Context: an optimization exercise on an open-source flow, tuned for small area, a short achievable clock period and few clock cycles per item. The choices shown serve that exercise and are no tape-out recipe. At most, simulation tests tie the RTL to the original design; equivalence was not proved. Some runs may be left out. An edit can pass the tests and still lose a function that they never use. For runs 2 and 6 to 8, only the layout was checked, not whether the RTL still works.

==> flow/design.v <==
module des(ck,rst,keyin,k,datin,p,e,f,ev,rdy);
    input   ck, keyin, datin;
    input   f;
    input   [64:1]  p, k;
    output  [64:1]  e;
    input   rst;
    output  ev, rdy;
    assign rdy = 1'b1;
    wire [56:1] kp = {k[4],k[12],k[20],k[28],k[5],k[13],k[21],k[29],k[37],k[45],k[53],k[61],k[6],k[14],k[22],k[30],k[38],k[46],k[54],k[62],k[7],k[15],k[23],k[31],k[39],k[47],k[55],k[63],k[36],k[44],k[52],k[60],k[3],k[11],k[19],k[27],k[35],k[43],k[51],k[59],k[2],k[10],k[18],k[26],k[34],k[42],k[50],k[58],k[1],k[9],k[17],k[25],k[33],k[41],k[49],k[57]};
    reg [56:1] ne, nd;
    always @(posedge ck) begin
        if (keyin) begin
            ne <= ~(kp & {56{f}});
            nd <= ~(kp & {56{~f}});
        end
    end
    wire [48:1] ka1 = {ne[33], ne[30], ne[37], ne[51], ne[43], ne[47], ne[54], ne[35], ne[29], ne[40], ne[50], ne[45], ne[49], ne[34], ne[46], ne[52], ne[41], ne[31], ne[56], ne[48], ne[38], ne[32], ne[53], ne[42], ne[3], ne[14], ne[21], ne[28], ne[8], ne[17], ne[9], ne[27], ne[5], ne[13], ne[20], ne[24], ne[11], ne[22], ne[7], ne[16], ne[1], ne[4], ne[6], ne[2], ne[25], ne[12], ne[18], ne[15]};
    wire [48:1] kb1 = {nd[32], nd[29], nd[36], nd[50], nd[42], nd[46], nd[53], nd[34], nd[56], nd[39], nd[49], nd[44], nd[48], nd[33], nd[45], nd[51], nd[40], nd[30], nd[55], nd[47], nd[37], nd[31], nd[52], nd[41], nd[2], nd[13], nd[20], nd[27], nd[7], nd[16], nd[8], nd[26], nd[4], nd[12], nd[19], nd[23], nd[10], nd[21], nd[6], nd[15], nd[28], nd[3], nd[5], nd[1], nd[24], nd[11], nd[17], nd[14]};
    wire [48:1] ka2 = {ne[34], ne[31], ne[38], ne[52], ne[44], ne[48], ne[55], ne[36], ne[30], ne[41], ne[51], ne[46], ne[50], ne[35], ne[47], ne[53], ne[42], ne[32], ne[29], ne[49], ne[39], ne[33], ne[54], ne[43], ne[4], ne[15], ne[22], ne[1], ne[9], ne[18], ne[10], ne[28], ne[6], ne[14], ne[21], ne[25], ne[12], ne[23], ne[8], ne[17], ne[2], ne[5], ne[7], ne[3], ne[26], ne[13], ne[19], ne[16]};
    wire [48:1] kb2 = {nd[31], nd[56], nd[35], nd[49], nd[41], nd[45], nd[52], nd[33], nd[55], nd[38], nd[48], nd[43], nd[47], nd[32], nd[44], nd[50], nd[39], nd[29], nd[54], nd[46], nd[36], nd[30], nd[51], nd[40], nd[1], nd[12], nd[19], nd[26], nd[6], nd[15], nd[7], nd[25], nd[3], nd[11], nd[18], nd[22], nd[9], nd[20], nd[5], nd[14], nd[27], nd[2], nd[4], nd[28], nd[23], nd[10], nd[16], nd[13]};
    wire [48:1] ka3 = {ne[36], ne[33], ne[40], ne[54], ne[46], ne[50], ne[29], ne[38], ne[32], ne[43], ne[53], ne[48], ne[52], ne[37], ne[49], ne[55], ne[44], ne[34], ne[31], ne[51], ne[41], ne[35], ne[56], ne[45], ne[6], ne[17], ne[24], ne[3], ne[11], ne[20], ne[12], ne[2], ne[8], ne[16], ne[23], ne[27], ne[14], ne[25], ne[10], ne[19], ne[4], ne[7], ne[9], ne[5], ne[28], ne[15], ne[21], ne[18]};
    wire [48:1] kb3 = {nd[29], nd[54], nd[33], nd[47], nd[39], nd[43], nd[50], nd[31], nd[53], nd[36], nd[46], nd[41], nd[45], nd[30], nd[42], nd[48], nd[37], nd[55], nd[52], nd[44], nd[34], nd[56], nd[49], nd[38], nd[27], nd[10], nd[17], nd[24], nd[4], nd[13], nd[5], nd[23], nd[1], nd[9], nd[16], nd[20], nd[7], nd[18], nd[3], nd[12], nd[25], nd[28], nd[2], nd[26], nd[21], nd[8], nd[14], nd[11]};
    wire [48:1] ka4 = {ne[38], ne[35], ne[42], ne[56], ne[48], ne[52], ne[31], ne[40], ne[34], ne[45], ne[55], ne[50], ne[54], ne[39], ne[51], ne[29], ne[46], ne[36], ne[33], ne[53], ne[43], ne[37], ne[30], ne[47], ne[8], ne[19], ne[26], ne[5], ne[13], ne[22], ne[14], ne[4], ne[10], ne[18], ne[25], ne[1], ne[16], ne[27], ne[12], ne[21], ne[6], ne[9], ne[11], ne[7], ne[2], ne[17], ne[23], ne[20]};
    wire [48:1] kb4 = {nd[55], nd[52], nd[31], nd[45], nd[37], nd[41], nd[48], nd[29], nd[51], nd[34], nd[44], nd[39], nd[43], nd[56], nd[40], nd[46], nd[35], nd[53], nd[50], nd[42], nd[32], nd[54], nd[47], nd[36], nd[25], nd[8], nd[15], nd[22], nd[2], nd[11], nd[3], nd[21], nd[27], nd[7], nd[14], nd[18], nd[5], nd[16], nd[1], nd[10], nd[23], nd[26], nd[28], nd[24], nd[19], nd[6], nd[12], nd[9]};
    wire [48:1] ka5 = {ne[40], ne[37], ne[44], ne[30], ne[50], ne[54], ne[33], ne[42], ne[36], ne[47], ne[29], ne[52], ne[56], ne[41], ne[53], ne[31], ne[48], ne[38], ne[35], ne[55], ne[45], ne[39], ne[32], ne[49], ne[10], ne[21], ne[28], ne[7], ne[15], ne[24], ne[16], ne[6], ne[12], ne[20], ne[27], ne[3], ne[18], ne[1], ne[14], ne[23], ne[8], ne[11], ne[13], ne[9], ne[4], ne[19], ne[25], ne[22]};
    wire [48:1] kb5 = {nd[53], nd[50], nd[29], nd[43], nd[35], nd[39], nd[46], nd[55], nd[49], nd[32], nd[42], nd[37], nd[41], nd[54], nd[38], nd[44], nd[33], nd[51], nd[48], nd[40], nd[30], nd[52], nd[45], nd[34], nd[23], nd[6], nd[13], nd[20], nd[28], nd[9], nd[1], nd[19], nd[25], nd[5], nd[12], nd[16], nd[3], nd[14], nd[27], nd[8], nd[21], nd[24], nd[26], nd[22], nd[17], nd[4], nd[10], nd[7]};
    wire [48:1] ka6 = {ne[42], ne[39], ne[46], ne[32], ne[52], ne[56], ne[35], ne[44], ne[38], ne[49], ne[31], ne[54], ne[30], ne[43], ne[55], ne[33], ne[50], ne[40], ne[37], ne[29], ne[47], ne[41], ne[34], ne[51], ne[12], ne[23], ne[2], ne[9], ne[17], ne[26], ne[18], ne[8], ne[14], ne[22], ne[1], ne[5], ne[20], ne[3], ne[16], ne[25], ne[10], ne[13], ne[15], ne[11], ne[6], ne[21], ne[27], ne[24]};
    wire [48:1] kb6 = {nd[51], nd[48], nd[55], nd[41], nd[33], nd[37], nd[44], nd[53], nd[47], nd[30], nd[40], nd[35], nd[39], nd[52], nd[36], nd[42], nd[31], nd[49], nd[46], nd[38], nd[56], nd[50], nd[43], nd[32], nd[21], nd[4], nd[11], nd[18], nd[26], nd[7], nd[27], nd[17], nd[23], nd[3], nd[10], nd[14], nd[1], nd[12], nd[25], nd[6], nd[19], nd[22], nd[24], nd[20], nd[15], nd[2], nd[8], nd[5]};
    wire [48:1] ka7 = {ne[44], ne[41], ne[48], ne[34], ne[54], ne[30], ne[37], ne[46], ne[40], ne[51], ne[33], ne[56], ne[32], ne[45], ne[29], ne[35], ne[52], ne[42], ne[39], ne[31], ne[49], ne[43], ne[36], ne[53], ne[14], ne[25], ne[4], ne[11], ne[19], ne[28], ne[20], ne[10], ne[16], ne[24], ne[3], ne[7], ne[22], ne[5], ne[18], ne[27], ne[12], ne[15], ne[17], ne[13], ne[8], ne[23], ne[1], ne[26]};
    wire [48:1] kb7 = {nd[49], nd[46], nd[53], nd[39], nd[31], nd[35], nd[42], nd[51], nd[45], nd[56], nd[38], nd[33], nd[37], nd[50], nd[34], nd[40], nd[29], nd[47], nd[44], nd[36], nd[54], nd[48], nd[41], nd[30], nd[19], nd[2], nd[9], nd[16], nd[24], nd[5], nd[25], nd[15], nd[21], nd[1], nd[8], nd[12], nd[27], nd[10], nd[23], nd[4], nd[17], nd[20], nd[22], nd[18], nd[13], nd[28], nd[6], nd[3]};
    wire [48:1] ka8 = {ne[46], ne[43], ne[50], ne[36], ne[56], ne[32], ne[39], ne[48], ne[42], ne[53], ne[35], ne[30], ne[34], ne[47], ne[31], ne[37], ne[54], ne[44], ne[41], ne[33], ne[51], ne[45], ne[38], ne[55], ne[16], ne[27], ne[6], ne[13], ne[21], ne[2], ne[22], ne[12], ne[18], ne[26], ne[5], ne[9], ne[24], ne[7], ne[20], ne[1], ne[14], ne[17], ne[19], ne[15], ne[10], ne[25], ne[3], ne[28]};
    wire [48:1] kb8 = {nd[47], nd[44], nd[51], nd[37], nd[29], nd[33], nd[40], nd[49], nd[43], nd[54], nd[36], nd[31], nd[35], nd[48], nd[32], nd[38], nd[55], nd[45], nd[42], nd[34], nd[52], nd[46], nd[39], nd[56], nd[17], nd[28], nd[7], nd[14], nd[22], nd[3], nd[23], nd[13], nd[19], nd[27], nd[6], nd[10], nd[25], nd[8], nd[21], nd[2], nd[15], nd[18], nd[20], nd[16], nd[11], nd[26], nd[4], nd[1]};
    wire [48:1] ka9 = {ne[47], ne[44], ne[51], ne[37], ne[29], ne[33], ne[40], ne[49], ne[43], ne[54], ne[36], ne[31], ne[35], ne[48], ne[32], ne[38], ne[55], ne[45], ne[42], ne[34], ne[52], ne[46], ne[39], ne[56], ne[17], ne[28], ne[7], ne[14], ne[22], ne[3], ne[23], ne[13], ne[19], ne[27], ne[6], ne[10], ne[25], ne[8], ne[21], ne[2], ne[15], ne[18], ne[20], ne[16], ne[11], ne[26], ne[4], ne[1]};
    wire [48:1] kb9 = {nd[46], nd[43], nd[50], nd[36], nd[56], nd[32], nd[39], nd[48], nd[42], nd[53], nd[35], nd[30], nd[34], nd[47], nd[31], nd[37], nd[54], nd[44], nd[41], nd[33], nd[51], nd[45], nd[38], nd[55], nd[16], nd[27], nd[6], nd[13], nd[21], nd[2], nd[22], nd[12], nd[18], nd[26], nd[5], nd[9], nd[24], nd[7], nd[20], nd[1], nd[14], nd[17], nd[19], nd[15], nd[10], nd[25], nd[3], nd[28]};
    wire [48:1] ka10 = {ne[49], ne[46], ne[53], ne[39], ne[31], ne[35], ne[42], ne[51], ne[45], ne[56], ne[38], ne[33], ne[37], ne[50], ne[34], ne[40], ne[29], ne[47], ne[44], ne[36], ne[54], ne[48], ne[41], ne[30], ne[19], ne[2], ne[9], ne[16], ne[24], ne[5], ne[25], ne[15], ne[21], ne[1], ne[8], ne[12], ne[27], ne[10], ne[23], ne[4], ne[17], ne[20], ne[22], ne[18], ne[13], ne[28], ne[6], ne[3]};
    wire [48:1] kb10 = {nd[44], nd[41], nd[48], nd[34], nd[54], nd[30], nd[37], nd[46], nd[40], nd[51], nd[33], nd[56], nd[32], nd[45], nd[29], nd[35], nd[52], nd[42], nd[39], nd[31], nd[49], nd[43], nd[36], nd[53], nd[14], nd[25], nd[4], nd[11], nd[19], nd[28], nd[20], nd[10], nd[16], nd[24], nd[3], nd[7], nd[22], nd[5], nd[18], nd[27], nd[12], nd[15], nd[17], nd[13], nd[8], nd[23], nd[1], nd[26]};
    wire [48:1] ka11 = {ne[51], ne[48], ne[55], ne[41], ne[33], ne[37], ne[44], ne[53], ne[47], ne[30], ne[40], ne[35], ne[39], ne[52], ne[36], ne[42], ne[31], ne[49], ne[46], ne[38], ne[56], ne[50], ne[43], ne[32], ne[21], ne[4], ne[11], ne[18], ne[26], ne[7], ne[27], ne[17], ne[23], ne[3], ne[10], ne[14], ne[1], ne[12], ne[25], ne[6], ne[19], ne[22], ne[24], ne[20], ne[15], ne[2], ne[8], ne[5]};
    wire [48:1] kb11 = {nd[42], nd[39], nd[46], nd[32], nd[52], nd[56], nd[35], nd[44], nd[38], nd[49], nd[31], nd[54], nd[30], nd[43], nd[55], nd[33], nd[50], nd[40], nd[37], nd[29], nd[47], nd[41], nd[34], nd[51], nd[12], nd[23], nd[2], nd[9], nd[17], nd[26], nd[18], nd[8], nd[14], nd[22], nd[1], nd[5], nd[20], nd[3], nd[16], nd[25], nd[10], nd[13], nd[15], nd[11], nd[6], nd[21], nd[27], nd[24]};
    wire [48:1] ka12 = {ne[53], ne[50], ne[29], ne[43], ne[35], ne[39], ne[46], ne[55], ne[49], ne[32], ne[42], ne[37], ne[41], ne[54], ne[38], ne[44], ne[33], ne[51], ne[48], ne[40], ne[30], ne[52], ne[45], ne[34], ne[23], ne[6], ne[13], ne[20], ne[28], ne[9], ne[1], ne[19], ne[25], ne[5], ne[12], ne[16], ne[3], ne[14], ne[27], ne[8], ne[21], ne[24], ne[26], ne[22], ne[17], ne[4], ne[10], ne[7]};
    wire [48:1] kb12 = {nd[40], nd[37], nd[44], nd[30], nd[50], nd[54], nd[33], nd[42], nd[36], nd[47], nd[29], nd[52], nd[56], nd[41], nd[53], nd[31], nd[48], nd[38], nd[35], nd[55], nd[45], nd[39], nd[32], nd[49], nd[10], nd[21], nd[28], nd[7], nd[15], nd[24], nd[16], nd[6], nd[12], nd[20], nd[27], nd[3], nd[18], nd[1], nd[14], nd[23], nd[8], nd[11], nd[13], nd[9], nd[4], nd[19], nd[25], nd[22]};
    wire [48:1] ka13 = {ne[55], ne[52], ne[31], ne[45], ne[37], ne[41], ne[48], ne[29], ne[51], ne[34], ne[44], ne[39], ne[43], ne[56], ne[40], ne[46], ne[35], ne[53], ne[50], ne[42], ne[32], ne[54], ne[47], ne[36], ne[25], ne[8], ne[15], ne[22], ne[2], ne[11], ne[3], ne[21], ne[27], ne[7], ne[14], ne[18], ne[5], ne[16], ne[1], ne[10], ne[23], ne[26], ne[28], ne[24], ne[19], ne[6], ne[12], ne[9]};
    wire [48:1] kb13 = {nd[38], nd[35], nd[42], nd[56], nd[48], nd[52], nd[31], nd[40], nd[34], nd[45], nd[55], nd[50], nd[54], nd[39], nd[51], nd[29], nd[46], nd[36], nd[33], nd[53], nd[43], nd[37], nd[30], nd[47], nd[8], nd[19], nd[26], nd[5], nd[13], nd[22], nd[14], nd[4], nd[10], nd[18], nd[25], nd[1], nd[16], nd[27], nd[12], nd[21], nd[6], nd[9], nd[11], nd[7], nd[2], nd[17], nd[23], nd[20]};
    wire [48:1] ka14 = {ne[29], ne[54], ne[33], ne[47], ne[39], ne[43], ne[50], ne[31], ne[53], ne[36], ne[46], ne[41], ne[45], ne[30], ne[42], ne[48], ne[37], ne[55], ne[52], ne[44], ne[34], ne[56], ne[49], ne[38], ne[27], ne[10], ne[17], ne[24], ne[4], ne[13], ne[5], ne[23], ne[1], ne[9], ne[16], ne[20], ne[7], ne[18], ne[3], ne[12], ne[25], ne[28], ne[2], ne[26], ne[21], ne[8], ne[14], ne[11]};
    wire [48:1] kb14 = {nd[36], nd[33], nd[40], nd[54], nd[46], nd[50], nd[29], nd[38], nd[32], nd[43], nd[53], nd[48], nd[52], nd[37], nd[49], nd[55], nd[44], nd[34], nd[31], nd[51], nd[41], nd[35], nd[56], nd[45], nd[6], nd[17], nd[24], nd[3], nd[11], nd[20], nd[12], nd[2], nd[8], nd[16], nd[23], nd[27], nd[14], nd[25], nd[10], nd[19], nd[4], nd[7], nd[9], nd[5], nd[28], nd[15], nd[21], nd[18]};
    wire [48:1] ka15 = {ne[31], ne[56], ne[35], ne[49], ne[41], ne[45], ne[52], ne[33], ne[55], ne[38], ne[48], ne[43], ne[47], ne[32], ne[44], ne[50], ne[39], ne[29], ne[54], ne[46], ne[36], ne[30], ne[51], ne[40], ne[1], ne[12], ne[19], ne[26], ne[6], ne[15], ne[7], ne[25], ne[3], ne[11], ne[18], ne[22], ne[9], ne[20], ne[5], ne[14], ne[27], ne[2], ne[4], ne[28], ne[23], ne[10], ne[16], ne[13]};
    wire [48:1] kb15 = {nd[34], nd[31], nd[38], nd[52], nd[44], nd[48], nd[55], nd[36], nd[30], nd[41], nd[51], nd[46], nd[50], nd[35], nd[47], nd[53], nd[42], nd[32], nd[29], nd[49], nd[39], nd[33], nd[54], nd[43], nd[4], nd[15], nd[22], nd[1], nd[9], nd[18], nd[10], nd[28], nd[6], nd[14], nd[21], nd[25], nd[12], nd[23], nd[8], nd[17], nd[2], nd[5], nd[7], nd[3], nd[26], nd[13], nd[19], nd[16]};
    wire [48:1] ka16 = {ne[32], ne[29], ne[36], ne[50], ne[42], ne[46], ne[53], ne[34], ne[56], ne[39], ne[49], ne[44], ne[48], ne[33], ne[45], ne[51], ne[40], ne[30], ne[55], ne[47], ne[37], ne[31], ne[52], ne[41], ne[2], ne[13], ne[20], ne[27], ne[7], ne[16], ne[8], ne[26], ne[4], ne[12], ne[19], ne[23], ne[10], ne[21], ne[6], ne[15], ne[28], ne[3], ne[5], ne[1], ne[24], ne[11], ne[17], ne[14]};
    wire [48:1] kb16 = {nd[33], nd[30], nd[37], nd[51], nd[43], nd[47], nd[54], nd[35], nd[29], nd[40], nd[50], nd[45], nd[49], nd[34], nd[46], nd[52], nd[41], nd[31], nd[56], nd[48], nd[38], nd[32], nd[53], nd[42], nd[3], nd[14], nd[21], nd[28], nd[8], nd[17], nd[9], nd[27], nd[5], nd[13], nd[20], nd[24], nd[11], nd[22], nd[7], nd[16], nd[1], nd[4], nd[6], nd[2], nd[25], nd[12], nd[18], nd[15]};
    reg [64:1] x0;
    reg v0;
    always @(posedge ck) begin
        x0 <= {p[7],p[15],p[23],p[31],p[39],p[47],p[55],p[63],p[5],p[13],p[21],p[29],p[37],p[45],p[53],p[61],p[3],p[11],p[19],p[27],p[35],p[43],p[51],p[59],p[1],p[9],p[17],p[25],p[33],p[41],p[49],p[57],p[8],p[16],p[24],p[32],p[40],p[48],p[56],p[64],p[6],p[14],p[22],p[30],p[38],p[46],p[54],p[62],p[4],p[12],p[20],p[28],p[36],p[44],p[52],p[60],p[2],p[10],p[18],p[26],p[34],p[42],p[50],p[58]};
        v0 <= datin & ~keyin & ~rst;
    end
    wire [64:1] r1;
    wire [32:1] fo1;
    des_f u1(.r(x0[64:33]), .l(x0[32:1]), .ka(ka1), .kb(kb1), .y(fo1));
    assign r1 = {fo1, x0[64:33]};
    wire [64:1] r2;
    wire [32:1] fo2;
    des_f u2(.r(r1[64:33]), .l(r1[32:1]), .ka(ka2), .kb(kb2), .y(fo2));
    assign r2 = {fo2, r1[64:33]};
    wire [64:1] r3;
    wire [32:1] fo3;
    des_f u3(.r(r2[64:33]), .l(r2[32:1]), .ka(ka3), .kb(kb3), .y(fo3));
    assign r3 = {fo3, r2[64:33]};
    wire [64:1] r4;
    wire [32:1] fo4;
    des_f u4(.r(r3[64:33]), .l(r3[32:1]), .ka(ka4), .kb(kb4), .y(fo4));
    assign r4 = {fo4, r3[64:33]};
    reg [64:1] x1;
    reg v1;
    always @(posedge ck) begin
        x1 <= r4;
        v1 <= v0 & ~rst;
    end
    wire [64:1] r5;
    wire [32:1] fo5;
    des_f u5(.r(x1[64:33]), .l(x1[32:1]), .ka(ka5), .kb(kb5), .y(fo5));
    assign r5 = {fo5, x1[64:33]};
    wire [64:1] r6;
    wire [32:1] fo6;
    des_f u6(.r(r5[64:33]), .l(r5[32:1]), .ka(ka6), .kb(kb6), .y(fo6));
    assign r6 = {fo6, r5[64:33]};
    wire [64:1] r7;
    wire [32:1] fo7;
    des_f u7(.r(r6[64:33]), .l(r6[32:1]), .ka(ka7), .kb(kb7), .y(fo7));
    assign r7 = {fo7, r6[64:33]};
    wire [64:1] r8;
    wire [32:1] fo8;
    des_f u8(.r(r7[64:33]), .l(r7[32:1]), .ka(ka8), .kb(kb8), .y(fo8));
    assign r8 = {fo8, r7[64:33]};
    reg [64:1] x2;
    reg v2;
    always @(posedge ck) begin
        x2 <= r8;
        v2 <= v1 & ~rst;
    end
    wire [64:1] r9;
    wire [32:1] fo9;
    des_f u9(.r(x2[64:33]), .l(x2[32:1]), .ka(ka9), .kb(kb9), .y(fo9));
    assign r9 = {fo9, x2[64:33]};
    wire [64:1] r10;
    wire [32:1] fo10;
    des_f u10(.r(r9[64:33]), .l(r9[32:1]), .ka(ka10), .kb(kb10), .y(fo10));
    assign r10 = {fo10, r9[64:33]};
    wire [64:1] r11;
    wire [32:1] fo11;
    des_f u11(.r(r10[64:33]), .l(r10[32:1]), .ka(ka11), .kb(kb11), .y(fo11));
    assign r11 = {fo11, r10[64:33]};
    wire [64:1] r12;
    wire [32:1] fo12;
    des_f u12(.r(r11[64:33]), .l(r11[32:1]), .ka(ka12), .kb(kb12), .y(fo12));
    assign r12 = {fo12, r11[64:33]};
    reg [64:1] x3;
    reg v3;
    always @(posedge ck) begin
        x3 <= r12;
        v3 <= v2 & ~rst;
    end
    wire [64:1] r13;
    wire [32:1] fo13;
    des_f u13(.r(x3[64:33]), .l(x3[32:1]), .ka(ka13), .kb(kb13), .y(fo13));
    assign r13 = {fo13, x3[64:33]};
    wire [64:1] r14;
    wire [32:1] fo14;
    des_f u14(.r(r13[64:33]), .l(r13[32:1]), .ka(ka14), .kb(kb14), .y(fo14));
    assign r14 = {fo14, r13[64:33]};
    wire [64:1] r15;
    wire [32:1] fo15;
    des_f u15(.r(r14[64:33]), .l(r14[32:1]), .ka(ka15), .kb(kb15), .y(fo15));
    assign r15 = {fo15, r14[64:33]};
    wire [64:1] r16;
    wire [32:1] fo16;
    des_f u16(.r(r15[64:33]), .l(r15[32:1]), .ka(ka16), .kb(kb16), .y(fo16));
    assign r16 = {fo16, r15[64:33]};
    reg [64:1] e;
    reg ev;
    always @(posedge ck) begin
        e <= {r16[57],r16[25],r16[49],r16[17],r16[41],r16[9],r16[33],r16[1],r16[58],r16[26],r16[50],r16[18],r16[42],r16[10],r16[34],r16[2],r16[59],r16[27],r16[51],r16[19],r16[43],r16[11],r16[35],r16[3],r16[60],r16[28],r16[52],r16[20],r16[44],r16[12],r16[36],r16[4],r16[61],r16[29],r16[53],r16[21],r16[45],r16[13],r16[37],r16[5],r16[62],r16[30],r16[54],r16[22],r16[46],r16[14],r16[38],r16[6],r16[63],r16[31],r16[55],r16[23],r16[47],r16[15],r16[39],r16[7],r16[64],r16[32],r16[56],r16[24],r16[48],r16[16],r16[40],r16[8]};
        ev <= v3 & ~rst;
    end
endmodule
module des_f(input [32:1] r, input [32:1] l, input [48:1] ka, input [48:1] kb, output [32:1] y);
    wire [48:1] ex = {r[1],r[32],r[31],r[30],r[29],r[28],r[29],r[28],r[27],r[26],r[25],r[24],r[25],r[24],r[23],r[22],r[21],r[20],r[21],r[20],r[19],r[18],r[17],r[16],r[17],r[16],r[15],r[14],r[13],r[12],r[13],r[12],r[11],r[10],r[9],r[8],r[9],r[8],r[7],r[6],r[5],r[4],r[5],r[4],r[3],r[2],r[1],r[32]};
    wire [48:1] rk = ex ^ ~(ka & kb);
    wire [32:1] rs;
    des_sb1 s1(.i(rk[6:1]), .o(rs[4:1]));
    des_sb2 s2(.i(rk[12:7]), .o(rs[8:5]));
    des_sb3 s3(.i(rk[18:13]), .o(rs[12:9]));
    des_sb4 s4(.i(rk[24:19]), .o(rs[16:13]));
    des_sb5 s5(.i(rk[30:25]), .o(rs[20:17]));
    des_sb6 s6(.i(rk[36:31]), .o(rs[24:21]));
    des_sb7 s7(.i(rk[42:37]), .o(rs[28:25]));
    des_sb8 s8(.i(rk[48:43]), .o(rs[32:29]));
    wire [32:1] pr = {rs[25],rs[4],rs[11],rs[22],rs[6],rs[30],rs[13],rs[19],rs[9],rs[3],rs[27],rs[32],rs[14],rs[24],rs[8],rs[2],rs[10],rs[31],rs[18],rs[5],rs[26],rs[23],rs[15],rs[1],rs[17],rs[28],rs[12],rs[29],rs[21],rs[20],rs[7],rs[16]};
    assign y = l ^ pr;
endmodule
module des_sb1(i, o);
  input [5:0] i;
  wire [5:0] i;
  output [3:0] o;
  wire [3:0] o;
  wire _000_;
  wire _001_;
  wire _002_;
  wire _003_;
  wire _004_;
  wire _005_;
  wire _006_;
  wire _007_;
  wire _008_;
  wire _009_;
  wire _010_;
  wire _011_;
  wire _012_;
  wire _013_;
  wire _014_;
  wire _015_;
  wire _016_;
  wire _017_;
  wire _018_;
  wire _019_;
  wire _020_;
  wire _021_;
  wire _022_;
  wire _023_;
  wire _024_;
  wire _025_;
  wire _026_;
  wire _027_;
  wire _028_;
  wire _029_;
  wire _030_;
  wire _031_;
  wire _032_;
  wire _033_;
  wire _034_;
  wire _035_;
  wire _036_;
  wire _037_;
  wire _038_;
  wire _039_;
  wire _040_;
  wire _041_;
  wire _042_;
  wire _043_;
  wire _044_;
  wire _045_;
  wire _046_;
  wire _047_;
  wire _048_;
  wire _049_;
  wire _050_;
  wire _051_;
  wire _052_;
  wire _053_;
  wire _054_;
  wire _055_;
  wire _056_;
  wire _057_;
  wire _058_;
  wire _059_;
  wire _060_;
  wire _061_;
  wire _062_;
  wire _063_;
  wire _064_;
  wire _065_;
  wire _066_;
  wire _067_;
  wire _068_;
  wire _069_;
  wire _070_;
  wire _071_;
  wire _072_;
  wire _073_;
  wire _074_;
  wire _075_;
  wire _076_;
  wire _077_;
  wire _078_;
  wire _079_;
  wire _080_;
  wire _081_;
  wire _082_;
  wire _083_;
  wire _084_;
  wire _085_;
  wire _086_;
  wire _087_;
  wire _088_;
  wire _089_;
  wire _090_;
  wire _091_;
  wire _092_;
  wire _093_;
  wire _094_;
  wire _095_;
  wire _096_;
  wire _097_;
  wire _098_;
  wire _099_;
  wire _100_;
  wire _101_;
  wire _102_;
  wire _103_;
  wire _104_;
  wire _105_;
  wire _106_;
  wire _107_;
  wire _108_;
  wire _109_;
  wire _110_;
  wire _111_;
  wire _112_;
  wire _113_;
  wire _114_;
  wire _115_;
  wire _116_;
  wire _117_;
  wire _118_;
  wire _119_;
  wire _120_;
  wire _121_;
  wire _122_;
  wire _123_;
  wire _124_;
  wire _125_;
  wire _126_;
  wire _127_;
  wire _128_;
  wire _129_;
  wire _130_;
  wire _131_;
  wire _132_;
  wire _133_;
  wire _134_;
  wire _135_;
  wire _136_;
  wire _137_;
  wire _138_;
  wire _139_;
  wire _140_;
  wire _141_;
  wire _142_;
  wire _143_;
  wire _144_;
  wire _145_;
  wire _146_;
  wire _147_;
  wire _148_;
  wire _149_;
  wire _150_;
  wire _151_;
  wire _152_;
  wire _153_;
  wire _154_;
  wire _155_;
  wire _156_;
  wire _157_;
  wire _158_;
  wire _159_;
  wire _160_;
  wire _161_;
  wire _162_;
  wire _163_;
  wire _164_;
  wire _165_;
  wire _166_;
  wire _167_;
  wire _168_;
  wire _169_;
  wire _170_;
  wire _171_;
  wire _172_;
  wire _173_;
  wire _174_;
  wire _175_;
  wire _176_;
  wire _177_;
  wire _178_;
  wire _179_;
  wire _180_;
  wire _181_;
  wire _182_;
  wire _183_;
  wire _184_;
  wire _185_;
  wire _186_;
  wire _187_;
  wire _188_;
  wire _189_;
  assign _001_ = ~i[1];
  assign _005_ = i[2] & i[1];
  assign _003_ = _001_ & i[0];
  assign _004_ = _019_ & _072_;
  assign _072_ = ~_003_;
  assign _073_ = _010_ & _004_;
  assign _074_ = i[0] & _004_;
  assign _024_ = _073_ | _074_;
  assign _007_ = _002_ & i[1];
  assign _008_ = _075_ & _072_;
  assign _009_ = _076_ | i[2];
  assign _078_ = _077_ | _019_;
  assign _011_ = _078_ | _005_;
  assign _077_ = ~_009_;
  assign _019_ = ~i[3];
  assign _025_ = _079_ | i[4];
  assign _013_ = i[1] | i[0];
  assign _021_ = _080_ | _019_;
  assign _016_ = _000_ & _001_;
  assign _014_ = _075_ | _000_;
  assign _000_ = ~i[2];
  assign _015_ = i[2] | _002_;
  assign _017_ = _081_ | _082_;
  assign _022_ = _016_ | _017_;
  assign _018_ = i[2] & _076_;
  assign _076_ = ~_008_;
  assign _020_ = _018_ | _077_;
  assign _023_ = i[3] & _027_;
  assign _027_ = ~_020_;
  assign _085_ = _047_ & _083_;
  assign _086_ = _084_ & _083_;
  assign _026_ = _085_ | _086_;
  assign _083_ = ~_023_;
  assign _090_ = i[4] & _087_;
  assign _091_ = _088_ & _089_;
  assign _032_ = _090_ | _091_;
  assign _087_ = ~_026_;
  assign _088_ = ~_024_;
  assign _089_ = ~_025_;
  assign _092_ = _004_ & i[4];
  assign _093_ = _092_ & _010_;
  assign _094_ = _047_ & i[4];
  assign _095_ = _094_ & _010_;
  assign _030_ = _093_ | _095_;
  assign _010_ = ~_005_;
  assign _047_ = ~_021_;
  assign _028_ = _019_ & _020_;
  assign _031_ = _089_ & _096_;
  assign _096_ = ~_028_;
  assign _099_ = i[5] & _097_;
  assign _033_ = _099_ & _098_;
  assign _097_ = ~_030_;
  assign _098_ = ~_031_;
  assign _102_ = _100_ & _101_;
  assign _103_ = i[5] & _101_;
  assign o[2] = _102_ | _103_;
  assign _100_ = ~_032_;
  assign _101_ = ~_033_;
  assign _037_ = _010_ | _019_;
  assign _034_ = _001_ & i[3];
  assign _038_ = i[4] & _104_;
  assign _104_ = ~_034_;
  assign _036_ = _019_ & _105_;
  assign _105_ = ~_035_;
  assign _039_ = _057_ | _080_;
  assign _057_ = ~_036_;
  assign _080_ = ~_013_;
  assign _109_ = i[0] & _106_;
  assign _110_ = _109_ | _107_;
  assign _054_ = _110_ | _108_;
  assign _106_ = ~_037_;
  assign _107_ = ~_038_;
  assign _108_ = ~_039_;
  assign _111_ = _018_ & _019_;
  assign _112_ = i[1] & _019_;
  assign _040_ = _111_ | _112_;
  assign _043_ = ~_040_;
  assign _041_ = _113_ & _075_;
  assign _075_ = ~_007_;
  assign _042_ = _005_ | _114_;
  assign _114_ = ~_041_;
  assign _044_ = _115_ | _081_;
  assign _081_ = ~_014_;
  assign _117_ = _040_ & _012_;
  assign _118_ = _116_ & _012_;
  assign _045_ = _117_ | _118_;
  assign _012_ = ~i[4];
  assign _116_ = ~_044_;
  assign _119_ = _043_ | _081_;
  assign _046_ = _119_ | _115_;
  assign _115_ = ~_042_;
  assign _122_ = _120_ & _029_;
  assign _123_ = _121_ & _029_;
  assign _055_ = _122_ | _123_;
  assign _120_ = ~_045_;
  assign _029_ = ~i[5];
  assign _121_ = ~_046_;
  assign _050_ = _041_ & _021_;
  assign _113_ = ~_016_;
  assign _124_ = _047_ & _114_;
  assign _051_ = _124_ | _012_;
  assign _048_ = _104_ & _125_;
  assign _125_ = ~_017_;
  assign _126_ = _115_ & _012_;
  assign _127_ = _006_ & _012_;
  assign _049_ = _126_ | _127_;
  assign _006_ = ~_004_;
  assign _130_ = _047_ & _128_;
  assign _052_ = _130_ | _129_;
  assign _128_ = ~_048_;
  assign _129_ = ~_049_;
  assign _134_ = _131_ & _132_;
  assign _053_ = _134_ | _133_;
  assign _131_ = ~_050_;
  assign _132_ = ~_051_;
  assign _133_ = ~_052_;
  assign _056_ = i[5] & _135_;
  assign _135_ = ~_053_;
  assign _139_ = _136_ & _137_;
  assign _140_ = _138_ & _137_;
  assign o[1] = _139_ | _140_;
  assign _136_ = ~_054_;
  assign _137_ = ~_056_;
  assign _138_ = ~_055_;
  assign _141_ = _113_ & _036_;
  assign _060_ = _141_ | _107_;
  assign _035_ = _010_ & _020_;
  assign _142_ = _035_ | i[4];
  assign _061_ = _142_ | _106_;
  assign _143_ = _021_ & _012_;
  assign _144_ = _082_ & _012_;
  assign _058_ = _143_ | _144_;
  assign _082_ = ~_015_;
  assign _062_ = _036_ | _145_;
  assign _145_ = ~_058_;
  assign _146_ = _113_ & _004_;
  assign _059_ = _146_ | _079_;
  assign _079_ = ~_011_;
  assign _148_ = _147_ & _029_;
  assign _149_ = _012_ & _029_;
  assign _063_ = _148_ | _149_;
  assign _147_ = ~_059_;
  assign _154_ = _150_ & _151_;
  assign _155_ = _150_ & _152_;
  assign _156_ = _029_ & _151_;
  assign _157_ = _153_ & _151_;
  assign _158_ = _029_ & _152_;
  assign _159_ = _153_ & _152_;
  assign _160_ = _154_ | _155_;
  assign _161_ = _160_ | _156_;
  assign _162_ = _161_ | _157_;
  assign _163_ = _162_ | _158_;
  assign o[0] = _163_ | _159_;
  assign _151_ = ~_062_;
  assign _150_ = ~_060_;
  assign _152_ = ~_063_;
  assign _153_ = ~_061_;
  assign _164_ = i[2] & _128_;
  assign _165_ = _002_ & _128_;
  assign _166_ = _104_ & _128_;
  assign _167_ = _164_ | _165_;
  assign _064_ = _167_ | _166_;
  assign _002_ = ~i[0];
  assign _168_ = i[3] & _084_;
  assign _065_ = _168_ | _012_;
  assign _084_ = ~_022_;
  assign _171_ = _169_ & _096_;
  assign _172_ = _012_ & _170_;
  assign _069_ = _171_ | _172_;
  assign _169_ = ~_065_;
  assign _170_ = ~_064_;
  assign _066_ = _076_ | _019_;
  assign _067_ = _040_ | _173_;
  assign _173_ = ~_066_;
  assign _175_ = _174_ & _029_;
  assign _176_ = i[4] & _029_;
  assign _070_ = _175_ | _176_;
  assign _174_ = ~_067_;
  assign _068_ = i[4] & _083_;
  assign _178_ = _019_ & _075_;
  assign _179_ = _178_ & _020_;
  assign _180_ = _179_ | _121_;
  assign _071_ = _180_ | _177_;
  assign _177_ = ~_068_;
  assign _184_ = _181_ & _182_;
  assign _185_ = _181_ & _183_;
  assign _186_ = _029_ & _182_;
  assign _187_ = _029_ & _183_;
  assign _188_ = _184_ | _185_;
  assign _189_ = _188_ | _186_;
  assign o[3] = _189_ | _187_;
  assign _182_ = ~_070_;
  assign _181_ = ~_069_;
  assign _183_ = ~_071_;
endmodule
module des_sb2(i, o);
  input [5:0] i;
  wire [5:0] i;
  output [3:0] o;
  wire [3:0] o;
  wire _000_;
  wire _001_;
  wire _002_;
  wire _003_;
  wire _004_;
  wire _005_;
  wire _006_;
  wire _007_;
  wire _008_;
  wire _009_;
  wire _010_;
  wire _011_;
  wire _012_;
  wire _013_;
  wire _014_;
  wire _015_;
  wire _016_;
  wire _017_;
  wire _018_;
  wire _019_;
  wire _020_;
  wire _021_;
  wire _022_;
  wire _023_;
  wire _024_;
  wire _025_;
  wire _026_;
  wire _027_;
  wire _028_;
  wire _029_;
  wire _030_;
  wire _031_;
  wire _032_;
  wire _033_;
  wire _034_;
  wire _035_;
  wire _036_;
  wire _037_;
  wire _038_;
  wire _039_;
  wire _040_;
  wire _041_;
  wire _042_;
  wire _043_;
  wire _044_;
  wire _045_;
  wire _046_;
  wire _047_;
  wire _048_;
  wire _049_;
  wire _050_;
  wire _051_;
  wire _052_;
  wire _053_;
  wire _054_;
  wire _055_;
  wire _056_;
  wire _057_;
  wire _058_;
  wire _059_;
  wire _060_;
  wire _061_;
  wire _062_;
  wire _063_;
  wire _064_;
  wire _065_;
  wire _066_;
  wire _067_;
  wire _068_;
  wire _069_;
  wire _070_;
  wire _071_;
  wire _072_;
  wire _073_;
  wire _074_;
  wire _075_;
  wire _076_;
  wire _077_;
  wire _078_;
  wire _079_;
  wire _080_;
  wire _081_;
  wire _082_;
  wire _083_;
  wire _084_;
  wire _085_;
  wire _086_;
  wire _087_;
  wire _088_;
  wire _089_;
  wire _090_;
  wire _091_;
  wire _092_;
  wire _093_;
  wire _094_;
  wire _095_;
  wire _096_;
  wire _097_;
  wire _098_;
  wire _099_;
  wire _100_;
  wire _101_;
  wire _102_;
  wire _103_;
  wire _104_;
  wire _105_;
  wire _106_;
  wire _107_;
  wire _108_;
  wire _109_;
  wire _110_;
  wire _111_;
  wire _112_;
  wire _113_;
  wire _114_;
  wire _115_;
  wire _116_;
  wire _117_;
  wire _118_;
  wire _119_;
  wire _120_;
  wire _121_;
  wire _122_;
  wire _123_;
  wire _124_;
  wire _125_;
  wire _126_;
  wire _127_;
  wire _128_;
  wire _129_;
  wire _130_;
  wire _131_;
  wire _132_;
  wire _133_;
  wire _134_;
  wire _135_;
  wire _136_;
  wire _137_;
  wire _138_;
  wire _139_;
  wire _140_;
  wire _141_;
  wire _142_;
  wire _143_;
  wire _144_;
  wire _145_;
  wire _146_;
  wire _147_;
  wire _148_;
  wire _149_;
  wire _150_;
  wire _151_;
  wire _152_;
  wire _153_;
  wire _154_;
  wire _155_;
  wire _156_;
  wire _157_;
  wire _158_;
  wire _159_;
  wire _160_;
  wire _161_;
  wire _162_;
  wire _163_;
  wire _164_;
  wire _165_;
  wire _166_;
  wire _167_;
  wire _168_;
  wire _169_;
  wire _170_;
  wire _171_;
  wire _172_;
  wire _173_;
  wire _174_;
  wire _175_;
  wire _176_;
  wire _177_;
  wire _178_;
  wire _179_;
  wire _180_;
  wire _181_;
  wire _182_;
  wire _183_;
  wire _184_;
  assign _002_ = _001_ & i[2];
  assign _003_ = _000_ & i[1];
  assign _004_ = _069_ & _070_;
  assign _069_ = ~_002_;
  assign _070_ = ~_003_;
  assign _006_ = _071_ | _005_;
  assign _071_ = ~_004_;
  assign _007_ = _004_ | i[0];
  assign _012_ = _072_ | _073_;
  assign _072_ = ~_006_;
  assign _009_ = i[1] | i[3];
  assign _010_ = _000_ & i[0];
  assign _075_ = _074_ & _022_;
  assign _013_ = _075_ | i[4];
  assign _077_ = _018_ & _076_;
  assign _078_ = _008_ & _076_;
  assign _024_ = _077_ | _078_;
  assign _018_ = ~_012_;
  assign _076_ = ~_013_;
  assign _014_ = _005_ & _000_;
  assign _015_ = ~_014_;
  assign _016_ = i[3] & _014_;
  assign _019_ = _069_ & _079_;
  assign _079_ = ~_016_;
  assign _080_ = _071_ & i[4];
  assign _081_ = _008_ & i[4];
  assign _017_ = _080_ | _081_;
  assign _020_ = _008_ & _012_;
  assign _084_ = _008_ & _017_;
  assign _085_ = _084_ & _082_;
  assign _086_ = _083_ & _017_;
  assign _087_ = _086_ & _082_;
  assign _025_ = _085_ | _087_;
  assign _082_ = ~_020_;
  assign _021_ = _018_ | i[3];
  assign _089_ = _088_ & _076_;
  assign _090_ = _083_ & _076_;
  assign _026_ = _089_ | _090_;
  assign _088_ = ~_021_;
  assign _022_ = ~_010_;
  assign _091_ = i[1] & _008_;
  assign _092_ = _091_ & _010_;
  assign _093_ = _092_ | _011_;
  assign _023_ = _093_ | _083_;
  assign _008_ = ~i[3];
  assign _011_ = ~i[4];
  assign _083_ = ~_019_;
  assign _027_ = _094_ | _045_;
  assign _094_ = ~_023_;
  assign _045_ = ~i[5];
  assign _099_ = _045_ & _095_;
  assign _100_ = _099_ & _096_;
  assign _101_ = _097_ & _098_;
  assign o[2] = _100_ | _101_;
  assign _095_ = ~_024_;
  assign _096_ = ~_025_;
  assign _097_ = ~_026_;
  assign _098_ = ~_027_;
  assign _028_ = i[1] & i[3];
  assign _029_ = _074_ | _005_;
  assign _005_ = ~i[0];
  assign _030_ = _051_ & _102_;
  assign _051_ = ~_028_;
  assign _102_ = ~_029_;
  assign _034_ = i[4] & _040_;
  assign _040_ = ~_030_;
  assign _103_ = i[1] & _005_;
  assign _104_ = _008_ & _005_;
  assign _031_ = _103_ | _104_;
  assign _035_ = _003_ | _105_;
  assign _000_ = ~i[2];
  assign _105_ = ~_031_;
  assign _106_ = i[2] & _012_;
  assign _032_ = _106_ | _014_;
  assign _036_ = _107_ | _001_;
  assign _001_ = ~i[1];
  assign _108_ = _005_ & _105_;
  assign _109_ = _074_ & _105_;
  assign _033_ = _108_ | _109_;
  assign _074_ = ~_009_;
  assign _037_ = _011_ & _110_;
  assign _110_ = ~_033_;
  assign _115_ = _111_ & _112_;
  assign _116_ = _111_ & _113_;
  assign _117_ = _114_ & _112_;
  assign _118_ = _114_ & _113_;
  assign _119_ = _115_ | _116_;
  assign _120_ = _119_ | _117_;
  assign _048_ = _120_ | _118_;
  assign _112_ = ~_036_;
  assign _111_ = ~_034_;
  assign _113_ = ~_037_;
  assign _114_ = ~_035_;
  assign _038_ = _005_ & i[2];
  assign _122_ = _018_ & _121_;
  assign _123_ = i[2] & _121_;
  assign _039_ = _122_ | _123_;
  assign _121_ = ~_038_;
  assign _041_ = _008_ & _124_;
  assign _124_ = ~_039_;
  assign _125_ = _112_ & i[3];
  assign _126_ = _030_ & i[3];
  assign _042_ = _125_ | _126_;
  assign _129_ = _127_ & _128_;
  assign _046_ = _129_ | _011_;
  assign _128_ = ~_042_;
  assign _043_ = _011_ & _127_;
  assign _127_ = ~_041_;
  assign _044_ = _124_ | _008_;
  assign _132_ = _130_ & i[5];
  assign _133_ = _131_ & i[5];
  assign _047_ = _132_ | _133_;
  assign _130_ = ~_043_;
  assign _131_ = ~_044_;
  assign _049_ = _134_ | _135_;
  assign _134_ = ~_046_;
  assign _135_ = ~_047_;
  assign _138_ = _045_ & _136_;
  assign o[1] = _138_ | _137_;
  assign _136_ = ~_048_;
  assign _137_ = ~_049_;
  assign _139_ = _005_ & _096_;
  assign _061_ = _139_ | _111_;
  assign _050_ = _073_ | _010_;
  assign _052_ = _140_ | _028_;
  assign _140_ = ~_050_;
  assign _142_ = i[2] & _028_;
  assign _053_ = _142_ | _141_;
  assign _141_ = ~_052_;
  assign _143_ = _056_ & i[5];
  assign _144_ = i[4] & i[5];
  assign _062_ = _143_ | _144_;
  assign _056_ = ~_053_;
  assign _145_ = i[1] & _010_;
  assign _054_ = _145_ | _074_;
  assign _147_ = _140_ | _146_;
  assign _057_ = _147_ | _028_;
  assign _146_ = ~_054_;
  assign _058_ = _079_ & _017_;
  assign _148_ = _015_ & _011_;
  assign _149_ = i[3] & _011_;
  assign _055_ = _148_ | _149_;
  assign _150_ = _053_ & _055_;
  assign _151_ = _073_ & _055_;
  assign _059_ = _150_ | _151_;
  assign _073_ = ~_007_;
  assign _155_ = _152_ & _153_;
  assign _156_ = _154_ & _153_;
  assign _060_ = _155_ | _156_;
  assign _152_ = ~_057_;
  assign _153_ = ~_059_;
  assign _154_ = ~_058_;
  assign _063_ = _045_ & _157_;
  assign _157_ = ~_060_;
  assign _161_ = _158_ & _159_;
  assign _162_ = _160_ & _159_;
  assign o[0] = _161_ | _162_;
  assign _158_ = ~_061_;
  assign _159_ = ~_063_;
  assign _160_ = ~_062_;
  assign _163_ = _008_ & _055_;
  assign _164_ = _163_ & _040_;
  assign _165_ = _121_ & _055_;
  assign _166_ = _165_ & _040_;
  assign _065_ = _164_ | _166_;
  assign _167_ = i[3] & i[4];
  assign _168_ = _167_ & _128_;
  assign _169_ = _107_ & i[4];
  assign _170_ = _169_ & _128_;
  assign _066_ = _168_ | _170_;
  assign _107_ = ~_032_;
  assign _171_ = i[3] & _017_;
  assign _172_ = _073_ & _017_;
  assign _173_ = _010_ & _017_;
  assign _174_ = _171_ | _172_;
  assign _067_ = _174_ | _173_;
  assign _175_ = _005_ & _028_;
  assign _064_ = _175_ | i[4];
  assign _177_ = _146_ & _176_;
  assign _068_ = _177_ | _045_;
  assign _176_ = ~_064_;
  assign _182_ = _045_ & _178_;
  assign _183_ = _182_ & _179_;
  assign _184_ = _180_ & _181_;
  assign o[3] = _183_ | _184_;
  assign _178_ = ~_065_;
  assign _179_ = ~_066_;
  assign _180_ = ~_067_;
  assign _181_ = ~_068_;
endmodule
module des_sb3(i, o);
  input [5:0] i;
  wire [5:0] i;
  output [3:0] o;
  wire [3:0] o;
  wire _000_;
  wire _001_;
  wire _002_;
  wire _003_;
  wire _004_;
  wire _005_;
  wire _006_;
  wire _007_;
  wire _008_;
  wire _009_;
  wire _010_;
  wire _011_;
  wire _012_;
  wire _013_;
  wire _014_;
  wire _015_;
  wire _016_;
  wire _017_;
  wire _018_;
  wire _019_;
  wire _020_;
  wire _021_;
  wire _022_;
  wire _023_;
  wire _024_;
  wire _025_;
  wire _026_;
  wire _027_;
  wire _028_;
  wire _029_;
  wire _030_;
  wire _031_;
  wire _032_;
  wire _033_;
  wire _034_;
  wire _035_;
  wire _036_;
  wire _037_;
  wire _038_;
  wire _039_;
  wire _040_;
  wire _041_;
  wire _042_;
  wire _043_;
  wire _044_;
  wire _045_;
  wire _046_;
  wire _047_;
  wire _048_;
  wire _049_;
  wire _050_;
  wire _051_;
  wire _052_;
  wire _053_;
  wire _054_;
  wire _055_;
  wire _056_;
  wire _057_;
  wire _058_;
  wire _059_;
  wire _060_;
  wire _061_;
  wire _062_;
  wire _063_;
  wire _064_;
  wire _065_;
  wire _066_;
  wire _067_;
  wire _068_;
  wire _069_;
  wire _070_;
  wire _071_;
  wire _072_;
  wire _073_;
  wire _074_;
  wire _075_;
  wire _076_;
  wire _077_;
  wire _078_;
  wire _079_;
  wire _080_;
  wire _081_;
  wire _082_;
  wire _083_;
  wire _084_;
  wire _085_;
  wire _086_;
  wire _087_;
  wire _088_;
  wire _089_;
  wire _090_;
  wire _091_;
  wire _092_;
  wire _093_;
  wire _094_;
  wire _095_;
  wire _096_;
  wire _097_;
  wire _098_;
  wire _099_;
  wire _100_;
  wire _101_;
  wire _102_;
  wire _103_;
  wire _104_;
  wire _105_;
  wire _106_;
  wire _107_;
  wire _108_;
  wire _109_;
  wire _110_;
  wire _111_;
  wire _112_;
  wire _113_;
  wire _114_;
  wire _115_;
  wire _116_;
  wire _117_;
  wire _118_;
  wire _119_;
  wire _120_;
  wire _121_;
  wire _122_;
  wire _123_;
  wire _124_;
  wire _125_;
  wire _126_;
  wire _127_;
  wire _128_;
  wire _129_;
  wire _130_;
  wire _131_;
  wire _132_;
  wire _133_;
  wire _134_;
  wire _135_;
  wire _136_;
  wire _137_;
  wire _138_;
  wire _139_;
  wire _140_;
  wire _141_;
  wire _142_;
  wire _143_;
  wire _144_;
  wire _145_;
  wire _146_;
  wire _147_;
  wire _148_;
  wire _149_;
  wire _150_;
  wire _151_;
  wire _152_;
  wire _153_;
  wire _154_;
  wire _155_;
  wire _156_;
  assign _002_ = _000_ & _001_;
  assign _003_ = i[2] & i[4];
  assign _004_ = _011_ & _001_;
  assign _011_ = ~i[0];
  assign _001_ = ~i[4];
  assign _006_ = ~_004_;
  assign _008_ = _026_ | _004_;
  assign _030_ = _066_ | _067_;
  assign _067_ = ~_008_;
  assign _017_ = i[3] & i[5];
  assign _068_ = i[1] & i[5];
  assign _026_ = _009_ & i[5];
  assign _014_ = _068_ | _026_;
  assign _012_ = _011_ & i[1];
  assign _013_ = _010_ & i[0];
  assign _015_ = _069_ & _070_;
  assign _069_ = ~_012_;
  assign _070_ = ~_013_;
  assign _073_ = _014_ & _071_;
  assign _074_ = _072_ & _015_;
  assign _016_ = _073_ | _074_;
  assign _071_ = ~_015_;
  assign _072_ = ~_014_;
  assign _018_ = ~_016_;
  assign _076_ = i[1] & _075_;
  assign _029_ = _076_ & _016_;
  assign _075_ = ~_017_;
  assign _077_ = _005_ & _064_;
  assign _019_ = _077_ | i[1];
  assign _079_ = _078_ | _009_;
  assign _024_ = _079_ | _004_;
  assign _078_ = ~_019_;
  assign _020_ = i[0] & i[4];
  assign _021_ = _006_ & _080_;
  assign _080_ = ~_020_;
  assign _022_ = _005_ & _044_;
  assign _044_ = ~_021_;
  assign _023_ = _065_ & _081_;
  assign _081_ = ~_022_;
  assign _025_ = _082_ & _023_;
  assign _082_ = ~_024_;
  assign _027_ = _005_ & i[3];
  assign _028_ = _083_ & _084_;
  assign _083_ = ~_026_;
  assign _084_ = ~_027_;
  assign _086_ = _023_ | i[1];
  assign _031_ = _086_ | _085_;
  assign _085_ = ~_028_;
  assign _007_ = _065_ & _064_;
  assign _032_ = _007_ | _087_;
  assign _064_ = ~_002_;
  assign _087_ = ~_029_;
  assign _091_ = _088_ & _087_;
  assign _092_ = _091_ | _025_;
  assign _093_ = _092_ | _089_;
  assign o[2] = _093_ | _090_;
  assign _088_ = ~_030_;
  assign _089_ = ~_031_;
  assign _090_ = ~_032_;
  assign _033_ = _011_ & _005_;
  assign _005_ = ~i[5];
  assign _095_ = _066_ & _094_;
  assign _096_ = _095_ & _081_;
  assign _097_ = _009_ & i[4];
  assign _034_ = _096_ | _097_;
  assign _094_ = ~_033_;
  assign _009_ = ~i[3];
  assign _035_ = _018_ | _000_;
  assign _000_ = ~i[2];
  assign _098_ = _071_ | _001_;
  assign _036_ = _098_ | _084_;
  assign _099_ = _069_ | i[2];
  assign _037_ = _099_ | _009_;
  assign _038_ = _016_ | _100_;
  assign _100_ = ~_034_;
  assign _105_ = _100_ & _101_;
  assign _106_ = _105_ | _102_;
  assign _107_ = _106_ | _103_;
  assign o[1] = _107_ | _104_;
  assign _101_ = ~_035_;
  assign _102_ = ~_036_;
  assign _103_ = ~_037_;
  assign _104_ = ~_038_;
  assign _039_ = _099_ | i[3];
  assign _109_ = _102_ & _066_;
  assign _110_ = _108_ & _066_;
  assign _048_ = _109_ | _110_;
  assign _066_ = ~_007_;
  assign _108_ = ~_039_;
  assign _040_ = i[1] & _065_;
  assign _065_ = ~_003_;
  assign _112_ = i[1] & _111_;
  assign _113_ = i[1] & _084_;
  assign _114_ = i[3] & _111_;
  assign _115_ = i[3] & _084_;
  assign _116_ = _112_ | _113_;
  assign _117_ = _116_ | _114_;
  assign _041_ = _117_ | _115_;
  assign _111_ = ~_040_;
  assign _119_ = _011_ & _064_;
  assign _049_ = _119_ & _118_;
  assign _118_ = ~_041_;
  assign _042_ = i[2] & i[1];
  assign _045_ = _080_ | i[2];
  assign _121_ = _042_ & _021_;
  assign _046_ = _121_ | _120_;
  assign _120_ = ~_045_;
  assign _122_ = _017_ & _044_;
  assign _123_ = _122_ & _043_;
  assign _124_ = _046_ & _028_;
  assign _050_ = _123_ | _124_;
  assign _047_ = i[4] & _118_;
  assign _127_ = i[0] & _085_;
  assign _128_ = _127_ & _125_;
  assign _051_ = _128_ & _126_;
  assign _125_ = ~_046_;
  assign _126_ = ~_047_;
  assign _133_ = _129_ & _130_;
  assign _134_ = _133_ & _131_;
  assign o[0] = _134_ & _132_;
  assign _129_ = ~_048_;
  assign _130_ = ~_049_;
  assign _131_ = ~_050_;
  assign _132_ = ~_051_;
  assign _052_ = _000_ & _010_;
  assign _010_ = ~i[1];
  assign _054_ = _135_ & _043_;
  assign _135_ = ~_052_;
  assign _043_ = ~_042_;
  assign _053_ = i[0] & _084_;
  assign _055_ = _094_ & _136_;
  assign _136_ = ~_053_;
  assign _139_ = _054_ & _137_;
  assign _140_ = _138_ & _055_;
  assign _056_ = _139_ | _140_;
  assign _137_ = ~_055_;
  assign _138_ = ~_054_;
  assign _057_ = _013_ & _141_;
  assign _141_ = ~_056_;
  assign _143_ = _025_ & _142_;
  assign _144_ = _010_ & _142_;
  assign _145_ = _085_ & _142_;
  assign _146_ = _143_ | _144_;
  assign _062_ = _146_ | _145_;
  assign _142_ = ~_057_;
  assign _058_ = _004_ & _085_;
  assign _059_ = _067_ | _043_;
  assign _060_ = _147_ | i[1];
  assign _147_ = ~_058_;
  assign _150_ = _147_ & _148_;
  assign _061_ = _150_ | _149_;
  assign _148_ = ~_059_;
  assign _149_ = ~_060_;
  assign _152_ = _141_ & _151_;
  assign _153_ = _001_ & _151_;
  assign _063_ = _152_ | _153_;
  assign _151_ = ~_061_;
  assign _156_ = _001_ & _154_;
  assign o[3] = _156_ | _155_;
  assign _154_ = ~_062_;
  assign _155_ = ~_063_;
endmodule
module des_sb4(i, o);
  input [5:0] i;
  wire [5:0] i;
  output [3:0] o;
  wire [3:0] o;
  wire _000_;
  wire _001_;
  wire _002_;
  wire _003_;
  wire _004_;
  wire _005_;
  wire _006_;
  wire _007_;
  wire _008_;
  wire _009_;
  wire _010_;
  wire _011_;
  wire _012_;
  wire _013_;
  wire _014_;
  wire _015_;
  wire _016_;
  wire _017_;
  wire _018_;
  wire _019_;
  wire _020_;
  wire _021_;
  wire _022_;
  wire _023_;
  wire _024_;
  wire _025_;
  wire _026_;
  wire _027_;
  wire _028_;
  wire _029_;
  wire _030_;
  wire _031_;
  wire _032_;
  wire _033_;
  wire _034_;
  wire _035_;
  wire _036_;
  wire _037_;
  wire _038_;
  wire _039_;
  wire _040_;
  wire _041_;
  wire _042_;
  wire _043_;
  wire _044_;
  wire _045_;
  wire _046_;
  wire _047_;
  wire _048_;
  wire _049_;
  wire _050_;
  wire _051_;
  wire _052_;
  wire _053_;
  wire _054_;
  wire _055_;
  wire _056_;
  wire _057_;
  wire _058_;
  wire _059_;
  wire _060_;
  wire _061_;
  wire _062_;
  wire _063_;
  wire _064_;
  wire _065_;
  wire _066_;
  wire _067_;
  wire _068_;
  wire _069_;
  wire _070_;
  wire _071_;
  wire _072_;
  wire _073_;
  wire _074_;
  wire _075_;
  wire _076_;
  wire _077_;
  wire _078_;
  wire _079_;
  wire _080_;
  wire _081_;
  wire _082_;
  wire _083_;
  wire _084_;
  wire _085_;
  wire _086_;
  wire _087_;
  wire _088_;
  wire _089_;
  wire _090_;
  wire _091_;
  wire _092_;
  wire _093_;
  wire _094_;
  wire _095_;
  wire _096_;
  wire _097_;
  wire _098_;
  wire _099_;
  wire _100_;
  wire _101_;
  wire _102_;
  wire _103_;
  wire _104_;
  wire _105_;
  wire _106_;
  wire _107_;
  wire _108_;
  wire _109_;
  wire _110_;
  wire _111_;
  wire _112_;
  wire _113_;
  wire _114_;
  wire _115_;
  wire _116_;
  wire _117_;
  wire _118_;
  assign _008_ = i[2] & _038_;
  assign _000_ = i[2] & _039_;
  assign _001_ = i[0] & _040_;
  assign _002_ = _000_ | _001_;
  assign _043_ = _041_ & _042_;
  assign _009_ = _043_ | i[3];
  assign _042_ = ~_003_;
  assign _005_ = _038_ & _041_;
  assign _041_ = ~_002_;
  assign _006_ = i[1] & _001_;
  assign _007_ = _005_ | _006_;
  assign _010_ = _004_ | _044_;
  assign _044_ = ~_007_;
  assign _048_ = _045_ & _046_;
  assign _016_ = _048_ | _047_;
  assign _046_ = ~_009_;
  assign _047_ = ~_010_;
  assign _011_ = _039_ & _040_;
  assign _040_ = ~i[2];
  assign _012_ = _038_ & _049_;
  assign _049_ = ~_011_;
  assign _014_ = _050_ & _046_;
  assign _050_ = ~_012_;
  assign _013_ = i[1] & _002_;
  assign _052_ = i[3] & _042_;
  assign _015_ = _052_ & _051_;
  assign _051_ = ~_013_;
  assign _056_ = _053_ & _054_;
  assign _017_ = _056_ | _055_;
  assign _053_ = ~_014_;
  assign _054_ = ~_015_;
  assign _055_ = ~i[4];
  assign _059_ = _055_ & _057_;
  assign _024_ = _059_ | _058_;
  assign _057_ = ~_016_;
  assign _058_ = ~_017_;
  assign _061_ = i[3] & _060_;
  assign _020_ = _061_ & _045_;
  assign _060_ = ~_001_;
  assign _045_ = ~_008_;
  assign _062_ = _038_ & _004_;
  assign _021_ = _062_ & _049_;
  assign _004_ = ~i[3];
  assign _065_ = _038_ & _063_;
  assign _066_ = _064_ & _063_;
  assign _018_ = _065_ | _066_;
  assign _063_ = ~_005_;
  assign _064_ = ~_000_;
  assign _019_ = _004_ | _067_;
  assign _067_ = ~_018_;
  assign _069_ = _044_ & _004_;
  assign _070_ = _049_ & _068_;
  assign _071_ = _069_ | _070_;
  assign _022_ = _071_ | _055_;
  assign _068_ = ~_019_;
  assign _072_ = i[4] & _022_;
  assign _073_ = _020_ & _022_;
  assign _074_ = _021_ & _022_;
  assign _075_ = _072_ | _073_;
  assign _023_ = _075_ | _074_;
  assign _025_ = _076_ | _077_;
  assign _077_ = ~_023_;
  assign _080_ = _076_ & _078_;
  assign o[2] = _080_ | _079_;
  assign _078_ = ~_024_;
  assign _079_ = ~_025_;
  assign _003_ = _039_ & _038_;
  assign _081_ = _040_ & _038_;
  assign _026_ = _003_ | _081_;
  assign _038_ = ~i[1];
  assign _084_ = _082_ & i[3];
  assign _085_ = _083_ & _046_;
  assign _028_ = _084_ | _085_;
  assign _082_ = ~_026_;
  assign _083_ = ~_006_;
  assign _086_ = _039_ & _004_;
  assign _087_ = _086_ & _044_;
  assign _088_ = _040_ & _004_;
  assign _089_ = _088_ & _044_;
  assign _027_ = _087_ | _089_;
  assign _091_ = _004_ & _090_;
  assign _092_ = _091_ & _055_;
  assign _093_ = _067_ & _090_;
  assign _094_ = _093_ & _055_;
  assign _029_ = _092_ | _094_;
  assign _090_ = ~_027_;
  assign _097_ = _055_ & _095_;
  assign _098_ = _096_ & _095_;
  assign _036_ = _097_ | _098_;
  assign _095_ = ~_029_;
  assign _096_ = ~_028_;
  assign _099_ = _041_ & _045_;
  assign _031_ = _099_ | _003_;
  assign _039_ = ~i[0];
  assign _100_ = _045_ & _051_;
  assign _030_ = _100_ | _004_;
  assign _032_ = _042_ & _101_;
  assign _101_ = ~_030_;
  assign _104_ = i[3] & _102_;
  assign _105_ = _103_ & _102_;
  assign _033_ = _104_ | _105_;
  assign _102_ = ~_032_;
  assign _103_ = ~_031_;
  assign _106_ = _004_ & _067_;
  assign _107_ = _106_ | _101_;
  assign _034_ = _107_ | _055_;
  assign _110_ = _055_ & _108_;
  assign _035_ = _110_ | _109_;
  assign _108_ = ~_033_;
  assign _109_ = ~_034_;
  assign _037_ = _076_ | _111_;
  assign _111_ = ~_035_;
  assign _114_ = _076_ & _112_;
  assign o[1] = _114_ | _113_;
  assign _112_ = ~_036_;
  assign _113_ = ~_037_;
  assign _115_ = _111_ & _076_;
  assign _116_ = _112_ & i[5];
  assign o[0] = _115_ | _116_;
  assign _076_ = ~i[5];
  assign _117_ = _077_ & _076_;
  assign _118_ = _078_ & i[5];
  assign o[3] = _117_ | _118_;
endmodule
module des_sb5(i, o);
  input [5:0] i;
  wire [5:0] i;
  output [3:0] o;
  wire [3:0] o;
  wire _000_;
  wire _001_;
  wire _002_;
  wire _003_;
  wire _004_;
  wire _005_;
  wire _006_;
  wire _007_;
  wire _008_;
  wire _009_;
  wire _010_;
  wire _011_;
  wire _012_;
  wire _013_;
  wire _014_;
  wire _015_;
  wire _016_;
  wire _017_;
  wire _018_;
  wire _019_;
  wire _020_;
  wire _021_;
  wire _022_;
  wire _023_;
  wire _024_;
  wire _025_;
  wire _026_;
  wire _027_;
  wire _028_;
  wire _029_;
  wire _030_;
  wire _031_;
  wire _032_;
  wire _033_;
  wire _034_;
  wire _035_;
  wire _036_;
  wire _037_;
  wire _038_;
  wire _039_;
  wire _040_;
  wire _041_;
  wire _042_;
  wire _043_;
  wire _044_;
  wire _045_;
  wire _046_;
  wire _047_;
  wire _048_;
  wire _049_;
  wire _050_;
  wire _051_;
  wire _052_;
  wire _053_;
  wire _054_;
  wire _055_;
  wire _056_;
  wire _057_;
  wire _058_;
  wire _059_;
  wire _060_;
  wire _061_;
  wire _062_;
  wire _063_;
  wire _064_;
  wire _065_;
  wire _066_;
  wire _067_;
  wire _068_;
  wire _069_;
  wire _070_;
  wire _071_;
  wire _072_;
  wire _073_;
  wire _074_;
  wire _075_;
  wire _076_;
  wire _077_;
  wire _078_;
  wire _079_;
  wire _080_;
  wire _081_;
  wire _082_;
  wire _083_;
  wire _084_;
  wire _085_;
  wire _086_;
  wire _087_;
  wire _088_;
  wire _089_;
  wire _090_;
  wire _091_;
  wire _092_;
  wire _093_;
  wire _094_;
  wire _095_;
  wire _096_;
  wire _097_;
  wire _098_;
  wire _099_;
  wire _100_;
  wire _101_;
  wire _102_;
  wire _103_;
  wire _104_;
  wire _105_;
  wire _106_;
  wire _107_;
  wire _108_;
  wire _109_;
  wire _110_;
  wire _111_;
  wire _112_;
  wire _113_;
  wire _114_;
  wire _115_;
  wire _116_;
  wire _117_;
  wire _118_;
  wire _119_;
  wire _120_;
  wire _121_;
  wire _122_;
  wire _123_;
  wire _124_;
  wire _125_;
  wire _126_;
  wire _127_;
  wire _128_;
  wire _129_;
  wire _130_;
  wire _131_;
  wire _132_;
  wire _133_;
  wire _134_;
  wire _135_;
  wire _136_;
  wire _137_;
  wire _138_;
  wire _139_;
  wire _140_;
  wire _141_;
  wire _142_;
  wire _143_;
  wire _144_;
  wire _145_;
  wire _146_;
  wire _147_;
  wire _148_;
  wire _149_;
  wire _150_;
  wire _151_;
  wire _152_;
  wire _153_;
  wire _154_;
  wire _155_;
  wire _156_;
  wire _157_;
  wire _158_;
  wire _159_;
  wire _160_;
  wire _161_;
  wire _162_;
  wire _163_;
  wire _164_;
  wire _165_;
  wire _166_;
  wire _167_;
  wire _168_;
  wire _169_;
  wire _170_;
  wire _171_;
  wire _172_;
  wire _173_;
  wire _174_;
  wire _175_;
  wire _176_;
  wire _177_;
  wire _178_;
  wire _179_;
  wire _180_;
  wire _181_;
  wire _182_;
  wire _183_;
  wire _184_;
  wire _185_;
  wire _186_;
  wire _187_;
  wire _188_;
  wire _189_;
  wire _190_;
  wire _191_;
  wire _192_;
  wire _193_;
  wire _194_;
  wire _195_;
  wire _196_;
  wire _197_;
  wire _198_;
  wire _199_;
  wire _200_;
  wire _201_;
  wire _202_;
  assign _000_ = i[0] | i[1];
  assign _001_ = _062_ | _006_;
  assign _002_ = _063_ | _064_;
  assign _004_ = i[2] & _002_;
  assign _003_ = _062_ & _007_;
  assign _005_ = _012_ & _067_;
  assign _067_ = ~_003_;
  assign _071_ = _068_ & _069_;
  assign _024_ = _071_ | _070_;
  assign _068_ = ~_004_;
  assign _069_ = ~_005_;
  assign _070_ = ~i[4];
  assign _072_ = _062_ & i[1];
  assign _009_ = _072_ | _007_;
  assign _007_ = ~i[3];
  assign _073_ = i[3] & _070_;
  assign _074_ = _063_ & _070_;
  assign _075_ = _064_ & _070_;
  assign _076_ = _073_ | _074_;
  assign _010_ = _076_ | _075_;
  assign _063_ = ~_000_;
  assign _064_ = ~_001_;
  assign _008_ = _065_ | i[1];
  assign _011_ = _070_ & _077_;
  assign _077_ = ~_008_;
  assign _082_ = _078_ & _079_;
  assign _083_ = _082_ & _080_;
  assign _084_ = _081_ & _079_;
  assign _085_ = _084_ & _080_;
  assign _025_ = _083_ | _085_;
  assign _079_ = ~_011_;
  assign _080_ = ~i[5];
  assign _081_ = ~_010_;
  assign _012_ = _065_ & _066_;
  assign _066_ = ~_002_;
  assign _087_ = _065_ & _086_;
  assign _088_ = _006_ & _086_;
  assign _013_ = _087_ | _088_;
  assign _086_ = ~_012_;
  assign _006_ = ~i[1];
  assign _090_ = _007_ & _089_;
  assign _021_ = _090_ | _070_;
  assign _089_ = ~_013_;
  assign _014_ = _012_ | _007_;
  assign _092_ = _065_ & _091_;
  assign _093_ = _006_ & _091_;
  assign _022_ = _092_ | _093_;
  assign _091_ = ~_014_;
  assign _015_ = i[2] & _062_;
  assign _096_ = _077_ & _094_;
  assign _019_ = _095_ | _096_;
  assign _094_ = ~_015_;
  assign _017_ = i[2] & _006_;
  assign _016_ = i[2] | _006_;
  assign _018_ = _062_ & _097_;
  assign _097_ = ~_016_;
  assign _100_ = _098_ & _099_;
  assign _020_ = _100_ | i[3];
  assign _099_ = ~_018_;
  assign _103_ = i[3] & _101_;
  assign _023_ = _103_ | _102_;
  assign _101_ = ~_019_;
  assign _102_ = ~_020_;
  assign _104_ = _021_ & _023_;
  assign _105_ = _104_ & i[5];
  assign _106_ = _022_ & _023_;
  assign _107_ = _106_ & i[5];
  assign _108_ = _021_ & i[4];
  assign _109_ = _108_ & i[5];
  assign _110_ = _022_ & i[4];
  assign _111_ = _110_ & i[5];
  assign _112_ = _105_ | _107_;
  assign _113_ = _112_ | _109_;
  assign _026_ = _113_ | _111_;
  assign _117_ = _114_ & _115_;
  assign _118_ = _116_ & _115_;
  assign o[2] = _117_ | _118_;
  assign _114_ = ~_024_;
  assign _115_ = ~_026_;
  assign _116_ = ~_025_;
  assign _027_ = _065_ & i[1];
  assign _028_ = _007_ & _119_;
  assign _119_ = ~_027_;
  assign _029_ = _068_ & _091_;
  assign _122_ = _063_ & _120_;
  assign _123_ = _121_ & _120_;
  assign _031_ = _122_ | _123_;
  assign _120_ = ~_029_;
  assign _121_ = ~_028_;
  assign _124_ = _064_ & _007_;
  assign _125_ = _077_ & _007_;
  assign _032_ = _124_ | _125_;
  assign _030_ = _007_ | _097_;
  assign _127_ = _068_ & _126_;
  assign _033_ = _127_ | _070_;
  assign _126_ = ~_030_;
  assign _131_ = _128_ & _129_;
  assign _132_ = _070_ & _130_;
  assign _037_ = _131_ | _132_;
  assign _128_ = ~_032_;
  assign _129_ = ~_033_;
  assign _130_ = ~_031_;
  assign _034_ = _007_ & _101_;
  assign _035_ = _120_ & _133_;
  assign _133_ = ~_034_;
  assign _135_ = _134_ & _070_;
  assign _136_ = _129_ & _133_;
  assign _036_ = _135_ | _136_;
  assign _134_ = ~_035_;
  assign _038_ = _080_ & _137_;
  assign _137_ = ~_036_;
  assign _140_ = _080_ & _138_;
  assign _141_ = _139_ & _138_;
  assign o[1] = _140_ | _141_;
  assign _138_ = ~_038_;
  assign _139_ = ~_037_;
  assign _039_ = _068_ & _099_;
  assign _143_ = _142_ & _007_;
  assign _144_ = _101_ & _126_;
  assign _145_ = _143_ | _144_;
  assign _049_ = _145_ | _070_;
  assign _040_ = i[3] | _097_;
  assign _043_ = _064_ & _146_;
  assign _146_ = ~_040_;
  assign _147_ = i[3] & _062_;
  assign _148_ = _065_ & _006_;
  assign _044_ = _147_ | _148_;
  assign _062_ = ~i[0];
  assign _065_ = ~i[2];
  assign _041_ = i[2] | _007_;
  assign _042_ = _063_ & _149_;
  assign _149_ = ~_041_;
  assign _045_ = _070_ & _150_;
  assign _150_ = ~_042_;
  assign _154_ = _151_ & _152_;
  assign _050_ = _154_ | _153_;
  assign _151_ = ~_043_;
  assign _152_ = ~_044_;
  assign _153_ = ~_045_;
  assign _095_ = _062_ & _094_;
  assign _155_ = _119_ & _094_;
  assign _046_ = _095_ | _155_;
  assign _157_ = _067_ & _102_;
  assign _158_ = _157_ & _070_;
  assign _159_ = _067_ & _156_;
  assign _160_ = _159_ & _070_;
  assign _161_ = _098_ & _102_;
  assign _162_ = _161_ & _070_;
  assign _163_ = _098_ & _156_;
  assign _164_ = _163_ & _070_;
  assign _165_ = _158_ | _160_;
  assign _166_ = _165_ | _162_;
  assign _047_ = _166_ | _164_;
  assign _156_ = ~_046_;
  assign _098_ = ~_017_;
  assign _169_ = _066_ & _167_;
  assign _170_ = _168_ & _167_;
  assign _048_ = _169_ | _170_;
  assign _167_ = ~_021_;
  assign _168_ = ~_022_;
  assign _173_ = _080_ & _171_;
  assign _051_ = _173_ & _172_;
  assign _171_ = ~_047_;
  assign _172_ = ~_048_;
  assign _177_ = _080_ & _174_;
  assign _178_ = _175_ & _174_;
  assign _179_ = _176_ & _174_;
  assign _180_ = _177_ | _178_;
  assign o[0] = _180_ | _179_;
  assign _174_ = ~_051_;
  assign _175_ = ~_049_;
  assign _176_ = ~_050_;
  assign _052_ = _062_ & _098_;
  assign _053_ = _121_ & _181_;
  assign _181_ = ~_052_;
  assign _182_ = _062_ & _146_;
  assign _054_ = _182_ | _070_;
  assign _183_ = i[3] & _142_;
  assign _055_ = _183_ | _081_;
  assign _142_ = ~_039_;
  assign _187_ = _184_ & _185_;
  assign _060_ = _187_ | _186_;
  assign _184_ = ~_053_;
  assign _185_ = ~_054_;
  assign _186_ = ~_055_;
  assign _056_ = _098_ & _091_;
  assign _189_ = i[3] & _188_;
  assign _190_ = _189_ & _070_;
  assign _191_ = _156_ & _188_;
  assign _192_ = _191_ & _070_;
  assign _058_ = _190_ | _192_;
  assign _188_ = ~_056_;
  assign _057_ = _148_ | _078_;
  assign _078_ = ~_009_;
  assign _194_ = _149_ & _185_;
  assign _195_ = _193_ & _185_;
  assign _059_ = _194_ | _195_;
  assign _193_ = ~_057_;
  assign _198_ = _080_ & _196_;
  assign _061_ = _198_ & _197_;
  assign _196_ = ~_058_;
  assign _197_ = ~_059_;
  assign _201_ = _080_ & _199_;
  assign _202_ = _200_ & _199_;
  assign o[3] = _201_ | _202_;
  assign _199_ = ~_061_;
  assign _200_ = ~_060_;
endmodule
module des_sb6(i, o);
  input [5:0] i;
  wire [5:0] i;
  output [3:0] o;
  wire [3:0] o;
  wire _000_;
  wire _001_;
  wire _002_;
  wire _003_;
  wire _004_;
  wire _005_;
  wire _006_;
  wire _007_;
  wire _008_;
  wire _009_;
  wire _010_;
  wire _011_;
  wire _012_;
  wire _013_;
  wire _014_;
  wire _015_;
  wire _016_;
  wire _017_;
  wire _018_;
  wire _019_;
  wire _020_;
  wire _021_;
  wire _022_;
  wire _023_;
  wire _024_;
  wire _025_;
  wire _026_;
  wire _027_;
  wire _028_;
  wire _029_;
  wire _030_;
  wire _031_;
  wire _032_;
  wire _033_;
  wire _034_;
  wire _035_;
  wire _036_;
  wire _037_;
  wire _038_;
  wire _039_;
  wire _040_;
  wire _041_;
  wire _042_;
  wire _043_;
  wire _044_;
  wire _045_;
  wire _046_;
  wire _047_;
  wire _048_;
  wire _049_;
  wire _050_;
  wire _051_;
  wire _052_;
  wire _053_;
  wire _054_;
  wire _055_;
  wire _056_;
  wire _057_;
  wire _058_;
  wire _059_;
  wire _060_;
  wire _061_;
  wire _062_;
  wire _063_;
  wire _064_;
  wire _065_;
  wire _066_;
  wire _067_;
  wire _068_;
  wire _069_;
  wire _070_;
  wire _071_;
  wire _072_;
  wire _073_;
  wire _074_;
  wire _075_;
  wire _076_;
  wire _077_;
  wire _078_;
  wire _079_;
  wire _080_;
  wire _081_;
  wire _082_;
  wire _083_;
  wire _084_;
  wire _085_;
  wire _086_;
  wire _087_;
  wire _088_;
  wire _089_;
  wire _090_;
  wire _091_;
  wire _092_;
  wire _093_;
  wire _094_;
  wire _095_;
  wire _096_;
  wire _097_;
  wire _098_;
  wire _099_;
  wire _100_;
  wire _101_;
  wire _102_;
  wire _103_;
  wire _104_;
  wire _105_;
  wire _106_;
  wire _107_;
  wire _108_;
  wire _109_;
  wire _110_;
  wire _111_;
  wire _112_;
  wire _113_;
  wire _114_;
  wire _115_;
  wire _116_;
  wire _117_;
  wire _118_;
  wire _119_;
  wire _120_;
  wire _121_;
  wire _122_;
  wire _123_;
  wire _124_;
  wire _125_;
  wire _126_;
  wire _127_;
  wire _128_;
  wire _129_;
  wire _130_;
  wire _131_;
  wire _132_;
  wire _133_;
  wire _134_;
  wire _135_;
  wire _136_;
  wire _137_;
  wire _138_;
  wire _139_;
  wire _140_;
  wire _141_;
  wire _142_;
  wire _143_;
  wire _144_;
  wire _145_;
  wire _146_;
  wire _147_;
  wire _148_;
  wire _149_;
  wire _150_;
  wire _151_;
  wire _152_;
  wire _153_;
  wire _154_;
  wire _155_;
  wire _156_;
  wire _157_;
  wire _158_;
  wire _159_;
  wire _160_;
  wire _161_;
  wire _162_;
  wire _163_;
  wire _164_;
  wire _165_;
  wire _166_;
  wire _167_;
  wire _168_;
  wire _169_;
  wire _170_;
  wire _171_;
  wire _172_;
  wire _173_;
  wire _174_;
  wire _175_;
  wire _176_;
  wire _177_;
  wire _178_;
  wire _179_;
  wire _180_;
  wire _181_;
  wire _182_;
  wire _183_;
  wire _184_;
  wire _185_;
  wire _186_;
  wire _187_;
  wire _188_;
  wire _189_;
  wire _190_;
  wire _191_;
  wire _192_;
  wire _193_;
  wire _194_;
  wire _195_;
  wire _196_;
  wire _197_;
  wire _198_;
  wire _199_;
  wire _200_;
  assign _011_ = i[1] | _060_;
  assign _001_ = i[0] & i[2];
  assign _002_ = _006_ & _060_;
  assign _003_ = _061_ & _062_;
  assign _004_ = _000_ & _061_;
  assign _061_ = ~_001_;
  assign _005_ = _063_ & _064_;
  assign _066_ = _006_ & _065_;
  assign _067_ = i[1] & _065_;
  assign _012_ = _066_ | _067_;
  assign _065_ = ~_005_;
  assign _068_ = i[0] | _000_;
  assign _008_ = _068_ | _060_;
  assign _000_ = ~i[1];
  assign _060_ = ~i[2];
  assign _007_ = _000_ & _030_;
  assign _030_ = ~i[3];
  assign _009_ = _063_ | _069_;
  assign _069_ = ~_007_;
  assign _010_ = _030_ | _061_;
  assign _074_ = _070_ | _071_;
  assign _075_ = _074_ | _072_;
  assign _013_ = _075_ | _073_;
  assign _071_ = ~_008_;
  assign _072_ = ~_009_;
  assign _073_ = ~_010_;
  assign _079_ = _030_ & _076_;
  assign _080_ = _077_ & _076_;
  assign _081_ = _078_ & _076_;
  assign _082_ = _079_ | _080_;
  assign _022_ = _082_ | _081_;
  assign _076_ = ~_013_;
  assign _077_ = ~_011_;
  assign _078_ = ~_012_;
  assign _083_ = i[0] & _000_;
  assign _014_ = _083_ | _071_;
  assign _015_ = _005_ | _077_;
  assign _064_ = ~_004_;
  assign _086_ = _030_ & _084_;
  assign _016_ = _086_ | _085_;
  assign _084_ = ~_014_;
  assign _085_ = ~_015_;
  assign _017_ = i[1] | _030_;
  assign _088_ = _001_ & _087_;
  assign _089_ = _016_ & _017_;
  assign _018_ = _088_ | _089_;
  assign _087_ = ~_017_;
  assign _091_ = i[1] & _030_;
  assign _092_ = _091_ & _061_;
  assign _093_ = _092_ & _062_;
  assign _019_ = _093_ | _090_;
  assign _062_ = ~_002_;
  assign _090_ = ~_018_;
  assign _027_ = _070_ & _094_;
  assign _094_ = ~_019_;
  assign _020_ = _000_ | _030_;
  assign _096_ = _003_ | _007_;
  assign _021_ = _096_ | _095_;
  assign _095_ = ~_020_;
  assign _097_ = i[4] & _021_;
  assign _023_ = _097_ | _022_;
  assign _099_ = _085_ & _030_;
  assign _101_ = _099_ | _100_;
  assign _025_ = _101_ | _098_;
  assign _098_ = ~_023_;
  assign _102_ = _030_ & _070_;
  assign _103_ = _084_ & _070_;
  assign _024_ = _102_ | _103_;
  assign _070_ = ~i[4];
  assign _026_ = _086_ | _104_;
  assign _104_ = ~_024_;
  assign _108_ = _105_ | _106_;
  assign _028_ = _108_ | _107_;
  assign _106_ = ~_025_;
  assign _107_ = ~_026_;
  assign _112_ = _105_ & _109_;
  assign _113_ = _112_ & _110_;
  assign o[2] = _113_ | _111_;
  assign _109_ = ~_022_;
  assign _110_ = ~_027_;
  assign _111_ = ~_028_;
  assign _029_ = i[2] & _000_;
  assign _035_ = _114_ & _090_;
  assign _115_ = i[3] | _015_;
  assign _031_ = _115_ | _014_;
  assign _117_ = i[3] | _077_;
  assign _032_ = _117_ | _116_;
  assign _116_ = ~_031_;
  assign _036_ = _070_ | _118_;
  assign _118_ = ~_032_;
  assign _033_ = _119_ | _072_;
  assign _121_ = _030_ & _120_;
  assign _122_ = _062_ & _120_;
  assign _034_ = _121_ | _122_;
  assign _120_ = ~_033_;
  assign _037_ = _001_ | _123_;
  assign _125_ = _035_ & _104_;
  assign _126_ = _035_ & _124_;
  assign _127_ = _036_ & _104_;
  assign _128_ = _036_ & _124_;
  assign _129_ = _125_ | _126_;
  assign _130_ = _129_ | _127_;
  assign _039_ = _130_ | _128_;
  assign _124_ = ~_037_;
  assign _038_ = _119_ | _071_;
  assign _133_ = _131_ & _132_;
  assign _134_ = _070_ & _123_;
  assign _135_ = _133_ | _134_;
  assign _040_ = _135_ | _105_;
  assign _131_ = ~_036_;
  assign _132_ = ~_038_;
  assign _123_ = ~_034_;
  assign _105_ = ~i[5];
  assign _136_ = i[5] & _040_;
  assign _137_ = _039_ & _040_;
  assign o[1] = _136_ | _137_;
  assign _138_ = _030_ & _078_;
  assign _041_ = _138_ | _070_;
  assign _140_ = _030_ & _139_;
  assign _141_ = _071_ & _139_;
  assign _142_ = _078_ & _139_;
  assign _143_ = _140_ | _141_;
  assign _042_ = _143_ | _142_;
  assign _139_ = ~_041_;
  assign _145_ = _144_ & _070_;
  assign _146_ = _116_ & _070_;
  assign _043_ = _145_ | _146_;
  assign _144_ = ~_016_;
  assign _149_ = _147_ & _148_;
  assign _048_ = _149_ | _105_;
  assign _147_ = ~_042_;
  assign _148_ = ~_043_;
  assign _045_ = _030_ | _070_;
  assign _044_ = _060_ | _094_;
  assign _151_ = _114_ & _150_;
  assign _152_ = _114_ & _000_;
  assign _153_ = _094_ & _150_;
  assign _154_ = _094_ & _000_;
  assign _155_ = _151_ | _152_;
  assign _156_ = _155_ | _153_;
  assign _046_ = _156_ | _154_;
  assign _150_ = ~_044_;
  assign _114_ = ~_029_;
  assign _157_ = i[3] & _105_;
  assign _158_ = _070_ & _105_;
  assign _159_ = _078_ & _105_;
  assign _160_ = _157_ | _158_;
  assign _047_ = _160_ | _159_;
  assign _164_ = _161_ & _070_;
  assign _165_ = _078_ & _162_;
  assign _166_ = _164_ | _165_;
  assign _049_ = _166_ | _163_;
  assign _161_ = ~_046_;
  assign _162_ = ~_045_;
  assign _163_ = ~_047_;
  assign o[0] = _167_ | _168_;
  assign _167_ = ~_048_;
  assign _168_ = ~_049_;
  assign _100_ = _060_ & _095_;
  assign _050_ = _100_ | _077_;
  assign _170_ = _000_ & _169_;
  assign _171_ = _170_ & _070_;
  assign _172_ = _063_ & _169_;
  assign _173_ = _172_ & _070_;
  assign _174_ = _150_ & _169_;
  assign _175_ = _174_ & _070_;
  assign _176_ = _171_ | _173_;
  assign _057_ = _176_ | _175_;
  assign _169_ = ~_050_;
  assign _063_ = ~_003_;
  assign _051_ = _062_ & _084_;
  assign _178_ = i[3] | _070_;
  assign _052_ = _178_ | _177_;
  assign _177_ = ~_051_;
  assign _180_ = _162_ & _177_;
  assign _181_ = _180_ | _179_;
  assign _058_ = _181_ | _105_;
  assign _179_ = ~_052_;
  assign _054_ = _070_ | _119_;
  assign _119_ = ~_021_;
  assign _055_ = _124_ & _177_;
  assign _182_ = _000_ & _006_;
  assign _183_ = _030_ & _006_;
  assign _053_ = _182_ | _183_;
  assign _006_ = ~i[0];
  assign _185_ = _006_ & _184_;
  assign _186_ = _006_ & _072_;
  assign _187_ = _169_ & _184_;
  assign _188_ = _169_ & _072_;
  assign _189_ = _185_ | _186_;
  assign _190_ = _189_ | _187_;
  assign _056_ = _190_ | _188_;
  assign _184_ = ~_053_;
  assign _194_ = _191_ & _070_;
  assign _195_ = _192_ & _193_;
  assign _059_ = _194_ | _195_;
  assign _191_ = ~_056_;
  assign _192_ = ~_054_;
  assign _193_ = ~_055_;
  assign _199_ = _196_ & _105_;
  assign _200_ = _197_ & _198_;
  assign o[3] = _199_ | _200_;
  assign _196_ = ~_059_;
  assign _197_ = ~_057_;
  assign _198_ = ~_058_;
endmodule
module des_sb7(i, o);
  input [5:0] i;
  wire [5:0] i;
  output [3:0] o;
  wire [3:0] o;
  wire _000_;
  wire _001_;
  wire _002_;
  wire _003_;
  wire _004_;
  wire _005_;
  wire _006_;
  wire _007_;
  wire _008_;
  wire _009_;
  wire _010_;
  wire _011_;
  wire _012_;
  wire _013_;
  wire _014_;
  wire _015_;
  wire _016_;
  wire _017_;
  wire _018_;
  wire _019_;
  wire _020_;
  wire _021_;
  wire _022_;
  wire _023_;
  wire _024_;
  wire _025_;
  wire _026_;
  wire _027_;
  wire _028_;
  wire _029_;
  wire _030_;
  wire _031_;
  wire _032_;
  wire _033_;
  wire _034_;
  wire _035_;
  wire _036_;
  wire _037_;
  wire _038_;
  wire _039_;
  wire _040_;
  wire _041_;
  wire _042_;
  wire _043_;
  wire _044_;
  wire _045_;
  wire _046_;
  wire _047_;
  wire _048_;
  wire _049_;
  wire _050_;
  wire _051_;
  wire _052_;
  wire _053_;
  wire _054_;
  wire _055_;
  wire _056_;
  wire _057_;
  wire _058_;
  wire _059_;
  wire _060_;
  wire _061_;
  wire _062_;
  wire _063_;
  wire _064_;
  wire _065_;
  wire _066_;
  wire _067_;
  wire _068_;
  wire _069_;
  wire _070_;
  wire _071_;
  wire _072_;
  wire _073_;
  wire _074_;
  wire _075_;
  wire _076_;
  wire _077_;
  wire _078_;
  wire _079_;
  wire _080_;
  wire _081_;
  wire _082_;
  wire _083_;
  wire _084_;
  wire _085_;
  wire _086_;
  wire _087_;
  wire _088_;
  wire _089_;
  wire _090_;
  wire _091_;
  wire _092_;
  wire _093_;
  wire _094_;
  wire _095_;
  wire _096_;
  wire _097_;
  wire _098_;
  wire _099_;
  wire _100_;
  wire _101_;
  wire _102_;
  wire _103_;
  wire _104_;
  wire _105_;
  wire _106_;
  wire _107_;
  wire _108_;
  wire _109_;
  wire _110_;
  wire _111_;
  wire _112_;
  wire _113_;
  wire _114_;
  wire _115_;
  wire _116_;
  wire _117_;
  wire _118_;
  wire _119_;
  wire _120_;
  wire _121_;
  wire _122_;
  wire _123_;
  wire _124_;
  wire _125_;
  wire _126_;
  wire _127_;
  wire _128_;
  wire _129_;
  wire _130_;
  wire _131_;
  wire _132_;
  wire _133_;
  wire _134_;
  wire _135_;
  wire _136_;
  wire _137_;
  wire _138_;
  wire _139_;
  wire _140_;
  wire _141_;
  wire _142_;
  wire _143_;
  wire _144_;
  wire _145_;
  wire _146_;
  wire _147_;
  wire _148_;
  wire _149_;
  wire _150_;
  wire _151_;
  wire _152_;
  wire _153_;
  wire _154_;
  wire _155_;
  wire _156_;
  wire _157_;
  wire _158_;
  wire _159_;
  wire _160_;
  wire _161_;
  wire _162_;
  wire _163_;
  wire _164_;
  wire _165_;
  wire _166_;
  wire _167_;
  wire _168_;
  wire _169_;
  wire _170_;
  wire _171_;
  wire _172_;
  wire _173_;
  wire _174_;
  wire _175_;
  wire _176_;
  wire _177_;
  wire _178_;
  wire _179_;
  wire _180_;
  wire _181_;
  wire _182_;
  wire _183_;
  wire _184_;
  wire _185_;
  wire _186_;
  wire _187_;
  wire _188_;
  wire _189_;
  wire _190_;
  wire _191_;
  wire _192_;
  wire _193_;
  assign _002_ = i[2] & _055_;
  assign _000_ = i[2] | i[0];
  assign _007_ = _001_ & _056_;
  assign _005_ = _001_ | _055_;
  assign _055_ = ~i[0];
  assign _003_ = i[2] | _055_;
  assign _059_ = i[1] & _057_;
  assign _004_ = _059_ | _058_;
  assign _057_ = ~_002_;
  assign _058_ = ~_003_;
  assign _060_ = _001_ & _055_;
  assign _006_ = _060_ | _004_;
  assign _063_ = _061_ & _062_;
  assign _008_ = _063_ | _037_;
  assign _061_ = ~i[2];
  assign _062_ = ~_005_;
  assign _037_ = ~_006_;
  assign _065_ = ~_008_;
  assign _010_ = _002_ | _009_;
  assign _011_ = _066_ & _010_;
  assign _021_ = _060_ | _067_;
  assign _067_ = ~_011_;
  assign _068_ = i[2] & i[0];
  assign _012_ = _068_ | _007_;
  assign _072_ = _069_ | _070_;
  assign _013_ = _072_ | _071_;
  assign _070_ = ~_004_;
  assign _071_ = ~_010_;
  assign _075_ = _069_ & _073_;
  assign _076_ = _075_ | _074_;
  assign _022_ = _076_ | _066_;
  assign _073_ = ~_012_;
  assign _074_ = ~_013_;
  assign _066_ = ~i[3];
  assign _014_ = _066_ | _058_;
  assign _078_ = _057_ & _077_;
  assign _015_ = _078_ | _069_;
  assign _077_ = ~_014_;
  assign _069_ = ~i[4];
  assign _080_ = _066_ & _079_;
  assign _019_ = _080_ | _015_;
  assign _079_ = ~_009_;
  assign _081_ = _001_ & _057_;
  assign _082_ = i[1] & _002_;
  assign _016_ = _081_ | _082_;
  assign _017_ = i[3] & _008_;
  assign _085_ = _066_ & _083_;
  assign _086_ = _085_ & _069_;
  assign _087_ = _066_ & _001_;
  assign _088_ = _087_ & _069_;
  assign _089_ = _084_ & _083_;
  assign _090_ = _089_ & _069_;
  assign _091_ = _084_ & _001_;
  assign _092_ = _091_ & _069_;
  assign _093_ = _086_ | _088_;
  assign _094_ = _093_ | _090_;
  assign _018_ = _094_ | _092_;
  assign _083_ = ~_017_;
  assign _001_ = ~i[1];
  assign _084_ = ~_016_;
  assign _096_ = _066_ & _084_;
  assign _097_ = _096_ & _073_;
  assign _020_ = _097_ | _095_;
  assign _095_ = ~_018_;
  assign _101_ = _098_ & _099_;
  assign _102_ = _100_ & _099_;
  assign _023_ = _101_ | _102_;
  assign _098_ = ~_019_;
  assign _099_ = ~i[5];
  assign _100_ = ~_020_;
  assign _106_ = _099_ & _103_;
  assign _107_ = _104_ & _103_;
  assign _108_ = _105_ & _103_;
  assign _109_ = _106_ | _107_;
  assign o[2] = _109_ | _108_;
  assign _103_ = ~_023_;
  assign _104_ = ~_021_;
  assign _105_ = ~_022_;
  assign _110_ = _061_ & _064_;
  assign _111_ = _055_ & _064_;
  assign _024_ = _110_ | _111_;
  assign _064_ = ~_007_;
  assign _025_ = _062_ | _112_;
  assign _112_ = ~_024_;
  assign _114_ = _061_ & _113_;
  assign _026_ = _114_ | _115_;
  assign _113_ = ~_025_;
  assign _027_ = i[3] & _026_;
  assign _028_ = _066_ & _065_;
  assign _119_ = _069_ & _116_;
  assign _120_ = _119_ & _117_;
  assign _121_ = _065_ & _118_;
  assign _034_ = _120_ | _121_;
  assign _116_ = ~_027_;
  assign _117_ = ~_028_;
  assign _118_ = ~_015_;
  assign _029_ = _066_ & _070_;
  assign _030_ = _083_ & _122_;
  assign _122_ = ~_029_;
  assign _032_ = _069_ & _123_;
  assign _123_ = ~_030_;
  assign _031_ = _029_ | _069_;
  assign _125_ = _001_ & _124_;
  assign _126_ = _066_ & _124_;
  assign _127_ = _056_ & _124_;
  assign _128_ = _125_ | _126_;
  assign _033_ = _128_ | _127_;
  assign _124_ = ~_031_;
  assign _056_ = ~_000_;
  assign _131_ = _099_ & _129_;
  assign _035_ = _131_ & _130_;
  assign _129_ = ~_032_;
  assign _130_ = ~_033_;
  assign _134_ = _099_ & _132_;
  assign _135_ = _133_ & _132_;
  assign o[1] = _134_ | _135_;
  assign _132_ = ~_035_;
  assign _133_ = ~_034_;
  assign _009_ = _064_ & _065_;
  assign _041_ = _009_ | _066_;
  assign _036_ = _066_ & _056_;
  assign _042_ = _069_ & _136_;
  assign _136_ = ~_036_;
  assign _137_ = _062_ & _066_;
  assign _038_ = _137_ | _036_;
  assign _139_ = _064_ & _006_;
  assign _039_ = _139_ & _138_;
  assign _138_ = ~_038_;
  assign _141_ = _061_ & _140_;
  assign _142_ = _055_ & _140_;
  assign _040_ = _141_ | _142_;
  assign _140_ = ~_039_;
  assign _143_ = _001_ & _040_;
  assign _144_ = _143_ & i[4];
  assign _145_ = _014_ & _040_;
  assign _146_ = _145_ & i[4];
  assign _147_ = _001_ & i[3];
  assign _148_ = _147_ & i[4];
  assign _149_ = _014_ & i[3];
  assign _150_ = _149_ & i[4];
  assign _151_ = _144_ | _146_;
  assign _152_ = _151_ | _148_;
  assign _043_ = _152_ | _150_;
  assign _156_ = _104_ & _153_;
  assign _157_ = _154_ & _153_;
  assign _158_ = _155_ & _153_;
  assign _159_ = _156_ | _157_;
  assign _047_ = _159_ | _158_;
  assign _153_ = ~_043_;
  assign _154_ = ~_041_;
  assign _155_ = ~_042_;
  assign _115_ = _066_ & _113_;
  assign _044_ = _115_ | _069_;
  assign _045_ = _130_ & _044_;
  assign _160_ = i[3] & _016_;
  assign _161_ = _160_ | _038_;
  assign _046_ = _161_ | i[4];
  assign _164_ = _140_ & _162_;
  assign _165_ = _164_ | _163_;
  assign _048_ = _165_ | _099_;
  assign _162_ = ~_045_;
  assign _163_ = ~_046_;
  assign _168_ = _099_ & _166_;
  assign o[0] = _168_ | _167_;
  assign _166_ = ~_047_;
  assign _167_ = ~_048_;
  assign _170_ = _061_ & _169_;
  assign _171_ = _055_ & _169_;
  assign _172_ = _066_ & _169_;
  assign _173_ = _170_ | _171_;
  assign _049_ = _173_ | _172_;
  assign _169_ = ~_026_;
  assign _051_ = _069_ & _174_;
  assign _174_ = ~_049_;
  assign _176_ = _066_ & _175_;
  assign _177_ = _113_ & _175_;
  assign _052_ = _176_ | _177_;
  assign _175_ = ~_044_;
  assign _178_ = _066_ & _112_;
  assign _050_ = _178_ | _069_;
  assign _180_ = _066_ & _179_;
  assign _181_ = _071_ & _179_;
  assign _053_ = _180_ | _181_;
  assign _179_ = ~_050_;
  assign _182_ = _069_ & _083_;
  assign _183_ = _182_ & _067_;
  assign _054_ = _183_ | _099_;
  assign _184_ = i[5] & _053_;
  assign _185_ = i[5] & _054_;
  assign _186_ = _051_ & _053_;
  assign _187_ = _052_ & _053_;
  assign _188_ = _051_ & _054_;
  assign _189_ = _052_ & _054_;
  assign _190_ = _184_ | _185_;
  assign _191_ = _190_ | _186_;
  assign _192_ = _191_ | _187_;
  assign _193_ = _192_ | _188_;
  assign o[3] = _193_ | _189_;
endmodule
module des_sb8(i, o);
  input [5:0] i;
  wire [5:0] i;
  output [3:0] o;
  wire [3:0] o;
  wire _000_;
  wire _001_;
  wire _002_;
  wire _003_;
  wire _004_;
  wire _005_;
  wire _006_;
  wire _007_;
  wire _008_;
  wire _009_;
  wire _010_;
  wire _011_;
  wire _012_;
  wire _013_;
  wire _014_;
  wire _015_;
  wire _016_;
  wire _017_;
  wire _018_;
  wire _019_;
  wire _020_;
  wire _021_;
  wire _022_;
  wire _023_;
  wire _024_;
  wire _025_;
  wire _026_;
  wire _027_;
  wire _028_;
  wire _029_;
  wire _030_;
  wire _031_;
  wire _032_;
  wire _033_;
  wire _034_;
  wire _035_;
  wire _036_;
  wire _037_;
  wire _038_;
  wire _039_;
  wire _040_;
  wire _041_;
  wire _042_;
  wire _043_;
  wire _044_;
  wire _045_;
  wire _046_;
  wire _047_;
  wire _048_;
  wire _049_;
  wire _050_;
  wire _051_;
  wire _052_;
  wire _053_;
  wire _054_;
  wire _055_;
  wire _056_;
  wire _057_;
  wire _058_;
  wire _059_;
  wire _060_;
  wire _061_;
  wire _062_;
  wire _063_;
  wire _064_;
  wire _065_;
  wire _066_;
  wire _067_;
  wire _068_;
  wire _069_;
  wire _070_;
  wire _071_;
  wire _072_;
  wire _073_;
  wire _074_;
  wire _075_;
  wire _076_;
  wire _077_;
  wire _078_;
  wire _079_;
  wire _080_;
  wire _081_;
  wire _082_;
  wire _083_;
  wire _084_;
  wire _085_;
  wire _086_;
  wire _087_;
  wire _088_;
  wire _089_;
  wire _090_;
  wire _091_;
  wire _092_;
  wire _093_;
  wire _094_;
  wire _095_;
  wire _096_;
  wire _097_;
  wire _098_;
  wire _099_;
  wire _100_;
  wire _101_;
  wire _102_;
  wire _103_;
  wire _104_;
  wire _105_;
  wire _106_;
  wire _107_;
  wire _108_;
  wire _109_;
  wire _110_;
  wire _111_;
  wire _112_;
  wire _113_;
  wire _114_;
  wire _115_;
  wire _116_;
  wire _117_;
  wire _118_;
  wire _119_;
  wire _120_;
  wire _121_;
  wire _122_;
  wire _123_;
  wire _124_;
  wire _125_;
  wire _126_;
  wire _127_;
  wire _128_;
  wire _129_;
  wire _130_;
  wire _131_;
  wire _132_;
  wire _133_;
  wire _134_;
  wire _135_;
  wire _136_;
  wire _137_;
  wire _138_;
  wire _139_;
  wire _140_;
  wire _141_;
  wire _142_;
  wire _143_;
  wire _144_;
  wire _145_;
  wire _146_;
  wire _147_;
  wire _148_;
  wire _149_;
  wire _150_;
  wire _151_;
  wire _152_;
  wire _153_;
  wire _154_;
  wire _155_;
  wire _156_;
  wire _157_;
  wire _158_;
  wire _159_;
  wire _160_;
  assign _002_ = _001_ & i[2];
  assign _003_ = _000_ & i[0];
  assign _012_ = _063_ & _064_;
  assign _064_ = ~_003_;
  assign _007_ = _001_ & i[1];
  assign _005_ = _000_ & i[1];
  assign _006_ = _004_ & i[2];
  assign _008_ = _010_ & _065_;
  assign _065_ = ~_006_;
  assign _013_ = _066_ & _067_;
  assign _010_ = i[0] & _009_;
  assign _011_ = _001_ & _005_;
  assign _070_ = _068_ & _069_;
  assign _014_ = _070_ | _025_;
  assign _068_ = ~_010_;
  assign _069_ = ~_011_;
  assign _073_ = _071_ & _032_;
  assign _074_ = _025_ & _072_;
  assign _015_ = _073_ | _074_;
  assign _072_ = ~_012_;
  assign _075_ = _009_ & _065_;
  assign _016_ = _075_ | i[0];
  assign _076_ = _068_ & _016_;
  assign _077_ = _004_ & _016_;
  assign _018_ = _076_ | _077_;
  assign _021_ = _015_ | _078_;
  assign _078_ = ~_018_;
  assign _079_ = _065_ & _066_;
  assign _080_ = _001_ & _066_;
  assign _019_ = _079_ | _080_;
  assign _066_ = ~_007_;
  assign _028_ = ~_019_;
  assign _022_ = ~_020_;
  assign _082_ = _081_ & _041_;
  assign _083_ = _020_ & _041_;
  assign _036_ = _082_ | _083_;
  assign _081_ = ~_021_;
  assign _041_ = ~i[4];
  assign _023_ = _025_ & _009_;
  assign _009_ = ~_005_;
  assign _024_ = ~_023_;
  assign _084_ = _067_ & _023_;
  assign _026_ = _084_ | _041_;
  assign _027_ = i[3] & _071_;
  assign _071_ = ~_013_;
  assign _087_ = _085_ & _086_;
  assign _037_ = _087_ | _031_;
  assign _085_ = ~_026_;
  assign _086_ = ~_027_;
  assign _031_ = ~i[5];
  assign _029_ = i[3] & _019_;
  assign _089_ = _022_ & _088_;
  assign _030_ = _089_ | _041_;
  assign _088_ = ~_029_;
  assign _038_ = _090_ | i[5];
  assign _090_ = ~_030_;
  assign _034_ = _081_ | _023_;
  assign _032_ = ~_014_;
  assign _091_ = _024_ & _014_;
  assign _092_ = _028_ & _014_;
  assign _033_ = _091_ | _092_;
  assign _035_ = _093_ | i[1];
  assign _093_ = ~_033_;
  assign _097_ = _096_ & _016_;
  assign _098_ = _001_ & _041_;
  assign _099_ = _098_ & _016_;
  assign _101_ = _100_ & _016_;
  assign _102_ = _097_ | _099_;
  assign _039_ = _102_ | _101_;
  assign _094_ = ~_034_;
  assign _001_ = ~i[0];
  assign _095_ = ~_035_;
  assign _107_ = _103_ & _104_;
  assign _108_ = _105_ & _106_;
  assign o[2] = _107_ | _108_;
  assign _103_ = ~_038_;
  assign _104_ = ~_039_;
  assign _105_ = ~_036_;
  assign _106_ = ~_037_;
  assign _109_ = _001_ & _000_;
  assign _040_ = _109_ | i[1];
  assign _000_ = ~i[2];
  assign _112_ = i[3] & _040_;
  assign _042_ = _111_ | _112_;
  assign _043_ = i[4] & _067_;
  assign _067_ = ~_008_;
  assign _115_ = _064_ & _113_;
  assign _046_ = _115_ | _114_;
  assign _113_ = ~_042_;
  assign _114_ = ~_043_;
  assign _116_ = _095_ & _031_;
  assign _117_ = i[4] & _031_;
  assign _118_ = _005_ & _031_;
  assign _119_ = _116_ | _117_;
  assign _047_ = _119_ | _118_;
  assign _120_ = i[4] & _113_;
  assign _044_ = _120_ | _031_;
  assign _096_ = _094_ & _041_;
  assign _100_ = _095_ & _041_;
  assign _045_ = _096_ | _100_;
  assign _048_ = _121_ & _122_;
  assign _121_ = ~_044_;
  assign _122_ = ~_045_;
  assign _126_ = _123_ & _124_;
  assign _127_ = _125_ & _124_;
  assign o[1] = _126_ | _127_;
  assign _123_ = ~_046_;
  assign _124_ = ~_048_;
  assign _125_ = ~_047_;
  assign _049_ = i[1] & _063_;
  assign _063_ = ~_002_;
  assign _129_ = i[3] & _128_;
  assign _050_ = _129_ | _041_;
  assign _128_ = ~_049_;
  assign _131_ = i[3] & _130_;
  assign _132_ = _017_ & _130_;
  assign _133_ = _110_ & _130_;
  assign _134_ = _131_ | _132_;
  assign _051_ = _134_ | _133_;
  assign _130_ = ~_050_;
  assign _017_ = ~_016_;
  assign _110_ = ~_040_;
  assign _136_ = _015_ & _135_;
  assign _137_ = i[4] & _135_;
  assign _057_ = _136_ | _137_;
  assign _135_ = ~_051_;
  assign _138_ = i[3] & _078_;
  assign _139_ = _023_ & _016_;
  assign _140_ = _138_ | _139_;
  assign _054_ = _140_ | i[4];
  assign _052_ = _025_ & i[1];
  assign _141_ = _072_ & i[4];
  assign _142_ = _004_ & i[4];
  assign _143_ = i[3] & i[4];
  assign _144_ = _141_ | _142_;
  assign _053_ = _144_ | _143_;
  assign _004_ = ~i[1];
  assign _147_ = _072_ & _145_;
  assign _055_ = _147_ | _146_;
  assign _145_ = ~_052_;
  assign _146_ = ~_053_;
  assign _056_ = _148_ | _149_;
  assign _148_ = ~_054_;
  assign _149_ = ~_055_;
  assign _058_ = _150_ | _031_;
  assign _153_ = _031_ & _151_;
  assign o[0] = _153_ | _152_;
  assign _151_ = ~_057_;
  assign _152_ = ~_058_;
  assign _060_ = _093_ | _146_;
  assign _020_ = _028_ & _025_;
  assign _111_ = _110_ & _025_;
  assign _059_ = _020_ | _111_;
  assign _025_ = ~i[3];
  assign _155_ = _154_ & _014_;
  assign _061_ = _155_ | i[4];
  assign _154_ = ~_059_;
  assign _158_ = _156_ | _157_;
  assign _062_ = _158_ | _031_;
  assign _156_ = ~_060_;
  assign _157_ = ~_061_;
  assign _160_ = _031_ & _150_;
  assign o[3] = _160_ | _159_;
  assign _150_ = ~_056_;
  assign _159_ = ~_062_;
endmodule
==> flow/flow/run.sh <==
#!/bin/bash
# Own flow: the standard layout, with synthesis mapping combinational logic for area
# (ABC "strash; dch; map -a") and without half-adder extraction. Registers come out of the
# standard synthesis steps unchanged.
set -euo pipefail
W=$PWD
rm -rf "$W/scripts_own"
cp -r "$FLOW_HOME/scripts" "$W/scripts_own"
cp "$W/flow/abc_own.script" "$W/scripts_own/abc_area.script"
bash standard.sh synth SCRIPTS_DIR="$W/scripts_own" ABC_AREA=1 ADDER_MAP_FILE= > "$W/own_synth.log" 2>&1
bash standard.sh > "$W/own_layout.log" 2>&1
==> flow/flow/abc_own.script <==
strash
dch
map -a
topo
==> flow/standard.sh <==
#!/bin/bash
# synth_recipe.tcl (not shown) runs the flow's synth.tcl, then flattens the netlist and writes it again
# the make line also repeats each setting of config.mk as NAME=value (left out here)
make -C /OpenROAD-flow-scripts/flow DESIGN_CONFIG=/design/flow/config.mk WORK_HOME=/design/flow/orfs CLKGATE_MAP_FILE= SYNTH_SCRIPT=/design/flow/synth_recipe.tcl "${@:-finish}"
==> flow/config.mk <==
export PLATFORM = sky130hd
export DESIGN_NAME = des
export DESIGN_NICKNAME = des
export VERILOG_FILES = /design/flow/design.v
export SDC_FILE = /design/flow/constraint.sdc
export NUM_CORES = 8
export LEC_CHECK = 0
export ABC_AREA = 1
export CAP_MARGIN = 20
export CORE_MARGIN = 2
export CORE_UTILIZATION = 40
export SLEW_MARGIN = 20
export SYNTH_HIERARCHICAL = 1
==> flow/constraint.sdc <==
create_clock -name core_clock -period 60.0 [get_ports {ck}]
set_input_delay 12.0000 -clock core_clock [delete_from_list [all_inputs] [get_ports {ck}]]
set_output_delay 12.0000 -clock core_clock [all_outputs]
set_load 0.01 [all_outputs]
==> run_1/io_fan.png <==
Drawn at 1 px/um.
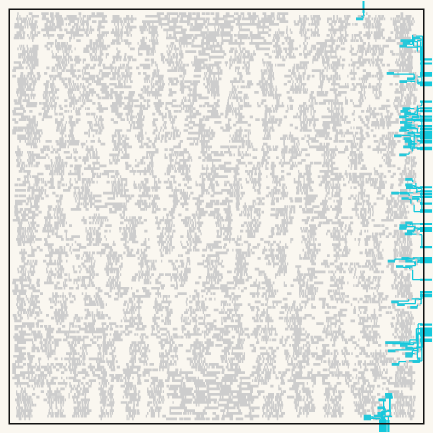
| colour | port | bits | direction | edge | end cells | buffers | wire |
|---|---|---|---|---|---|---|---|
| cyan | e | 64 | output | 55 right, 8 bottom, 1 top | 64 | 64 | 1330 um |

==> run_1/layer_met1.png <==
Drawn at 1 px/um. Supply wires on this layer in grey.
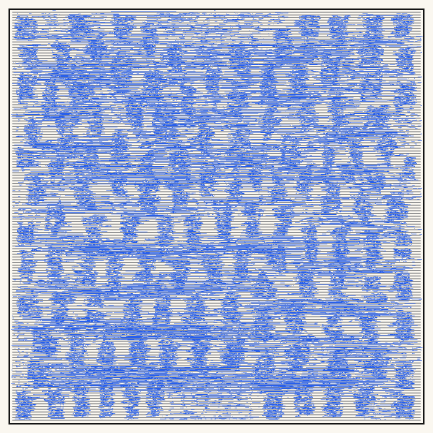
wire length on this layer: 129 mm
nets with wire on the layer: 11671
longest straight run: 98.0 um
share of all routed wire: 36%

==> run_1/flops_by_reg.png <==
Drawn at 1 px/um. Other sequential cells in the stronger grey, the rest of the logic in the fainter grey.
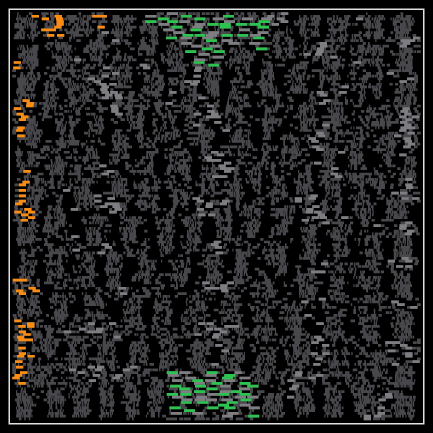
| colour | signal | flops | where |
|---|---|---|---|
| orange | x0 | 64 | a column on the left |
| green | nd | 56 | a column down the middle |

==> impl_metrics.toml, run 1 <==
[synthesis]
netlist_top_cells_count = "nor2_1 (2388), nand2_1 (1856), clkinv_1 (1701), xor2_1 (1296), a21oi_1 (1152)"
synth_edf_count = 112
yosysMostFrequentCell = "nor2_1"
syn_inst = 11700
synthDistinctLibCells = 37
ys_warn_count = 7
yosysTopAreaCellShare_pct = 17.0
synth-async-reset-ratio_pct = 0
synth_nets = 11800
avgSynthCellArea_um2 = 5.73
synthFlopType = "dfxtp_1"
synth_top_area_cell = "xor2_1"
ys_seq_area_share_pct = 14.8
synth_seq_cells = 437
netlist_area_mm2 = 0.0669
synth_area_leaders = "xor2_1 (17%), nor2_1 (13%), nand2_1 (10%), dfxtp_1 (9.7%), clkinv_1 (9.5%)"

[setup_path]
path_depth = 1
required_ns = 48.00
timing.rr.end = "x1[50]$_DFF_P_"
critPathBufInv = 1
crit_chain = "clkdlybuf4s50_1"
cpPeakStageDelay_ns = 0.56
r2r_cells = 44
cp_top_family = "buffers and inverters"
critPathCaptureType = "output port"
crit_path_start_kind = "flip-flop"
critPathSlowestCell = "clkdlybuf4s50_1"
timing.rr.start = "nd[45]$_DFFE_PP_"
startpoint = "e[47]$_DFF_P_"
worstSetupPathType = "flip-flop to output port"
r2r_slack_ns = 46.66

[cts]
cts_made_buffers = 61
cts-root-buf = "clkbuf_16"
cts.path.max_buffers = 3
post-cts-setup-buffers = 0
cts_tree = "yes"
clock-sinks = 437
ctsResizeCount = 0
cts-htree-levels = 2
ctsHoldBuffers = 0
clock_latency_ns = 0.80
path_clk_slew_ns = 0.07

[finish]
postLayoutCellArea_mm2 = 0.0754
seqCellArea_mm2 = 0.00987
fill_cells = 17800
syn_to_final_growth_pct = 12.7
layoutNonFillerInstCount = 14400

[placed_design]
dp_cells = 14300
portBuffers = 189
dp_hpwl_um = 273000
gp_congestion = 1.08

[timing]
rsz0062_at_grt = "no"
tns_ns = 0
maxSlewViolCount = 0
whs_ns = 0.394
fin_crit_sh_pct = 22.8
max_freq_ghz = 0.0732
skew_ns = 0.0744
finalSetupViolCount = 0
min_period_ns = 13.65
hold_viol = 0
worst_slew_margin_rel_pct = 11.9

[min_path]
min_from = "v3$_DFF_P_"
hold_end = "ev$_DFF_P_"
hp-class = "flip-flop to flip-flop"
worstHoldPathCells = 2

[die]
num_rows = 150
die_area_mm2 = 0.170
start_util_pct = 40.1
ioPinCount = 199
core_mm2 = 0.167

[global_route]
grt_pass1_vias = 77600
antenna_found_initial = 17
grt.total_usage_pct = 40.5
grt_use_met1_pct = 45.8
grt_pass1_wl_um = 511000
grt_busiest_layer = "met2"
overflow = 0
grt_use_met3_pct = 9.98

[status]
status = "no timing/DRC/antenna violations"

[detailed_routing]
num_vias = 87000
drtPass1Iterations = 9
postRouteAntennaNets = 0
wire_per_inst_um = 25.1
routed_via_density = 6.04
drc_errors = 0
first_iter_violations = 10700

[run]
cap_violations = 0
Testbench counts for the RTL of run 1, summed over its fixed seeds: cycles 4,256, items 4,096.
-- run 1: registers in the layout, summed over array words and instances (netlist names) --
name	flops
e	64
nd	56
v2	1
x2	64
x0	64
ev	1
v3	1
v0	1
x1	64
x3	64
ne	56
v1	1
-- run 1: layout make-up --
cell class,instances,area share [%]
Antenna cell,4,0.0133
Clock buffer,72,2.10
Clock inverter,43,0.647
Inverter,1701,8.47
Multi-Input combinational cell,9526,67.3
Sequential cell,437,13.1
Tap cell,2204,3.66
Timing Repair Buffer,408,4.68
-- run 1: worst min-delay path, stage by stage (launching register included) --
cell      delay (ns)
dfxtp_1         0.30
clkinv_1        0.04
nor2_1          0.03
-- run 1: metrics by stage --
step / util (%) / worst slack [ns]
6_report: 45.2 / 46.35
3_5_place_dp: 44.0 / 46.19
4_1_cts: 45.2 / 46.31
3_3_place_gp: 43.9 / 46.21
5_1_grt: 45.2 / 46.26
2_1_floorplan: - / 46.87
-- run 1: Yosys stat by module (local to each module, per instance), a selection --
module | flops+latches | cells inside
des_sb3 | 0 | 68
des_sb4 | 0 | 54
des_sb6 | 0 | 82
des_sb5 | 0 | 73
des_sb7 | 0 | 74
des_sb8 | 0 | 68
-- run 1: routing by layer --
| metal | share of wire, % | up-vias |
|---|---|---|
| met5 | 0.054 | - |
| met4 | 12 | 7 |
| met3 | 10 | 1358 |
| met2 | 42 | 5466 |
| met1 | 36 | 39500 |
| li1 | - | 40600 |
-- run 1: cell families (layout without fill, tap and decap cells) --
logic type,after synthesis,after routing,synth area share (%)
AO/OA/AOI/OAI,3360,3360,29.8
XOR/XNOR,1296,1296,17.0
buffers and inverters,1702,2224,9.56
flip-flops,437,437,14.8
multiplexers,32,32,0.509
other,1,5,0.00561
AND/OR/NAND/NOR,4837,4837,28.4
-- run 1: layout by cell type, fill, tap and decap left out, types with 45 or more instances in the layout --
master,instances
dfxtp_1,325
buf_4,220
clkbuf_16,61
nor3_1,320
a211oi_1,128
a21oi_1,1152
o31ai_1,127
nand3_1,224
o32ai_1,45
clkinv_1,1705
clkdlybuf4s50_1,187
o221ai_1,64
o211ai_1,80
o22ai_1,96
a221oi_1,48
edfxtp_1,112
nand2_1,1856
o21ai_0,1066
a32oi_1,64
xor2_1,1290
nor2_1,2388
o21a_1,64
a31oi_1,160
==> run_1/layer_met2.png <==
Drawn at 2 px/um. Cells faint in the background.
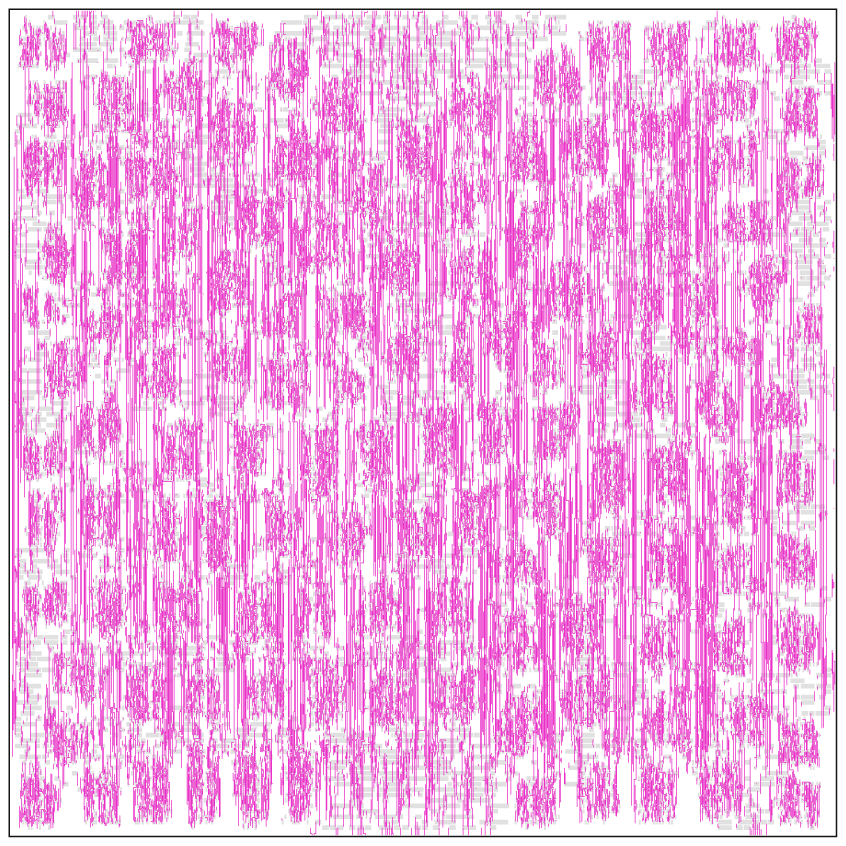

==> run 2, diff against run 1 <==
--- a/flow/design.v
+++ b/flow/design.v
@@ -7,12 +7,15 @@
     output  ev, rdy;
     assign rdy = 1'b1;
+    reg [56:1] cd;
+    reg fr;
     wire [56:1] kp = {k[4],k[12],k[20],k[28],k[5],k[13],k[21],k[29],k[37],k[45],k[53],k[61],k[6],k[14],k[22],k[30],k[38],k[46],k[54],k[62],k[7],k[15],k[23],k[31],k[39],k[47],k[55],k[63],k[36],k[44],k[52],k[60],k[3],k[11],k[19],k[27],k[35],k[43],k[51],k[59],k[2],k[10],k[18],k[26],k[34],k[42],k[50],k[58],k[1],k[9],k[17],k[25],k[33],k[41],k[49],k[57]};
-    reg [56:1] ne, nd;
     always @(posedge ck) begin
         if (keyin) begin
-            ne <= ~(kp & {56{f}});
-            nd <= ~(kp & {56{~f}});
+            cd <= kp;
+            fr <= f;
         end
     end
+    wire [56:1] ne = ~(cd & {56{fr}});
+    wire [56:1] nd = ~(cd & {56{~fr}});
     wire [48:1] ka1 = {ne[33], ne[30], ne[37], ne[51], ne[43], ne[47], ne[54], ne[35], ne[29], ne[40], ne[50], ne[45], ne[49], ne[34], ne[46], ne[52], ne[41], ne[31], ne[56], ne[48], ne[38], ne[32], ne[53], ne[42], ne[3], ne[14], ne[21], ne[28], ne[8], ne[17], ne[9], ne[27], ne[5], ne[13], ne[20], ne[24], ne[11], ne[22], ne[7], ne[16], ne[1], ne[4], ne[6], ne[2], ne[25], ne[12], ne[18], ne[15]};
     wire [48:1] kb1 = {nd[32], nd[29], nd[36], nd[50], nd[42], nd[46], nd[53], nd[34], nd[56], nd[39], nd[49], nd[44], nd[48], nd[33], nd[45], nd[51], nd[40], nd[30], nd[55], nd[47], nd[37], nd[31], nd[52], nd[41], nd[2], nd[13], nd[20], nd[27], nd[7], nd[16], nd[8], nd[26], nd[4], nd[12], nd[19], nd[23], nd[10], nd[21], nd[6], nd[15], nd[28], nd[3], nd[5], nd[1], nd[24], nd[11], nd[17], nd[14]};
==> run_2/layer_met2.png <==
Drawn at 2 px/um. Cells faint in the background.
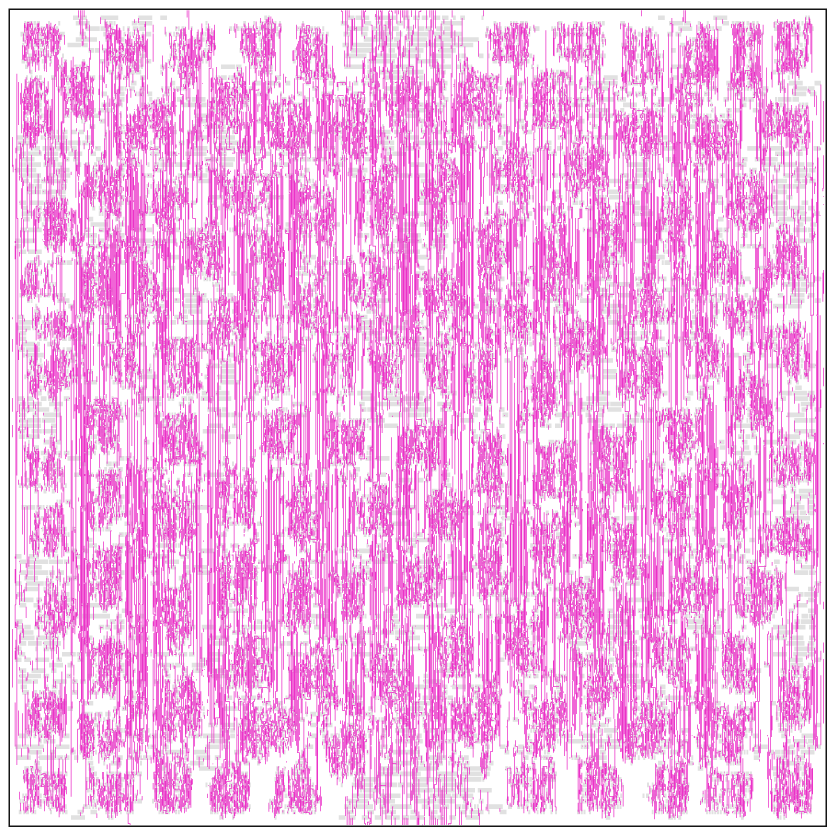
longest straight run: 223 um
nets with wire on the layer: 10009
share of all routed wire: 42%
wire length on this layer: 147 mm
main direction: vertical

==> run_2/clocks.png <==
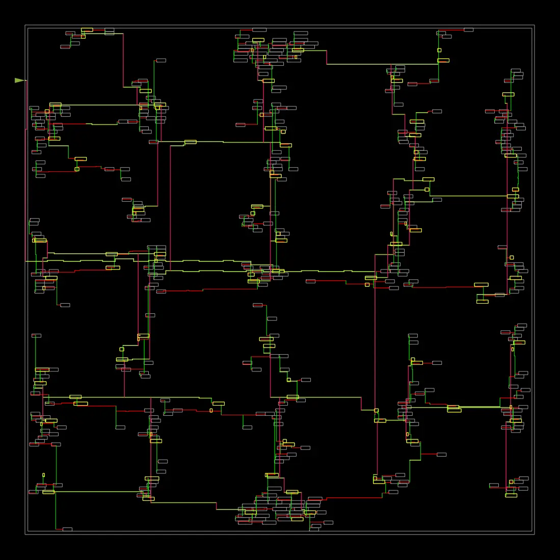
Worst Skew: 0.0387 ns
CTS buffer count: 59

==> impl_metrics.toml, run 2 <==
[status]
status = "no timing/DRC/antenna violations"

[timing]
rsz0062_at_grt = "no"
tns_ns = 0
hold_viol = 0
whs_ns = 0.399
maxSlewViolCount = 0
timing.final.ws_setup_ns = 44.58

[finish]
postLayoutCellArea_mm2 = 0.0736
layout_common_cells = "nor2_1 (2388), nand2_1 (1854), clkinv_1 (1702)"
layoutNonFillerInstCount = 14300
utilization_pct = 45.3

[placed_design]
portBuffers = 189
gp_congestion = 1.08
pre_cts_slack_ns = 45.55
dp_hpwl_um = 270000

[setup_path]
critPathCaptureType = "flip-flop"
r2r_cells = 45
crit_path_start_kind = "flip-flop"
critPathSlowestCell = "xor2_1"
required_ns = 60.59

[cts]
cts.path.max_buffers = 3
path_clk_slew_ns = 0.06
post-cts-setup-buffers = 0
cts_tree = "yes"
ctsHoldBuffers = 0
cts-htree-levels = 2
cts-root-buf = "clkbuf_16"

[global_route]
grt.total_usage_pct = 40.6
grt_pass1_wl_um = 506000

[synthesis]
avgSynthCellArea_um2 = 5.62
netlist_top_cells_count = "nor2_1 (2388), nand2_1 (1856), clkinv_1 (1701), xor2_1 (1296), a21oi_1 (1152)"
synth_edf_count = 57
ys_warn_count = 7
synthFlopType = "dfxtp_1"
synth-async-reset-ratio_pct = 0
synth_top_area_cell = "xor2_1"
netlist_area_mm2 = 0.0652
syn_inst = 11600

[detailed_routing]
drc_errors = 0
postRouteAntennaNets = 0
drtPass1Iterations = 10
met3WireLength_um = 37600
wl_met2_um = 147000
==> run_2/io_fan.png <==
Drawn at 1 px/um.
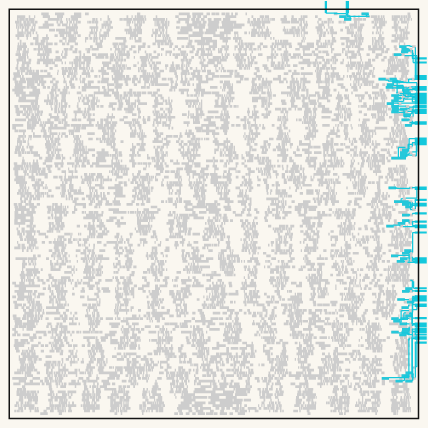
| colour | port | bits | direction | edge | end cells | buffers | wire |
|---|---|---|---|---|---|---|---|
| cyan | e | 64 | output | 61 right, 3 top | 64 | 64 | 1340 um |

[run 2: changes by cell type after synthesis]
cell	before	now
edfxtp_1	112	57
[run 2: cell families after synthesis]
group                     share of synthesized area [%]
and+or+nand+nor                                    29.1
xor gates and xnor gates                           17.4
AOI/OAI and AO/OA                                  30.6
buffers and inverters                              9.80
DFF                                                12.6
muxes                                             0.522
other                                           0.00575
[run 2: layer usage]
layer / vias up / track usage (%)
met5: - / 0
met1: 39200 / 45.5
met4: 4 / 41.9
li1: 40400 / -
met2: 5890 / 61.5
met3: 1467 / 9.80
[run 2: per-module statistics from Yosys, one instance, submodules excluded]
module,times used,cell area (um2)
des_sb2,16,340
des_sb3,16,327
des_sb4,16,253
des,1,8690
des_sb6,16,383
des_sb8,16,315
des_sb7,16,345
des_sb1,16,343
des_f,16,881
des_sb5,16,347
[run 2: area by class of cell]
type,instances,area (um2)
diodes,13,32.5
clock buffers,74,1570
clock inverters,37,455
fillers,17300,88800
inverters,1701,6380
multi-input cells,9526,50700
flip-flops and latches,382,8220
well taps,2175,2720
repair buffers,394,3430
[run 2: worst paths after layout]
kind,start,endpoint,slack (ns)
worst max register to register,fr$_DFFE_PP_,x2[64]$_DFF_P_,44.58
worst max-delay path,fr$_DFFE_PP_,x2[64]$_DFF_P_,44.58
worst min-delay path,v0$_DFF_P_,v1$_DFF_P_,0.40
worst min register to register,v0$_DFF_P_,v1$_DFF_P_,0.40
[run 2: worst max-delay path: cells and delay by family (launching register included)]
family / cells / cell delay, ns
flip-flops: 1 / 0.63
XOR/XNOR: 8 / 5.24
AND/OR/NAND/NOR: 13 / 2.58
AO/OA/AOI/OAI: 14 / 3.37
buffers and inverters: 10 / 3.36
==> run_2/layer_met1.png <==
Drawn at 1 px/um. Supply wires on this layer in grey.
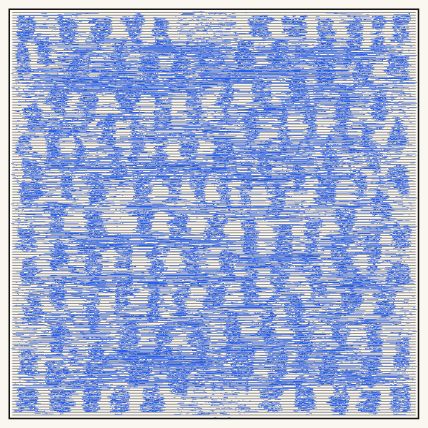

==> run 3, diff against run 2 <==
--- a/flow/design.v
+++ b/flow/design.v
@@ -7,15 +7,12 @@
     output  ev, rdy;
     assign rdy = 1'b1;
-    reg [56:1] cd;
-    reg fr;
     wire [56:1] kp = {k[4],k[12],k[20],k[28],k[5],k[13],k[21],k[29],k[37],k[45],k[53],k[61],k[6],k[14],k[22],k[30],k[38],k[46],k[54],k[62],k[7],k[15],k[23],k[31],k[39],k[47],k[55],k[63],k[36],k[44],k[52],k[60],k[3],k[11],k[19],k[27],k[35],k[43],k[51],k[59],k[2],k[10],k[18],k[26],k[34],k[42],k[50],k[58],k[1],k[9],k[17],k[25],k[33],k[41],k[49],k[57]};
+    reg [56:1] ne, nd;
     always @(posedge ck) begin
         if (keyin) begin
-            cd <= kp;
-            fr <= f;
+            ne <= ~(kp & {56{f}});
+            nd <= ~(kp & {56{~f}});
         end
     end
-    wire [56:1] ne = ~(cd & {56{fr}});
-    wire [56:1] nd = ~(cd & {56{~fr}});
     wire [48:1] ka1 = {ne[33], ne[30], ne[37], ne[51], ne[43], ne[47], ne[54], ne[35], ne[29], ne[40], ne[50], ne[45], ne[49], ne[34], ne[46], ne[52], ne[41], ne[31], ne[56], ne[48], ne[38], ne[32], ne[53], ne[42], ne[3], ne[14], ne[21], ne[28], ne[8], ne[17], ne[9], ne[27], ne[5], ne[13], ne[20], ne[24], ne[11], ne[22], ne[7], ne[16], ne[1], ne[4], ne[6], ne[2], ne[25], ne[12], ne[18], ne[15]};
     wire [48:1] kb1 = {nd[32], nd[29], nd[36], nd[50], nd[42], nd[46], nd[53], nd[34], nd[56], nd[39], nd[49], nd[44], nd[48], nd[33], nd[45], nd[51], nd[40], nd[30], nd[55], nd[47], nd[37], nd[31], nd[52], nd[41], nd[2], nd[13], nd[20], nd[27], nd[7], nd[16], nd[8], nd[26], nd[4], nd[12], nd[19], nd[23], nd[10], nd[21], nd[6], nd[15], nd[28], nd[3], nd[5], nd[1], nd[24], nd[11], nd[17], nd[14]};
==> flow/flow/run.sh (replaced) <==
#!/bin/bash
# Own flow: the standard layout (standard.sh), with two changes:
#  - synthesis maps combinational logic for area with ABC "strash; dch; map -a"
#    (flow/abc_own.script) and skips half-adder extraction; registers come out of the
#    standard synthesis steps unchanged;
#  - extra ORFS make variables from flow/make_args.txt (one NAME=value per line), for
#    example the cell used to buffer the ports.
set -euo pipefail
W=$PWD
rm -rf "$W/scripts_own"
cp -r "$FLOW_HOME/scripts" "$W/scripts_own"
cp "$W/flow/abc_own.script" "$W/scripts_own/abc_area.script"
ARGS=()
if [[ -f "$W/flow/make_args.txt" ]]; then
  while IFS= read -r line; do
    [[ -z "$line" || "$line" == \#* ]] && continue
    ARGS+=("$line")
  done < "$W/flow/make_args.txt"
fi
bash standard.sh synth SCRIPTS_DIR="$W/scripts_own" ABC_AREA=1 ADDER_MAP_FILE= "${ARGS[@]}" > "$W/own_synth.log" 2>&1
bash standard.sh finish "${ARGS[@]}" > "$W/own_layout.log" 2>&1
==> flow/flow/make_args.txt (new file) <==
BUFFER_PORTS_ARGS=-buffer_cell sky130_fd_sc_hd__buf_2
SETUP_SLACK_MARGIN=47
--- a/flow/config.mk
+++ b/flow/config.mk
@@ -9,5 +9,5 @@
 export CAP_MARGIN = 20
 export CORE_MARGIN = 2
-export CORE_UTILIZATION = 40
+export CORE_UTILIZATION = 60
 export SLEW_MARGIN = 20
 export SYNTH_HIERARCHICAL = 1
==> run_3/layer_met1.png <==
Drawn at 1.5 px/um. Supply wires on this layer in grey.
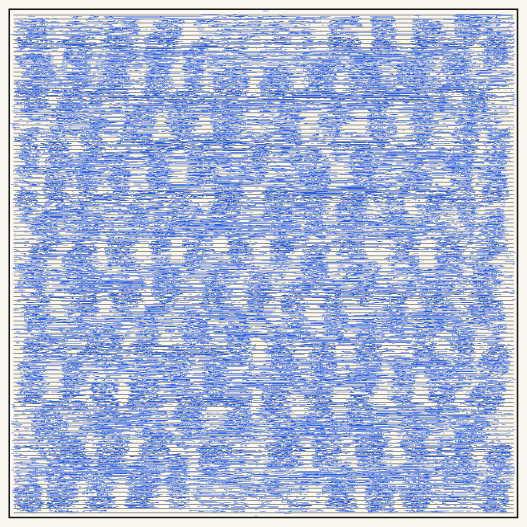
vias: 90700
routing usage on met1: 60.5%

==> run_3/flops_by_reg.png <==
Drawn at 1 px/um. Other sequential cells in the stronger grey, the rest of the logic in the fainter grey.
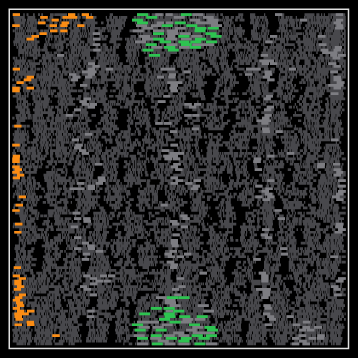
| colour | signal | flops | where |
|---|---|---|---|
| green | nd | 56 | a column down the middle |
| orange | x0 | 64 | a column on the left |
sequential share of cell area: 13.5%
FF+latch area: 0.00992 mm2
final core occ: 66.3%

==> impl_metrics.toml, run 3 <==
[setup_path]
crit_chain = "buf_6"
worstSetupPathType = "flip-flop to output port"
cp_top_family = "flip-flops"
critPathCaptureType = "output port"
critPathBufInv = 1
cpPeakStageDelay_ns = 0.36
crit_path_start_kind = "flip-flop"
required_ns = 48.00
critPathSlowestCell = "dfxtp_4"

[finish]
syn_to_final_growth_pct = 9.80
layout_common_cells = "nor2_1 (2388), nand2_1 (1856), clkinv_1 (1700)"
fill_cells = 10200
layoutNonFillerInstCount = 13600
mostFrequentLayoutCell = "nor2_1"

[synthesis]
synth_edf_count = 112
synth_nets = 11800
netlist_area_mm2 = 0.0669
synth_seq_cells = 437
synthDistinctLibCells = 37
syn_inst = 11700
synth-async-reset-ratio_pct = 0
ys_seq_area_share_pct = 14.8
netlist_top_cells_count = "nor2_1 (2388), nand2_1 (1856), clkinv_1 (1701), xor2_1 (1296), a21oi_1 (1152)"
avgSynthCellArea_um2 = 5.73
synth_top_area_cell = "xor2_1"
synth_area_leaders = "xor2_1 (17%), nor2_1 (13%), nand2_1 (10%), dfxtp_1 (9.7%), clkinv_1 (9.5%)"
synthFlopType = "dfxtp_1"
yosysMostFrequentCell = "nor2_1"
ys_warn_count = 7

[cts]
cts_tree = "yes"
ctsResizeCount = 24
post-cts-setup-buffers = 0
clock-sinks = 437
cts_made_buffers = 54
clock_latency_ns = 0.74
cts-htree-levels = 2
ctsHoldBuffers = 0
cts-root-buf = "clkbuf_16"
cts.path.max_buffers = 3
path_clk_slew_ns = 0.07

[global_route]
antenna_found_initial = 18
grt_pass1_wl_um = 483000
grt_pass1_vias = 79700
grt.total_usage_pct = 55.7
overflow = 0

[timing]
rsz0062_at_grt = "yes"
hold_viol = 0
skew_ns = 0.0372
finalSetupViolCount = 0
max_freq_ghz = 0.0759
maxSlewViolCount = 0
fin_crit_sh_pct = 22.0
min_period_ns = 13.18
tns_ns = 0
worst_slew_margin_rel_pct = 10.2

[die]
core_mm2 = 0.111
start_util_pct = 60.4
num_rows = 122
die_area_mm2 = 0.114
ioPinCount = 199

[detailed_routing]
routed_via_density = 6.66
drc_errors = 0
postRouteAntennaNets = 0
wire_per_inst_um = 24.2
first_iter_violations = 15800
drtPass1Iterations = 14

[placed_design]
dp_cells = 13500
portBuffers = 189
dp_hpwl_um = 239000
gp_congestion = 1.16

[min_path]
hp-class = "flip-flop to flip-flop"

[run]
cap_violations = 0

[status]
status = "no timing/DRC/antenna violations"
Testbench counts for the RTL of run 3, summed over its fixed seeds: cycles 4,256, items 4,096.
==> run_3/io_fan.png <==
Drawn at 1.5 px/um.
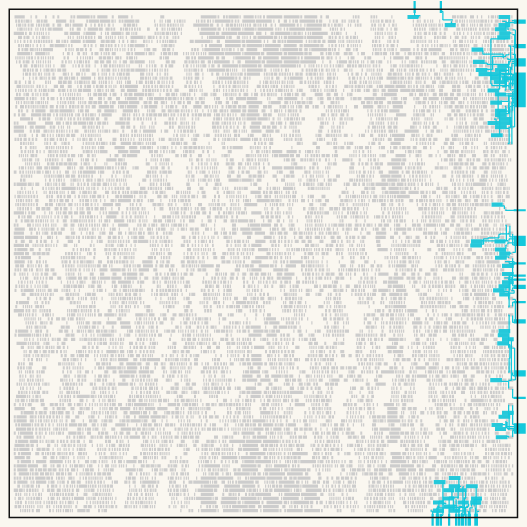
| colour | port | bits | direction | edge | end cells | buffers | wire |
|---|---|---|---|---|---|---|---|
| cyan | e | 64 | output | 48 right, 14 bottom, 2 top | 64 | 64 | 1330 um |

-- run 3: through the flow --
stage	setup WS (ns)	instance area [um2]	hold slack (ns)	util (%)
2_1_floorplan	47.32	66900	0.383	-
3_3_place_gp	46.29	71000	0.389	64.1
3_5_place_dp	46.19	71000	0.395	64.1
4_1_cts	46.83	72800	0.404	65.8
5_1_grt	46.81	73400	0.424	66.3
6_report	46.82	73400	0.407	66.3
-- run 3: layer usage --
metal,vias to the layer above,share of wire (%),track usage [%]
met3,2452,17,24.9
met1,39800,31,60.5
li1,40400,-,-
met4,18,14,57.5
met5,-,0.074,1.19
met2,8031,38,77.8
-- run 3: layout make-up --
| class | instances | area (um2) | area share (%) |
|---|---|---|---|
| multi-input combinational | 9526 | 51000 | 69.4 |
| sequential | 437 | 9920 | 13.5 |
| inverter | 1701 | 6390 | 8.70 |
| timing repair buffer | 357 | 2480 | 3.37 |
| tap | 1488 | 1860 | 2.54 |
| clock buffer | 65 | 1460 | 1.99 |
| clock inverter | 36 | 314 | 0.428 |
| antenna | 16 | 40.0 | 0.0545 |
-- run 3: cells by family (layout without fill, tap and decap cells) --
group | count (synthesis) | after routing | synth area share [%]
AOI/OAI and AO/OA | 3360 | 3360 | 29.8
and+or+nand+nor | 4837 | 4837 | 28.4
muxes | 32 | 32 | 0.509
buffers and inverters | 1702 | 2159 | 9.56
DFF | 437 | 437 | 14.8
xor gates and xnor gates | 1296 | 1296 | 17.0
other | 1 | 17 | 0.00561
-- run 3: modules after synthesis, one instance, submodules excluded --
| module | area (um2) | copies in the design |
|---|---|---|
| des_sb8 | 315 | 16 |
| des_sb5 | 347 | 16 |
| des_sb6 | 383 | 16 |
| des_sb1 | 343 | 16 |
| des_sb4 | 253 | 16 |
| des_sb7 | 345 | 16 |
| des | 10300 | 1 |
| des_f | 881 | 16 |
| des_sb2 | 340 | 16 |
| des_sb3 | 327 | 16 |
-- run 3: path summary, 6_finish.rpt --
path	startpoint	endpoint	slack (ns)	cells after the start
max	e[18]$_DFF_P_	e[18]	46.82	1
min	v0$_DFF_P_	v1$_DFF_P_	0.41	2
max reg2reg	ne[50]$_DFFE_PP_	x2[64]$_DFF_P_	47.18	49
min reg2reg	v0$_DFF_P_	v1$_DFF_P_	0.41	2
==> run_3/layer_met2.png <==
Drawn at 2 px/um. Cells faint in the background.
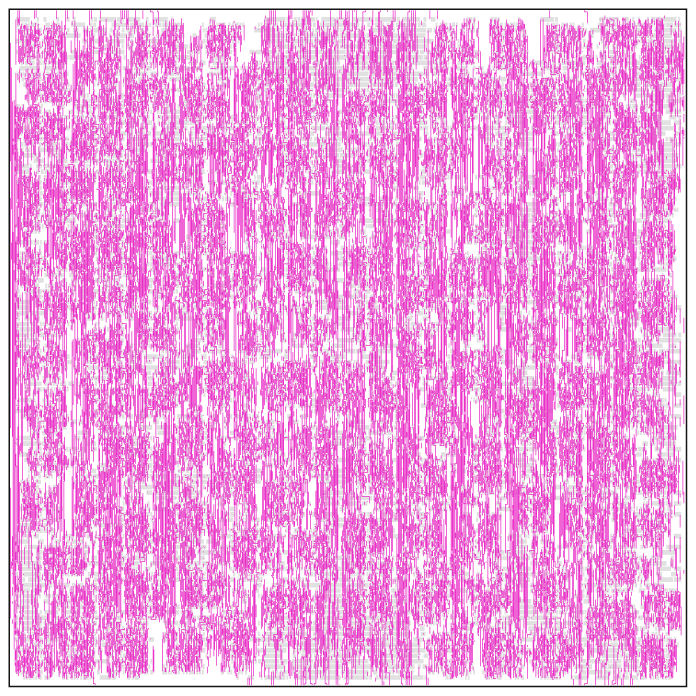

==> run 4, diff against run 3 <==
==> flow/flow/make_args.txt (replaced) <==
BUFFER_PORTS_ARGS=-buffer_cell sky130_fd_sc_hd__buf_2
==> run_4/layer_met2.png <==
Drawn at 2 px/um. Cells faint in the background.
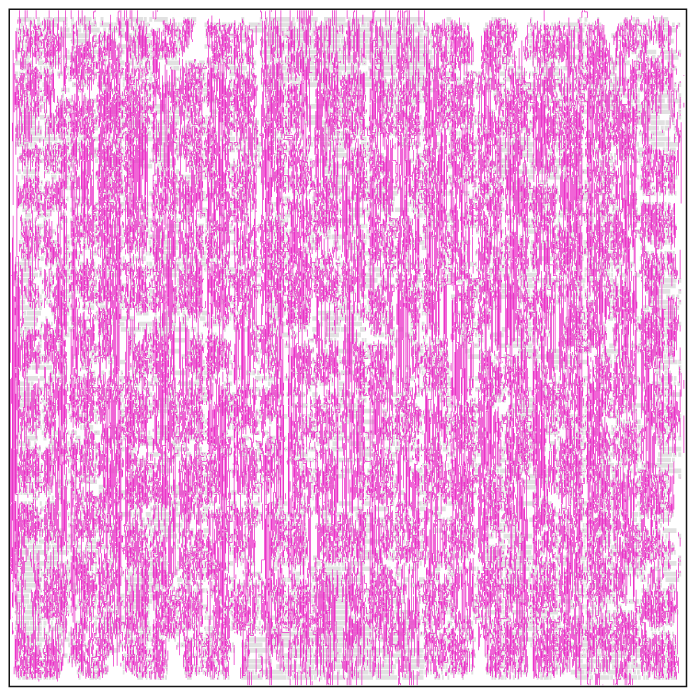
nets with wire on the layer: 10222
main direction: vertical
wire length on this layer: 126 mm
share of all routed wire: 38%
longest straight run: 196 um
vias: 91100
Detailed Route WL: 328000 um

==> run_4/layer_met1.png <==
Drawn at 1.5 px/um. Supply wires on this layer in grey.
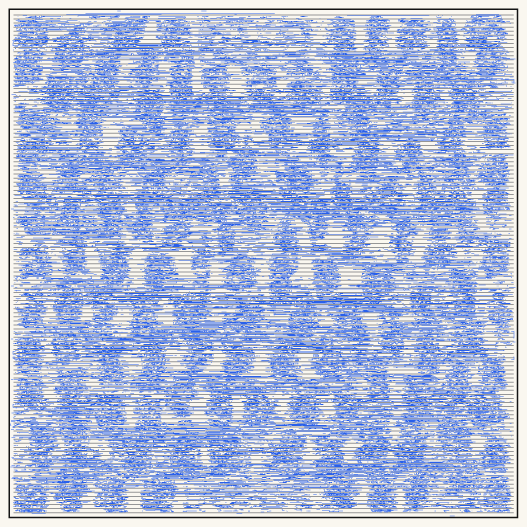
longest straight run: 126 um
nets with wire on the layer: 11565
share of all routed wire: 31%
main direction: horizontal
routing usage on met1: 60.2%

==> impl_metrics.toml, run 4 <==
[status]
status = "no timing/DRC/antenna violations"

[cts]
clock_latency_ns = 0.74
cts_made_buffers = 55
cts-htree-levels = 2
clock-sinks = 437
path_clk_slew_ns = 0.08
cts_tree = "yes"
post-cts-setup-buffers = 0
cts.path.max_buffers = 3

[setup_path]
startpoint = "e[31]$_DFF_P_"
r2r_cells = 50
timing.rr.end = "x3[54]$_DFF_P_"
critPathBufInv = 1
cp_top_family = "flip-flops"
cpPeakStageDelay_ns = 0.37
r2r_slack_ns = 46.86
crit_chain = "buf_2"
timing.rr.start = "ne[45]$_DFFE_PP_"
path_depth = 1
crit_end = "e[31]"
worstSetupPathType = "flip-flop to output port"
critPathCaptureType = "output port"
required_ns = 48.00

[placed_design]
place_area_mm2 = 0.0709
dp_cells = 13500
gp_congestion = 1.15
dp_hpwl_um = 238000
pre_cts_slack_ns = 46.23

[detailed_routing]
wire_per_inst_um = 24.1
first_iter_violations = 16000
drtPass1Iterations = 15

[synthesis]
netlist_top_cells_count = "nor2_1 (2388), nand2_1 (1856), clkinv_1 (1701), xor2_1 (1296), a21oi_1 (1152)"
synth-async-reset-ratio_pct = 0
yosysMostFrequentCell = "nor2_1"
avgSynthCellArea_um2 = 5.73
synthFlopType = "dfxtp_1"
synth_area_leaders = "xor2_1 (17%), nor2_1 (13%), nand2_1 (10%), dfxtp_1 (9.7%), clkinv_1 (9.5%)"
synthDistinctLibCells = 37
ys_warn_count = 7
ys_seq_area_share_pct = 14.8
synth_edf_count = 112
netlist_area_mm2 = 0.0669
synth_nets = 11800
syn_inst = 11700
synth_seq_cells = 437
synth_top_area_cell = "xor2_1"

[min_path]
hp-class = "flip-flop to flip-flop"
hold_end = "v1$_DFF_P_"
min_from = "v0$_DFF_P_"
worstHoldPathCells = 2

[finish]
layoutNonFillerInstCount = 13600
mostFrequentLayoutCell = "nor2_1"
layout_common_cells = "nor2_1 (2388), nand2_1 (1856), clkinv_1 (1703)"
seqCellArea_mm2 = 0.00987
fill_cells = 10200
postLayoutCellArea_mm2 = 0.0730
syn_to_final_growth_pct = 9.13

[timing]
maxSlewViolCount = 0
fin_crit_sh_pct = 22.1
max_freq_ghz = 0.0754
skew_ns = 0.0364
hold_viol = 0
worst_slew_margin_rel_pct = 10.3
finalSetupViolCount = 0
tns_ns = 0

[die]
core_mm2 = 0.111
die_area_mm2 = 0.114

[global_route]
grt.total_usage_pct = 55.7
grt_pass1_vias = 80000
antenna_found_initial = 19

[run]
cap_violations = 0
==> run_4/io_fan.png <==
Drawn at 1.5 px/um.
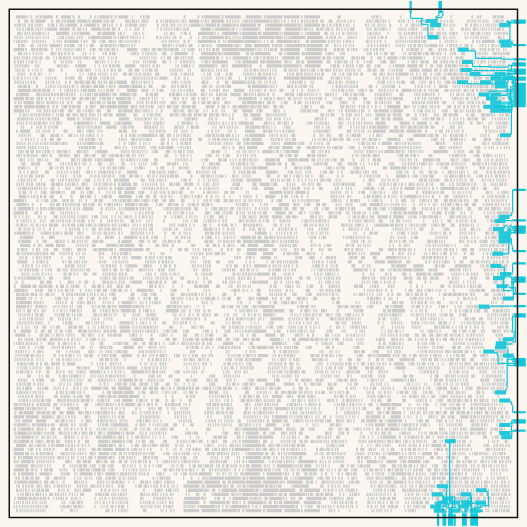
| colour | port | bits | direction | edge | end cells | buffers | wire |
|---|---|---|---|---|---|---|---|
| cyan | e | 64 | output | 46 right, 15 bottom, 3 top | 64 | 64 | 1090 um |
PortBufs: 189
IO Count: 199

[run 4: cell types whose count changed in the layout (fill, tap and decap cells not counted), sizes merged]
cell / delta
buf: -8
clkinvlp: +1
diode: +11
inv: -3
clkinv: +4
clkbuf: -2
bufinv: +1
[run 4: area by class of cell]
type                       count  area share [%]
antenna                       27          0.0926
multi-input combinational   9526            69.6
clock inverter                39           0.495
tap                         1488            2.55
clock buffer                  63            2.03
timing repair buffer         349            2.96
sequential                   437            13.5
inverter                    1701            8.75
[run 4: metal layers]
metal / wire [um] / track usage [%] / part of all wire [%]
met1: 102000 / 60.2 / 31
met2: 126000 / 77.6 / 38
met3: 55100 / 26.3 / 17
met4: 45100 / 57.2 / 14
met5: 11 / 0.638 / 0.0034
[run 4: metrics by stage]
| stage | util (%) | hold WS, ns |
|---|---|---|
| global placement | 64.0 | 0.391 |
| floorplan | - | 0.383 |
| CTS | 65.7 | 0.403 |
| detailed placement | 64.0 | 0.387 |
| global route | 65.9 | 0.403 |
| finish | 65.9 | 0.400 |
[run 4: logic make-up (layout without fill, tap and decap cells)]
group	after synthesis	after routing	share of synthesized area [%]
AOI/OAI and AO/OA	3360	3360	29.8
muxes	32	32	0.509
buffers and inverters	1702	2152	9.56
xor gates and xnor gates	1296	1296	17.0
and+or+nand+nor	4837	4837	28.4
other	1	28	0.00561
DFF	437	437	14.8
[run 4: Yosys stat by module, one instance, submodules excluded]
| module | area [um2] | flops+latches | cells |
|---|---|---|---|
| des_sb7 | 345 | 0 | 74 |
| des_sb2 | 340 | 0 | 73 |
| des_sb6 | 383 | 0 | 82 |
| des_sb1 | 343 | 0 | 74 |
| des_sb8 | 315 | 0 | 68 |
| des_f | 881 | 0 | 128 |
| des | 10300 | 437 | 561 |
| des_sb3 | 327 | 0 | 68 |
| des_sb4 | 253 | 0 | 54 |
| des_sb5 | 347 | 0 | 73 |
==> run_4/flops_by_reg.png <==
Drawn at 1 px/um. Other sequential cells in the stronger grey, the rest of the logic in the fainter grey.
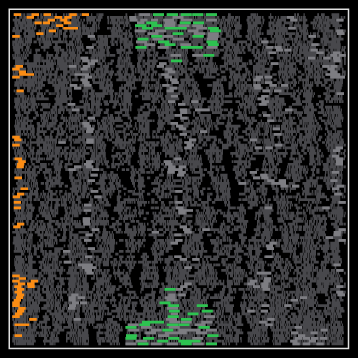

==> run 5, diff against run 4 <==
--- a/flow/config.mk
+++ b/flow/config.mk
@@ -10,4 +10,6 @@
 export CORE_MARGIN = 2
 export CORE_UTILIZATION = 60
+export CTS_CLUSTER_DIAMETER = 100
+export CTS_CLUSTER_SIZE = 24
 export SLEW_MARGIN = 20
 export SYNTH_HIERARCHICAL = 1
==> run_5/flops_by_reg.png <==
Drawn at 1 px/um. Other sequential cells in the stronger grey, the rest of the logic in the fainter grey.
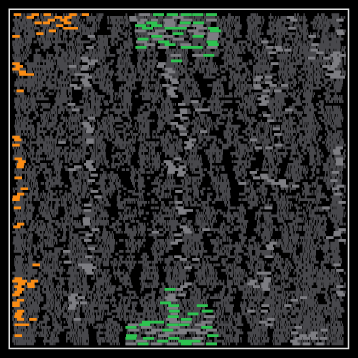
FF+latch area: 0.00987 mm2
sequential share of cell area: 13.6%
final core occ: 65.6%

==> run_5/io_fan.png <==
Drawn at 1.5 px/um.
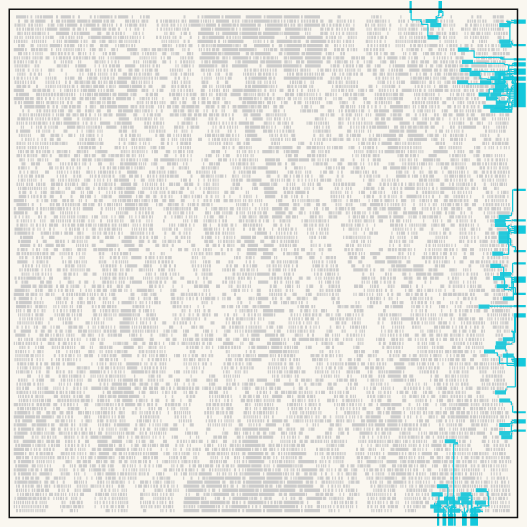
| colour | port | bits | direction | edge | end cells | buffers | wire |
|---|---|---|---|---|---|---|---|
| cyan | e | 64 | output | 46 right, 15 bottom, 3 top | 64 | 64 | 1030 um |

==> run_5/layer_met2.png <==
Drawn at 2 px/um. Cells faint in the background.
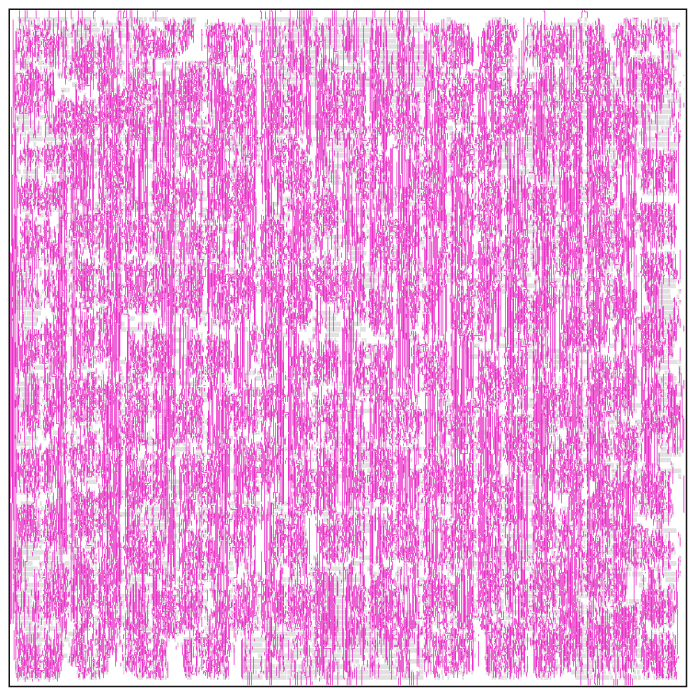
share of all routed wire: 38%
nets with wire on the layer: 10205
main direction: vertical
wire length on this layer: 125 mm
longest straight run: 199 um

==> impl_metrics.toml, run 5 <==
[synthesis]
syn_inst = 11700
yosysTopAreaCellShare_pct = 17.0
synth_top_family_by_area = "compound AO/OA/AOI/OAI gates"
synth_fa_ha_area_share_pct = 0
synth_area_leaders = "xor2_1 (17%), nor2_1 (13%), nand2_1 (10%), dfxtp_1 (9.7%), clkinv_1 (9.5%)"
synth_seq_cells = 437
synthFlopType = "dfxtp_1"
synth.mux.area_fraction_pct = 0.509
ys_seq_area_share_pct = 14.8
synthXorXnorAreaFrac_pct = 17.0
netlist_top_cells_count = "nor2_1 (2388), nand2_1 (1856), clkinv_1 (1701), xor2_1 (1296), a21oi_1 (1152)"
yosysMostFrequentCell = "nor2_1"
ys_warn_count = 7
synth_edf_count = 112
yosys.area_share.simple_pct = 28.4
synth_top_area_cell = "xor2_1"
synth_compound_area_share_pct = 29.8
synth-async-reset-ratio_pct = 0
netlist_area_mm2 = 0.0669
synthDistinctLibCells = 37
synth_nets = 11800
avgSynthCellArea_um2 = 5.73

[global_route]
grt_pass1_wl_um = 482000
antenna_found_initial = 21
grt_pass1_vias = 79600
grt_max_degree = 72
overflow = 0
grt.total_usage_pct = 55.6

[detailed_routing]
routed_via_density = 6.69
wirelength_um = 328000
drc_errors = 0
drtPass1Iterations = 14
num_vias = 90900
wire_per_inst_um = 24.2
first_iter_violations = 15900
postRouteAntennaNets = 0

[cts]
clock_latency_ns = 0.72
clock-sinks = 437
path_clk_slew_ns = 0.10
ctsResizeCount = 0
cts_made_buffers = 37
cts-htree-levels = 2
post-cts-setup-buffers = 0
ctsHoldBuffers = 0
cts-root-buf = "clkbuf_16"
cts_tree = "yes"
cts.path.max_buffers = 3

[setup_path]
cp_top_family = "XOR/XNOR gates"
critPathCaptureType = "flip-flop"
crit_path_start_kind = "flip-flop"
cp_max_fo = 12
critPathBufInv = 8
cpPeakStageDelay_ns = 1.00
critPathSlowestCell = "o32ai_1"
required_ns = 60.54
worstSetupPathType = "flip-flop to flip-flop"

[die]
die_area_mm2 = 0.114
start_util_pct = 60.4
num_rows = 122
core_mm2 = 0.111
ioPinCount = 199
die_w_um = 338

[timing]
maxSlewViolCount = 0
min_period_ns = 13.34
worst_slew_margin_rel_pct = 4.27
whs_ns = 0.399
rsz0062_at_grt = "no"
max_freq_ghz = 0.0750
finalSetupViolCount = 0
skew_ns = 0.0470
tns_ns = 0
hold_viol = 0
worst_pin_slew_ns = 1.43
fin_crit_sh_pct = 22.2

[placed_design]
portBuffers = 189
gp_congestion = 1.15
dp_hpwl_um = 238000

[finish]
drive_gt1_share_pct = 4.20
mostFrequentLayoutCell = "nor2_1"
layout_common_cells = "nor2_1 (2388), nand2_1 (1856), clkinv_1 (1700)"
final_nets = 12200
syn_to_final_growth_pct = 8.58

[run]
cap_violations = 0

[min_path]
hp-class = "flip-flop to flip-flop"

[status]
status = "no timing/DRC/antenna violations"
run 5: cell families after synthesis:
logic type,count (synthesis)
XOR/XNOR,1296
other,1
flip-flops,437
AO/OA/AOI/OAI,3360
buffers and inverters,1702
AND/OR/NAND/NOR,4837
multiplexers,32
run 5: Yosys stat by module, one instance, submodules excluded:
module / flip-flops and latches / copies in the design / cells / cell area [um2]
des_sb2: 0 / 16 / 73 / 340
des_sb4: 0 / 16 / 54 / 253
des_sb3: 0 / 16 / 68 / 327
des: 437 / 1 / 561 / 10300
des_sb6: 0 / 16 / 82 / 383
des_sb7: 0 / 16 / 74 / 345
des_sb1: 0 / 16 / 74 / 343
des_f: 0 / 16 / 128 / 881
des_sb8: 0 / 16 / 68 / 315
des_sb5: 0 / 16 / 73 / 347
run 5: per-stage QoR:
stage	area [um2]	utilization (%)	setup WS [ns]	instances
floorplan	66900	-	46.87	11700
global placement	70900	64.0	46.31	13500
detailed placement	70900	64.0	46.23	13500
CTS	72300	65.3	46.82	13600
global route	72600	65.6	46.43	13600
finish	72600	65.6	46.66	13600
run 5: worst paths after layout:
| path | from | endpoint | slack (ns) | depth (start not counted) |
|---|---|---|---|---|
| worst min-delay path | v1$_DFF_P_ | v2$_DFF_P_ | 0.40 | 2 |
| worst min register to register | v1$_DFF_P_ | v2$_DFF_P_ | 0.40 | 2 |
| worst max-delay path | ne[50]$_DFFE_PP_ | x1[43]$_DFF_P_ | 46.66 | 46 |
| worst max register to register | ne[50]$_DFFE_PP_ | x1[43]$_DFF_P_ | 46.66 | 46 |
run 5: cell type report:
cell class                 count  area [um2]
inverter                    1701        6380
antenna                       19        47.5
clock inverter                27         449
fill                       10300       38100
clock buffer                  41         983
multi-input combinational   9526       50900
sequential                   437        9870
tap                         1488        1860
timing repair buffer         349        2160
run 5: layer usage:
metal | track usage [%] | up-vias | share of wire [%]
met2 | 77.6 | 8338 | 38
met1 | 60.2 | 39600 | 31
li1 | - | 40400 | -
met4 | 56.9 | 12 | 14
met5 | 0.383 | - | 0.020
met3 | 25.7 | 2536 | 17
==> run_5/clocks.png <==
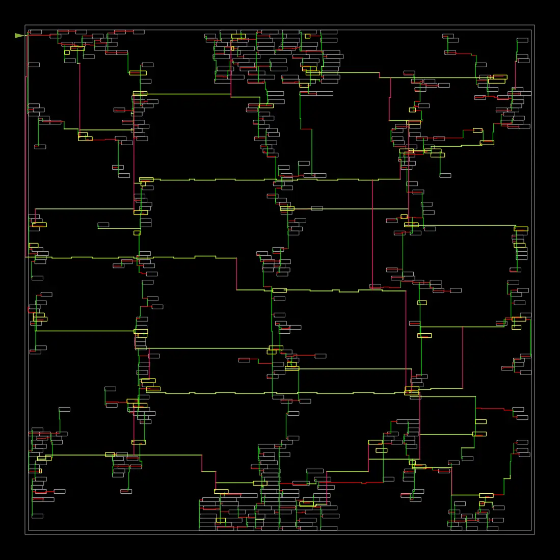

==> run 6: a larger rewrite; changed files in full <==
removed: flow/flow/run.sh
removed: flow/flow/abc_own.script
removed: flow/flow/make_args.txt
removed: flow/standard.sh
==> flow/design.v <==
module des(ck,rst,keyin,k,datin,p,e,f,ev,rdy);
    input   ck, keyin, datin;
    input   f;
    input   [64:1]  p, k;
    output  [64:1]  e;
    input   rst;
    output  ev, rdy;
    reg ev;
    assign rdy = 1'b1;
    always @(posedge ck) begin
        if (rst) ev <= 1'b0;
        else     ev <= datin & ~keyin;
    end
    reg [4:0] kst;
    reg [48:1] KS01, KS02, KS03, KS04, KS05, KS06, KS07, KS08, KS09, KS10,
               KS11, KS12, KS13, KS14, KS15, KS16;
    reg [56:1] PC1, CD1;
    reg [64:1] IP1, IP2, IP3, IP4, IP5,IP6, IP7, IP8, IP9, IP10, IP11, IP12, IP13, IP14, IP15, IP16,IP17, LR, e;
    always @(posedge ck) begin
        if (keyin == 1) begin
            PC1[56:1] = { k[4],k[12],k[20],k[28],k[5],k[13],k[21],
                          k[29],k[37],k[45],k[53],k[61],k[6],k[14],
                          k[22],k[30],k[38],k[46],k[54],k[62],k[7],
                          k[15],k[23],k[31],k[39],k[47],k[55],k[63],
                          k[36],k[44],k[52],k[60],k[3],k[11],k[19],
                          k[27],k[35],k[43],k[51],k[59],k[2],k[10],
                          k[18],k[26],k[34],k[42],k[50],k[58],k[1],
                          k[9],k[17],k[25],k[33],k[41],k[49],k[57] };
            if (f == 1) begin  
                PC1[56:1] = { PC1[29], PC1[56:30],PC1[1],PC1[28:2] };   KS01[48:1] = PC2(PC1[56:1]);
                PC1[56:1] = { PC1[29], PC1[56:30],PC1[1],PC1[28:2] };   KS02[48:1] = PC2(PC1[56:1]);
                PC1[56:1] = { PC1[30:29], PC1[56:31],PC1[2:1],PC1[28:3] };  KS03[48:1] = PC2(PC1[56:1]);
                PC1[56:1] = { PC1[30:29], PC1[56:31],PC1[2:1],PC1[28:3] };  KS04[48:1] = PC2(PC1[56:1]);
                PC1[56:1] = { PC1[30:29], PC1[56:31],PC1[2:1],PC1[28:3] };  KS05[48:1] = PC2(PC1[56:1]);
                PC1[56:1] = { PC1[30:29], PC1[56:31],PC1[2:1],PC1[28:3] };  KS06[48:1] = PC2(PC1[56:1]);
                PC1[56:1] = { PC1[30:29], PC1[56:31],PC1[2:1],PC1[28:3] };  KS07[48:1] = PC2(PC1[56:1]);
                PC1[56:1] = { PC1[30:29], PC1[56:31],PC1[2:1],PC1[28:3] };  KS08[48:1] = PC2(PC1[56:1]);
                PC1[56:1] = { PC1[29], PC1[56:30],PC1[1],PC1[28:2] };   KS09[48:1] = PC2(PC1[56:1]);
                PC1[56:1] = { PC1[30:29], PC1[56:31],PC1[2:1],PC1[28:3] };  KS10[48:1] = PC2(PC1[56:1]);
                PC1[56:1] = { PC1[30:29], PC1[56:31],PC1[2:1],PC1[28:3] };  KS11[48:1] = PC2(PC1[56:1]);
                PC1[56:1] = { PC1[30:29], PC1[56:31],PC1[2:1],PC1[28:3] };  KS12[48:1] = PC2(PC1[56:1]);
                PC1[56:1] = { PC1[30:29], PC1[56:31],PC1[2:1],PC1[28:3] };  KS13[48:1] = PC2(PC1[56:1]);
                PC1[56:1] = { PC1[30:29], PC1[56:31],PC1[2:1],PC1[28:3] };  KS14[48:1] = PC2(PC1[56:1]);
                PC1[56:1] = { PC1[30:29], PC1[56:31],PC1[2:1],PC1[28:3] };  KS15[48:1] = PC2(PC1[56:1]);
                PC1[56:1] = { PC1[29], PC1[56:30],PC1[1],PC1[28:2] };   KS16[48:1] = PC2(PC1[56:1]);
            end else begin   
                PC1[56:1] = { PC1[29], PC1[56:30],PC1[1],PC1[28:2] };   KS16[48:1] = PC2(PC1[56:1]);
                PC1[56:1] = { PC1[29], PC1[56:30],PC1[1],PC1[28:2] };   KS15[48:1] = PC2(PC1[56:1]);
                PC1[56:1] = { PC1[30:29], PC1[56:31],PC1[2:1],PC1[28:3] };  KS14[48:1] = PC2(PC1[56:1]);
                PC1[56:1] = { PC1[30:29], PC1[56:31],PC1[2:1],PC1[28:3] };  KS13[48:1] = PC2(PC1[56:1]);
                PC1[56:1] = { PC1[30:29], PC1[56:31],PC1[2:1],PC1[28:3] };  KS12[48:1] = PC2(PC1[56:1]);
                PC1[56:1] = { PC1[30:29], PC1[56:31],PC1[2:1],PC1[28:3] };  KS11[48:1] = PC2(PC1[56:1]);
                PC1[56:1] = { PC1[30:29], PC1[56:31],PC1[2:1],PC1[28:3] };  KS10[48:1] = PC2(PC1[56:1]);
                PC1[56:1] = { PC1[30:29], PC1[56:31],PC1[2:1],PC1[28:3] };  KS09[48:1] = PC2(PC1[56:1]);
                PC1[56:1] = { PC1[29], PC1[56:30],PC1[1],PC1[28:2] };   KS08[48:1] = PC2(PC1[56:1]);
                PC1[56:1] = { PC1[30:29], PC1[56:31],PC1[2:1],PC1[28:3] };  KS07[48:1] = PC2(PC1[56:1]);
                PC1[56:1] = { PC1[30:29], PC1[56:31],PC1[2:1],PC1[28:3] };  KS06[48:1] = PC2(PC1[56:1]);
                PC1[56:1] = { PC1[30:29], PC1[56:31],PC1[2:1],PC1[28:3] };  KS05[48:1] = PC2(PC1[56:1]);
                PC1[56:1] = { PC1[30:29], PC1[56:31],PC1[2:1],PC1[28:3] };  KS04[48:1] = PC2(PC1[56:1]);
                PC1[56:1] = { PC1[30:29], PC1[56:31],PC1[2:1],PC1[28:3] };  KS03[48:1] = PC2(PC1[56:1]);
                PC1[56:1] = { PC1[30:29], PC1[56:31],PC1[2:1],PC1[28:3] };  KS02[48:1] = PC2(PC1[56:1]);
                PC1[56:1] = { PC1[29], PC1[56:30],PC1[1],PC1[28:2] };   KS01[48:1] = PC2(PC1[56:1]);
            end
        end else if (datin == 1) begin
            IP1[64:1] = { p[7],  p[15], p[23], p[31], p[39], p[47], p[55], p[63],
                          p[5],  p[13], p[21], p[29], p[37], p[45], p[53], p[61],
                          p[3],  p[11], p[19], p[27], p[35], p[43], p[51], p[59],
                          p[1],  p[9],  p[17], p[25], p[33], p[41], p[49], p[57],
                          p[8],  p[16], p[24], p[32], p[40], p[48], p[56], p[64],
                          p[6],  p[14], p[22], p[30], p[38], p[46], p[54], p[62],
                          p[4],  p[12], p[20], p[28], p[36], p[44], p[52], p[60],
                          p[2],  p[10], p[18], p[26], p[34], p[42], p[50], p[58] };
            IP2 = des1( IP1, KS01 );
            IP3 = des1( IP2, KS02 );
            IP4 = des1( IP3, KS03 );
            IP5 = des1( IP4, KS04 );
            IP6 = des1( IP5, KS05 );
            IP7 = des1( IP6, KS06 );
            IP8 = des1( IP7, KS07 );
            IP9 = des1( IP8, KS08 );
            IP10 = des1( IP9, KS09 );
            IP11 = des1( IP10, KS10 );
            IP12 = des1( IP11, KS11 );
            IP13 = des1( IP12, KS12 );
            IP14 = des1( IP13, KS13 );
            IP15 = des1( IP14, KS14 );
            IP16 = des1( IP15, KS15 );
            IP17 = des1( IP16, KS16 );
            LR = {IP17[32:1], IP17[64:33]};
            e = { LR[25], LR[57], LR[17], LR[49], LR[9], LR[41], LR[1], LR[33],
                  LR[26], LR[58], LR[18], LR[50], LR[10], LR[42], LR[2], LR[34],
                  LR[27], LR[59], LR[19], LR[51], LR[11], LR[43], LR[3], LR[35],
                  LR[28], LR[60], LR[20], LR[52], LR[12], LR[44], LR[4], LR[36],
                  LR[29], LR[61], LR[21], LR[53], LR[13], LR[45], LR[5], LR[37],
                  LR[30], LR[62], LR[22], LR[54], LR[14], LR[46], LR[6], LR[38],
                  LR[31], LR[63], LR[23], LR[55], LR[15], LR[47], LR[7], LR[39],
                  LR[32], LR[64], LR[24], LR[56], LR[16], LR[48], LR[8], LR[40] };
        end
    end
    function [63:0] des1;
        input [64:1] IP;
        input [48:1] KS;
        reg [48:1] R, RK;
        reg [32:1] RS,P;
        begin
            R[48:1] = e2(IP[64:33]);
            RK[48:1] = R^KS;
            RS[4:1]=s1(RK[6:1]);
            RS[8:5]=s2(RK[12:7]);
            RS[12:9]=s3(RK[18:13]);
            RS[16:13]=s4(RK[24:19]);
            RS[20:17]=s5(RK[30:25]);
            RS[24:21]=s6(RK[36:31]);
            RS[28:25]=s7(RK[42:37]);
            RS[32:29]=s8(RK[48:43]);
            P[32:1] = { RS[25], RS[4], RS[11], RS[22], RS[6], RS[30], RS[13], RS[19],
                        RS[9], RS[3], RS[27], RS[32], RS[14], RS[24], RS[8], RS[2],
                        RS[10], RS[31], RS[18], RS[5], RS[26], RS[23], RS[15], RS[1],
                        RS[17], RS[28], RS[12], RS[29], RS[21], RS[20], RS[7], RS[16] };
            des1 = { IP[32:1]^P , IP[64:33] };
        end
    endfunction
    function [3:0] s1;
        input [5:0] in;
        reg [3:0] s;
        begin
            case ({in[0],in[5]})
                0: begin
                    case ({in[1],in[2],in[3],in[4]})
                        0: s = 14;  1: s = 4;   2: s = 13;  3: s = 1;
                        4: s = 2;   5: s = 15;  6: s = 11;  7: s = 8;
                        8: s = 3;   9: s = 10;  10: s = 6;  11: s = 12;
                        12: s = 5;  13: s = 9;  14: s = 0;  15: s = 7;
                    endcase
                end
                1: begin
                    case ({in[1],in[2],in[3],in[4]})
                        0: s = 0;   1: s = 15;  2: s = 7;   3: s = 4;
                        4: s = 14;  5: s = 2;   6: s = 13;  7: s = 1;
                        8: s = 10;  9: s = 6;   10: s = 12;     11: s = 11;
                        12: s = 9;  13: s = 5;  14: s = 3;  15: s = 8;
                    endcase
                end
                2: begin
                    case ({in[1],in[2],in[3],in[4]})
                        0: s = 4;   1: s = 1;   2: s = 14;  3: s = 8;
                        4: s = 13;  5: s = 6;   6: s = 2;   7: s = 11;
                        8: s = 15;  9: s = 12;  10: s = 9;  11: s = 7;
                        12: s = 3;  13: s = 10;     14: s = 5;  15: s = 0;
                    endcase
                end
                3: begin
                    case ({in[1],in[2],in[3],in[4]})
                        0: s = 15;  1: s = 12;  2: s = 8;   3: s = 2;
                        4: s = 4;   5: s = 9;   6: s = 1;   7: s = 7;
                        8: s = 5;   9: s = 11;  10: s = 3;  11: s = 14;
                        12: s = 10;     13: s = 0;  14: s = 6;  15: s = 13;
                    endcase
                end
            endcase
            s1 = {s[0],s[1],s[2],s[3]};
        end
    endfunction
    function [3:0] s2;
        input [5:0] in;
        reg [3:0] s;
        begin
            case ({in[0],in[5]})
                0: begin
                    case ({in[1],in[2],in[3],in[4]})
                        0: s = 15;  1: s = 1;   2: s = 8;   3: s = 14;
                        4: s = 6;   5: s = 11;  6: s = 3;   7: s = 4;
                        8: s = 9;   9: s = 7;   10: s = 2;  11: s = 13;
                        12: s = 12;     13: s = 0;  14: s = 5;  15: s = 10;
                    endcase
                end
                1: begin
                    case ({in[1],in[2],in[3],in[4]})
                        0: s = 3;   1: s = 13;  2: s = 4;   3: s = 7;
                        4: s = 15;  5: s = 2;   6: s = 8;   7: s = 14;
                        8: s = 12;  9: s = 0;   10: s = 1;  11: s = 10;
                        12: s = 6;  13: s = 9;  14: s = 11;     15: s = 5;
                    endcase
                end
                2: begin
                    case ({in[1],in[2],in[3],in[4]})
                        0: s = 0;   1: s = 14;  2: s = 7;   3: s = 11;
                        4: s = 10;  5: s = 4;   6: s = 13;  7: s = 1;
                        8: s = 5;   9: s = 8;   10: s = 12;     11: s = 6;
                        12: s = 9;  13: s = 3;  14: s = 2;  15: s = 15;
                    endcase
                end
                3: begin
                    case ({in[1],in[2],in[3],in[4]})
                        0: s = 13;  1: s = 8;   2: s = 10;  3: s = 1;
                        4: s = 3;   5: s = 15;  6: s = 4;   7: s = 2;
                        8: s = 11;  9: s = 6;   10: s = 7;  11: s = 12;
                        12: s = 0;  13: s = 5;  14: s = 14;     15: s = 9;
                    endcase
                end
            endcase
            s2 = {s[0],s[1],s[2],s[3]};
        end
    endfunction
    function [3:0] s3;
        input [5:0] in;
        reg [3:0] s;
        begin
            case ({in[0],in[5]})
                0: begin
                    case ({in[1],in[2],in[3],in[4]})
                        0: s = 10;  1: s = 0;   2: s = 9;   3: s = 14;
                        4: s = 6;   5: s = 3;   6: s = 15;  7: s = 5;
                        8: s = 1;   9: s = 13;  10: s = 12;     11: s = 7;
                        12: s = 11;     13: s = 4;  14: s = 2;  15: s = 8;
                    endcase
                end
                1: begin
                    case ({in[1],in[2],in[3],in[4]})
                        0: s = 13;  1: s = 7;   2: s = 0;   3: s = 9;
                        4: s = 3;   5: s = 4;   6: s = 6;   7: s = 10;
                        8: s = 2;   9: s = 8;   10: s = 5;  11: s = 14;
                        12: s = 12;     13: s = 11;     14: s = 15;     15: s = 1;
                    endcase
                end
                2: begin
                    case ({in[1],in[2],in[3],in[4]})
                        0: s = 13;  1: s = 6;   2: s = 4;   3: s = 9;
                        4: s = 8;   5: s = 15;  6: s = 3;   7: s = 0;
                        8: s = 11;  9: s = 1;   10: s = 2;  11: s = 12;
                        12: s = 5;  13: s = 10;     14: s = 14;     15: s = 7;
                    endcase
                end
                3: begin
                    case ({in[1],in[2],in[3],in[4]})
                        0: s = 1;   1: s = 10;  2: s = 13;  3: s = 0;
                        4: s = 6;   5: s = 9;   6: s = 8;   7: s = 7;
                        8: s = 4;   9: s = 15;  10: s = 14;     11: s = 3;
                        12: s = 11;     13: s = 5;  14: s = 2;  15: s = 12;
                    endcase
                end
            endcase
            s3 = {s[0],s[1],s[2],s[3]};
        end
    endfunction
    function [3:0] s4;
        input [5:0] in;
        reg [3:0] s;
        begin
            case ({in[0],in[5]})
                0: begin
                    case ({in[1],in[2],in[3],in[4]})
                        0: s = 7;   1: s = 13;  2: s = 14;  3: s = 3;
                        4: s = 0;   5: s = 6;   6: s = 9;   7: s = 10;
                        8: s = 1;   9: s = 2;   10: s = 8;  11: s = 5;
                        12: s = 11;     13: s = 12;     14: s = 4;  15: s = 15;
                    endcase
                end
                1: begin
                    case ({in[1],in[2],in[3],in[4]})
                        0: s = 13;  1: s = 8;   2: s = 11;  3: s = 5;
                        4: s = 6;   5: s = 15;  6: s = 0;   7: s = 3;
                        8: s = 4;   9: s = 7;   10: s = 2;  11: s = 12;
                        12: s = 1;  13: s = 10;     14: s = 14;     15: s = 9;
                    endcase
                end
                2: begin
                    case ({in[1],in[2],in[3],in[4]})
                        0: s = 10;  1: s = 6;   2: s = 9;   3: s = 0;
                        4: s = 12;  5: s = 11;  6: s = 7;   7: s = 13;
                        8: s = 15;  9: s = 1;   10: s = 3;  11: s = 14;
                        12: s = 5;  13: s = 2;  14: s = 8;  15: s = 4;
                    endcase
                end
                3: begin
                    case ({in[1],in[2],in[3],in[4]})
                        0: s = 3;   1: s = 15;  2: s = 0;   3: s = 6;
                        4: s = 10;  5: s = 1;   6: s = 13;  7: s = 8;
                        8: s = 9;   9: s = 4;   10: s = 5;  11: s = 11;
                        12: s = 12;     13: s = 7;  14: s = 2;  15: s = 14;
                    endcase
                end
            endcase
            s4 = {s[0],s[1],s[2],s[3]};
        end
    endfunction
    function [3:0] s5;
        input [5:0] in;
        reg [3:0] s;
        begin
            case ({in[0],in[5]})
                0: begin
                    case ({in[1],in[2],in[3],in[4]})
                        0: s = 2;   1: s = 12;  2: s = 4;   3: s = 1;
                        4: s = 7;   5: s = 10;  6: s = 11;  7: s = 6;
                        8: s = 8;   9: s = 5;   10: s = 3;  11: s = 15;
                        12: s = 13;     13: s = 0;  14: s = 14;     15: s = 9;
                    endcase
                end
                1: begin
                    case ({in[1],in[2],in[3],in[4]})
                        0: s = 14;  1: s = 11;  2: s = 2;   3: s = 12;
                        4: s = 4;   5: s = 7;   6: s = 13;  7: s = 1;
                        8: s = 5;   9: s = 0;   10: s = 15;     11: s = 10;
                        12: s = 3;  13: s = 9;  14: s = 8;  15: s = 6;
                    endcase
                end
                2: begin
                    case ({in[1],in[2],in[3],in[4]})
                        0: s = 4;   1: s = 2;   2: s = 1;   3: s = 11;
                        4: s = 10;  5: s = 13;  6: s = 7;   7: s = 8;
                        8: s = 15;  9: s = 9;   10: s = 12;     11: s = 5;
                        12: s = 6;  13: s = 3;  14: s = 0;  15: s = 14;
                    endcase
                end
                3: begin
                    case ({in[1],in[2],in[3],in[4]})
                        0: s = 11;  1: s = 8;   2: s = 12;  3: s = 7;
                        4: s = 1;   5: s = 14;  6: s = 2;   7: s = 13;
                        8: s = 6;   9: s = 15;  10: s = 0;  11: s = 9;
                        12: s = 10;     13: s = 4;  14: s = 5;  15: s = 3;
                    endcase
                end
            endcase
            s5 = {s[0],s[1],s[2],s[3]};
        end
    endfunction
    function [3:0] s6;
        input [5:0] in;
        reg [3:0] s;
        begin
            case ({in[0],in[5]})
                0: begin
                    case ({in[1],in[2],in[3],in[4]})
                        0: s = 12;  1: s = 1;   2: s = 10;  3: s = 15;
                        4: s = 9;   5: s = 2;   6: s = 6;   7: s = 8;
                        8: s = 0;   9: s = 13;  10: s = 3;  11: s = 4;
                        12: s = 14;     13: s = 7;  14: s = 5;  15: s = 11;
                    endcase
                end
                1: begin
                    case ({in[1],in[2],in[3],in[4]})
                        0: s = 10;  1: s = 15;  2: s = 4;   3: s = 2;
                        4: s = 7;   5: s = 12;  6: s = 9;   7: s = 5;
                        8: s = 6;   9: s = 1;   10: s = 13;     11: s = 14;
                        12: s = 0;  13: s = 11;     14: s = 3;  15: s = 8;
                    endcase
                end
                2: begin
                    case ({in[1],in[2],in[3],in[4]})
                        0: s = 9;   1: s = 14;  2: s = 15;  3: s = 5;
                        4: s = 2;   5: s = 8;   6: s = 12;  7: s = 3;
                        8: s = 7;   9: s = 0;   10: s = 4;  11: s = 10;
                        12: s = 1;  13: s = 13;     14: s = 11;     15: s = 6;
                    endcase
                end
                3: begin
                    case ({in[1],in[2],in[3],in[4]})
                        0: s = 4;   1: s = 3;   2: s = 2;   3: s = 12;
                        4: s = 9;   5: s = 5;   6: s = 15;  7: s = 10;
                        8: s = 11;  9: s = 14;  10: s = 1;  11: s = 7;
                        12: s = 6;  13: s = 0;  14: s = 8;  15: s = 13;
                    endcase
                end
            endcase
            s6 = {s[0],s[1],s[2],s[3]};
        end
    endfunction
    function [3:0] s7;
        input [5:0] in;
        reg [3:0] s;
        begin
            case ({in[0],in[5]})
                0: begin
                    case ({in[1],in[2],in[3],in[4]})
                        0: s = 4;   1: s = 11;  2: s = 2;   3: s = 14;
                        4: s = 15;  5: s = 0;   6: s = 8;   7: s = 13;
                        8: s = 3;   9: s = 12;  10: s = 9;  11: s = 7;
                        12: s = 5;  13: s = 10;     14: s = 6;  15: s = 1;
                    endcase
                end
                1: begin
                    case ({in[1],in[2],in[3],in[4]})
                        0: s = 13;  1: s = 0;   2: s = 11;  3: s = 7;
                        4: s = 4;   5: s = 9;   6: s = 1;   7: s = 10;
                        8: s = 14;  9: s = 3;   10: s = 5;  11: s = 12;
                        12: s = 2;  13: s = 15;     14: s = 8;  15: s = 6;
                    endcase
                end
                2: begin
                    case ({in[1],in[2],in[3],in[4]})
                        0: s = 1;   1: s = 4;   2: s = 11;  3: s = 13;
                        4: s = 12;  5: s = 3;   6: s = 7;   7: s = 14;
                        8: s = 10;  9: s = 15;  10: s = 6;  11: s = 8;
                        12: s = 0;  13: s = 5;  14: s = 9;  15: s = 2;
                    endcase
                end
                3: begin
                    case ({in[1],in[2],in[3],in[4]})
                        0: s = 6;   1: s = 11;  2: s = 13;  3: s = 8;
                        4: s = 1;   5: s = 4;   6: s = 10;  7: s = 7;
                        8: s = 9;   9: s = 5;   10: s = 0;  11: s = 15;
                        12: s = 14;     13: s = 2;  14: s = 3;  15: s = 12;
                    endcase
                end
            endcase
            s7 = {s[0],s[1],s[2],s[3]};
        end
    endfunction
    function [3:0] s8;
        input [5:0] in;
        reg [3:0] s;
        begin
            case ({in[0],in[5]})
                0: begin
                    case ({in[1],in[2],in[3],in[4]})
                        0: s = 13;  1: s = 2;   2: s = 8;   3: s = 4;
                        4: s = 6;   5: s = 15;  6: s = 11;  7: s = 1;
                        8: s = 10;  9: s = 9;   10: s = 3;  11: s = 14;
                        12: s = 5;  13: s = 0;  14: s = 12;     15: s = 7;
                    endcase
                end
                1: begin
                    case ({in[1],in[2],in[3],in[4]})
                        0: s = 1;   1: s = 15;  2: s = 13;  3: s = 8;
                        4: s = 10;  5: s = 3;   6: s = 7;   7: s = 4;
                        8: s = 12;  9: s = 5;   10: s = 6;  11: s = 11;
                        12: s = 0;  13: s = 14;     14: s = 9;  15: s = 2;
                    endcase
                end
                2: begin
                    case ({in[1],in[2],in[3],in[4]})
                        0: s = 7;   1: s = 11;  2: s = 4;   3: s = 1;
                        4: s = 9;   5: s = 12;  6: s = 14;  7: s = 2;
                        8: s = 0;   9: s = 6;   10: s = 10;     11: s = 13;
                        12: s = 15;     13: s = 3;  14: s = 5;  15: s = 8;
                    endcase
                end
                3: begin
                    case ({in[1],in[2],in[3],in[4]})
                        0: s = 2;   1: s = 1;   2: s = 14;  3: s = 7;
                        4: s = 4;   5: s = 10;  6: s = 8;   7: s = 13;
                        8: s = 15;  9: s = 12;  10: s = 9;  11: s = 0;
                        12: s = 3;  13: s = 5;  14: s = 6;  15: s = 11;
                    endcase
                end
            endcase
            s8 = {s[0],s[1],s[2],s[3]};
        end
    endfunction
    function [47:0] e2;
        input [32:1] in;
        e2 = {in[1],in[32:28],in[29:24],in[25:20],in[21:16],in[17:12],in[13:8],in[9:4],in[5:1],in[32]};
    endfunction
    function [47:0] PC2;
        input [56:1] in;
        PC2 = {in[32],in[29],in[36],in[50],in[42],in[46],
               in[53],in[34],in[56],in[39],in[49],in[44],
               in[48],in[33],in[45],in[51],in[40],in[30],
               in[55],in[47],in[37],in[31],in[52],in[41],
               in[2],in[13],in[20],in[27],in[7],in[16],
               in[8],in[26],in[4],in[12],in[19],in[23],
               in[10],in[21],in[6],in[15],in[28],in[3],
               in[5],in[1],in[24],in[11],in[17],in[14] };
    endfunction
endmodule
==> flow/run.sh <==
#!/bin/bash
# synth_recipe.tcl (not shown) runs the flow's synth.tcl, then flattens the netlist and writes it again
# the make line also repeats each setting of config.mk as NAME=value (left out here)
make -C /OpenROAD-flow-scripts/flow DESIGN_CONFIG=/design/flow/config.mk WORK_HOME=/design/flow/orfs CLKGATE_MAP_FILE= SYNTH_SCRIPT=/design/flow/synth_recipe.tcl finish
==> flow/config.mk <==
export PLATFORM = sky130hd
export DESIGN_NAME = des
export DESIGN_NICKNAME = des
export VERILOG_FILES = /design/flow/design.v
export SDC_FILE = /design/flow/constraint.sdc
export NUM_CORES = 8
export LEC_CHECK = 0
export CAP_MARGIN = 20
export CORE_MARGIN = 2
export CORE_UTILIZATION = 40
export SLEW_MARGIN = 20
==> run_6/clocks.png <==
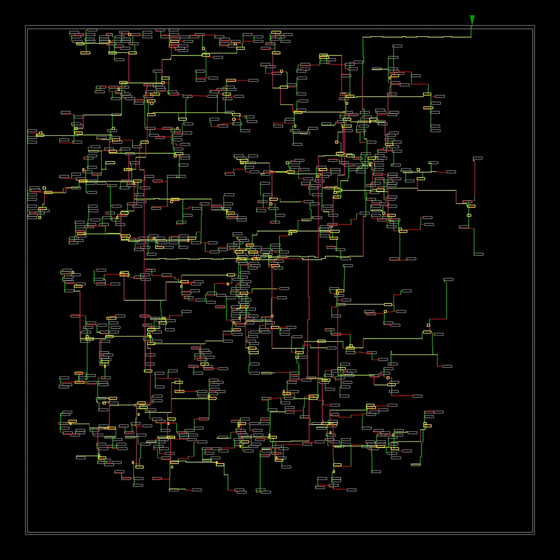
CTS buffer count: 114
clock latency on the worst-skew pair: 0.95 ns
num sequential: 753
clk_buf instances: 121

==> run_6/layer_met1.png <==
Drawn at 1 px/um. Supply wires on this layer in grey.
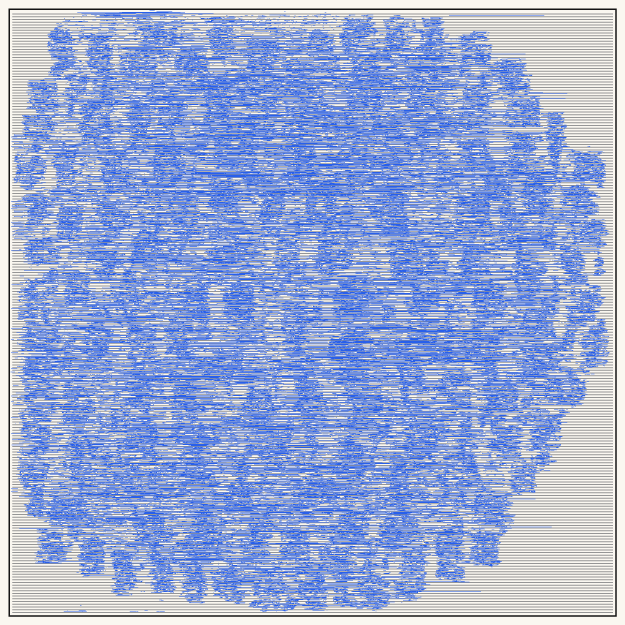
routing usage on met1: 52.6%
vias: 160000
Detailed Route WL: 778000 um

==> impl_metrics.toml, run 6 <==
[status]
status = "no timing/DRC/antenna violations"

[synthesis]
yosys.area_share.simple_pct = 20.9
netlist_top_cells_count = "nand2_1 (2015), xnor2_1 (1277), nor2_1 (1217), a21oi_1 (920), ha_1 (904)"
synth.mux.area_fraction_pct = 5.24
yosysMostFrequentCell = "nand2_1"
synthXorXnorAreaFrac_pct = 16.1
synthDistinctLibCells = 163
synth_area_leaders = "edfxtp_1 (16%), ha_1 (7.8%), xnor2_1 (7.7%), nand2_1 (5.2%), mux2i_1 (3.7%)"
avgSynthCellArea_um2 = 7.97
synth_top_family_by_area = "compound AO/OA/AOI/OAI gates"
synth_edf_count = 752
netlist_area_mm2 = 0.145
ys_seq_area_share_pct = 15.6
synth_compound_area_share_pct = 29.2
synth-async-reset-ratio_pct = 0
synthFlopType = "edfxtp_1"
synth_nets = 19200
ys_warn_count = 1
syn_inst = 18100
synth_seq_cells = 753
synth_top_area_cell = "edfxtp_1"
yosysTopAreaCellShare_pct = 15.6
synth_fa_ha_area_share_pct = 7.86

[timing]
skew_ns = 0.0579
min_period_ns = 54.11
worst_slew_margin_rel_pct = 6.67
tns_ns = 0
hold_viol = 0
rsz0062_at_grt = "no"
maxSlewViolCount = 0
max_freq_ghz = 0.0185
finalSetupViolCount = 0
worst_pin_slew_ns = 1.39
fin_crit_sh_pct = 90.2

[setup_path]
path_depth = 136
timing.rr.end = "e[54]$_DFFE_PP_"
worstSetupPathType = "primary input to flip-flop"
r2r_cells = 135
critPathCaptureType = "flip-flop"
timing.rr.start = "KS09[9]$_DFFE_PP_"
required_ns = 60.61
critPathBufInv = 16
r2r_slack_ns = 17.27
crit_end = "e[54]$_DFFE_PP_"
cp_max_fo = 15
critPathSlowestCell = "xor2_1"
crit_path_start_kind = "primary input"
cpPeakStageDelay_ns = 1.06
cp_top_family = "compound AO/OA/AOI/OAI gates"
startpoint = "p[33]"

[cts]
cts-root-buf = "clkbuf_16"
cts.path.max_buffers = 4
cts-htree-levels = 3
cts_tree = "yes"
clock-sinks = 753
ctsHoldBuffers = 0
ctsResizeCount = 0
path_clk_slew_ns = 0.06
post-cts-setup-buffers = 0

[die]
num_rows = 220
ioPinCount = 199
die_w_um = 605
core_mm2 = 0.359
die_area_mm2 = 0.366
die_h_um = 605
start_util_pct = 40.2

[global_route]
grt_pass1_vias = 136000
grt.total_usage_pct = 40.2
grt_max_degree = 147
antenna_found_initial = 62
overflow = 0
grt_pass1_wl_um = 1060000

[placed_design]
dp_hpwl_um = 586000
gp_congestion = 1.07
portBuffers = 189
dp_cells = 22600

[detailed_routing]
routed_via_density = 6.97
drtPass1Iterations = 7
postRouteAntennaNets = 0
first_iter_violations = 26800
drc_errors = 0
wire_per_inst_um = 33.9

[min_path]
hp-class = "flip-flop to flip-flop"

[finish]
syn_to_final_growth_pct = 8.44
layoutNonFillerInstCount = 22900
layout_common_cells = "nand2_1 (1970), xnor2_1 (1227), nor2_1 (1216)"
mostFrequentLayoutCell = "nand2_1"
drive_gt1_share_pct = 9.43
largest_reg_flops = 64
final_nets = 19000

[run]
cap_violations = 0
==> run_6/layer_met2.png <==
Drawn at 1 px/um. Cells faint in the background.
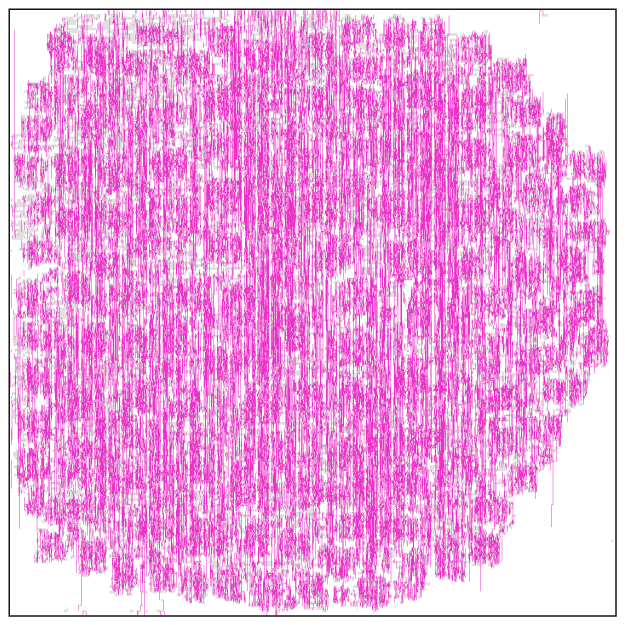
wire length on this layer: 303 mm
nets with wire on the layer: 15419
M2 GR Usage: 53.5%

==> run 6: per-layer routing <==
layer	GRT usage [%]	part of all wire [%]	vias up
met2	53.5	39	11700
met1	52.6	39	77100
li1	-	-	68900
met3	13.4	14	2139
met4	31.2	8.5	35
met5	0.170	0.087	-
==> run 6: how the worst min path moves through the flow <==
stage | start | slack (ns) | end | cells after the start
finish | KS15[9]$_DFFE_PP_ | 1.28 | e[49]$_DFFE_PP_ | 5
global route | KS15[37]$_DFFE_PP_ | 1.35 | e[21]$_DFFE_PP_ | 4
CTS | KS15[9]$_DFFE_PP_ | 1.28 | e[49]$_DFFE_PP_ | 5
detailed placement | KS15[9]$_DFFE_PP_ | 1.22 | e[49]$_DFFE_PP_ | 5
global placement | KS15[9]$_DFFE_PP_ | 1.22 | e[49]$_DFFE_PP_ | 5
floorplan | KS16[43]$_DFFE_PP_ | 0.88 | e[30]$_DFFE_PP_ | 3
==> run 6: cell type report <==
| type | instances | area [um2] |
|---|---|---|
| well taps | 4773 | 5970 |
| repair buffers | 713 | 5940 |
| clock inverters | 87 | 1010 |
| inverters | 664 | 2490 |
| clock buffers | 121 | 2880 |
| diodes | 106 | 265 |
| multi-input cells | 15700 | 116000 |
| fillers | 36300 | 203000 |
| flip-flops and latches | 753 | 22600 |
==> run 6: cell families after synthesis <==
family                   Yosys count
other                              1
buffers and inverters           1660
XOR/XNOR                        2121
AND/OR/NAND/NOR                 6268
flip-flops                       753
multiplexers                     693
adder cells (fa/ha/maj)          909
AO/OA/AOI/OAI                   5727
==> run 6: per-stage QoR <==
step / area, um2 / hold slack (ns) / utilization (%) / setup slack, ns
after CTS: 156000 / 1.28 / 43.4 / 7.40
final: 157000 / 1.28 / 43.6 / 5.89
after detailed placement: 152000 / 1.22 / 42.3 / 6.56
after floorplan: 145000 / 0.878 / - / 17.50
after global routing: 157000 / 1.35 / 43.5 / 4.87
after global placement: 152000 / 1.22 / 42.3 / 6.48
==> run 6: tightest hold or removal path, delay by kind of cell, from the launching register on <==
kind | cells | cell delay [ns]
flops | 1 | 0.36
compound gates | 2 | 0.36
simple gates | 2 | 0.28
xor+xnor | 1 | 0.09
==> run_6/io_fan.png <==
Drawn at 1 px/um.
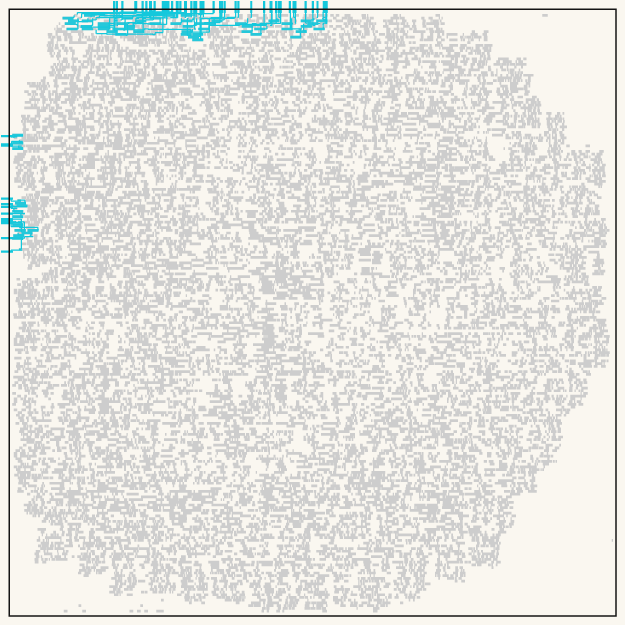

--- run 7: outline of the changes from run 6 ---
flow/design.v: 466 -> 658 lines; modules unchanged: 0
  des: edited, 466 -> 83 lines
  des_round: new, 15 lines
  des_sb1: new, 70 lines
  des_sb2: new, 70 lines
  des_sb3: new, 70 lines
  des_sb4: new, 70 lines
  des_sb5: new, 70 lines
  des_sb6: new, 70 lines
  des_sb7: new, 70 lines
  des_sb8: new, 70 lines
==> module des_sb4 as of run 7 <==
module des_sb4(input [5:0] i, output reg [3:0] o);
    always @* begin
        case (i)
            6'd0: o = 4'd14;
            6'd1: o = 4'd5;
            6'd2: o = 4'd8;
            6'd3: o = 4'd15;
            6'd4: o = 4'd0;
            6'd5: o = 4'd3;
            6'd6: o = 4'd13;
            6'd7: o = 4'd10;
            6'd8: o = 4'd7;
            6'd9: o = 4'd9;
            6'd10: o = 4'd1;
            6'd11: o = 4'd12;
            6'd12: o = 4'd9;
            6'd13: o = 4'd14;
            6'd14: o = 4'd2;
            6'd15: o = 4'd1;
            6'd16: o = 4'd11;
            6'd17: o = 4'd6;
            6'd18: o = 4'd4;
            6'd19: o = 4'd8;
            6'd20: o = 4'd6;
            6'd21: o = 4'd13;
            6'd22: o = 4'd3;
            6'd23: o = 4'd4;
            6'd24: o = 4'd12;
            6'd25: o = 4'd0;
            6'd26: o = 4'd10;
            6'd27: o = 4'd7;
            6'd28: o = 4'd5;
            6'd29: o = 4'd11;
            6'd30: o = 4'd15;
            6'd31: o = 4'd2;
            6'd32: o = 4'd11;
            6'd33: o = 4'd12;
            6'd34: o = 4'd2;
            6'd35: o = 4'd9;
            6'd36: o = 4'd6;
            6'd37: o = 4'd5;
            6'd38: o = 4'd8;
            6'd39: o = 4'd3;
            6'd40: o = 4'd13;
            6'd41: o = 4'd0;
            6'd42: o = 4'd4;
            6'd43: o = 4'd10;
            6'd44: o = 4'd0;
            6'd45: o = 4'd11;
            6'd46: o = 4'd7;
            6'd47: o = 4'd4;
            6'd48: o = 4'd1;
            6'd49: o = 4'd15;
            6'd50: o = 4'd14;
            6'd51: o = 4'd2;
            6'd52: o = 4'd15;
            6'd53: o = 4'd8;
            6'd54: o = 4'd5;
            6'd55: o = 4'd14;
            6'd56: o = 4'd10;
            6'd57: o = 4'd6;
            6'd58: o = 4'd3;
            6'd59: o = 4'd13;
            6'd60: o = 4'd12;
            6'd61: o = 4'd1;
            6'd62: o = 4'd9;
            6'd63: o = 4'd7;
        endcase
    end
endmodule
==> module des_sb8 as of run 7 <==
module des_sb8(input [5:0] i, output reg [3:0] o);
    always @* begin
        case (i)
            6'd0: o = 4'd11;
            6'd1: o = 4'd14;
            6'd2: o = 4'd5;
            6'd3: o = 4'd0;
            6'd4: o = 4'd6;
            6'd5: o = 4'd9;
            6'd6: o = 4'd10;
            6'd7: o = 4'd15;
            6'd8: o = 4'd1;
            6'd9: o = 4'd2;
            6'd10: o = 4'd12;
            6'd11: o = 4'd5;
            6'd12: o = 4'd13;
            6'd13: o = 4'd7;
            6'd14: o = 4'd3;
            6'd15: o = 4'd10;
            6'd16: o = 4'd4;
            6'd17: o = 4'd13;
            6'd18: o = 4'd9;
            6'd19: o = 4'd6;
            6'd20: o = 4'd15;
            6'd21: o = 4'd3;
            6'd22: o = 4'd0;
            6'd23: o = 4'd12;
            6'd24: o = 4'd2;
            6'd25: o = 4'd8;
            6'd26: o = 4'd7;
            6'd27: o = 4'd11;
            6'd28: o = 4'd8;
            6'd29: o = 4'd4;
            6'd30: o = 4'd14;
            6'd31: o = 4'd1;
            6'd32: o = 4'd8;
            6'd33: o = 4'd4;
            6'd34: o = 4'd3;
            6'd35: o = 4'd15;
            6'd36: o = 4'd5;
            6'd37: o = 4'd2;
            6'd38: o = 4'd0;
            6'd39: o = 4'd12;
            6'd40: o = 4'd11;
            6'd41: o = 4'd7;
            6'd42: o = 4'd6;
            6'd43: o = 4'd9;
            6'd44: o = 4'd14;
            6'd45: o = 4'd1;
            6'd46: o = 4'd9;
            6'd47: o = 4'd6;
            6'd48: o = 4'd15;
            6'd49: o = 4'd8;
            6'd50: o = 4'd10;
            6'd51: o = 4'd3;
            6'd52: o = 4'd12;
            6'd53: o = 4'd5;
            6'd54: o = 4'd7;
            6'd55: o = 4'd10;
            6'd56: o = 4'd1;
            6'd57: o = 4'd14;
            6'd58: o = 4'd13;
            6'd59: o = 4'd0;
            6'd60: o = 4'd2;
            6'd61: o = 4'd11;
            6'd62: o = 4'd4;
            6'd63: o = 4'd13;
        endcase
    end
endmodule
==> module des_sb5 as of run 7 <==
module des_sb5(input [5:0] i, output reg [3:0] o);
    always @* begin
        case (i)
            6'd0: o = 4'd4;
            6'd1: o = 4'd2;
            6'd2: o = 4'd1;
            6'd3: o = 4'd15;
            6'd4: o = 4'd14;
            6'd5: o = 4'd5;
            6'd6: o = 4'd11;
            6'd7: o = 4'd6;
            6'd8: o = 4'd2;
            6'd9: o = 4'd8;
            6'd10: o = 4'd12;
            6'd11: o = 4'd3;
            6'd12: o = 4'd13;
            6'd13: o = 4'd14;
            6'd14: o = 4'd7;
            6'd15: o = 4'd0;
            6'd16: o = 4'd3;
            6'd17: o = 4'd4;
            6'd18: o = 4'd10;
            6'd19: o = 4'd9;
            6'd20: o = 4'd5;
            6'd21: o = 4'd11;
            6'd22: o = 4'd0;
            6'd23: o = 4'd12;
            6'd24: o = 4'd8;
            6'd25: o = 4'd13;
            6'd26: o = 4'd15;
            6'd27: o = 4'd10;
            6'd28: o = 4'd6;
            6'd29: o = 4'd1;
            6'd30: o = 4'd9;
            6'd31: o = 4'd7;
            6'd32: o = 4'd7;
            6'd33: o = 4'd13;
            6'd34: o = 4'd10;
            6'd35: o = 4'd6;
            6'd36: o = 4'd2;
            6'd37: o = 4'd8;
            6'd38: o = 4'd12;
            6'd39: o = 4'd5;
            6'd40: o = 4'd4;
            6'd41: o = 4'd3;
            6'd42: o = 4'd15;
            6'd43: o = 4'd0;
            6'd44: o = 4'd11;
            6'd45: o = 4'd4;
            6'd46: o = 4'd1;
            6'd47: o = 4'd10;
            6'd48: o = 4'd13;
            6'd49: o = 4'd1;
            6'd50: o = 4'd0;
            6'd51: o = 4'd15;
            6'd52: o = 4'd14;
            6'd53: o = 4'd7;
            6'd54: o = 4'd9;
            6'd55: o = 4'd2;
            6'd56: o = 4'd3;
            6'd57: o = 4'd14;
            6'd58: o = 4'd5;
            6'd59: o = 4'd9;
            6'd60: o = 4'd8;
            6'd61: o = 4'd11;
            6'd62: o = 4'd6;
            6'd63: o = 4'd12;
        endcase
    end
endmodule
==> module des_round as of run 7 <==
module des_round(input [64:1] x, input [48:1] ks, output [64:1] y);
    wire [48:1] ex = {x[33],x[64],x[63],x[62],x[61],x[60],x[61],x[60],x[59],x[58],x[57],x[56],x[57],x[56],x[55],x[54],x[53],x[52],x[53],x[52],x[51],x[50],x[49],x[48],x[49],x[48],x[47],x[46],x[45],x[44],x[45],x[44],x[43],x[42],x[41],x[40],x[41],x[40],x[39],x[38],x[37],x[36],x[37],x[36],x[35],x[34],x[33],x[64]};
    wire [48:1] rk = ex ^ ks;
    wire [32:1] rs;
    des_sb1 s1(.i(rk[6:1]), .o(rs[4:1]));
    des_sb2 s2(.i(rk[12:7]), .o(rs[8:5]));
    des_sb3 s3(.i(rk[18:13]), .o(rs[12:9]));
    des_sb4 s4(.i(rk[24:19]), .o(rs[16:13]));
    des_sb5 s5(.i(rk[30:25]), .o(rs[20:17]));
    des_sb6 s6(.i(rk[36:31]), .o(rs[24:21]));
    des_sb7 s7(.i(rk[42:37]), .o(rs[28:25]));
    des_sb8 s8(.i(rk[48:43]), .o(rs[32:29]));
    wire [32:1] pr = {rs[25],rs[4],rs[11],rs[22],rs[6],rs[30],rs[13],rs[19],rs[9],rs[3],rs[27],rs[32],rs[14],rs[24],rs[8],rs[2],rs[10],rs[31],rs[18],rs[5],rs[26],rs[23],rs[15],rs[1],rs[17],rs[28],rs[12],rs[29],rs[21],rs[20],rs[7],rs[16]};
    assign y = {x[32:1] ^ pr, x[64:33]};
endmodule
==> module des_sb7 as of run 7 <==
module des_sb7(input [5:0] i, output reg [3:0] o);
    always @* begin
        case (i)
            6'd0: o = 4'd2;
            6'd1: o = 4'd8;
            6'd2: o = 4'd12;
            6'd3: o = 4'd5;
            6'd4: o = 4'd15;
            6'd5: o = 4'd3;
            6'd6: o = 4'd10;
            6'd7: o = 4'd0;
            6'd8: o = 4'd4;
            6'd9: o = 4'd13;
            6'd10: o = 4'd9;
            6'd11: o = 4'd6;
            6'd12: o = 4'd1;
            6'd13: o = 4'd14;
            6'd14: o = 4'd6;
            6'd15: o = 4'd9;
            6'd16: o = 4'd13;
            6'd17: o = 4'd2;
            6'd18: o = 4'd3;
            6'd19: o = 4'd15;
            6'd20: o = 4'd0;
            6'd21: o = 4'd12;
            6'd22: o = 4'd5;
            6'd23: o = 4'd10;
            6'd24: o = 4'd7;
            6'd25: o = 4'd11;
            6'd26: o = 4'd14;
            6'd27: o = 4'd1;
            6'd28: o = 4'd11;
            6'd29: o = 4'd7;
            6'd30: o = 4'd8;
            6'd31: o = 4'd4;
            6'd32: o = 4'd11;
            6'd33: o = 4'd6;
            6'd34: o = 4'd7;
            6'd35: o = 4'd9;
            6'd36: o = 4'd2;
            6'd37: o = 4'd8;
            6'd38: o = 4'd4;
            6'd39: o = 4'd7;
            6'd40: o = 4'd13;
            6'd41: o = 4'd11;
            6'd42: o = 4'd10;
            6'd43: o = 4'd0;
            6'd44: o = 4'd8;
            6'd45: o = 4'd5;
            6'd46: o = 4'd1;
            6'd47: o = 4'd12;
            6'd48: o = 4'd0;
            6'd49: o = 4'd13;
            6'd50: o = 4'd12;
            6'd51: o = 4'd10;
            6'd52: o = 4'd9;
            6'd53: o = 4'd2;
            6'd54: o = 4'd15;
            6'd55: o = 4'd4;
            6'd56: o = 4'd14;
            6'd57: o = 4'd1;
            6'd58: o = 4'd3;
            6'd59: o = 4'd15;
            6'd60: o = 4'd5;
            6'd61: o = 4'd14;
            6'd62: o = 4'd6;
            6'd63: o = 4'd3;
        endcase
    end
endmodule
==> module des_sb3 as of run 7 <==
module des_sb3(input [5:0] i, output reg [3:0] o);
    always @* begin
        case (i)
            6'd0: o = 4'd5;
            6'd1: o = 4'd11;
            6'd2: o = 4'd8;
            6'd3: o = 4'd13;
            6'd4: o = 4'd6;
            6'd5: o = 4'd1;
            6'd6: o = 4'd13;
            6'd7: o = 4'd10;
            6'd8: o = 4'd9;
            6'd9: o = 4'd2;
            6'd10: o = 4'd3;
            6'd11: o = 4'd4;
            6'd12: o = 4'd15;
            6'd13: o = 4'd12;
            6'd14: o = 4'd4;
            6'd15: o = 4'd7;
            6'd16: o = 4'd0;
            6'd17: o = 4'd6;
            6'd18: o = 4'd11;
            6'd19: o = 4'd8;
            6'd20: o = 4'd12;
            6'd21: o = 4'd15;
            6'd22: o = 4'd2;
            6'd23: o = 4'd5;
            6'd24: o = 4'd7;
            6'd25: o = 4'd9;
            6'd26: o = 4'd14;
            6'd27: o = 4'd3;
            6'd28: o = 4'd10;
            6'd29: o = 4'd0;
            6'd30: o = 4'd1;
            6'd31: o = 4'd14;
            6'd32: o = 4'd11;
            6'd33: o = 4'd8;
            6'd34: o = 4'd4;
            6'd35: o = 4'd2;
            6'd36: o = 4'd12;
            6'd37: o = 4'd6;
            6'd38: o = 4'd3;
            6'd39: o = 4'd13;
            6'd40: o = 4'd0;
            6'd41: o = 4'd11;
            6'd42: o = 4'd10;
            6'd43: o = 4'd7;
            6'd44: o = 4'd6;
            6'd45: o = 4'd1;
            6'd46: o = 4'd15;
            6'd47: o = 4'd4;
            6'd48: o = 4'd14;
            6'd49: o = 4'd5;
            6'd50: o = 4'd1;
            6'd51: o = 4'd15;
            6'd52: o = 4'd2;
            6'd53: o = 4'd9;
            6'd54: o = 4'd13;
            6'd55: o = 4'd10;
            6'd56: o = 4'd9;
            6'd57: o = 4'd0;
            6'd58: o = 4'd7;
            6'd59: o = 4'd12;
            6'd60: o = 4'd5;
            6'd61: o = 4'd14;
            6'd62: o = 4'd8;
            6'd63: o = 4'd3;
        endcase
    end
endmodule
==> module des_sb6 as of run 7 <==
module des_sb6(input [5:0] i, output reg [3:0] o);
    always @* begin
        case (i)
            6'd0: o = 4'd3;
            6'd1: o = 4'd9;
            6'd2: o = 4'd0;
            6'd3: o = 4'd14;
            6'd4: o = 4'd9;
            6'd5: o = 4'd4;
            6'd6: o = 4'd7;
            6'd7: o = 4'd8;
            6'd8: o = 4'd5;
            6'd9: o = 4'd15;
            6'd10: o = 4'd12;
            6'd11: o = 4'd2;
            6'd12: o = 4'd6;
            6'd13: o = 4'd3;
            6'd14: o = 4'd10;
            6'd15: o = 4'd13;
            6'd16: o = 4'd8;
            6'd17: o = 4'd7;
            6'd18: o = 4'd11;
            6'd19: o = 4'd0;
            6'd20: o = 4'd4;
            6'd21: o = 4'd1;
            6'd22: o = 4'd14;
            6'd23: o = 4'd11;
            6'd24: o = 4'd15;
            6'd25: o = 4'd10;
            6'd26: o = 4'd2;
            6'd27: o = 4'd5;
            6'd28: o = 4'd1;
            6'd29: o = 4'd12;
            6'd30: o = 4'd13;
            6'd31: o = 4'd6;
            6'd32: o = 4'd5;
            6'd33: o = 4'd2;
            6'd34: o = 4'd6;
            6'd35: o = 4'd13;
            6'd36: o = 4'd14;
            6'd37: o = 4'd9;
            6'd38: o = 4'd0;
            6'd39: o = 4'd6;
            6'd40: o = 4'd2;
            6'd41: o = 4'd4;
            6'd42: o = 4'd11;
            6'd43: o = 4'd8;
            6'd44: o = 4'd9;
            6'd45: o = 4'd15;
            6'd46: o = 4'd12;
            6'd47: o = 4'd1;
            6'd48: o = 4'd15;
            6'd49: o = 4'd12;
            6'd50: o = 4'd8;
            6'd51: o = 4'd7;
            6'd52: o = 4'd3;
            6'd53: o = 4'd10;
            6'd54: o = 4'd13;
            6'd55: o = 4'd0;
            6'd56: o = 4'd4;
            6'd57: o = 4'd3;
            6'd58: o = 4'd7;
            6'd59: o = 4'd14;
            6'd60: o = 4'd10;
            6'd61: o = 4'd5;
            6'd62: o = 4'd1;
            6'd63: o = 4'd11;
        endcase
    end
endmodule
==> module des_sb1 as of run 7 <==
module des_sb1(input [5:0] i, output reg [3:0] o);
    always @* begin
        case (i)
            6'd0: o = 4'd7;
            6'd1: o = 4'd2;
            6'd2: o = 4'd12;
            6'd3: o = 4'd15;
            6'd4: o = 4'd4;
            6'd5: o = 4'd11;
            6'd6: o = 4'd10;
            6'd7: o = 4'd12;
            6'd8: o = 4'd11;
            6'd9: o = 4'd7;
            6'd10: o = 4'd6;
            6'd11: o = 4'd9;
            6'd12: o = 4'd13;
            6'd13: o = 4'd4;
            6'd14: o = 4'd0;
            6'd15: o = 4'd10;
            6'd16: o = 4'd2;
            6'd17: o = 4'd8;
            6'd18: o = 4'd5;
            6'd19: o = 4'd3;
            6'd20: o = 4'd15;
            6'd21: o = 4'd6;
            6'd22: o = 4'd9;
            6'd23: o = 4'd5;
            6'd24: o = 4'd8;
            6'd25: o = 4'd1;
            6'd26: o = 4'd3;
            6'd27: o = 4'd14;
            6'd28: o = 4'd1;
            6'd29: o = 4'd13;
            6'd30: o = 4'd14;
            6'd31: o = 4'd0;
            6'd32: o = 4'd0;
            6'd33: o = 4'd15;
            6'd34: o = 4'd5;
            6'd35: o = 4'd10;
            6'd36: o = 4'd7;
            6'd37: o = 4'd2;
            6'd38: o = 4'd9;
            6'd39: o = 4'd5;
            6'd40: o = 4'd14;
            6'd41: o = 4'd1;
            6'd42: o = 4'd3;
            6'd43: o = 4'd12;
            6'd44: o = 4'd11;
            6'd45: o = 4'd8;
            6'd46: o = 4'd12;
            6'd47: o = 4'd6;
            6'd48: o = 4'd15;
            6'd49: o = 4'd3;
            6'd50: o = 4'd6;
            6'd51: o = 4'd13;
            6'd52: o = 4'd4;
            6'd53: o = 4'd9;
            6'd54: o = 4'd10;
            6'd55: o = 4'd0;
            6'd56: o = 4'd2;
            6'd57: o = 4'd4;
            6'd58: o = 4'd13;
            6'd59: o = 4'd7;
            6'd60: o = 4'd8;
            6'd61: o = 4'd14;
            6'd62: o = 4'd1;
            6'd63: o = 4'd11;
        endcase
    end
endmodule
==> module des_sb2 as of run 7 <==
module des_sb2(input [5:0] i, output reg [3:0] o);
    always @* begin
        case (i)
            6'd0: o = 4'd15;
            6'd1: o = 4'd0;
            6'd2: o = 4'd9;
            6'd3: o = 4'd10;
            6'd4: o = 4'd6;
            6'd5: o = 4'd5;
            6'd6: o = 4'd3;
            6'd7: o = 4'd9;
            6'd8: o = 4'd1;
            6'd9: o = 4'd14;
            6'd10: o = 4'd4;
            6'd11: o = 4'd3;
            6'd12: o = 4'd12;
            6'd13: o = 4'd11;
            6'd14: o = 4'd10;
            6'd15: o = 4'd4;
            6'd16: o = 4'd8;
            6'd17: o = 4'd7;
            6'd18: o = 4'd14;
            6'd19: o = 4'd1;
            6'd20: o = 4'd13;
            6'd21: o = 4'd2;
            6'd22: o = 4'd0;
            6'd23: o = 4'd12;
            6'd24: o = 4'd7;
            6'd25: o = 4'd13;
            6'd26: o = 4'd11;
            6'd27: o = 4'd6;
            6'd28: o = 4'd2;
            6'd29: o = 4'd8;
            6'd30: o = 4'd5;
            6'd31: o = 4'd15;
            6'd32: o = 4'd12;
            6'd33: o = 4'd11;
            6'd34: o = 4'd3;
            6'd35: o = 4'd13;
            6'd36: o = 4'd15;
            6'd37: o = 4'd12;
            6'd38: o = 4'd6;
            6'd39: o = 4'd0;
            6'd40: o = 4'd2;
            6'd41: o = 4'd5;
            6'd42: o = 4'd8;
            6'd43: o = 4'd14;
            6'd44: o = 4'd1;
            6'd45: o = 4'd2;
            6'd46: o = 4'd13;
            6'd47: o = 4'd7;
            6'd48: o = 4'd11;
            6'd49: o = 4'd1;
            6'd50: o = 4'd0;
            6'd51: o = 4'd6;
            6'd52: o = 4'd4;
            6'd53: o = 4'd15;
            6'd54: o = 4'd9;
            6'd55: o = 4'd10;
            6'd56: o = 4'd14;
            6'd57: o = 4'd8;
            6'd58: o = 4'd5;
            6'd59: o = 4'd3;
            6'd60: o = 4'd7;
            6'd61: o = 4'd4;
            6'd62: o = 4'd10;
            6'd63: o = 4'd9;
        endcase
    end
endmodule
--- a/flow/config.mk
+++ b/flow/config.mk
@@ -6,4 +6,5 @@
 export NUM_CORES = 8
 export LEC_CHECK = 0
+export ABC_AREA = 1
 export CAP_MARGIN = 20
 export CORE_MARGIN = 2
==> run_7/io_fan.png <==
Drawn at 1 px/um.
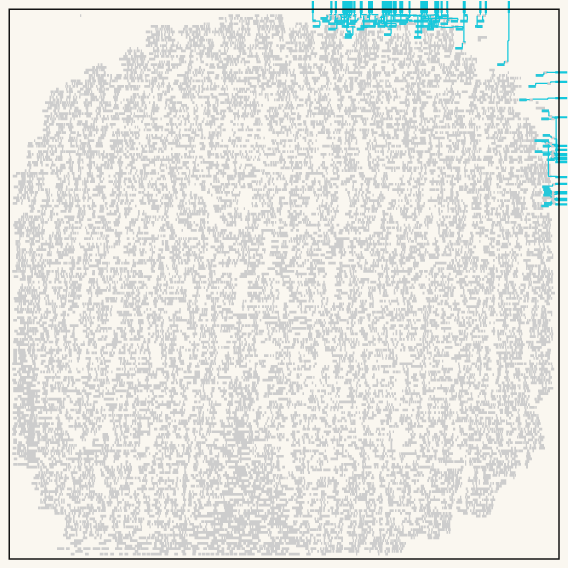
| colour | port | bits | direction | edge | end cells | buffers | wire |
|---|---|---|---|---|---|---|---|
| cyan | e | 64 | output | 46 top, 18 right | 64 | 64 | 1380 um |

==> run_7/layer_met1.png <==
Drawn at 1 px/um. Supply wires on this layer in grey.
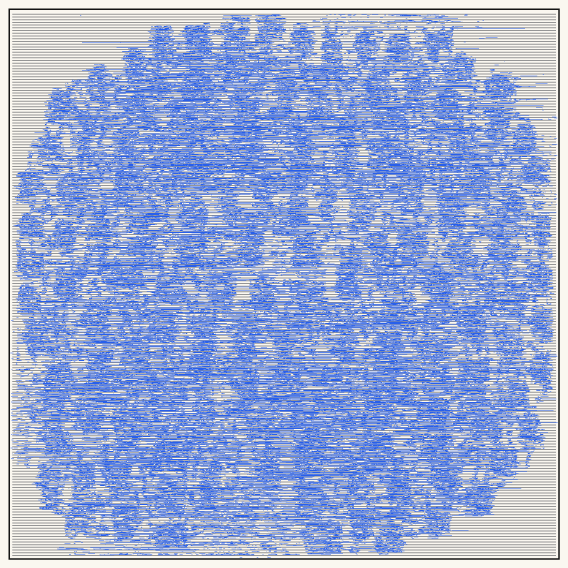
share of all routed wire: 36%
main direction: horizontal
nets with wire on the layer: 21667
wire length on this layer: 243 mm
longest straight run: 116 um

==> impl_metrics.toml, run 7 <==
[global_route]
grt_max_degree = 67

[timing]
fin_crit_sh_pct = 29.0
rsz0062_at_grt = "no"
min_period_ns = 17.42
timing.final.ws_setup_ns = 42.58

[min_path]
worstHoldPathCells = 2
hold_end = "v1$_DFF_P_"
min_from = "v0$_DFF_P_"

[detailed_routing]
num_vias = 160000
wirelength_um = 675000
first_iter_violations = 24100

[finish]
fill_cells = 33500
utilization_pct = 42.2
seqCellArea_mm2 = 0.00727
reg_top3 = "e (64), x0 (64), x1 (64)"
mostFrequentLayoutCell = "nand2_1"
final_nets = 23500
drive_gt1_share_pct = 8.61

[synthesis]
yosysMostFrequentCell = "nand2_1"
synth-async-reset-ratio_pct = 0
ys_seq_area_share_pct = 6.13
yosysTopAreaCellShare_pct = 29.8
synth_edf_count = 112
netlist_top_cells_count = "nand2_1 (8705), nand3_1 (7058), inv_1 (1943), nor2_1 (958), nand2_2 (915)"
synth_seq_cells = 307
synthFlopType = "dfxtp_1"

[setup_path]
cp_top_family = "simple AND/OR/NAND/NOR gates"
worstSetupPathType = "flip-flop to flip-flop"
r2r_slack_ns = 42.58
critPathCaptureType = "flip-flop"
crit_path_start_kind = "flip-flop"

[die]
die_h_um = 548
die_w_um = 548
core_mm2 = 0.294
ioPinCount = 199
num_rows = 199

[cts]
path_clk_slew_ns = 0.07
ctsResizeCount = 0
clock-sinks = 307
cts_tree = "yes"
post-cts-setup-buffers = 0

[placed_design]
place_area_mm2 = 0.122
portBuffers = 189

[status]
status = "no timing/DRC/antenna violations"
==> run_7/flops_by_reg.png <==
Drawn at 1 px/um. Other sequential cells in the stronger grey, the rest of the logic in the fainter grey.
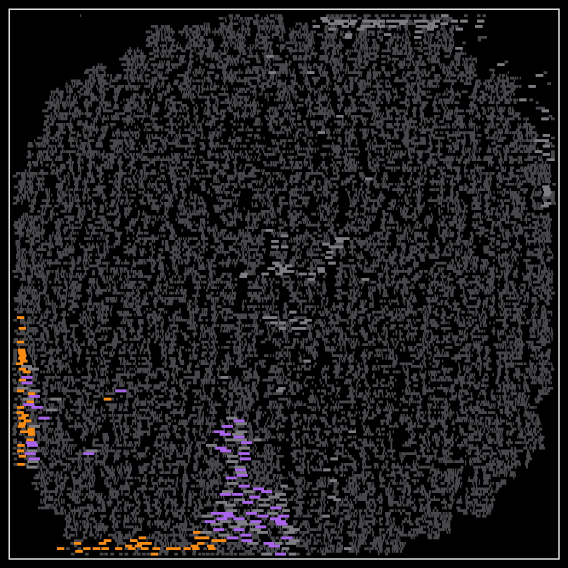
| colour | signal | flops |
|---|---|---|
| purple | kD | 56 |
| orange | x0 | 64 |
not coloured: 187

run 7: cell types whose count changed after synthesis, sizes merged, moves of 366 or more:
cell / before / now
nand2: 2024 / 9717
nand3: 781 / 7256
inv: 652 / 2206
xnor2: 1370 / 81
a21oi: 935 / 93
nor3: 702 / 0
o21ai: 909 / 229
edfxtp: 752 / 112
mux2i: 538 / 0
a211oi: 485 / 0
o211ai: 477 / 47
clkbuf: 469 / 85
xor2: 506 / 140
run 7: per-stage QoR:
step                hold WS (ns)  cells
floorplan                  0.388  22600
global placement           0.391  26400
detailed placement         0.399  26400
CTS                        0.405  26400
global route               0.439  26500
finish                     0.402  26600
run 7: per-layer routing:
| metal | vias up | global-route usage, % | wire, um |
|---|---|---|---|
| met5 | - | 0 | 146 |
| met4 | 20 | 42.8 | 78300 |
| met3 | 2550 | 13.2 | 87200 |
| met2 | 11000 | 60.4 | 266000 |
| met1 | 72200 | 50.0 | 243000 |
| li1 | 73800 | - | - |
run 7: worst max path at each step:
stage / startpoint / to
4_1_cts: kE[1]$_SDFFCE_PN0P_ / x1[59]$_DFF_P_
5_1_grt: kE[1]$_SDFFCE_PN0P_ / x1[59]$_DFF_P_
3_3_place_gp: kD[52]$_SDFFCE_PP0P_ / x1[59]$_DFF_P_
3_5_place_dp: kE[1]$_SDFFCE_PN0P_ / x1[59]$_DFF_P_
2_1_floorplan: f / kD[10]$_SDFFCE_PP0P_
6_report: kE[1]$_SDFFCE_PN0P_ / x1[59]$_DFF_P_
run 7: area by class of cell:
cell class / instances / area share [%]
repair buffers: 347 / 2.49
multi-input cells: 19600 / 79.5
flip-flops and latches: 307 / 5.86
diodes: 190 / 0.383
well taps: 3919 / 3.95
clock inverters: 26 / 0.223
clock buffers: 50 / 0.895
inverters: 2222 / 6.75
run 7: cells by family after synthesis:
group           count (synthesis)  synth area share, %
simple gates                18100                 69.0
compound gates                371                 1.73
buf+inv                      2759                 10.7
xor+xnor                      223                 3.34
fa+ha+maj                     869                 9.18
flops                         307                 6.13
other cells                     1              0.00317
==> run_7/clocks.png <==
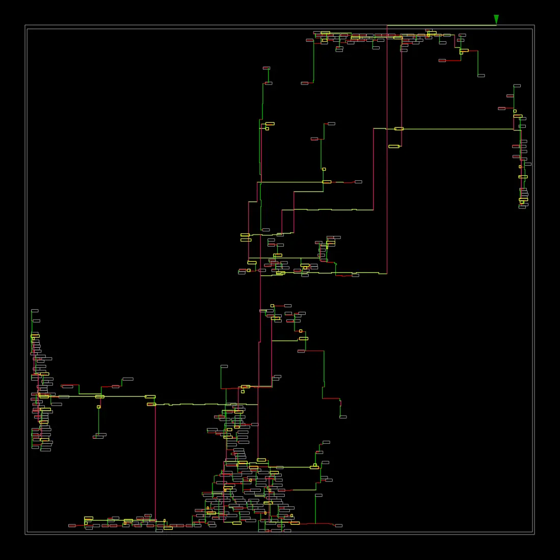

==> run 8: too many edits to list; what changed since run 7 <==
flow/design.v: 658 -> 3053 lines; modules unchanged: 0
  des: edited, 83 -> 140 lines
  des_f: new, 15 lines
  des_sb1: edited, 70 -> 390 lines
  des_sb2: edited, 70 -> 380 lines
  des_sb3: edited, 70 -> 340 lines
  des_sb4: edited, 70 -> 278 lines
  des_sb5: edited, 70 -> 422 lines
  des_sb6: edited, 70 -> 376 lines
  des_sb7: edited, 70 -> 380 lines
  des_sb8: edited, 70 -> 332 lines
  removed: des_round
==> module des_sb1 as of run 8 <==
module des_sb1(i, o);
  input [5:0] i;
  wire [5:0] i;
  output [3:0] o;
  wire [3:0] o;
  wire _000_;
  wire _001_;
  wire _002_;
  wire _003_;
  wire _004_;
  wire _005_;
  wire _006_;
  wire _007_;
  wire _008_;
  wire _009_;
  wire _010_;
  wire _011_;
  wire _012_;
  wire _013_;
  wire _014_;
  wire _015_;
  wire _016_;
  wire _017_;
  wire _018_;
  wire _019_;
  wire _020_;
  wire _021_;
  wire _022_;
  wire _023_;
  wire _024_;
  wire _025_;
  wire _026_;
  wire _027_;
  wire _028_;
  wire _029_;
  wire _030_;
  wire _031_;
  wire _032_;
  wire _033_;
  wire _034_;
  wire _035_;
  wire _036_;
  wire _037_;
  wire _038_;
  wire _039_;
  wire _040_;
  wire _041_;
  wire _042_;
  wire _043_;
  wire _044_;
  wire _045_;
  wire _046_;
  wire _047_;
  wire _048_;
  wire _049_;
  wire _050_;
  wire _051_;
  wire _052_;
  wire _053_;
  wire _054_;
  wire _055_;
  wire _056_;
  wire _057_;
  wire _058_;
  wire _059_;
  wire _060_;
  wire _061_;
  wire _062_;
  wire _063_;
  wire _064_;
  wire _065_;
  wire _066_;
  wire _067_;
  wire _068_;
  wire _069_;
  wire _070_;
  wire _071_;
  wire _072_;
  wire _073_;
  wire _074_;
  wire _075_;
  wire _076_;
  wire _077_;
  wire _078_;
  wire _079_;
  wire _080_;
  wire _081_;
  wire _082_;
  wire _083_;
  wire _084_;
  wire _085_;
  wire _086_;
  wire _087_;
  wire _088_;
  wire _089_;
  wire _090_;
  wire _091_;
  wire _092_;
  wire _093_;
  wire _094_;
  wire _095_;
  wire _096_;
  wire _097_;
  wire _098_;
  wire _099_;
  wire _100_;
  wire _101_;
  wire _102_;
  wire _103_;
  wire _104_;
  wire _105_;
  wire _106_;
  wire _107_;
  wire _108_;
  wire _109_;
  wire _110_;
  wire _111_;
  wire _112_;
  wire _113_;
  wire _114_;
  wire _115_;
  wire _116_;
  wire _117_;
  wire _118_;
  wire _119_;
  wire _120_;
  wire _121_;
  wire _122_;
  wire _123_;
  wire _124_;
  wire _125_;
  wire _126_;
  wire _127_;
  wire _128_;
  wire _129_;
  wire _130_;
  wire _131_;
  wire _132_;
  wire _133_;
  wire _134_;
  wire _135_;
  wire _136_;
  wire _137_;
  wire _138_;
  wire _139_;
  wire _140_;
  wire _141_;
  wire _142_;
  wire _143_;
  wire _144_;
  wire _145_;
  wire _146_;
  wire _147_;
  wire _148_;
  wire _149_;
  wire _150_;
  wire _151_;
  wire _152_;
  wire _153_;
  wire _154_;
  wire _155_;
  wire _156_;
  wire _157_;
  wire _158_;
  wire _159_;
  wire _160_;
  wire _161_;
  wire _162_;
  wire _163_;
  wire _164_;
  wire _165_;
  wire _166_;
  wire _167_;
  wire _168_;
  wire _169_;
  wire _170_;
  wire _171_;
  wire _172_;
  wire _173_;
  wire _174_;
  wire _175_;
  wire _176_;
  wire _177_;
  wire _178_;
  wire _179_;
  wire _180_;
  wire _181_;
  wire _182_;
  wire _183_;
  wire _184_;
  wire _185_;
  wire _186_;
  wire _187_;
  wire _188_;
  wire _189_;
  assign _001_ = ~i[1];
  assign _005_ = i[2] & i[1];
  assign _003_ = _001_ & i[0];
  assign _004_ = _019_ & _072_;
  assign _072_ = ~_003_;
  assign _073_ = _010_ & _004_;
  assign _074_ = i[0] & _004_;
  assign _024_ = _073_ | _074_;
  assign _007_ = _002_ & i[1];
  assign _008_ = _075_ & _072_;
  assign _009_ = _076_ | i[2];
  assign _078_ = _077_ | _019_;
  assign _011_ = _078_ | _005_;
  assign _077_ = ~_009_;
  assign _019_ = ~i[3];
  assign _025_ = _079_ | i[4];
  assign _013_ = i[1] | i[0];
  assign _021_ = _080_ | _019_;
  assign _016_ = _000_ & _001_;
  assign _014_ = _075_ | _000_;
  assign _000_ = ~i[2];
  assign _015_ = i[2] | _002_;
  assign _017_ = _081_ | _082_;
  assign _022_ = _016_ | _017_;
  assign _018_ = i[2] & _076_;
  assign _076_ = ~_008_;
  assign _020_ = _018_ | _077_;
  assign _023_ = i[3] & _027_;
  assign _027_ = ~_020_;
  assign _085_ = _047_ & _083_;
  assign _086_ = _084_ & _083_;
  assign _026_ = _085_ | _086_;
  assign _083_ = ~_023_;
  assign _090_ = i[4] & _087_;
  assign _091_ = _088_ & _089_;
  assign _032_ = _090_ | _091_;
  assign _087_ = ~_026_;
  assign _088_ = ~_024_;
  assign _089_ = ~_025_;
  assign _092_ = _004_ & i[4];
  assign _093_ = _092_ & _010_;
  assign _094_ = _047_ & i[4];
  assign _095_ = _094_ & _010_;
  assign _030_ = _093_ | _095_;
  assign _010_ = ~_005_;
  assign _047_ = ~_021_;
  assign _028_ = _019_ & _020_;
  assign _031_ = _089_ & _096_;
  assign _096_ = ~_028_;
  assign _099_ = i[5] & _097_;
  assign _033_ = _099_ & _098_;
  assign _097_ = ~_030_;
  assign _098_ = ~_031_;
  assign _102_ = _100_ & _101_;
  assign _103_ = i[5] & _101_;
  assign o[2] = _102_ | _103_;
  assign _100_ = ~_032_;
  assign _101_ = ~_033_;
  assign _037_ = _010_ | _019_;
  assign _034_ = _001_ & i[3];
  assign _038_ = i[4] & _104_;
  assign _104_ = ~_034_;
  assign _036_ = _019_ & _105_;
  assign _105_ = ~_035_;
  assign _039_ = _057_ | _080_;
  assign _057_ = ~_036_;
  assign _080_ = ~_013_;
  assign _109_ = i[0] & _106_;
  assign _110_ = _109_ | _107_;
  assign _054_ = _110_ | _108_;
  assign _106_ = ~_037_;
  assign _107_ = ~_038_;
  assign _108_ = ~_039_;
  assign _111_ = _018_ & _019_;
  assign _112_ = i[1] & _019_;
  assign _040_ = _111_ | _112_;
  assign _043_ = ~_040_;
  assign _041_ = _113_ & _075_;
  assign _075_ = ~_007_;
  assign _042_ = _005_ | _114_;
  assign _114_ = ~_041_;
  assign _044_ = _115_ | _081_;
  assign _081_ = ~_014_;
  assign _117_ = _040_ & _012_;
  assign _118_ = _116_ & _012_;
  assign _045_ = _117_ | _118_;
  assign _012_ = ~i[4];
  assign _116_ = ~_044_;
  assign _119_ = _043_ | _081_;
  assign _046_ = _119_ | _115_;
  assign _115_ = ~_042_;
  assign _122_ = _120_ & _029_;
  assign _123_ = _121_ & _029_;
  assign _055_ = _122_ | _123_;
  assign _120_ = ~_045_;
  assign _029_ = ~i[5];
  assign _121_ = ~_046_;
  assign _050_ = _041_ & _021_;
  assign _113_ = ~_016_;
  assign _124_ = _047_ & _114_;
  assign _051_ = _124_ | _012_;
  assign _048_ = _104_ & _125_;
  assign _125_ = ~_017_;
  assign _126_ = _115_ & _012_;
  assign _127_ = _006_ & _012_;
  assign _049_ = _126_ | _127_;
  assign _006_ = ~_004_;
  assign _130_ = _047_ & _128_;
  assign _052_ = _130_ | _129_;
  assign _128_ = ~_048_;
  assign _129_ = ~_049_;
  assign _134_ = _131_ & _132_;
  assign _053_ = _134_ | _133_;
  assign _131_ = ~_050_;
  assign _132_ = ~_051_;
  assign _133_ = ~_052_;
  assign _056_ = i[5] & _135_;
  assign _135_ = ~_053_;
  assign _139_ = _136_ & _137_;
  assign _140_ = _138_ & _137_;
  assign o[1] = _139_ | _140_;
  assign _136_ = ~_054_;
  assign _137_ = ~_056_;
  assign _138_ = ~_055_;
  assign _141_ = _113_ & _036_;
  assign _060_ = _141_ | _107_;
  assign _035_ = _010_ & _020_;
  assign _142_ = _035_ | i[4];
  assign _061_ = _142_ | _106_;
  assign _143_ = _021_ & _012_;
  assign _144_ = _082_ & _012_;
  assign _058_ = _143_ | _144_;
  assign _082_ = ~_015_;
  assign _062_ = _036_ | _145_;
  assign _145_ = ~_058_;
  assign _146_ = _113_ & _004_;
  assign _059_ = _146_ | _079_;
  assign _079_ = ~_011_;
  assign _148_ = _147_ & _029_;
  assign _149_ = _012_ & _029_;
  assign _063_ = _148_ | _149_;
  assign _147_ = ~_059_;
  assign _154_ = _150_ & _151_;
  assign _155_ = _150_ & _152_;
  assign _156_ = _029_ & _151_;
  assign _157_ = _153_ & _151_;
  assign _158_ = _029_ & _152_;
  assign _159_ = _153_ & _152_;
  assign _160_ = _154_ | _155_;
  assign _161_ = _160_ | _156_;
  assign _162_ = _161_ | _157_;
  assign _163_ = _162_ | _158_;
  assign o[0] = _163_ | _159_;
  assign _151_ = ~_062_;
  assign _150_ = ~_060_;
  assign _152_ = ~_063_;
  assign _153_ = ~_061_;
  assign _164_ = i[2] & _128_;
  assign _165_ = _002_ & _128_;
  assign _166_ = _104_ & _128_;
  assign _167_ = _164_ | _165_;
  assign _064_ = _167_ | _166_;
  assign _002_ = ~i[0];
  assign _168_ = i[3] & _084_;
  assign _065_ = _168_ | _012_;
  assign _084_ = ~_022_;
  assign _171_ = _169_ & _096_;
  assign _172_ = _012_ & _170_;
  assign _069_ = _171_ | _172_;
  assign _169_ = ~_065_;
  assign _170_ = ~_064_;
  assign _066_ = _076_ | _019_;
  assign _067_ = _040_ | _173_;
  assign _173_ = ~_066_;
  assign _175_ = _174_ & _029_;
  assign _176_ = i[4] & _029_;
  assign _070_ = _175_ | _176_;
  assign _174_ = ~_067_;
  assign _068_ = i[4] & _083_;
  assign _178_ = _019_ & _075_;
  assign _179_ = _178_ & _020_;
  assign _180_ = _179_ | _121_;
  assign _071_ = _180_ | _177_;
  assign _177_ = ~_068_;
  assign _184_ = _181_ & _182_;
  assign _185_ = _181_ & _183_;
  assign _186_ = _029_ & _182_;
  assign _187_ = _029_ & _183_;
  assign _188_ = _184_ | _185_;
  assign _189_ = _188_ | _186_;
  assign o[3] = _189_ | _187_;
  assign _182_ = ~_070_;
  assign _181_ = ~_069_;
  assign _183_ = ~_071_;
endmodule
==> module des_f as of run 8 <==
module des_f(input [32:1] r, input [32:1] l, input [48:1] ka, input [48:1] kb, output [32:1] y);
    wire [48:1] ex = {r[1],r[32],r[31],r[30],r[29],r[28],r[29],r[28],r[27],r[26],r[25],r[24],r[25],r[24],r[23],r[22],r[21],r[20],r[21],r[20],r[19],r[18],r[17],r[16],r[17],r[16],r[15],r[14],r[13],r[12],r[13],r[12],r[11],r[10],r[9],r[8],r[9],r[8],r[7],r[6],r[5],r[4],r[5],r[4],r[3],r[2],r[1],r[32]};
    wire [48:1] rk = ex ^ ~(ka & kb);
    wire [32:1] rs;
    des_sb1 s1(.i(rk[6:1]), .o(rs[4:1]));
    des_sb2 s2(.i(rk[12:7]), .o(rs[8:5]));
    des_sb3 s3(.i(rk[18:13]), .o(rs[12:9]));
    des_sb4 s4(.i(rk[24:19]), .o(rs[16:13]));
    des_sb5 s5(.i(rk[30:25]), .o(rs[20:17]));
    des_sb6 s6(.i(rk[36:31]), .o(rs[24:21]));
    des_sb7 s7(.i(rk[42:37]), .o(rs[28:25]));
    des_sb8 s8(.i(rk[48:43]), .o(rs[32:29]));
    wire [32:1] pr = {rs[25],rs[4],rs[11],rs[22],rs[6],rs[30],rs[13],rs[19],rs[9],rs[3],rs[27],rs[32],rs[14],rs[24],rs[8],rs[2],rs[10],rs[31],rs[18],rs[5],rs[26],rs[23],rs[15],rs[1],rs[17],rs[28],rs[12],rs[29],rs[21],rs[20],rs[7],rs[16]};
    assign y = l ^ pr;
endmodule
==> flow/flow/run.sh (new file) <==
#!/bin/bash
# Own flow: the standard layout, with synthesis mapping combinational logic for area
# (ABC "strash; dch; map -a") and without half-adder extraction. Registers come out of the
# standard synthesis steps unchanged.
set -euo pipefail
W=$PWD
rm -rf "$W/scripts_own"
cp -r "$FLOW_HOME/scripts" "$W/scripts_own"
cp "$W/flow/abc_own.script" "$W/scripts_own/abc_area.script"
bash standard.sh synth SCRIPTS_DIR="$W/scripts_own" ABC_AREA=1 ADDER_MAP_FILE= > "$W/own_synth.log" 2>&1
bash standard.sh > "$W/own_layout.log" 2>&1
==> flow/flow/abc_own.script (new file) <==
strash
dch
map -a
topo
==> flow/standard.sh (new file) <==
#!/bin/bash
# synth_recipe.tcl (not shown) runs the flow's synth.tcl, then flattens the netlist and writes it again
# the make line also repeats each setting of config.mk as NAME=value (left out here)
make -C /OpenROAD-flow-scripts/flow DESIGN_CONFIG=/design/flow/config.mk WORK_HOME=/design/flow/orfs CLKGATE_MAP_FILE= SYNTH_SCRIPT=/design/flow/synth_recipe.tcl "${@:-finish}"
--- a/flow/config.mk
+++ b/flow/config.mk
@@ -11,2 +11,3 @@
 export CORE_UTILIZATION = 40
 export SLEW_MARGIN = 20
+export SYNTH_HIERARCHICAL = 1
removed: flow/run.sh
==> run_8/clocks.png <==
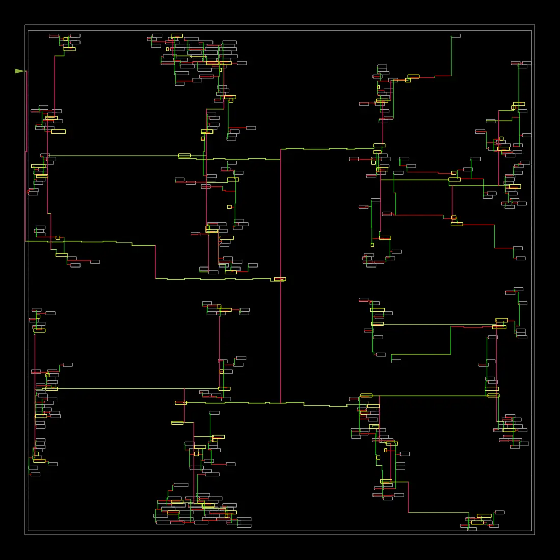
Worst Skew: 0.0493 ns
clock latency on the worst-skew pair: 0.68 ns

==> run_8/layer_met1.png <==
Drawn at 1 px/um. Supply wires on this layer in grey.
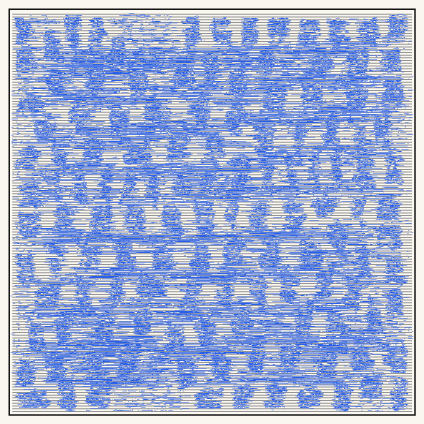
nets with wire on the layer: 11617
wire length on this layer: 125 mm
vias: 85200
routing usage on met1: 46.5%

==> run_8/io_fan.png <==
Drawn at 1 px/um.
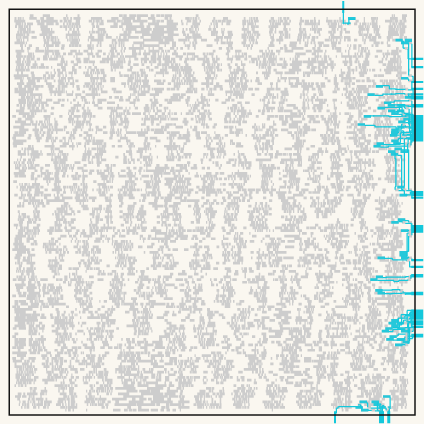
| colour | port | bits | direction | edge | end cells | buffers | wire |
|---|---|---|---|---|---|---|---|
| cyan | e | 64 | output | 56 right, 7 bottom, 1 top | 64 | 64 | 1570 um |

==> impl_metrics.toml, run 8 <==
[placed_design]
dp_hpwl_um = 271000
portBuffers = 189
gp_congestion = 1.09

[timing]
tns_ns = 0
worst_slew_margin_rel_pct = 13.7
hold_viol = 0
min_period_ns = 19.48
fin_crit_sh_pct = 32.5

[cts]
ctsResizeCount = 0
ctsHoldBuffers = 0
cts_made_buffers = 45
post-cts-setup-buffers = 0
cts-root-buf = "clkbuf_16"
cts-htree-levels = 2
clock-sinks = 317

[synthesis]
synth-async-reset-ratio_pct = 0
ys_warn_count = 7
synth_seq_cells = 317
yosysMostFrequentCell = "nor2_1"
synth_area_leaders = "xor2_1 (19%), nor2_1 (14%), nand2_1 (11%), clkinv_1 (11%), a21oi_1 (10%)"
synth_fa_ha_area_share_pct = 0

[global_route]
antenna_found_initial = 9
grt_pass1_vias = 76400

[finish]
postLayoutCellArea_mm2 = 0.0719
final_nets = 12200
drive_gt1_share_pct = 2.95
fill_cells = 17000

[detailed_routing]
wire_per_inst_um = 24.7
wirelength_um = 351000
drc_errors = 0
drtPass1Iterations = 12

[die]
num_rows = 146
die_w_um = 404

[setup_path]
cpPeakStageDelay_ns = 0.99
critPathCaptureType = "flip-flop"
crit_path_start_kind = "flip-flop"
cp_max_fo = 53

[min_path]
hp-class = "flip-flop to flip-flop"

[status]
status = "no timing/DRC/antenna violations"
run 8: cell count changes after synthesis, sizes merged, moves of 239 or more:
| cell | delta |
|---|---|
| nand2 | -7813 |
| nand3 | -7080 |
| inv | -2206 |
| clkinv | +1780 |
| nor2 | +1346 |
| xor2 | +1236 |
| a21oi | +1203 |
| ha | -869 |
| o21ai | +859 |
| buf | -451 |
| nor3 | +288 |
| a31oi | +239 |
run 8: final timing paths:
kind	start	to	slack, ns	depth (start not counted)
worst min register to register	v0$_DFF_P_	v1$_DFF_P_	0.40	2
worst max register to register	fr$_DFFE_PP_	x1[60]$_DFF_P_	40.52	88
worst max-delay path	fr$_DFFE_PP_	x1[60]$_DFF_P_	40.52	88
worst min-delay path	v0$_DFF_P_	v1$_DFF_P_	0.40	2
run 8: per-stage QoR:
step / utilization [%] / hold WS, ns / setup WS, ns / instances
after floorplan: - / 0.383 / 44.89 / 11700
after global placement: 44.2 / 0.394 / 41.11 / 14100
after detailed placement: 44.2 / 0.391 / 41.08 / 14100
after CTS: 45.2 / 0.400 / 41.04 / 14200
after global routing: 45.3 / 0.415 / 39.49 / 14200
final: 45.3 / 0.397 / 40.52 / 14200
run 8: worst max-delay path, delay by kind of cell, from the launching register on:
family | cells | cell delay, ns
AO/OA/AOI/OAI | 28 | 6.81
buffers and inverters | 18 | 2.99
flip-flops | 1 | 0.37
AND/OR/NAND/NOR | 30 | 4.17
XOR/XNOR | 12 | 4.89
run 8: area by class of cell:
cell class / instances / area, um2 / share of cell area (%)
diodes: 4 / 10.0 / 0.0139
clock buffers: 51 / 1210 / 1.68
clock inverters: 33 / 434 / 0.604
inverters: 1796 / 6740 / 9.38
multi-input cells: 9541 / 50500 / 70.3
flip-flops and latches: 317 / 6920 / 9.62
well taps: 2072 / 2590 / 3.61
repair buffers: 400 / 3470 / 4.83
run 8: layer usage:
layer,track usage [%],part of all wire (%),vias up
li1,-,-,40100
met1,46.5,36,38500
met2,61.3,41,5307
met3,9.91,10,1394
met4,44.3,13,2
met5,0,0.0040,-
run 8: logic make-up (layout without fill, tap and decap cells):
kind of cell           after synthesis  after routing
AND/OR/NAND/NOR                   4740           4740
AO/OA/AOI/OAI                     3392           3392
buffers and inverters             1797           2280
XOR/XNOR                          1392           1392
flip-flops                         317            317
multiplexers                        16             16
other                                1              5
==> run_8/flops_by_reg.png <==
Drawn at 1 px/um. Other sequential cells in the stronger grey, the rest of the logic in the fainter grey.
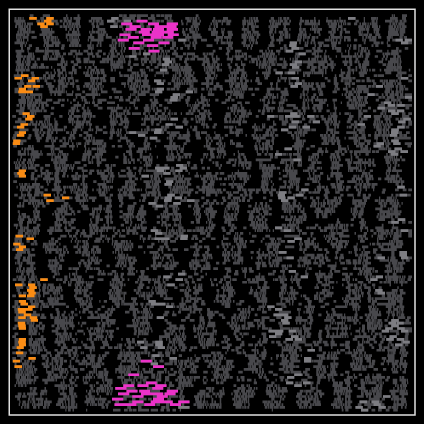

## Run 9: large edit since run 8, in outline
flow/design.v: 3053 -> 3653 lines; modules unchanged: 1
  des: edited, 140 -> 143 lines
  des_sb1: edited, 390 -> 460 lines
  des_sb2: edited, 380 -> 460 lines
  des_sb3: edited, 340 -> 425 lines
  des_sb4: edited, 278 -> 320 lines
  des_sb5: edited, 422 -> 495 lines
  des_sb6: edited, 376 -> 445 lines
  des_sb7: edited, 380 -> 450 lines
  des_sb8: edited, 332 -> 440 lines
==> flow/flow/run.sh (replaced) <==
#!/bin/bash
# Own flow: the standard layout (standard.sh), with two changes:
#  - synthesis maps combinational logic for area with ABC "strash; dch; map -a"
#    (flow/abc_own.script) and skips half-adder extraction; registers come out of the
#    standard synthesis steps unchanged;
#  - extra ORFS make variables from flow/make_args.txt (one NAME=value per line), for
#    example the cell used to buffer the ports.
set -euo pipefail
W=$PWD
rm -rf "$W/scripts_own"
cp -r "$FLOW_HOME/scripts" "$W/scripts_own"
cp "$W/flow/abc_own.script" "$W/scripts_own/abc_area.script"
ARGS=()
if [[ -f "$W/flow/make_args.txt" ]]; then
  while IFS= read -r line; do
    [[ -z "$line" || "$line" == \#* ]] && continue
    ARGS+=("$line")
  done < "$W/flow/make_args.txt"
fi
bash standard.sh synth SCRIPTS_DIR="$W/scripts_own" ABC_AREA=1 ADDER_MAP_FILE= "${ARGS[@]}" > "$W/own_synth.log" 2>&1
bash standard.sh finish "${ARGS[@]}" > "$W/own_layout.log" 2>&1
==> flow/flow/make_args.txt (new file) <==
BUFFER_PORTS_ARGS=-buffer_cell sky130_fd_sc_hd__buf_2
SETUP_SLACK_MARGIN=47
SYNTH_ARGS=-noabc
--- a/flow/config.mk
+++ b/flow/config.mk
@@ -9,5 +9,5 @@
 export CAP_MARGIN = 20
 export CORE_MARGIN = 2
-export CORE_UTILIZATION = 40
+export CORE_UTILIZATION = 60
 export SLEW_MARGIN = 20
 export SYNTH_HIERARCHICAL = 1
==> run_9/flops_by_reg.png <==
Drawn at 1 px/um. Other sequential cells in the stronger grey, the rest of the logic in the fainter grey.
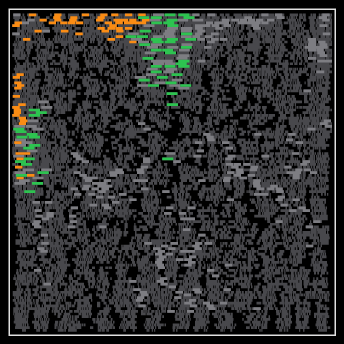
| colour | signal | flops |
|---|---|---|
| green | nd | 56 |
| orange | x0 | 64 |
not coloured: 317

==> run_9/clocks.png <==
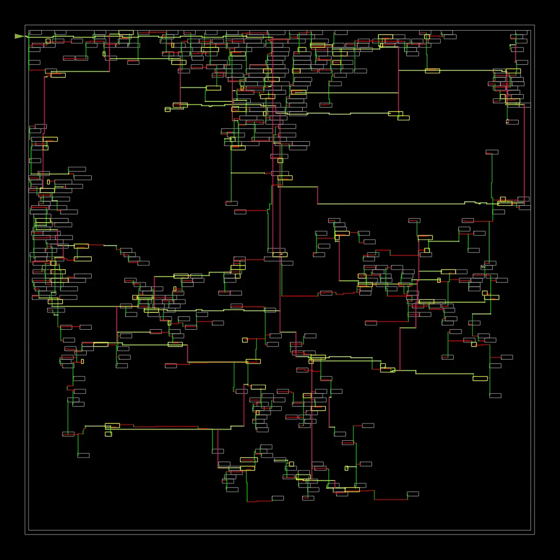
Worst Skew: 0.0603 ns
num sequential: 437
clk_buf instances: 58

==> impl_metrics.toml, run 9 <==
[status]
status = "no timing/DRC/antenna violations"

[placed_design]
dp_hpwl_um = 232000
dp_cells = 12200
gp_congestion = 1.21
pre_cts_slack_ns = 45.92

[synthesis]
yosysTopAreaCellShare_pct = 19.1
synth-async-reset-ratio_pct = 0
netlist_area_mm2 = 0.0616
synth_edf_count = 112
yosysMostFrequentCell = "nand2_1"
netlist_top_cells_count = "nand2_1 (1984), nor2_1 (1844), xor2_1 (1344), clkinv_1 (1157), a21oi_1 (1040)"
ys_warn_count = 7
avgSynthCellArea_um2 = 5.89
synth_nets = 10600
synth_top_area_cell = "xor2_1"
ys_seq_area_share_pct = 16.0
synth_area_leaders = "xor2_1 (19%), nand2_1 (12%), nor2_1 (11%), dfxtp_1 (11%), a21oi_1 (8.5%)"
synthDistinctLibCells = 33
synth_seq_cells = 437
synthFlopType = "dfxtp_1"

[min_path]
hp-class = "flip-flop to flip-flop"

[detailed_routing]
wire_per_inst_um = 25.9
drtPass1Iterations = 19
postRouteAntennaNets = 0
routed_via_density = 6.86
first_iter_violations = 17000
drc_errors = 0

[die]
start_util_pct = 60.5
num_rows = 117
tap_cells = 1368
core_mm2 = 0.102
die_area_mm2 = 0.105
ioPinCount = 199

[finish]
layout_common_cells = "nand2_1 (1984), nor2_1 (1844), xor2_1 (1334)"
dominant_cells = "multi-input combinational cells"
n_all_buffers = 366
fill_cells = 9295
drive_gt1_share_pct = 4.62
buffer_area_share_pct = 3.77
n_antenna_cell = 77
multi_input_area_share_pct = 69.9
seqCellArea_mm2 = 0.00992
seq_area_share_pct = 14.6
final_nets = 11000
syn_to_final_growth_pct = 10.2
final-clk-cell-share_pct = 2.46
layoutNonFillerInstCount = 12400
inverters = 1157

[global_route]
grt.total_usage_pct = 57.5
grt_max_degree = 79
grt_pass1_wl_um = 458000
antenna_found_initial = 39
overflow = 0

[setup_path]
cpPeakStageDelay_ns = 0.36
required_ns = 48.00
crit_path_start_kind = "flip-flop"
cp_max_fo = 1
cp_top_family = "flip-flops"
worstSetupPathType = "flip-flop to output port"
critPathCaptureType = "output port"
crit_chain = "buf_6"
critPathSlowestCell = "dfxtp_2"
critPathBufInv = 1

[cts]
clock-sinks = 437
path_clk_slew_ns = 0.07
cts_tree = "yes"
ctsHoldBuffers = 0
clock_latency_ns = 0.72
cts-htree-levels = 2
cts.path.max_buffers = 3

[timing]
hold_viol = 0
finalSetupViolCount = 0
timing.final.ws_setup_ns = 46.82
maxSlewViolCount = 0
rsz0062_at_grt = "yes"
worst_slew_margin_rel_pct = 9.77
fin_crit_sh_pct = 22.0
min_period_ns = 13.18
worst_pin_slew_ns = 1.35

[run]
cap_violations = 0
Testbench counts for the RTL of run 9, summed over its fixed seeds: cycles 4,256, items 4,096.
==> run_9/io_fan.png <==
Drawn at 1.5 px/um.
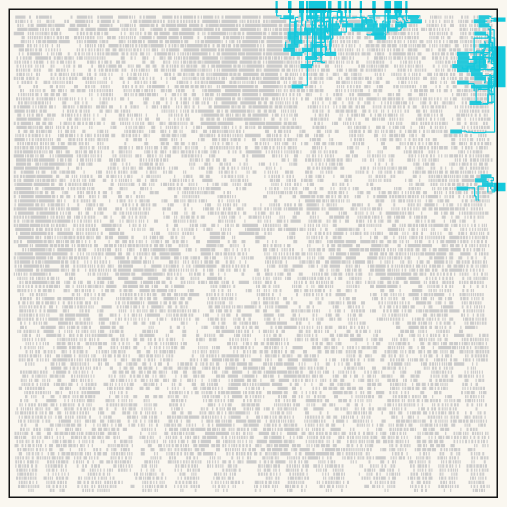
| colour | port | bits | direction | edge | end cells | buffers | wire |
|---|---|---|---|---|---|---|---|
| cyan | e | 64 | output | 38 top, 26 right | 64 | 64 | 1620 um |

[run 9: cell types whose count changed in the layout (fill, tap and decap cells not counted), moves of 73 or more]
| cell | before | now |
|---|---|---|
| buf_2 | 1 | 146 |
| nor2_1 | 2339 | 1844 |
| diode_2 | 4 | 77 |
| clkinv_1 | 1797 | 1160 |
| clkdlybuf4s50_1 | 188 | 0 |
| nand3_1 | 176 | 256 |
| a31oi_1 | 240 | 144 |
| nand2_1 | 1904 | 1984 |
| o22ai_1 | 96 | 208 |
| a22oi_1 | 48 | 144 |
| a21oi_1 | 1296 | 1040 |
| o21ai_0 | 1088 | 992 |
[run 9: worst paths after layout]
check	startpoint	endpoint	slack, ns	cells after the start
setup reg to reg	ne[48]$_DFFE_PP_	x1[39]$_DFF_P_	47.22	38
hold / removal	v1$_DFF_P_	v2$_DFF_P_	0.40	2
hold reg to reg	v1$_DFF_P_	v2$_DFF_P_	0.40	2
setup / recovery	e[55]$_DFF_P_	e[55]	46.82	1
[run 9: cell families (layout without fill, tap and decap cells)]
family                 Yosys count  in the layout  synth area share, %
AND/OR/NAND/NOR               4421           4421                 28.2
multiplexers                    16             16                0.260
flip-flops                     437            437                 16.0
buffers and inverters         1158           1615                 7.06
XOR/XNOR                      1408           1408                 20.0
AO/OA/AOI/OAI                 3008           3008                 28.4
other                            1             78              0.00609
[run 9: per-layer routing]
metal / vias to the layer above / routed length (um) / part of all wire, % / GRT usage, %
li1: 36700 / - / - / -
met1: 36800 / 99300 / 31 / 60.9
met2: 8287 / 116000 / 36 / 75.0
met3: 2853 / 61600 / 19 / 37.2
met4: 72 / 41100 / 13 / 54.1
met5: - / 1950 / 0.61 / 11.1
[run 9: metrics by stage]
stage               utilization [%]  hold slack (ns)  cell area [um2]
floorplan                         -            0.383            61600
finish                         66.7            0.401            67900
global placement               64.4            0.390            65500
detailed placement             64.4            0.393            65500
CTS                            66.2            0.402            67300
global route                   66.5            0.416            67700
[run 9: Yosys stat by module, one instance, submodules excluded]
module,flops+latches,cells inside,copies in the design
des_f,0,128,16
des_sb1,0,68,16
des_sb5,0,73,16
des_sb8,0,61,16
des,437,561,1
des_sb3,0,57,16
des_sb4,0,44,16
des_sb6,0,62,16
des_sb2,0,64,16
des_sb7,0,61,16
[run 9: timing repair]
item / in CTS / in global routing
setup buffers: 0 / 4
resized for setup: 32 / 62
gates cloned: 0 / 0
setup endpoints to repair: 199 / 147
==> run_9/layer_met2.png <==
Drawn at 2 px/um. Cells faint in the background.
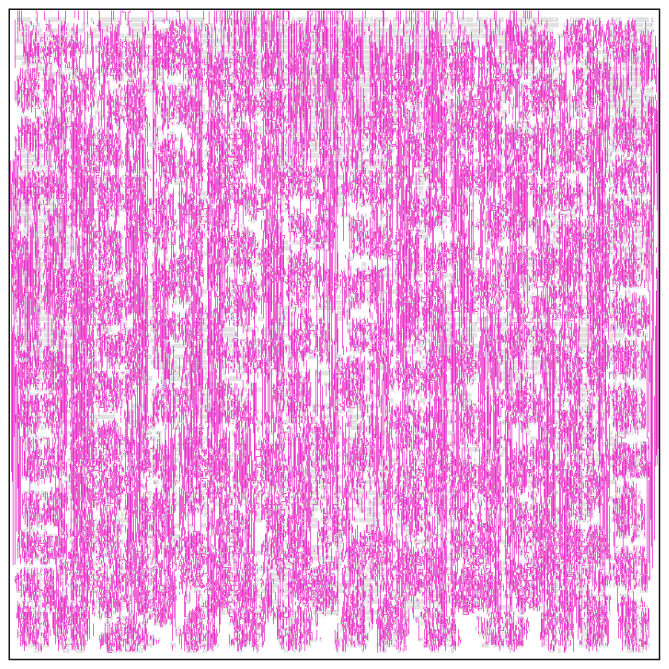

==> run 10: too many edits to list; what changed since run 9 <==
flow/design.v: 3653 -> 3620 lines; modules unchanged: 1
  des_f: edited, 15 -> 27 lines
  des_sb1: edited, 460 -> 455 lines
  des_sb2: edited, 460 -> 485 lines
  des_sb3: edited, 425 -> 385 lines
  des_sb4: edited, 320 -> 300 lines
  des_sb5: edited, 495 -> 495 lines
  des_sb6: edited, 445 -> 445 lines
  des_sb7: edited, 450 -> 445 lines
  des_sb8: edited, 440 -> 440 lines
==> module des_f as of run 10 <==
module des_f(input [32:1] r, input [32:1] l, input [48:1] ka, input [48:1] kb, output [32:1] y);
    wire [48:1] ex = {r[1],r[32],r[31],r[30],r[29],r[28],r[29],r[28],r[27],r[26],r[25],r[24],r[25],r[24],r[23],r[22],r[21],r[20],r[21],r[20],r[19],r[18],r[17],r[16],r[17],r[16],r[15],r[14],r[13],r[12],r[13],r[12],r[11],r[10],r[9],r[8],r[9],r[8],r[7],r[6],r[5],r[4],r[5],r[4],r[3],r[2],r[1],r[32]};
    wire [48:1] rk = ex ^ ~(ka & kb);
    wire [32:1] rs;
    des_sb1 s1(.i(rk[6:1]), .o(rs[4:1]));
    wire [3:0] so2;
    des_sb2 s2(.i(rk[12:7] ^ 6'd6), .o(so2));
    assign rs[8:5] = so2 ^ 4'd4;
    wire [3:0] so3;
    des_sb3 s3(.i(rk[18:13] ^ 6'd34), .o(so3));
    assign rs[12:9] = so3 ^ 4'd0;
    wire [3:0] so4;
    des_sb4 s4(.i(rk[24:19] ^ 6'd38), .o(so4));
    assign rs[16:13] = so4 ^ 4'd8;
    wire [3:0] so5;
    des_sb5 s5(.i(rk[30:25] ^ 6'd8), .o(so5));
    assign rs[20:17] = so5 ^ 4'd0;
    wire [3:0] so6;
    des_sb6 s6(.i(rk[36:31] ^ 6'd34), .o(so6));
    assign rs[24:21] = so6 ^ 4'd0;
    wire [3:0] so7;
    des_sb7 s7(.i(rk[42:37] ^ 6'd0), .o(so7));
    assign rs[28:25] = so7 ^ 4'd10;
    des_sb8 s8(.i(rk[48:43]), .o(rs[32:29]));
    wire [32:1] pr = {rs[25],rs[4],rs[11],rs[22],rs[6],rs[30],rs[13],rs[19],rs[9],rs[3],rs[27],rs[32],rs[14],rs[24],rs[8],rs[2],rs[10],rs[31],rs[18],rs[5],rs[26],rs[23],rs[15],rs[1],rs[17],rs[28],rs[12],rs[29],rs[21],rs[20],rs[7],rs[16]};
    assign y = l ^ pr;
endmodule
==> flow/flow/make_args.txt (replaced) <==
BUFFER_PORTS_ARGS=-buffer_cell sky130_fd_sc_hd__buf_2
SETUP_SLACK_MARGIN=48
SYNTH_ARGS=-noabc
--- a/flow/config.mk
+++ b/flow/config.mk
@@ -10,4 +10,6 @@
 export CORE_MARGIN = 2
 export CORE_UTILIZATION = 60
+export CTS_CLUSTER_DIAMETER = 100
+export CTS_CLUSTER_SIZE = 24
 export SLEW_MARGIN = 20
 export SYNTH_HIERARCHICAL = 1
==> run_10/layer_met2.png <==
Drawn at 2 px/um. Cells faint in the background.
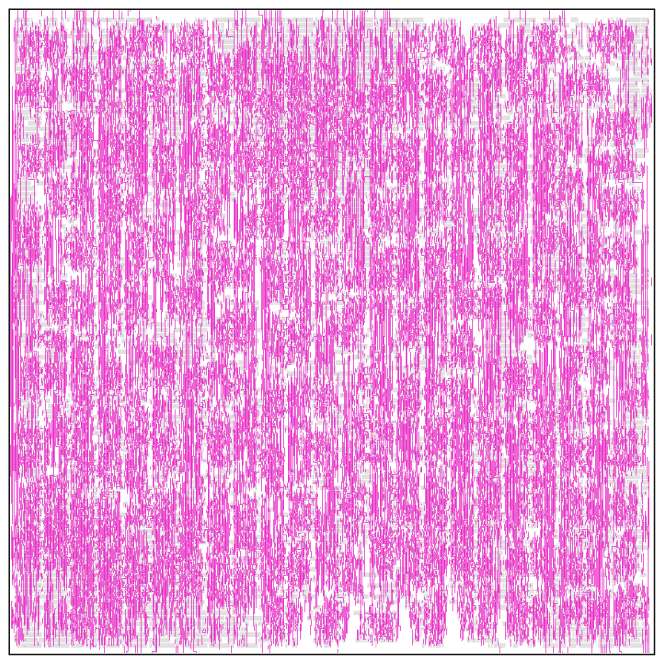
wire length on this layer: 119 mm
main direction: vertical
longest straight run: 144 um
nets with wire on the layer: 9373
share of all routed wire: 37%
Detailed Route WL: 318000 um
vias: 84100
M2 GR Usage: 78.4%

==> run_10/io_fan.png <==
Drawn at 1.5 px/um.
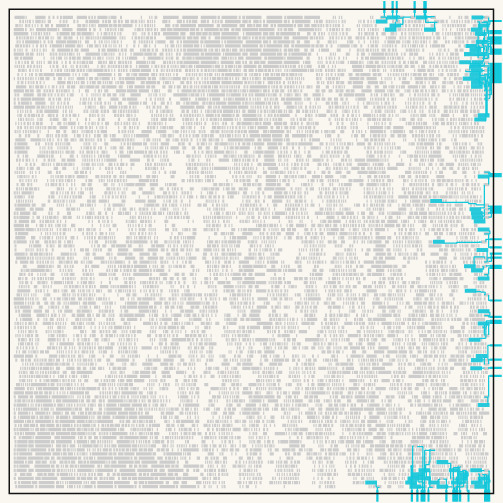
| colour | port | bits | direction | edge | end cells | buffers | wire |
|---|---|---|---|---|---|---|---|
| cyan | e | 64 | output | 40 right, 18 bottom, 6 top | 64 | 64 | 1230 um |

==> impl_metrics.toml, run 10 <==
[finish]
final_nets = 10800
multi_input_area_mm2 = 0.0501
mostFrequentLayoutCell = "nand2_1"
seqCellArea_mm2 = 0.00995
fill_cells = 8396
drive_gt1_share_pct = 9.75
syn_to_final_growth_pct = 17.0
layout_common_cells = "nand2_1 (2048), nor2_1 (1776), clkinv_1 (1028)"

[synthesis]
avgSynthCellArea_um2 = 5.91
synth_nets = 10400
synth_edf_count = 112
ys_warn_count = 7
netlist_area_mm2 = 0.0606
synth-async-reset-ratio_pct = 0
netlist_top_cells_count = "nand2_1 (2160), nor2_1 (1796), xor2_1 (1120), clkinv_1 (1029), o21ai_0 (976)"
yosysTopAreaCellShare_pct = 16.2
syn_inst = 10300
synth_area_leaders = "xor2_1 (16%), nand2_1 (13%), nor2_1 (11%), dfxtp_1 (11%), o21ai_0 (8.1%)"
yosysMostFrequentCell = "nand2_1"
synth_seq_cells = 437
synthDistinctLibCells = 36
synth_top_area_cell = "xor2_1"
synthFlopType = "dfxtp_1"
ys_seq_area_share_pct = 16.3

[die]
die_area_mm2 = 0.104
die_h_um = 322
die_w_um = 322
ioPinCount = 199
core_mm2 = 0.100
start_util_pct = 60.5
num_rows = 116

[timing]
tns_ns = 0
worst_pin_slew_ns = 1.27
max_freq_ghz = 0.0760
timing.final.ws_setup_ns = 46.84
hold_viol = 0
worst_slew_margin_rel_pct = 15.2
fin_crit_sh_pct = 21.9
min_period_ns = 13.16
maxSlewViolCount = 0
rsz0062_at_grt = "yes"
finalSetupViolCount = 0

[setup_path]
r2r_slack_ns = 47.99
worstSetupPathType = "flip-flop to output port"
timing.rr.start = "ne[1]$_DFFE_PP_"
startpoint = "ev$_DFF_P_"
crit_path_start_kind = "flip-flop"
required_ns = 48.00
timing.rr.end = "x1[52]$_DFF_P_"
cp_top_family = "flip-flops"
cpPeakStageDelay_ns = 0.36
critPathSlowestCell = "dfxtp_2"
r2r_cells = 53
critPathBufInv = 1
crit_chain = "buf_6"
cp_max_fo = 1
critPathCaptureType = "output port"
arrival_ns = 1.16

[global_route]
grt_max_degree = 30
overflow = 0
grt_pass1_wl_um = 451000
grt.total_usage_pct = 57.7
grt_pass1_vias = 73300
antenna_found_initial = 24

[detailed_routing]
first_iter_violations = 17100
postRouteAntennaNets = 0
wire_per_inst_um = 26.4
drc_errors = 0
drtPass1Iterations = 22
routed_via_density = 6.97

[min_path]
min_from = "v0$_DFF_P_"
hold_end = "v1$_DFF_P_"
hp-class = "flip-flop to flip-flop"
worstHoldPathCells = 2

[placed_design]
dp_hpwl_um = 216000
portBuffers = 189
gp_congestion = 1.20
pre_cts_slack_ns = 46.19

[cts]
path_clk_slew_ns = 0.10
cts.path.max_buffers = 3
cts-root-buf = "clkbuf_16"
ctsHoldBuffers = 0
cts_tree = "yes"
cts-htree-levels = 2
cts_made_buffers = 35
clock_latency_ns = 0.71

[run]
cap_violations = 0

[status]
status = "no timing/DRC/antenna violations"
Testbench counts for the RTL of run 10, summed over its fixed seeds: cycles 4,256, items 4,096.
==> run_10/clocks.png <==
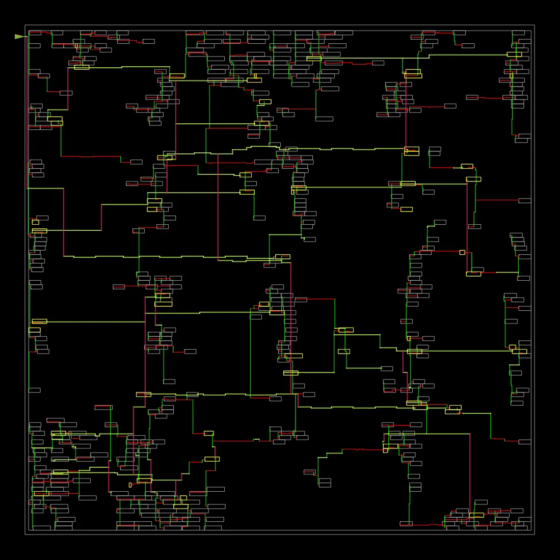
clk sinks: 437
Worst Skew: 0.0578 ns

[run 10: layout make-up]
type	instances	share of cell area, %
Multi-Input combinational cell	8790	70.7
Sequential cell	437	14.0
Inverter	1029	5.48
Timing Repair Buffer	416	5.31
Tap cell	1298	2.29
Clock buffer	42	1.36
Clock inverter	21	0.506
Timing Repair inverter	7	0.263
Antenna cell	21	0.0741
[run 10: worst max path at each step]
stage / endpoint / slack, ns / cells past startpoint
after floorplan: nd[10]$_DFFE_PP_ / 47.62 / 2
after global placement: ne[1]$_DFFE_PP_ / 46.22 / 3
after detailed placement: nd[19]$_DFFE_PP_ / 46.19 / 2
after CTS: ev / 46.88 / 1
after global routing: ev / 46.84 / 1
final: ev / 46.84 / 1
[run 10: stage by stage]
step | cells | instance area (um2) | hold WS [ns] | util, %
floorplan | 10300 | 61100 | 0.379 | -
global placement | 11900 | 64800 | 0.392 | 64.7
detailed placement | 11900 | 64800 | 0.401 | 64.7
CTS | 12000 | 67600 | 0.415 | 67.5
global route | 12000 | 70900 | 0.428 | 70.8
finish | 12100 | 70900 | 0.417 | 70.8
[run 10: kinds of logic after synthesis]
| logic type | synth area share, % |
|---|---|
| buffers and inverters | 6.38 |
| DFF | 16.3 |
| and+or+nand+nor | 29.2 |
| AOI/OAI and AO/OA | 28.0 |
| other | 0.00619 |
| xor gates and xnor gates | 20.1 |
[run 10: modules after synthesis, one instance, submodules excluded, excerpt]
module	cell area (um2)	cells
des_sb4	204	44
des	10300	561
des_f	881	128
des_sb2	297	61
des_sb5	328	69
des_sb3	260	56
des_sb1	308	64
des_sb6	290	62
[run 10: routing by layer]
layer	vias up	wire length (um)	GRT usage, %	share of wire (%)
met3	3008	56400	29.6	18
met5	-	559	0.520	0.18
met1	36700	95000	61.3	30
met4	26	47100	62.1	15
met2	8422	119000	78.4	37
li1	35900	-	-	-
[run 10: what timing repair did]
action	CTS	global route
gates resized for setup	182	385
endpoints found under the setup margin	297	333
cloned	18	5
buffers inserted	9	55
endpoints found under the hold margin	0	0
pin swaps	7	44

==> notes/layouts.md <==
Pictures saved along the way, in no particular order.

Met1 routing.
Drawn at 1.5 px/um. Supply wires on this layer in grey.
panel A
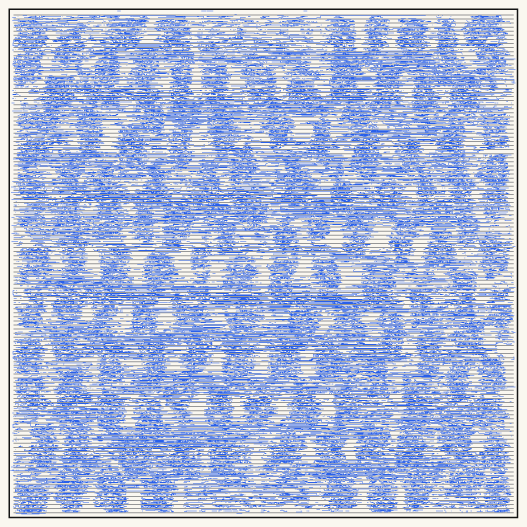
panel B
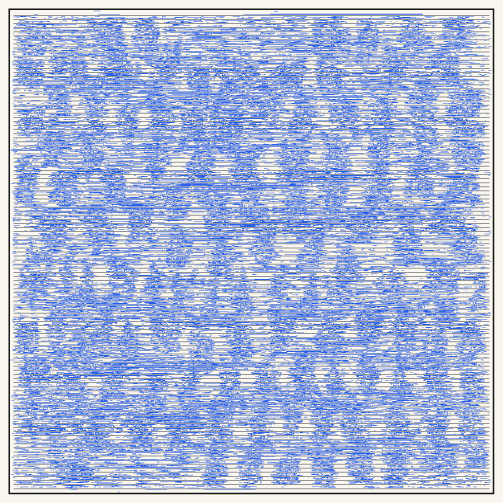
panel C
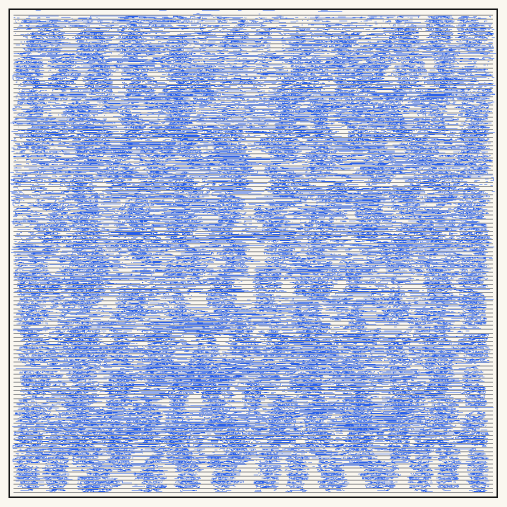
- panel B = run 10
- panel C = run 9
- panel A = run 5

Key to panel C:
main direction: horizontal
longest straight run: 64.9 um
share of all routed wire: 31%

[what the ideal ports hide]
Ports are ideal in the flow. The routed layouts listed here were re-timed in OpenROAD. Step 1 (the two cells are an assumption about what drives the block):
set clk [get_ports {ck}]
set_driving_cell -lib_cell sky130_fd_sc_hd__clkbuf_16 $clk
set_driving_cell -lib_cell sky130_fd_sc_hd__buf_2 [delete_from_list [all_inputs] $clk]
Step 2, shift: input delay + t, output delay - t, t = (earliest + latest rising clock arrival at the registers) / 2. This alone moves slack from input paths to output paths. Slacks: no drivers / after step 1 / after step 2; pairs: no drivers / after step 1.
run	t (ns)	slack for setup (ns)	hold slack, ns
run 1	0.855	46.346 / 46.259 / 46.104	0.394 / 0.394 / 0.394
run 2	0.821	44.582 / 44.582 / 44.582	0.399 / 0.399 / 0.399
run 3	0.808	46.819 / 46.734 / 46.365	0.407 / 0.407 / 0.407
run 4	0.807	46.742 / 46.658 / 46.130	0.400 / 0.400 / 0.400
run 5	0.781	46.661 / 46.661 / 46.186	0.399 / 0.399 / 0.399
run 6	1.033	5.888 / 5.969 / 4.936	1.282 / 1.282 / 1.282
run 7	0.809	42.585 / 42.585 / 42.585	0.402 / 0.402 / 0.402
run 8	0.747	40.524 / 40.524 / 40.524	0.397 / 0.397 / 0.397
run 9	0.768	46.822 / 46.743 / 46.338	0.401 / 0.401 / 0.401
run 10	0.764	46.841 / 46.760 / 46.918	0.417 / 0.417 / 0.417
After both steps setup and hold are still met in every run listed. For run 6, which loses most, drivers alone change the setup slack by +0.081 ns; drivers and shift together by -0.952 ns.
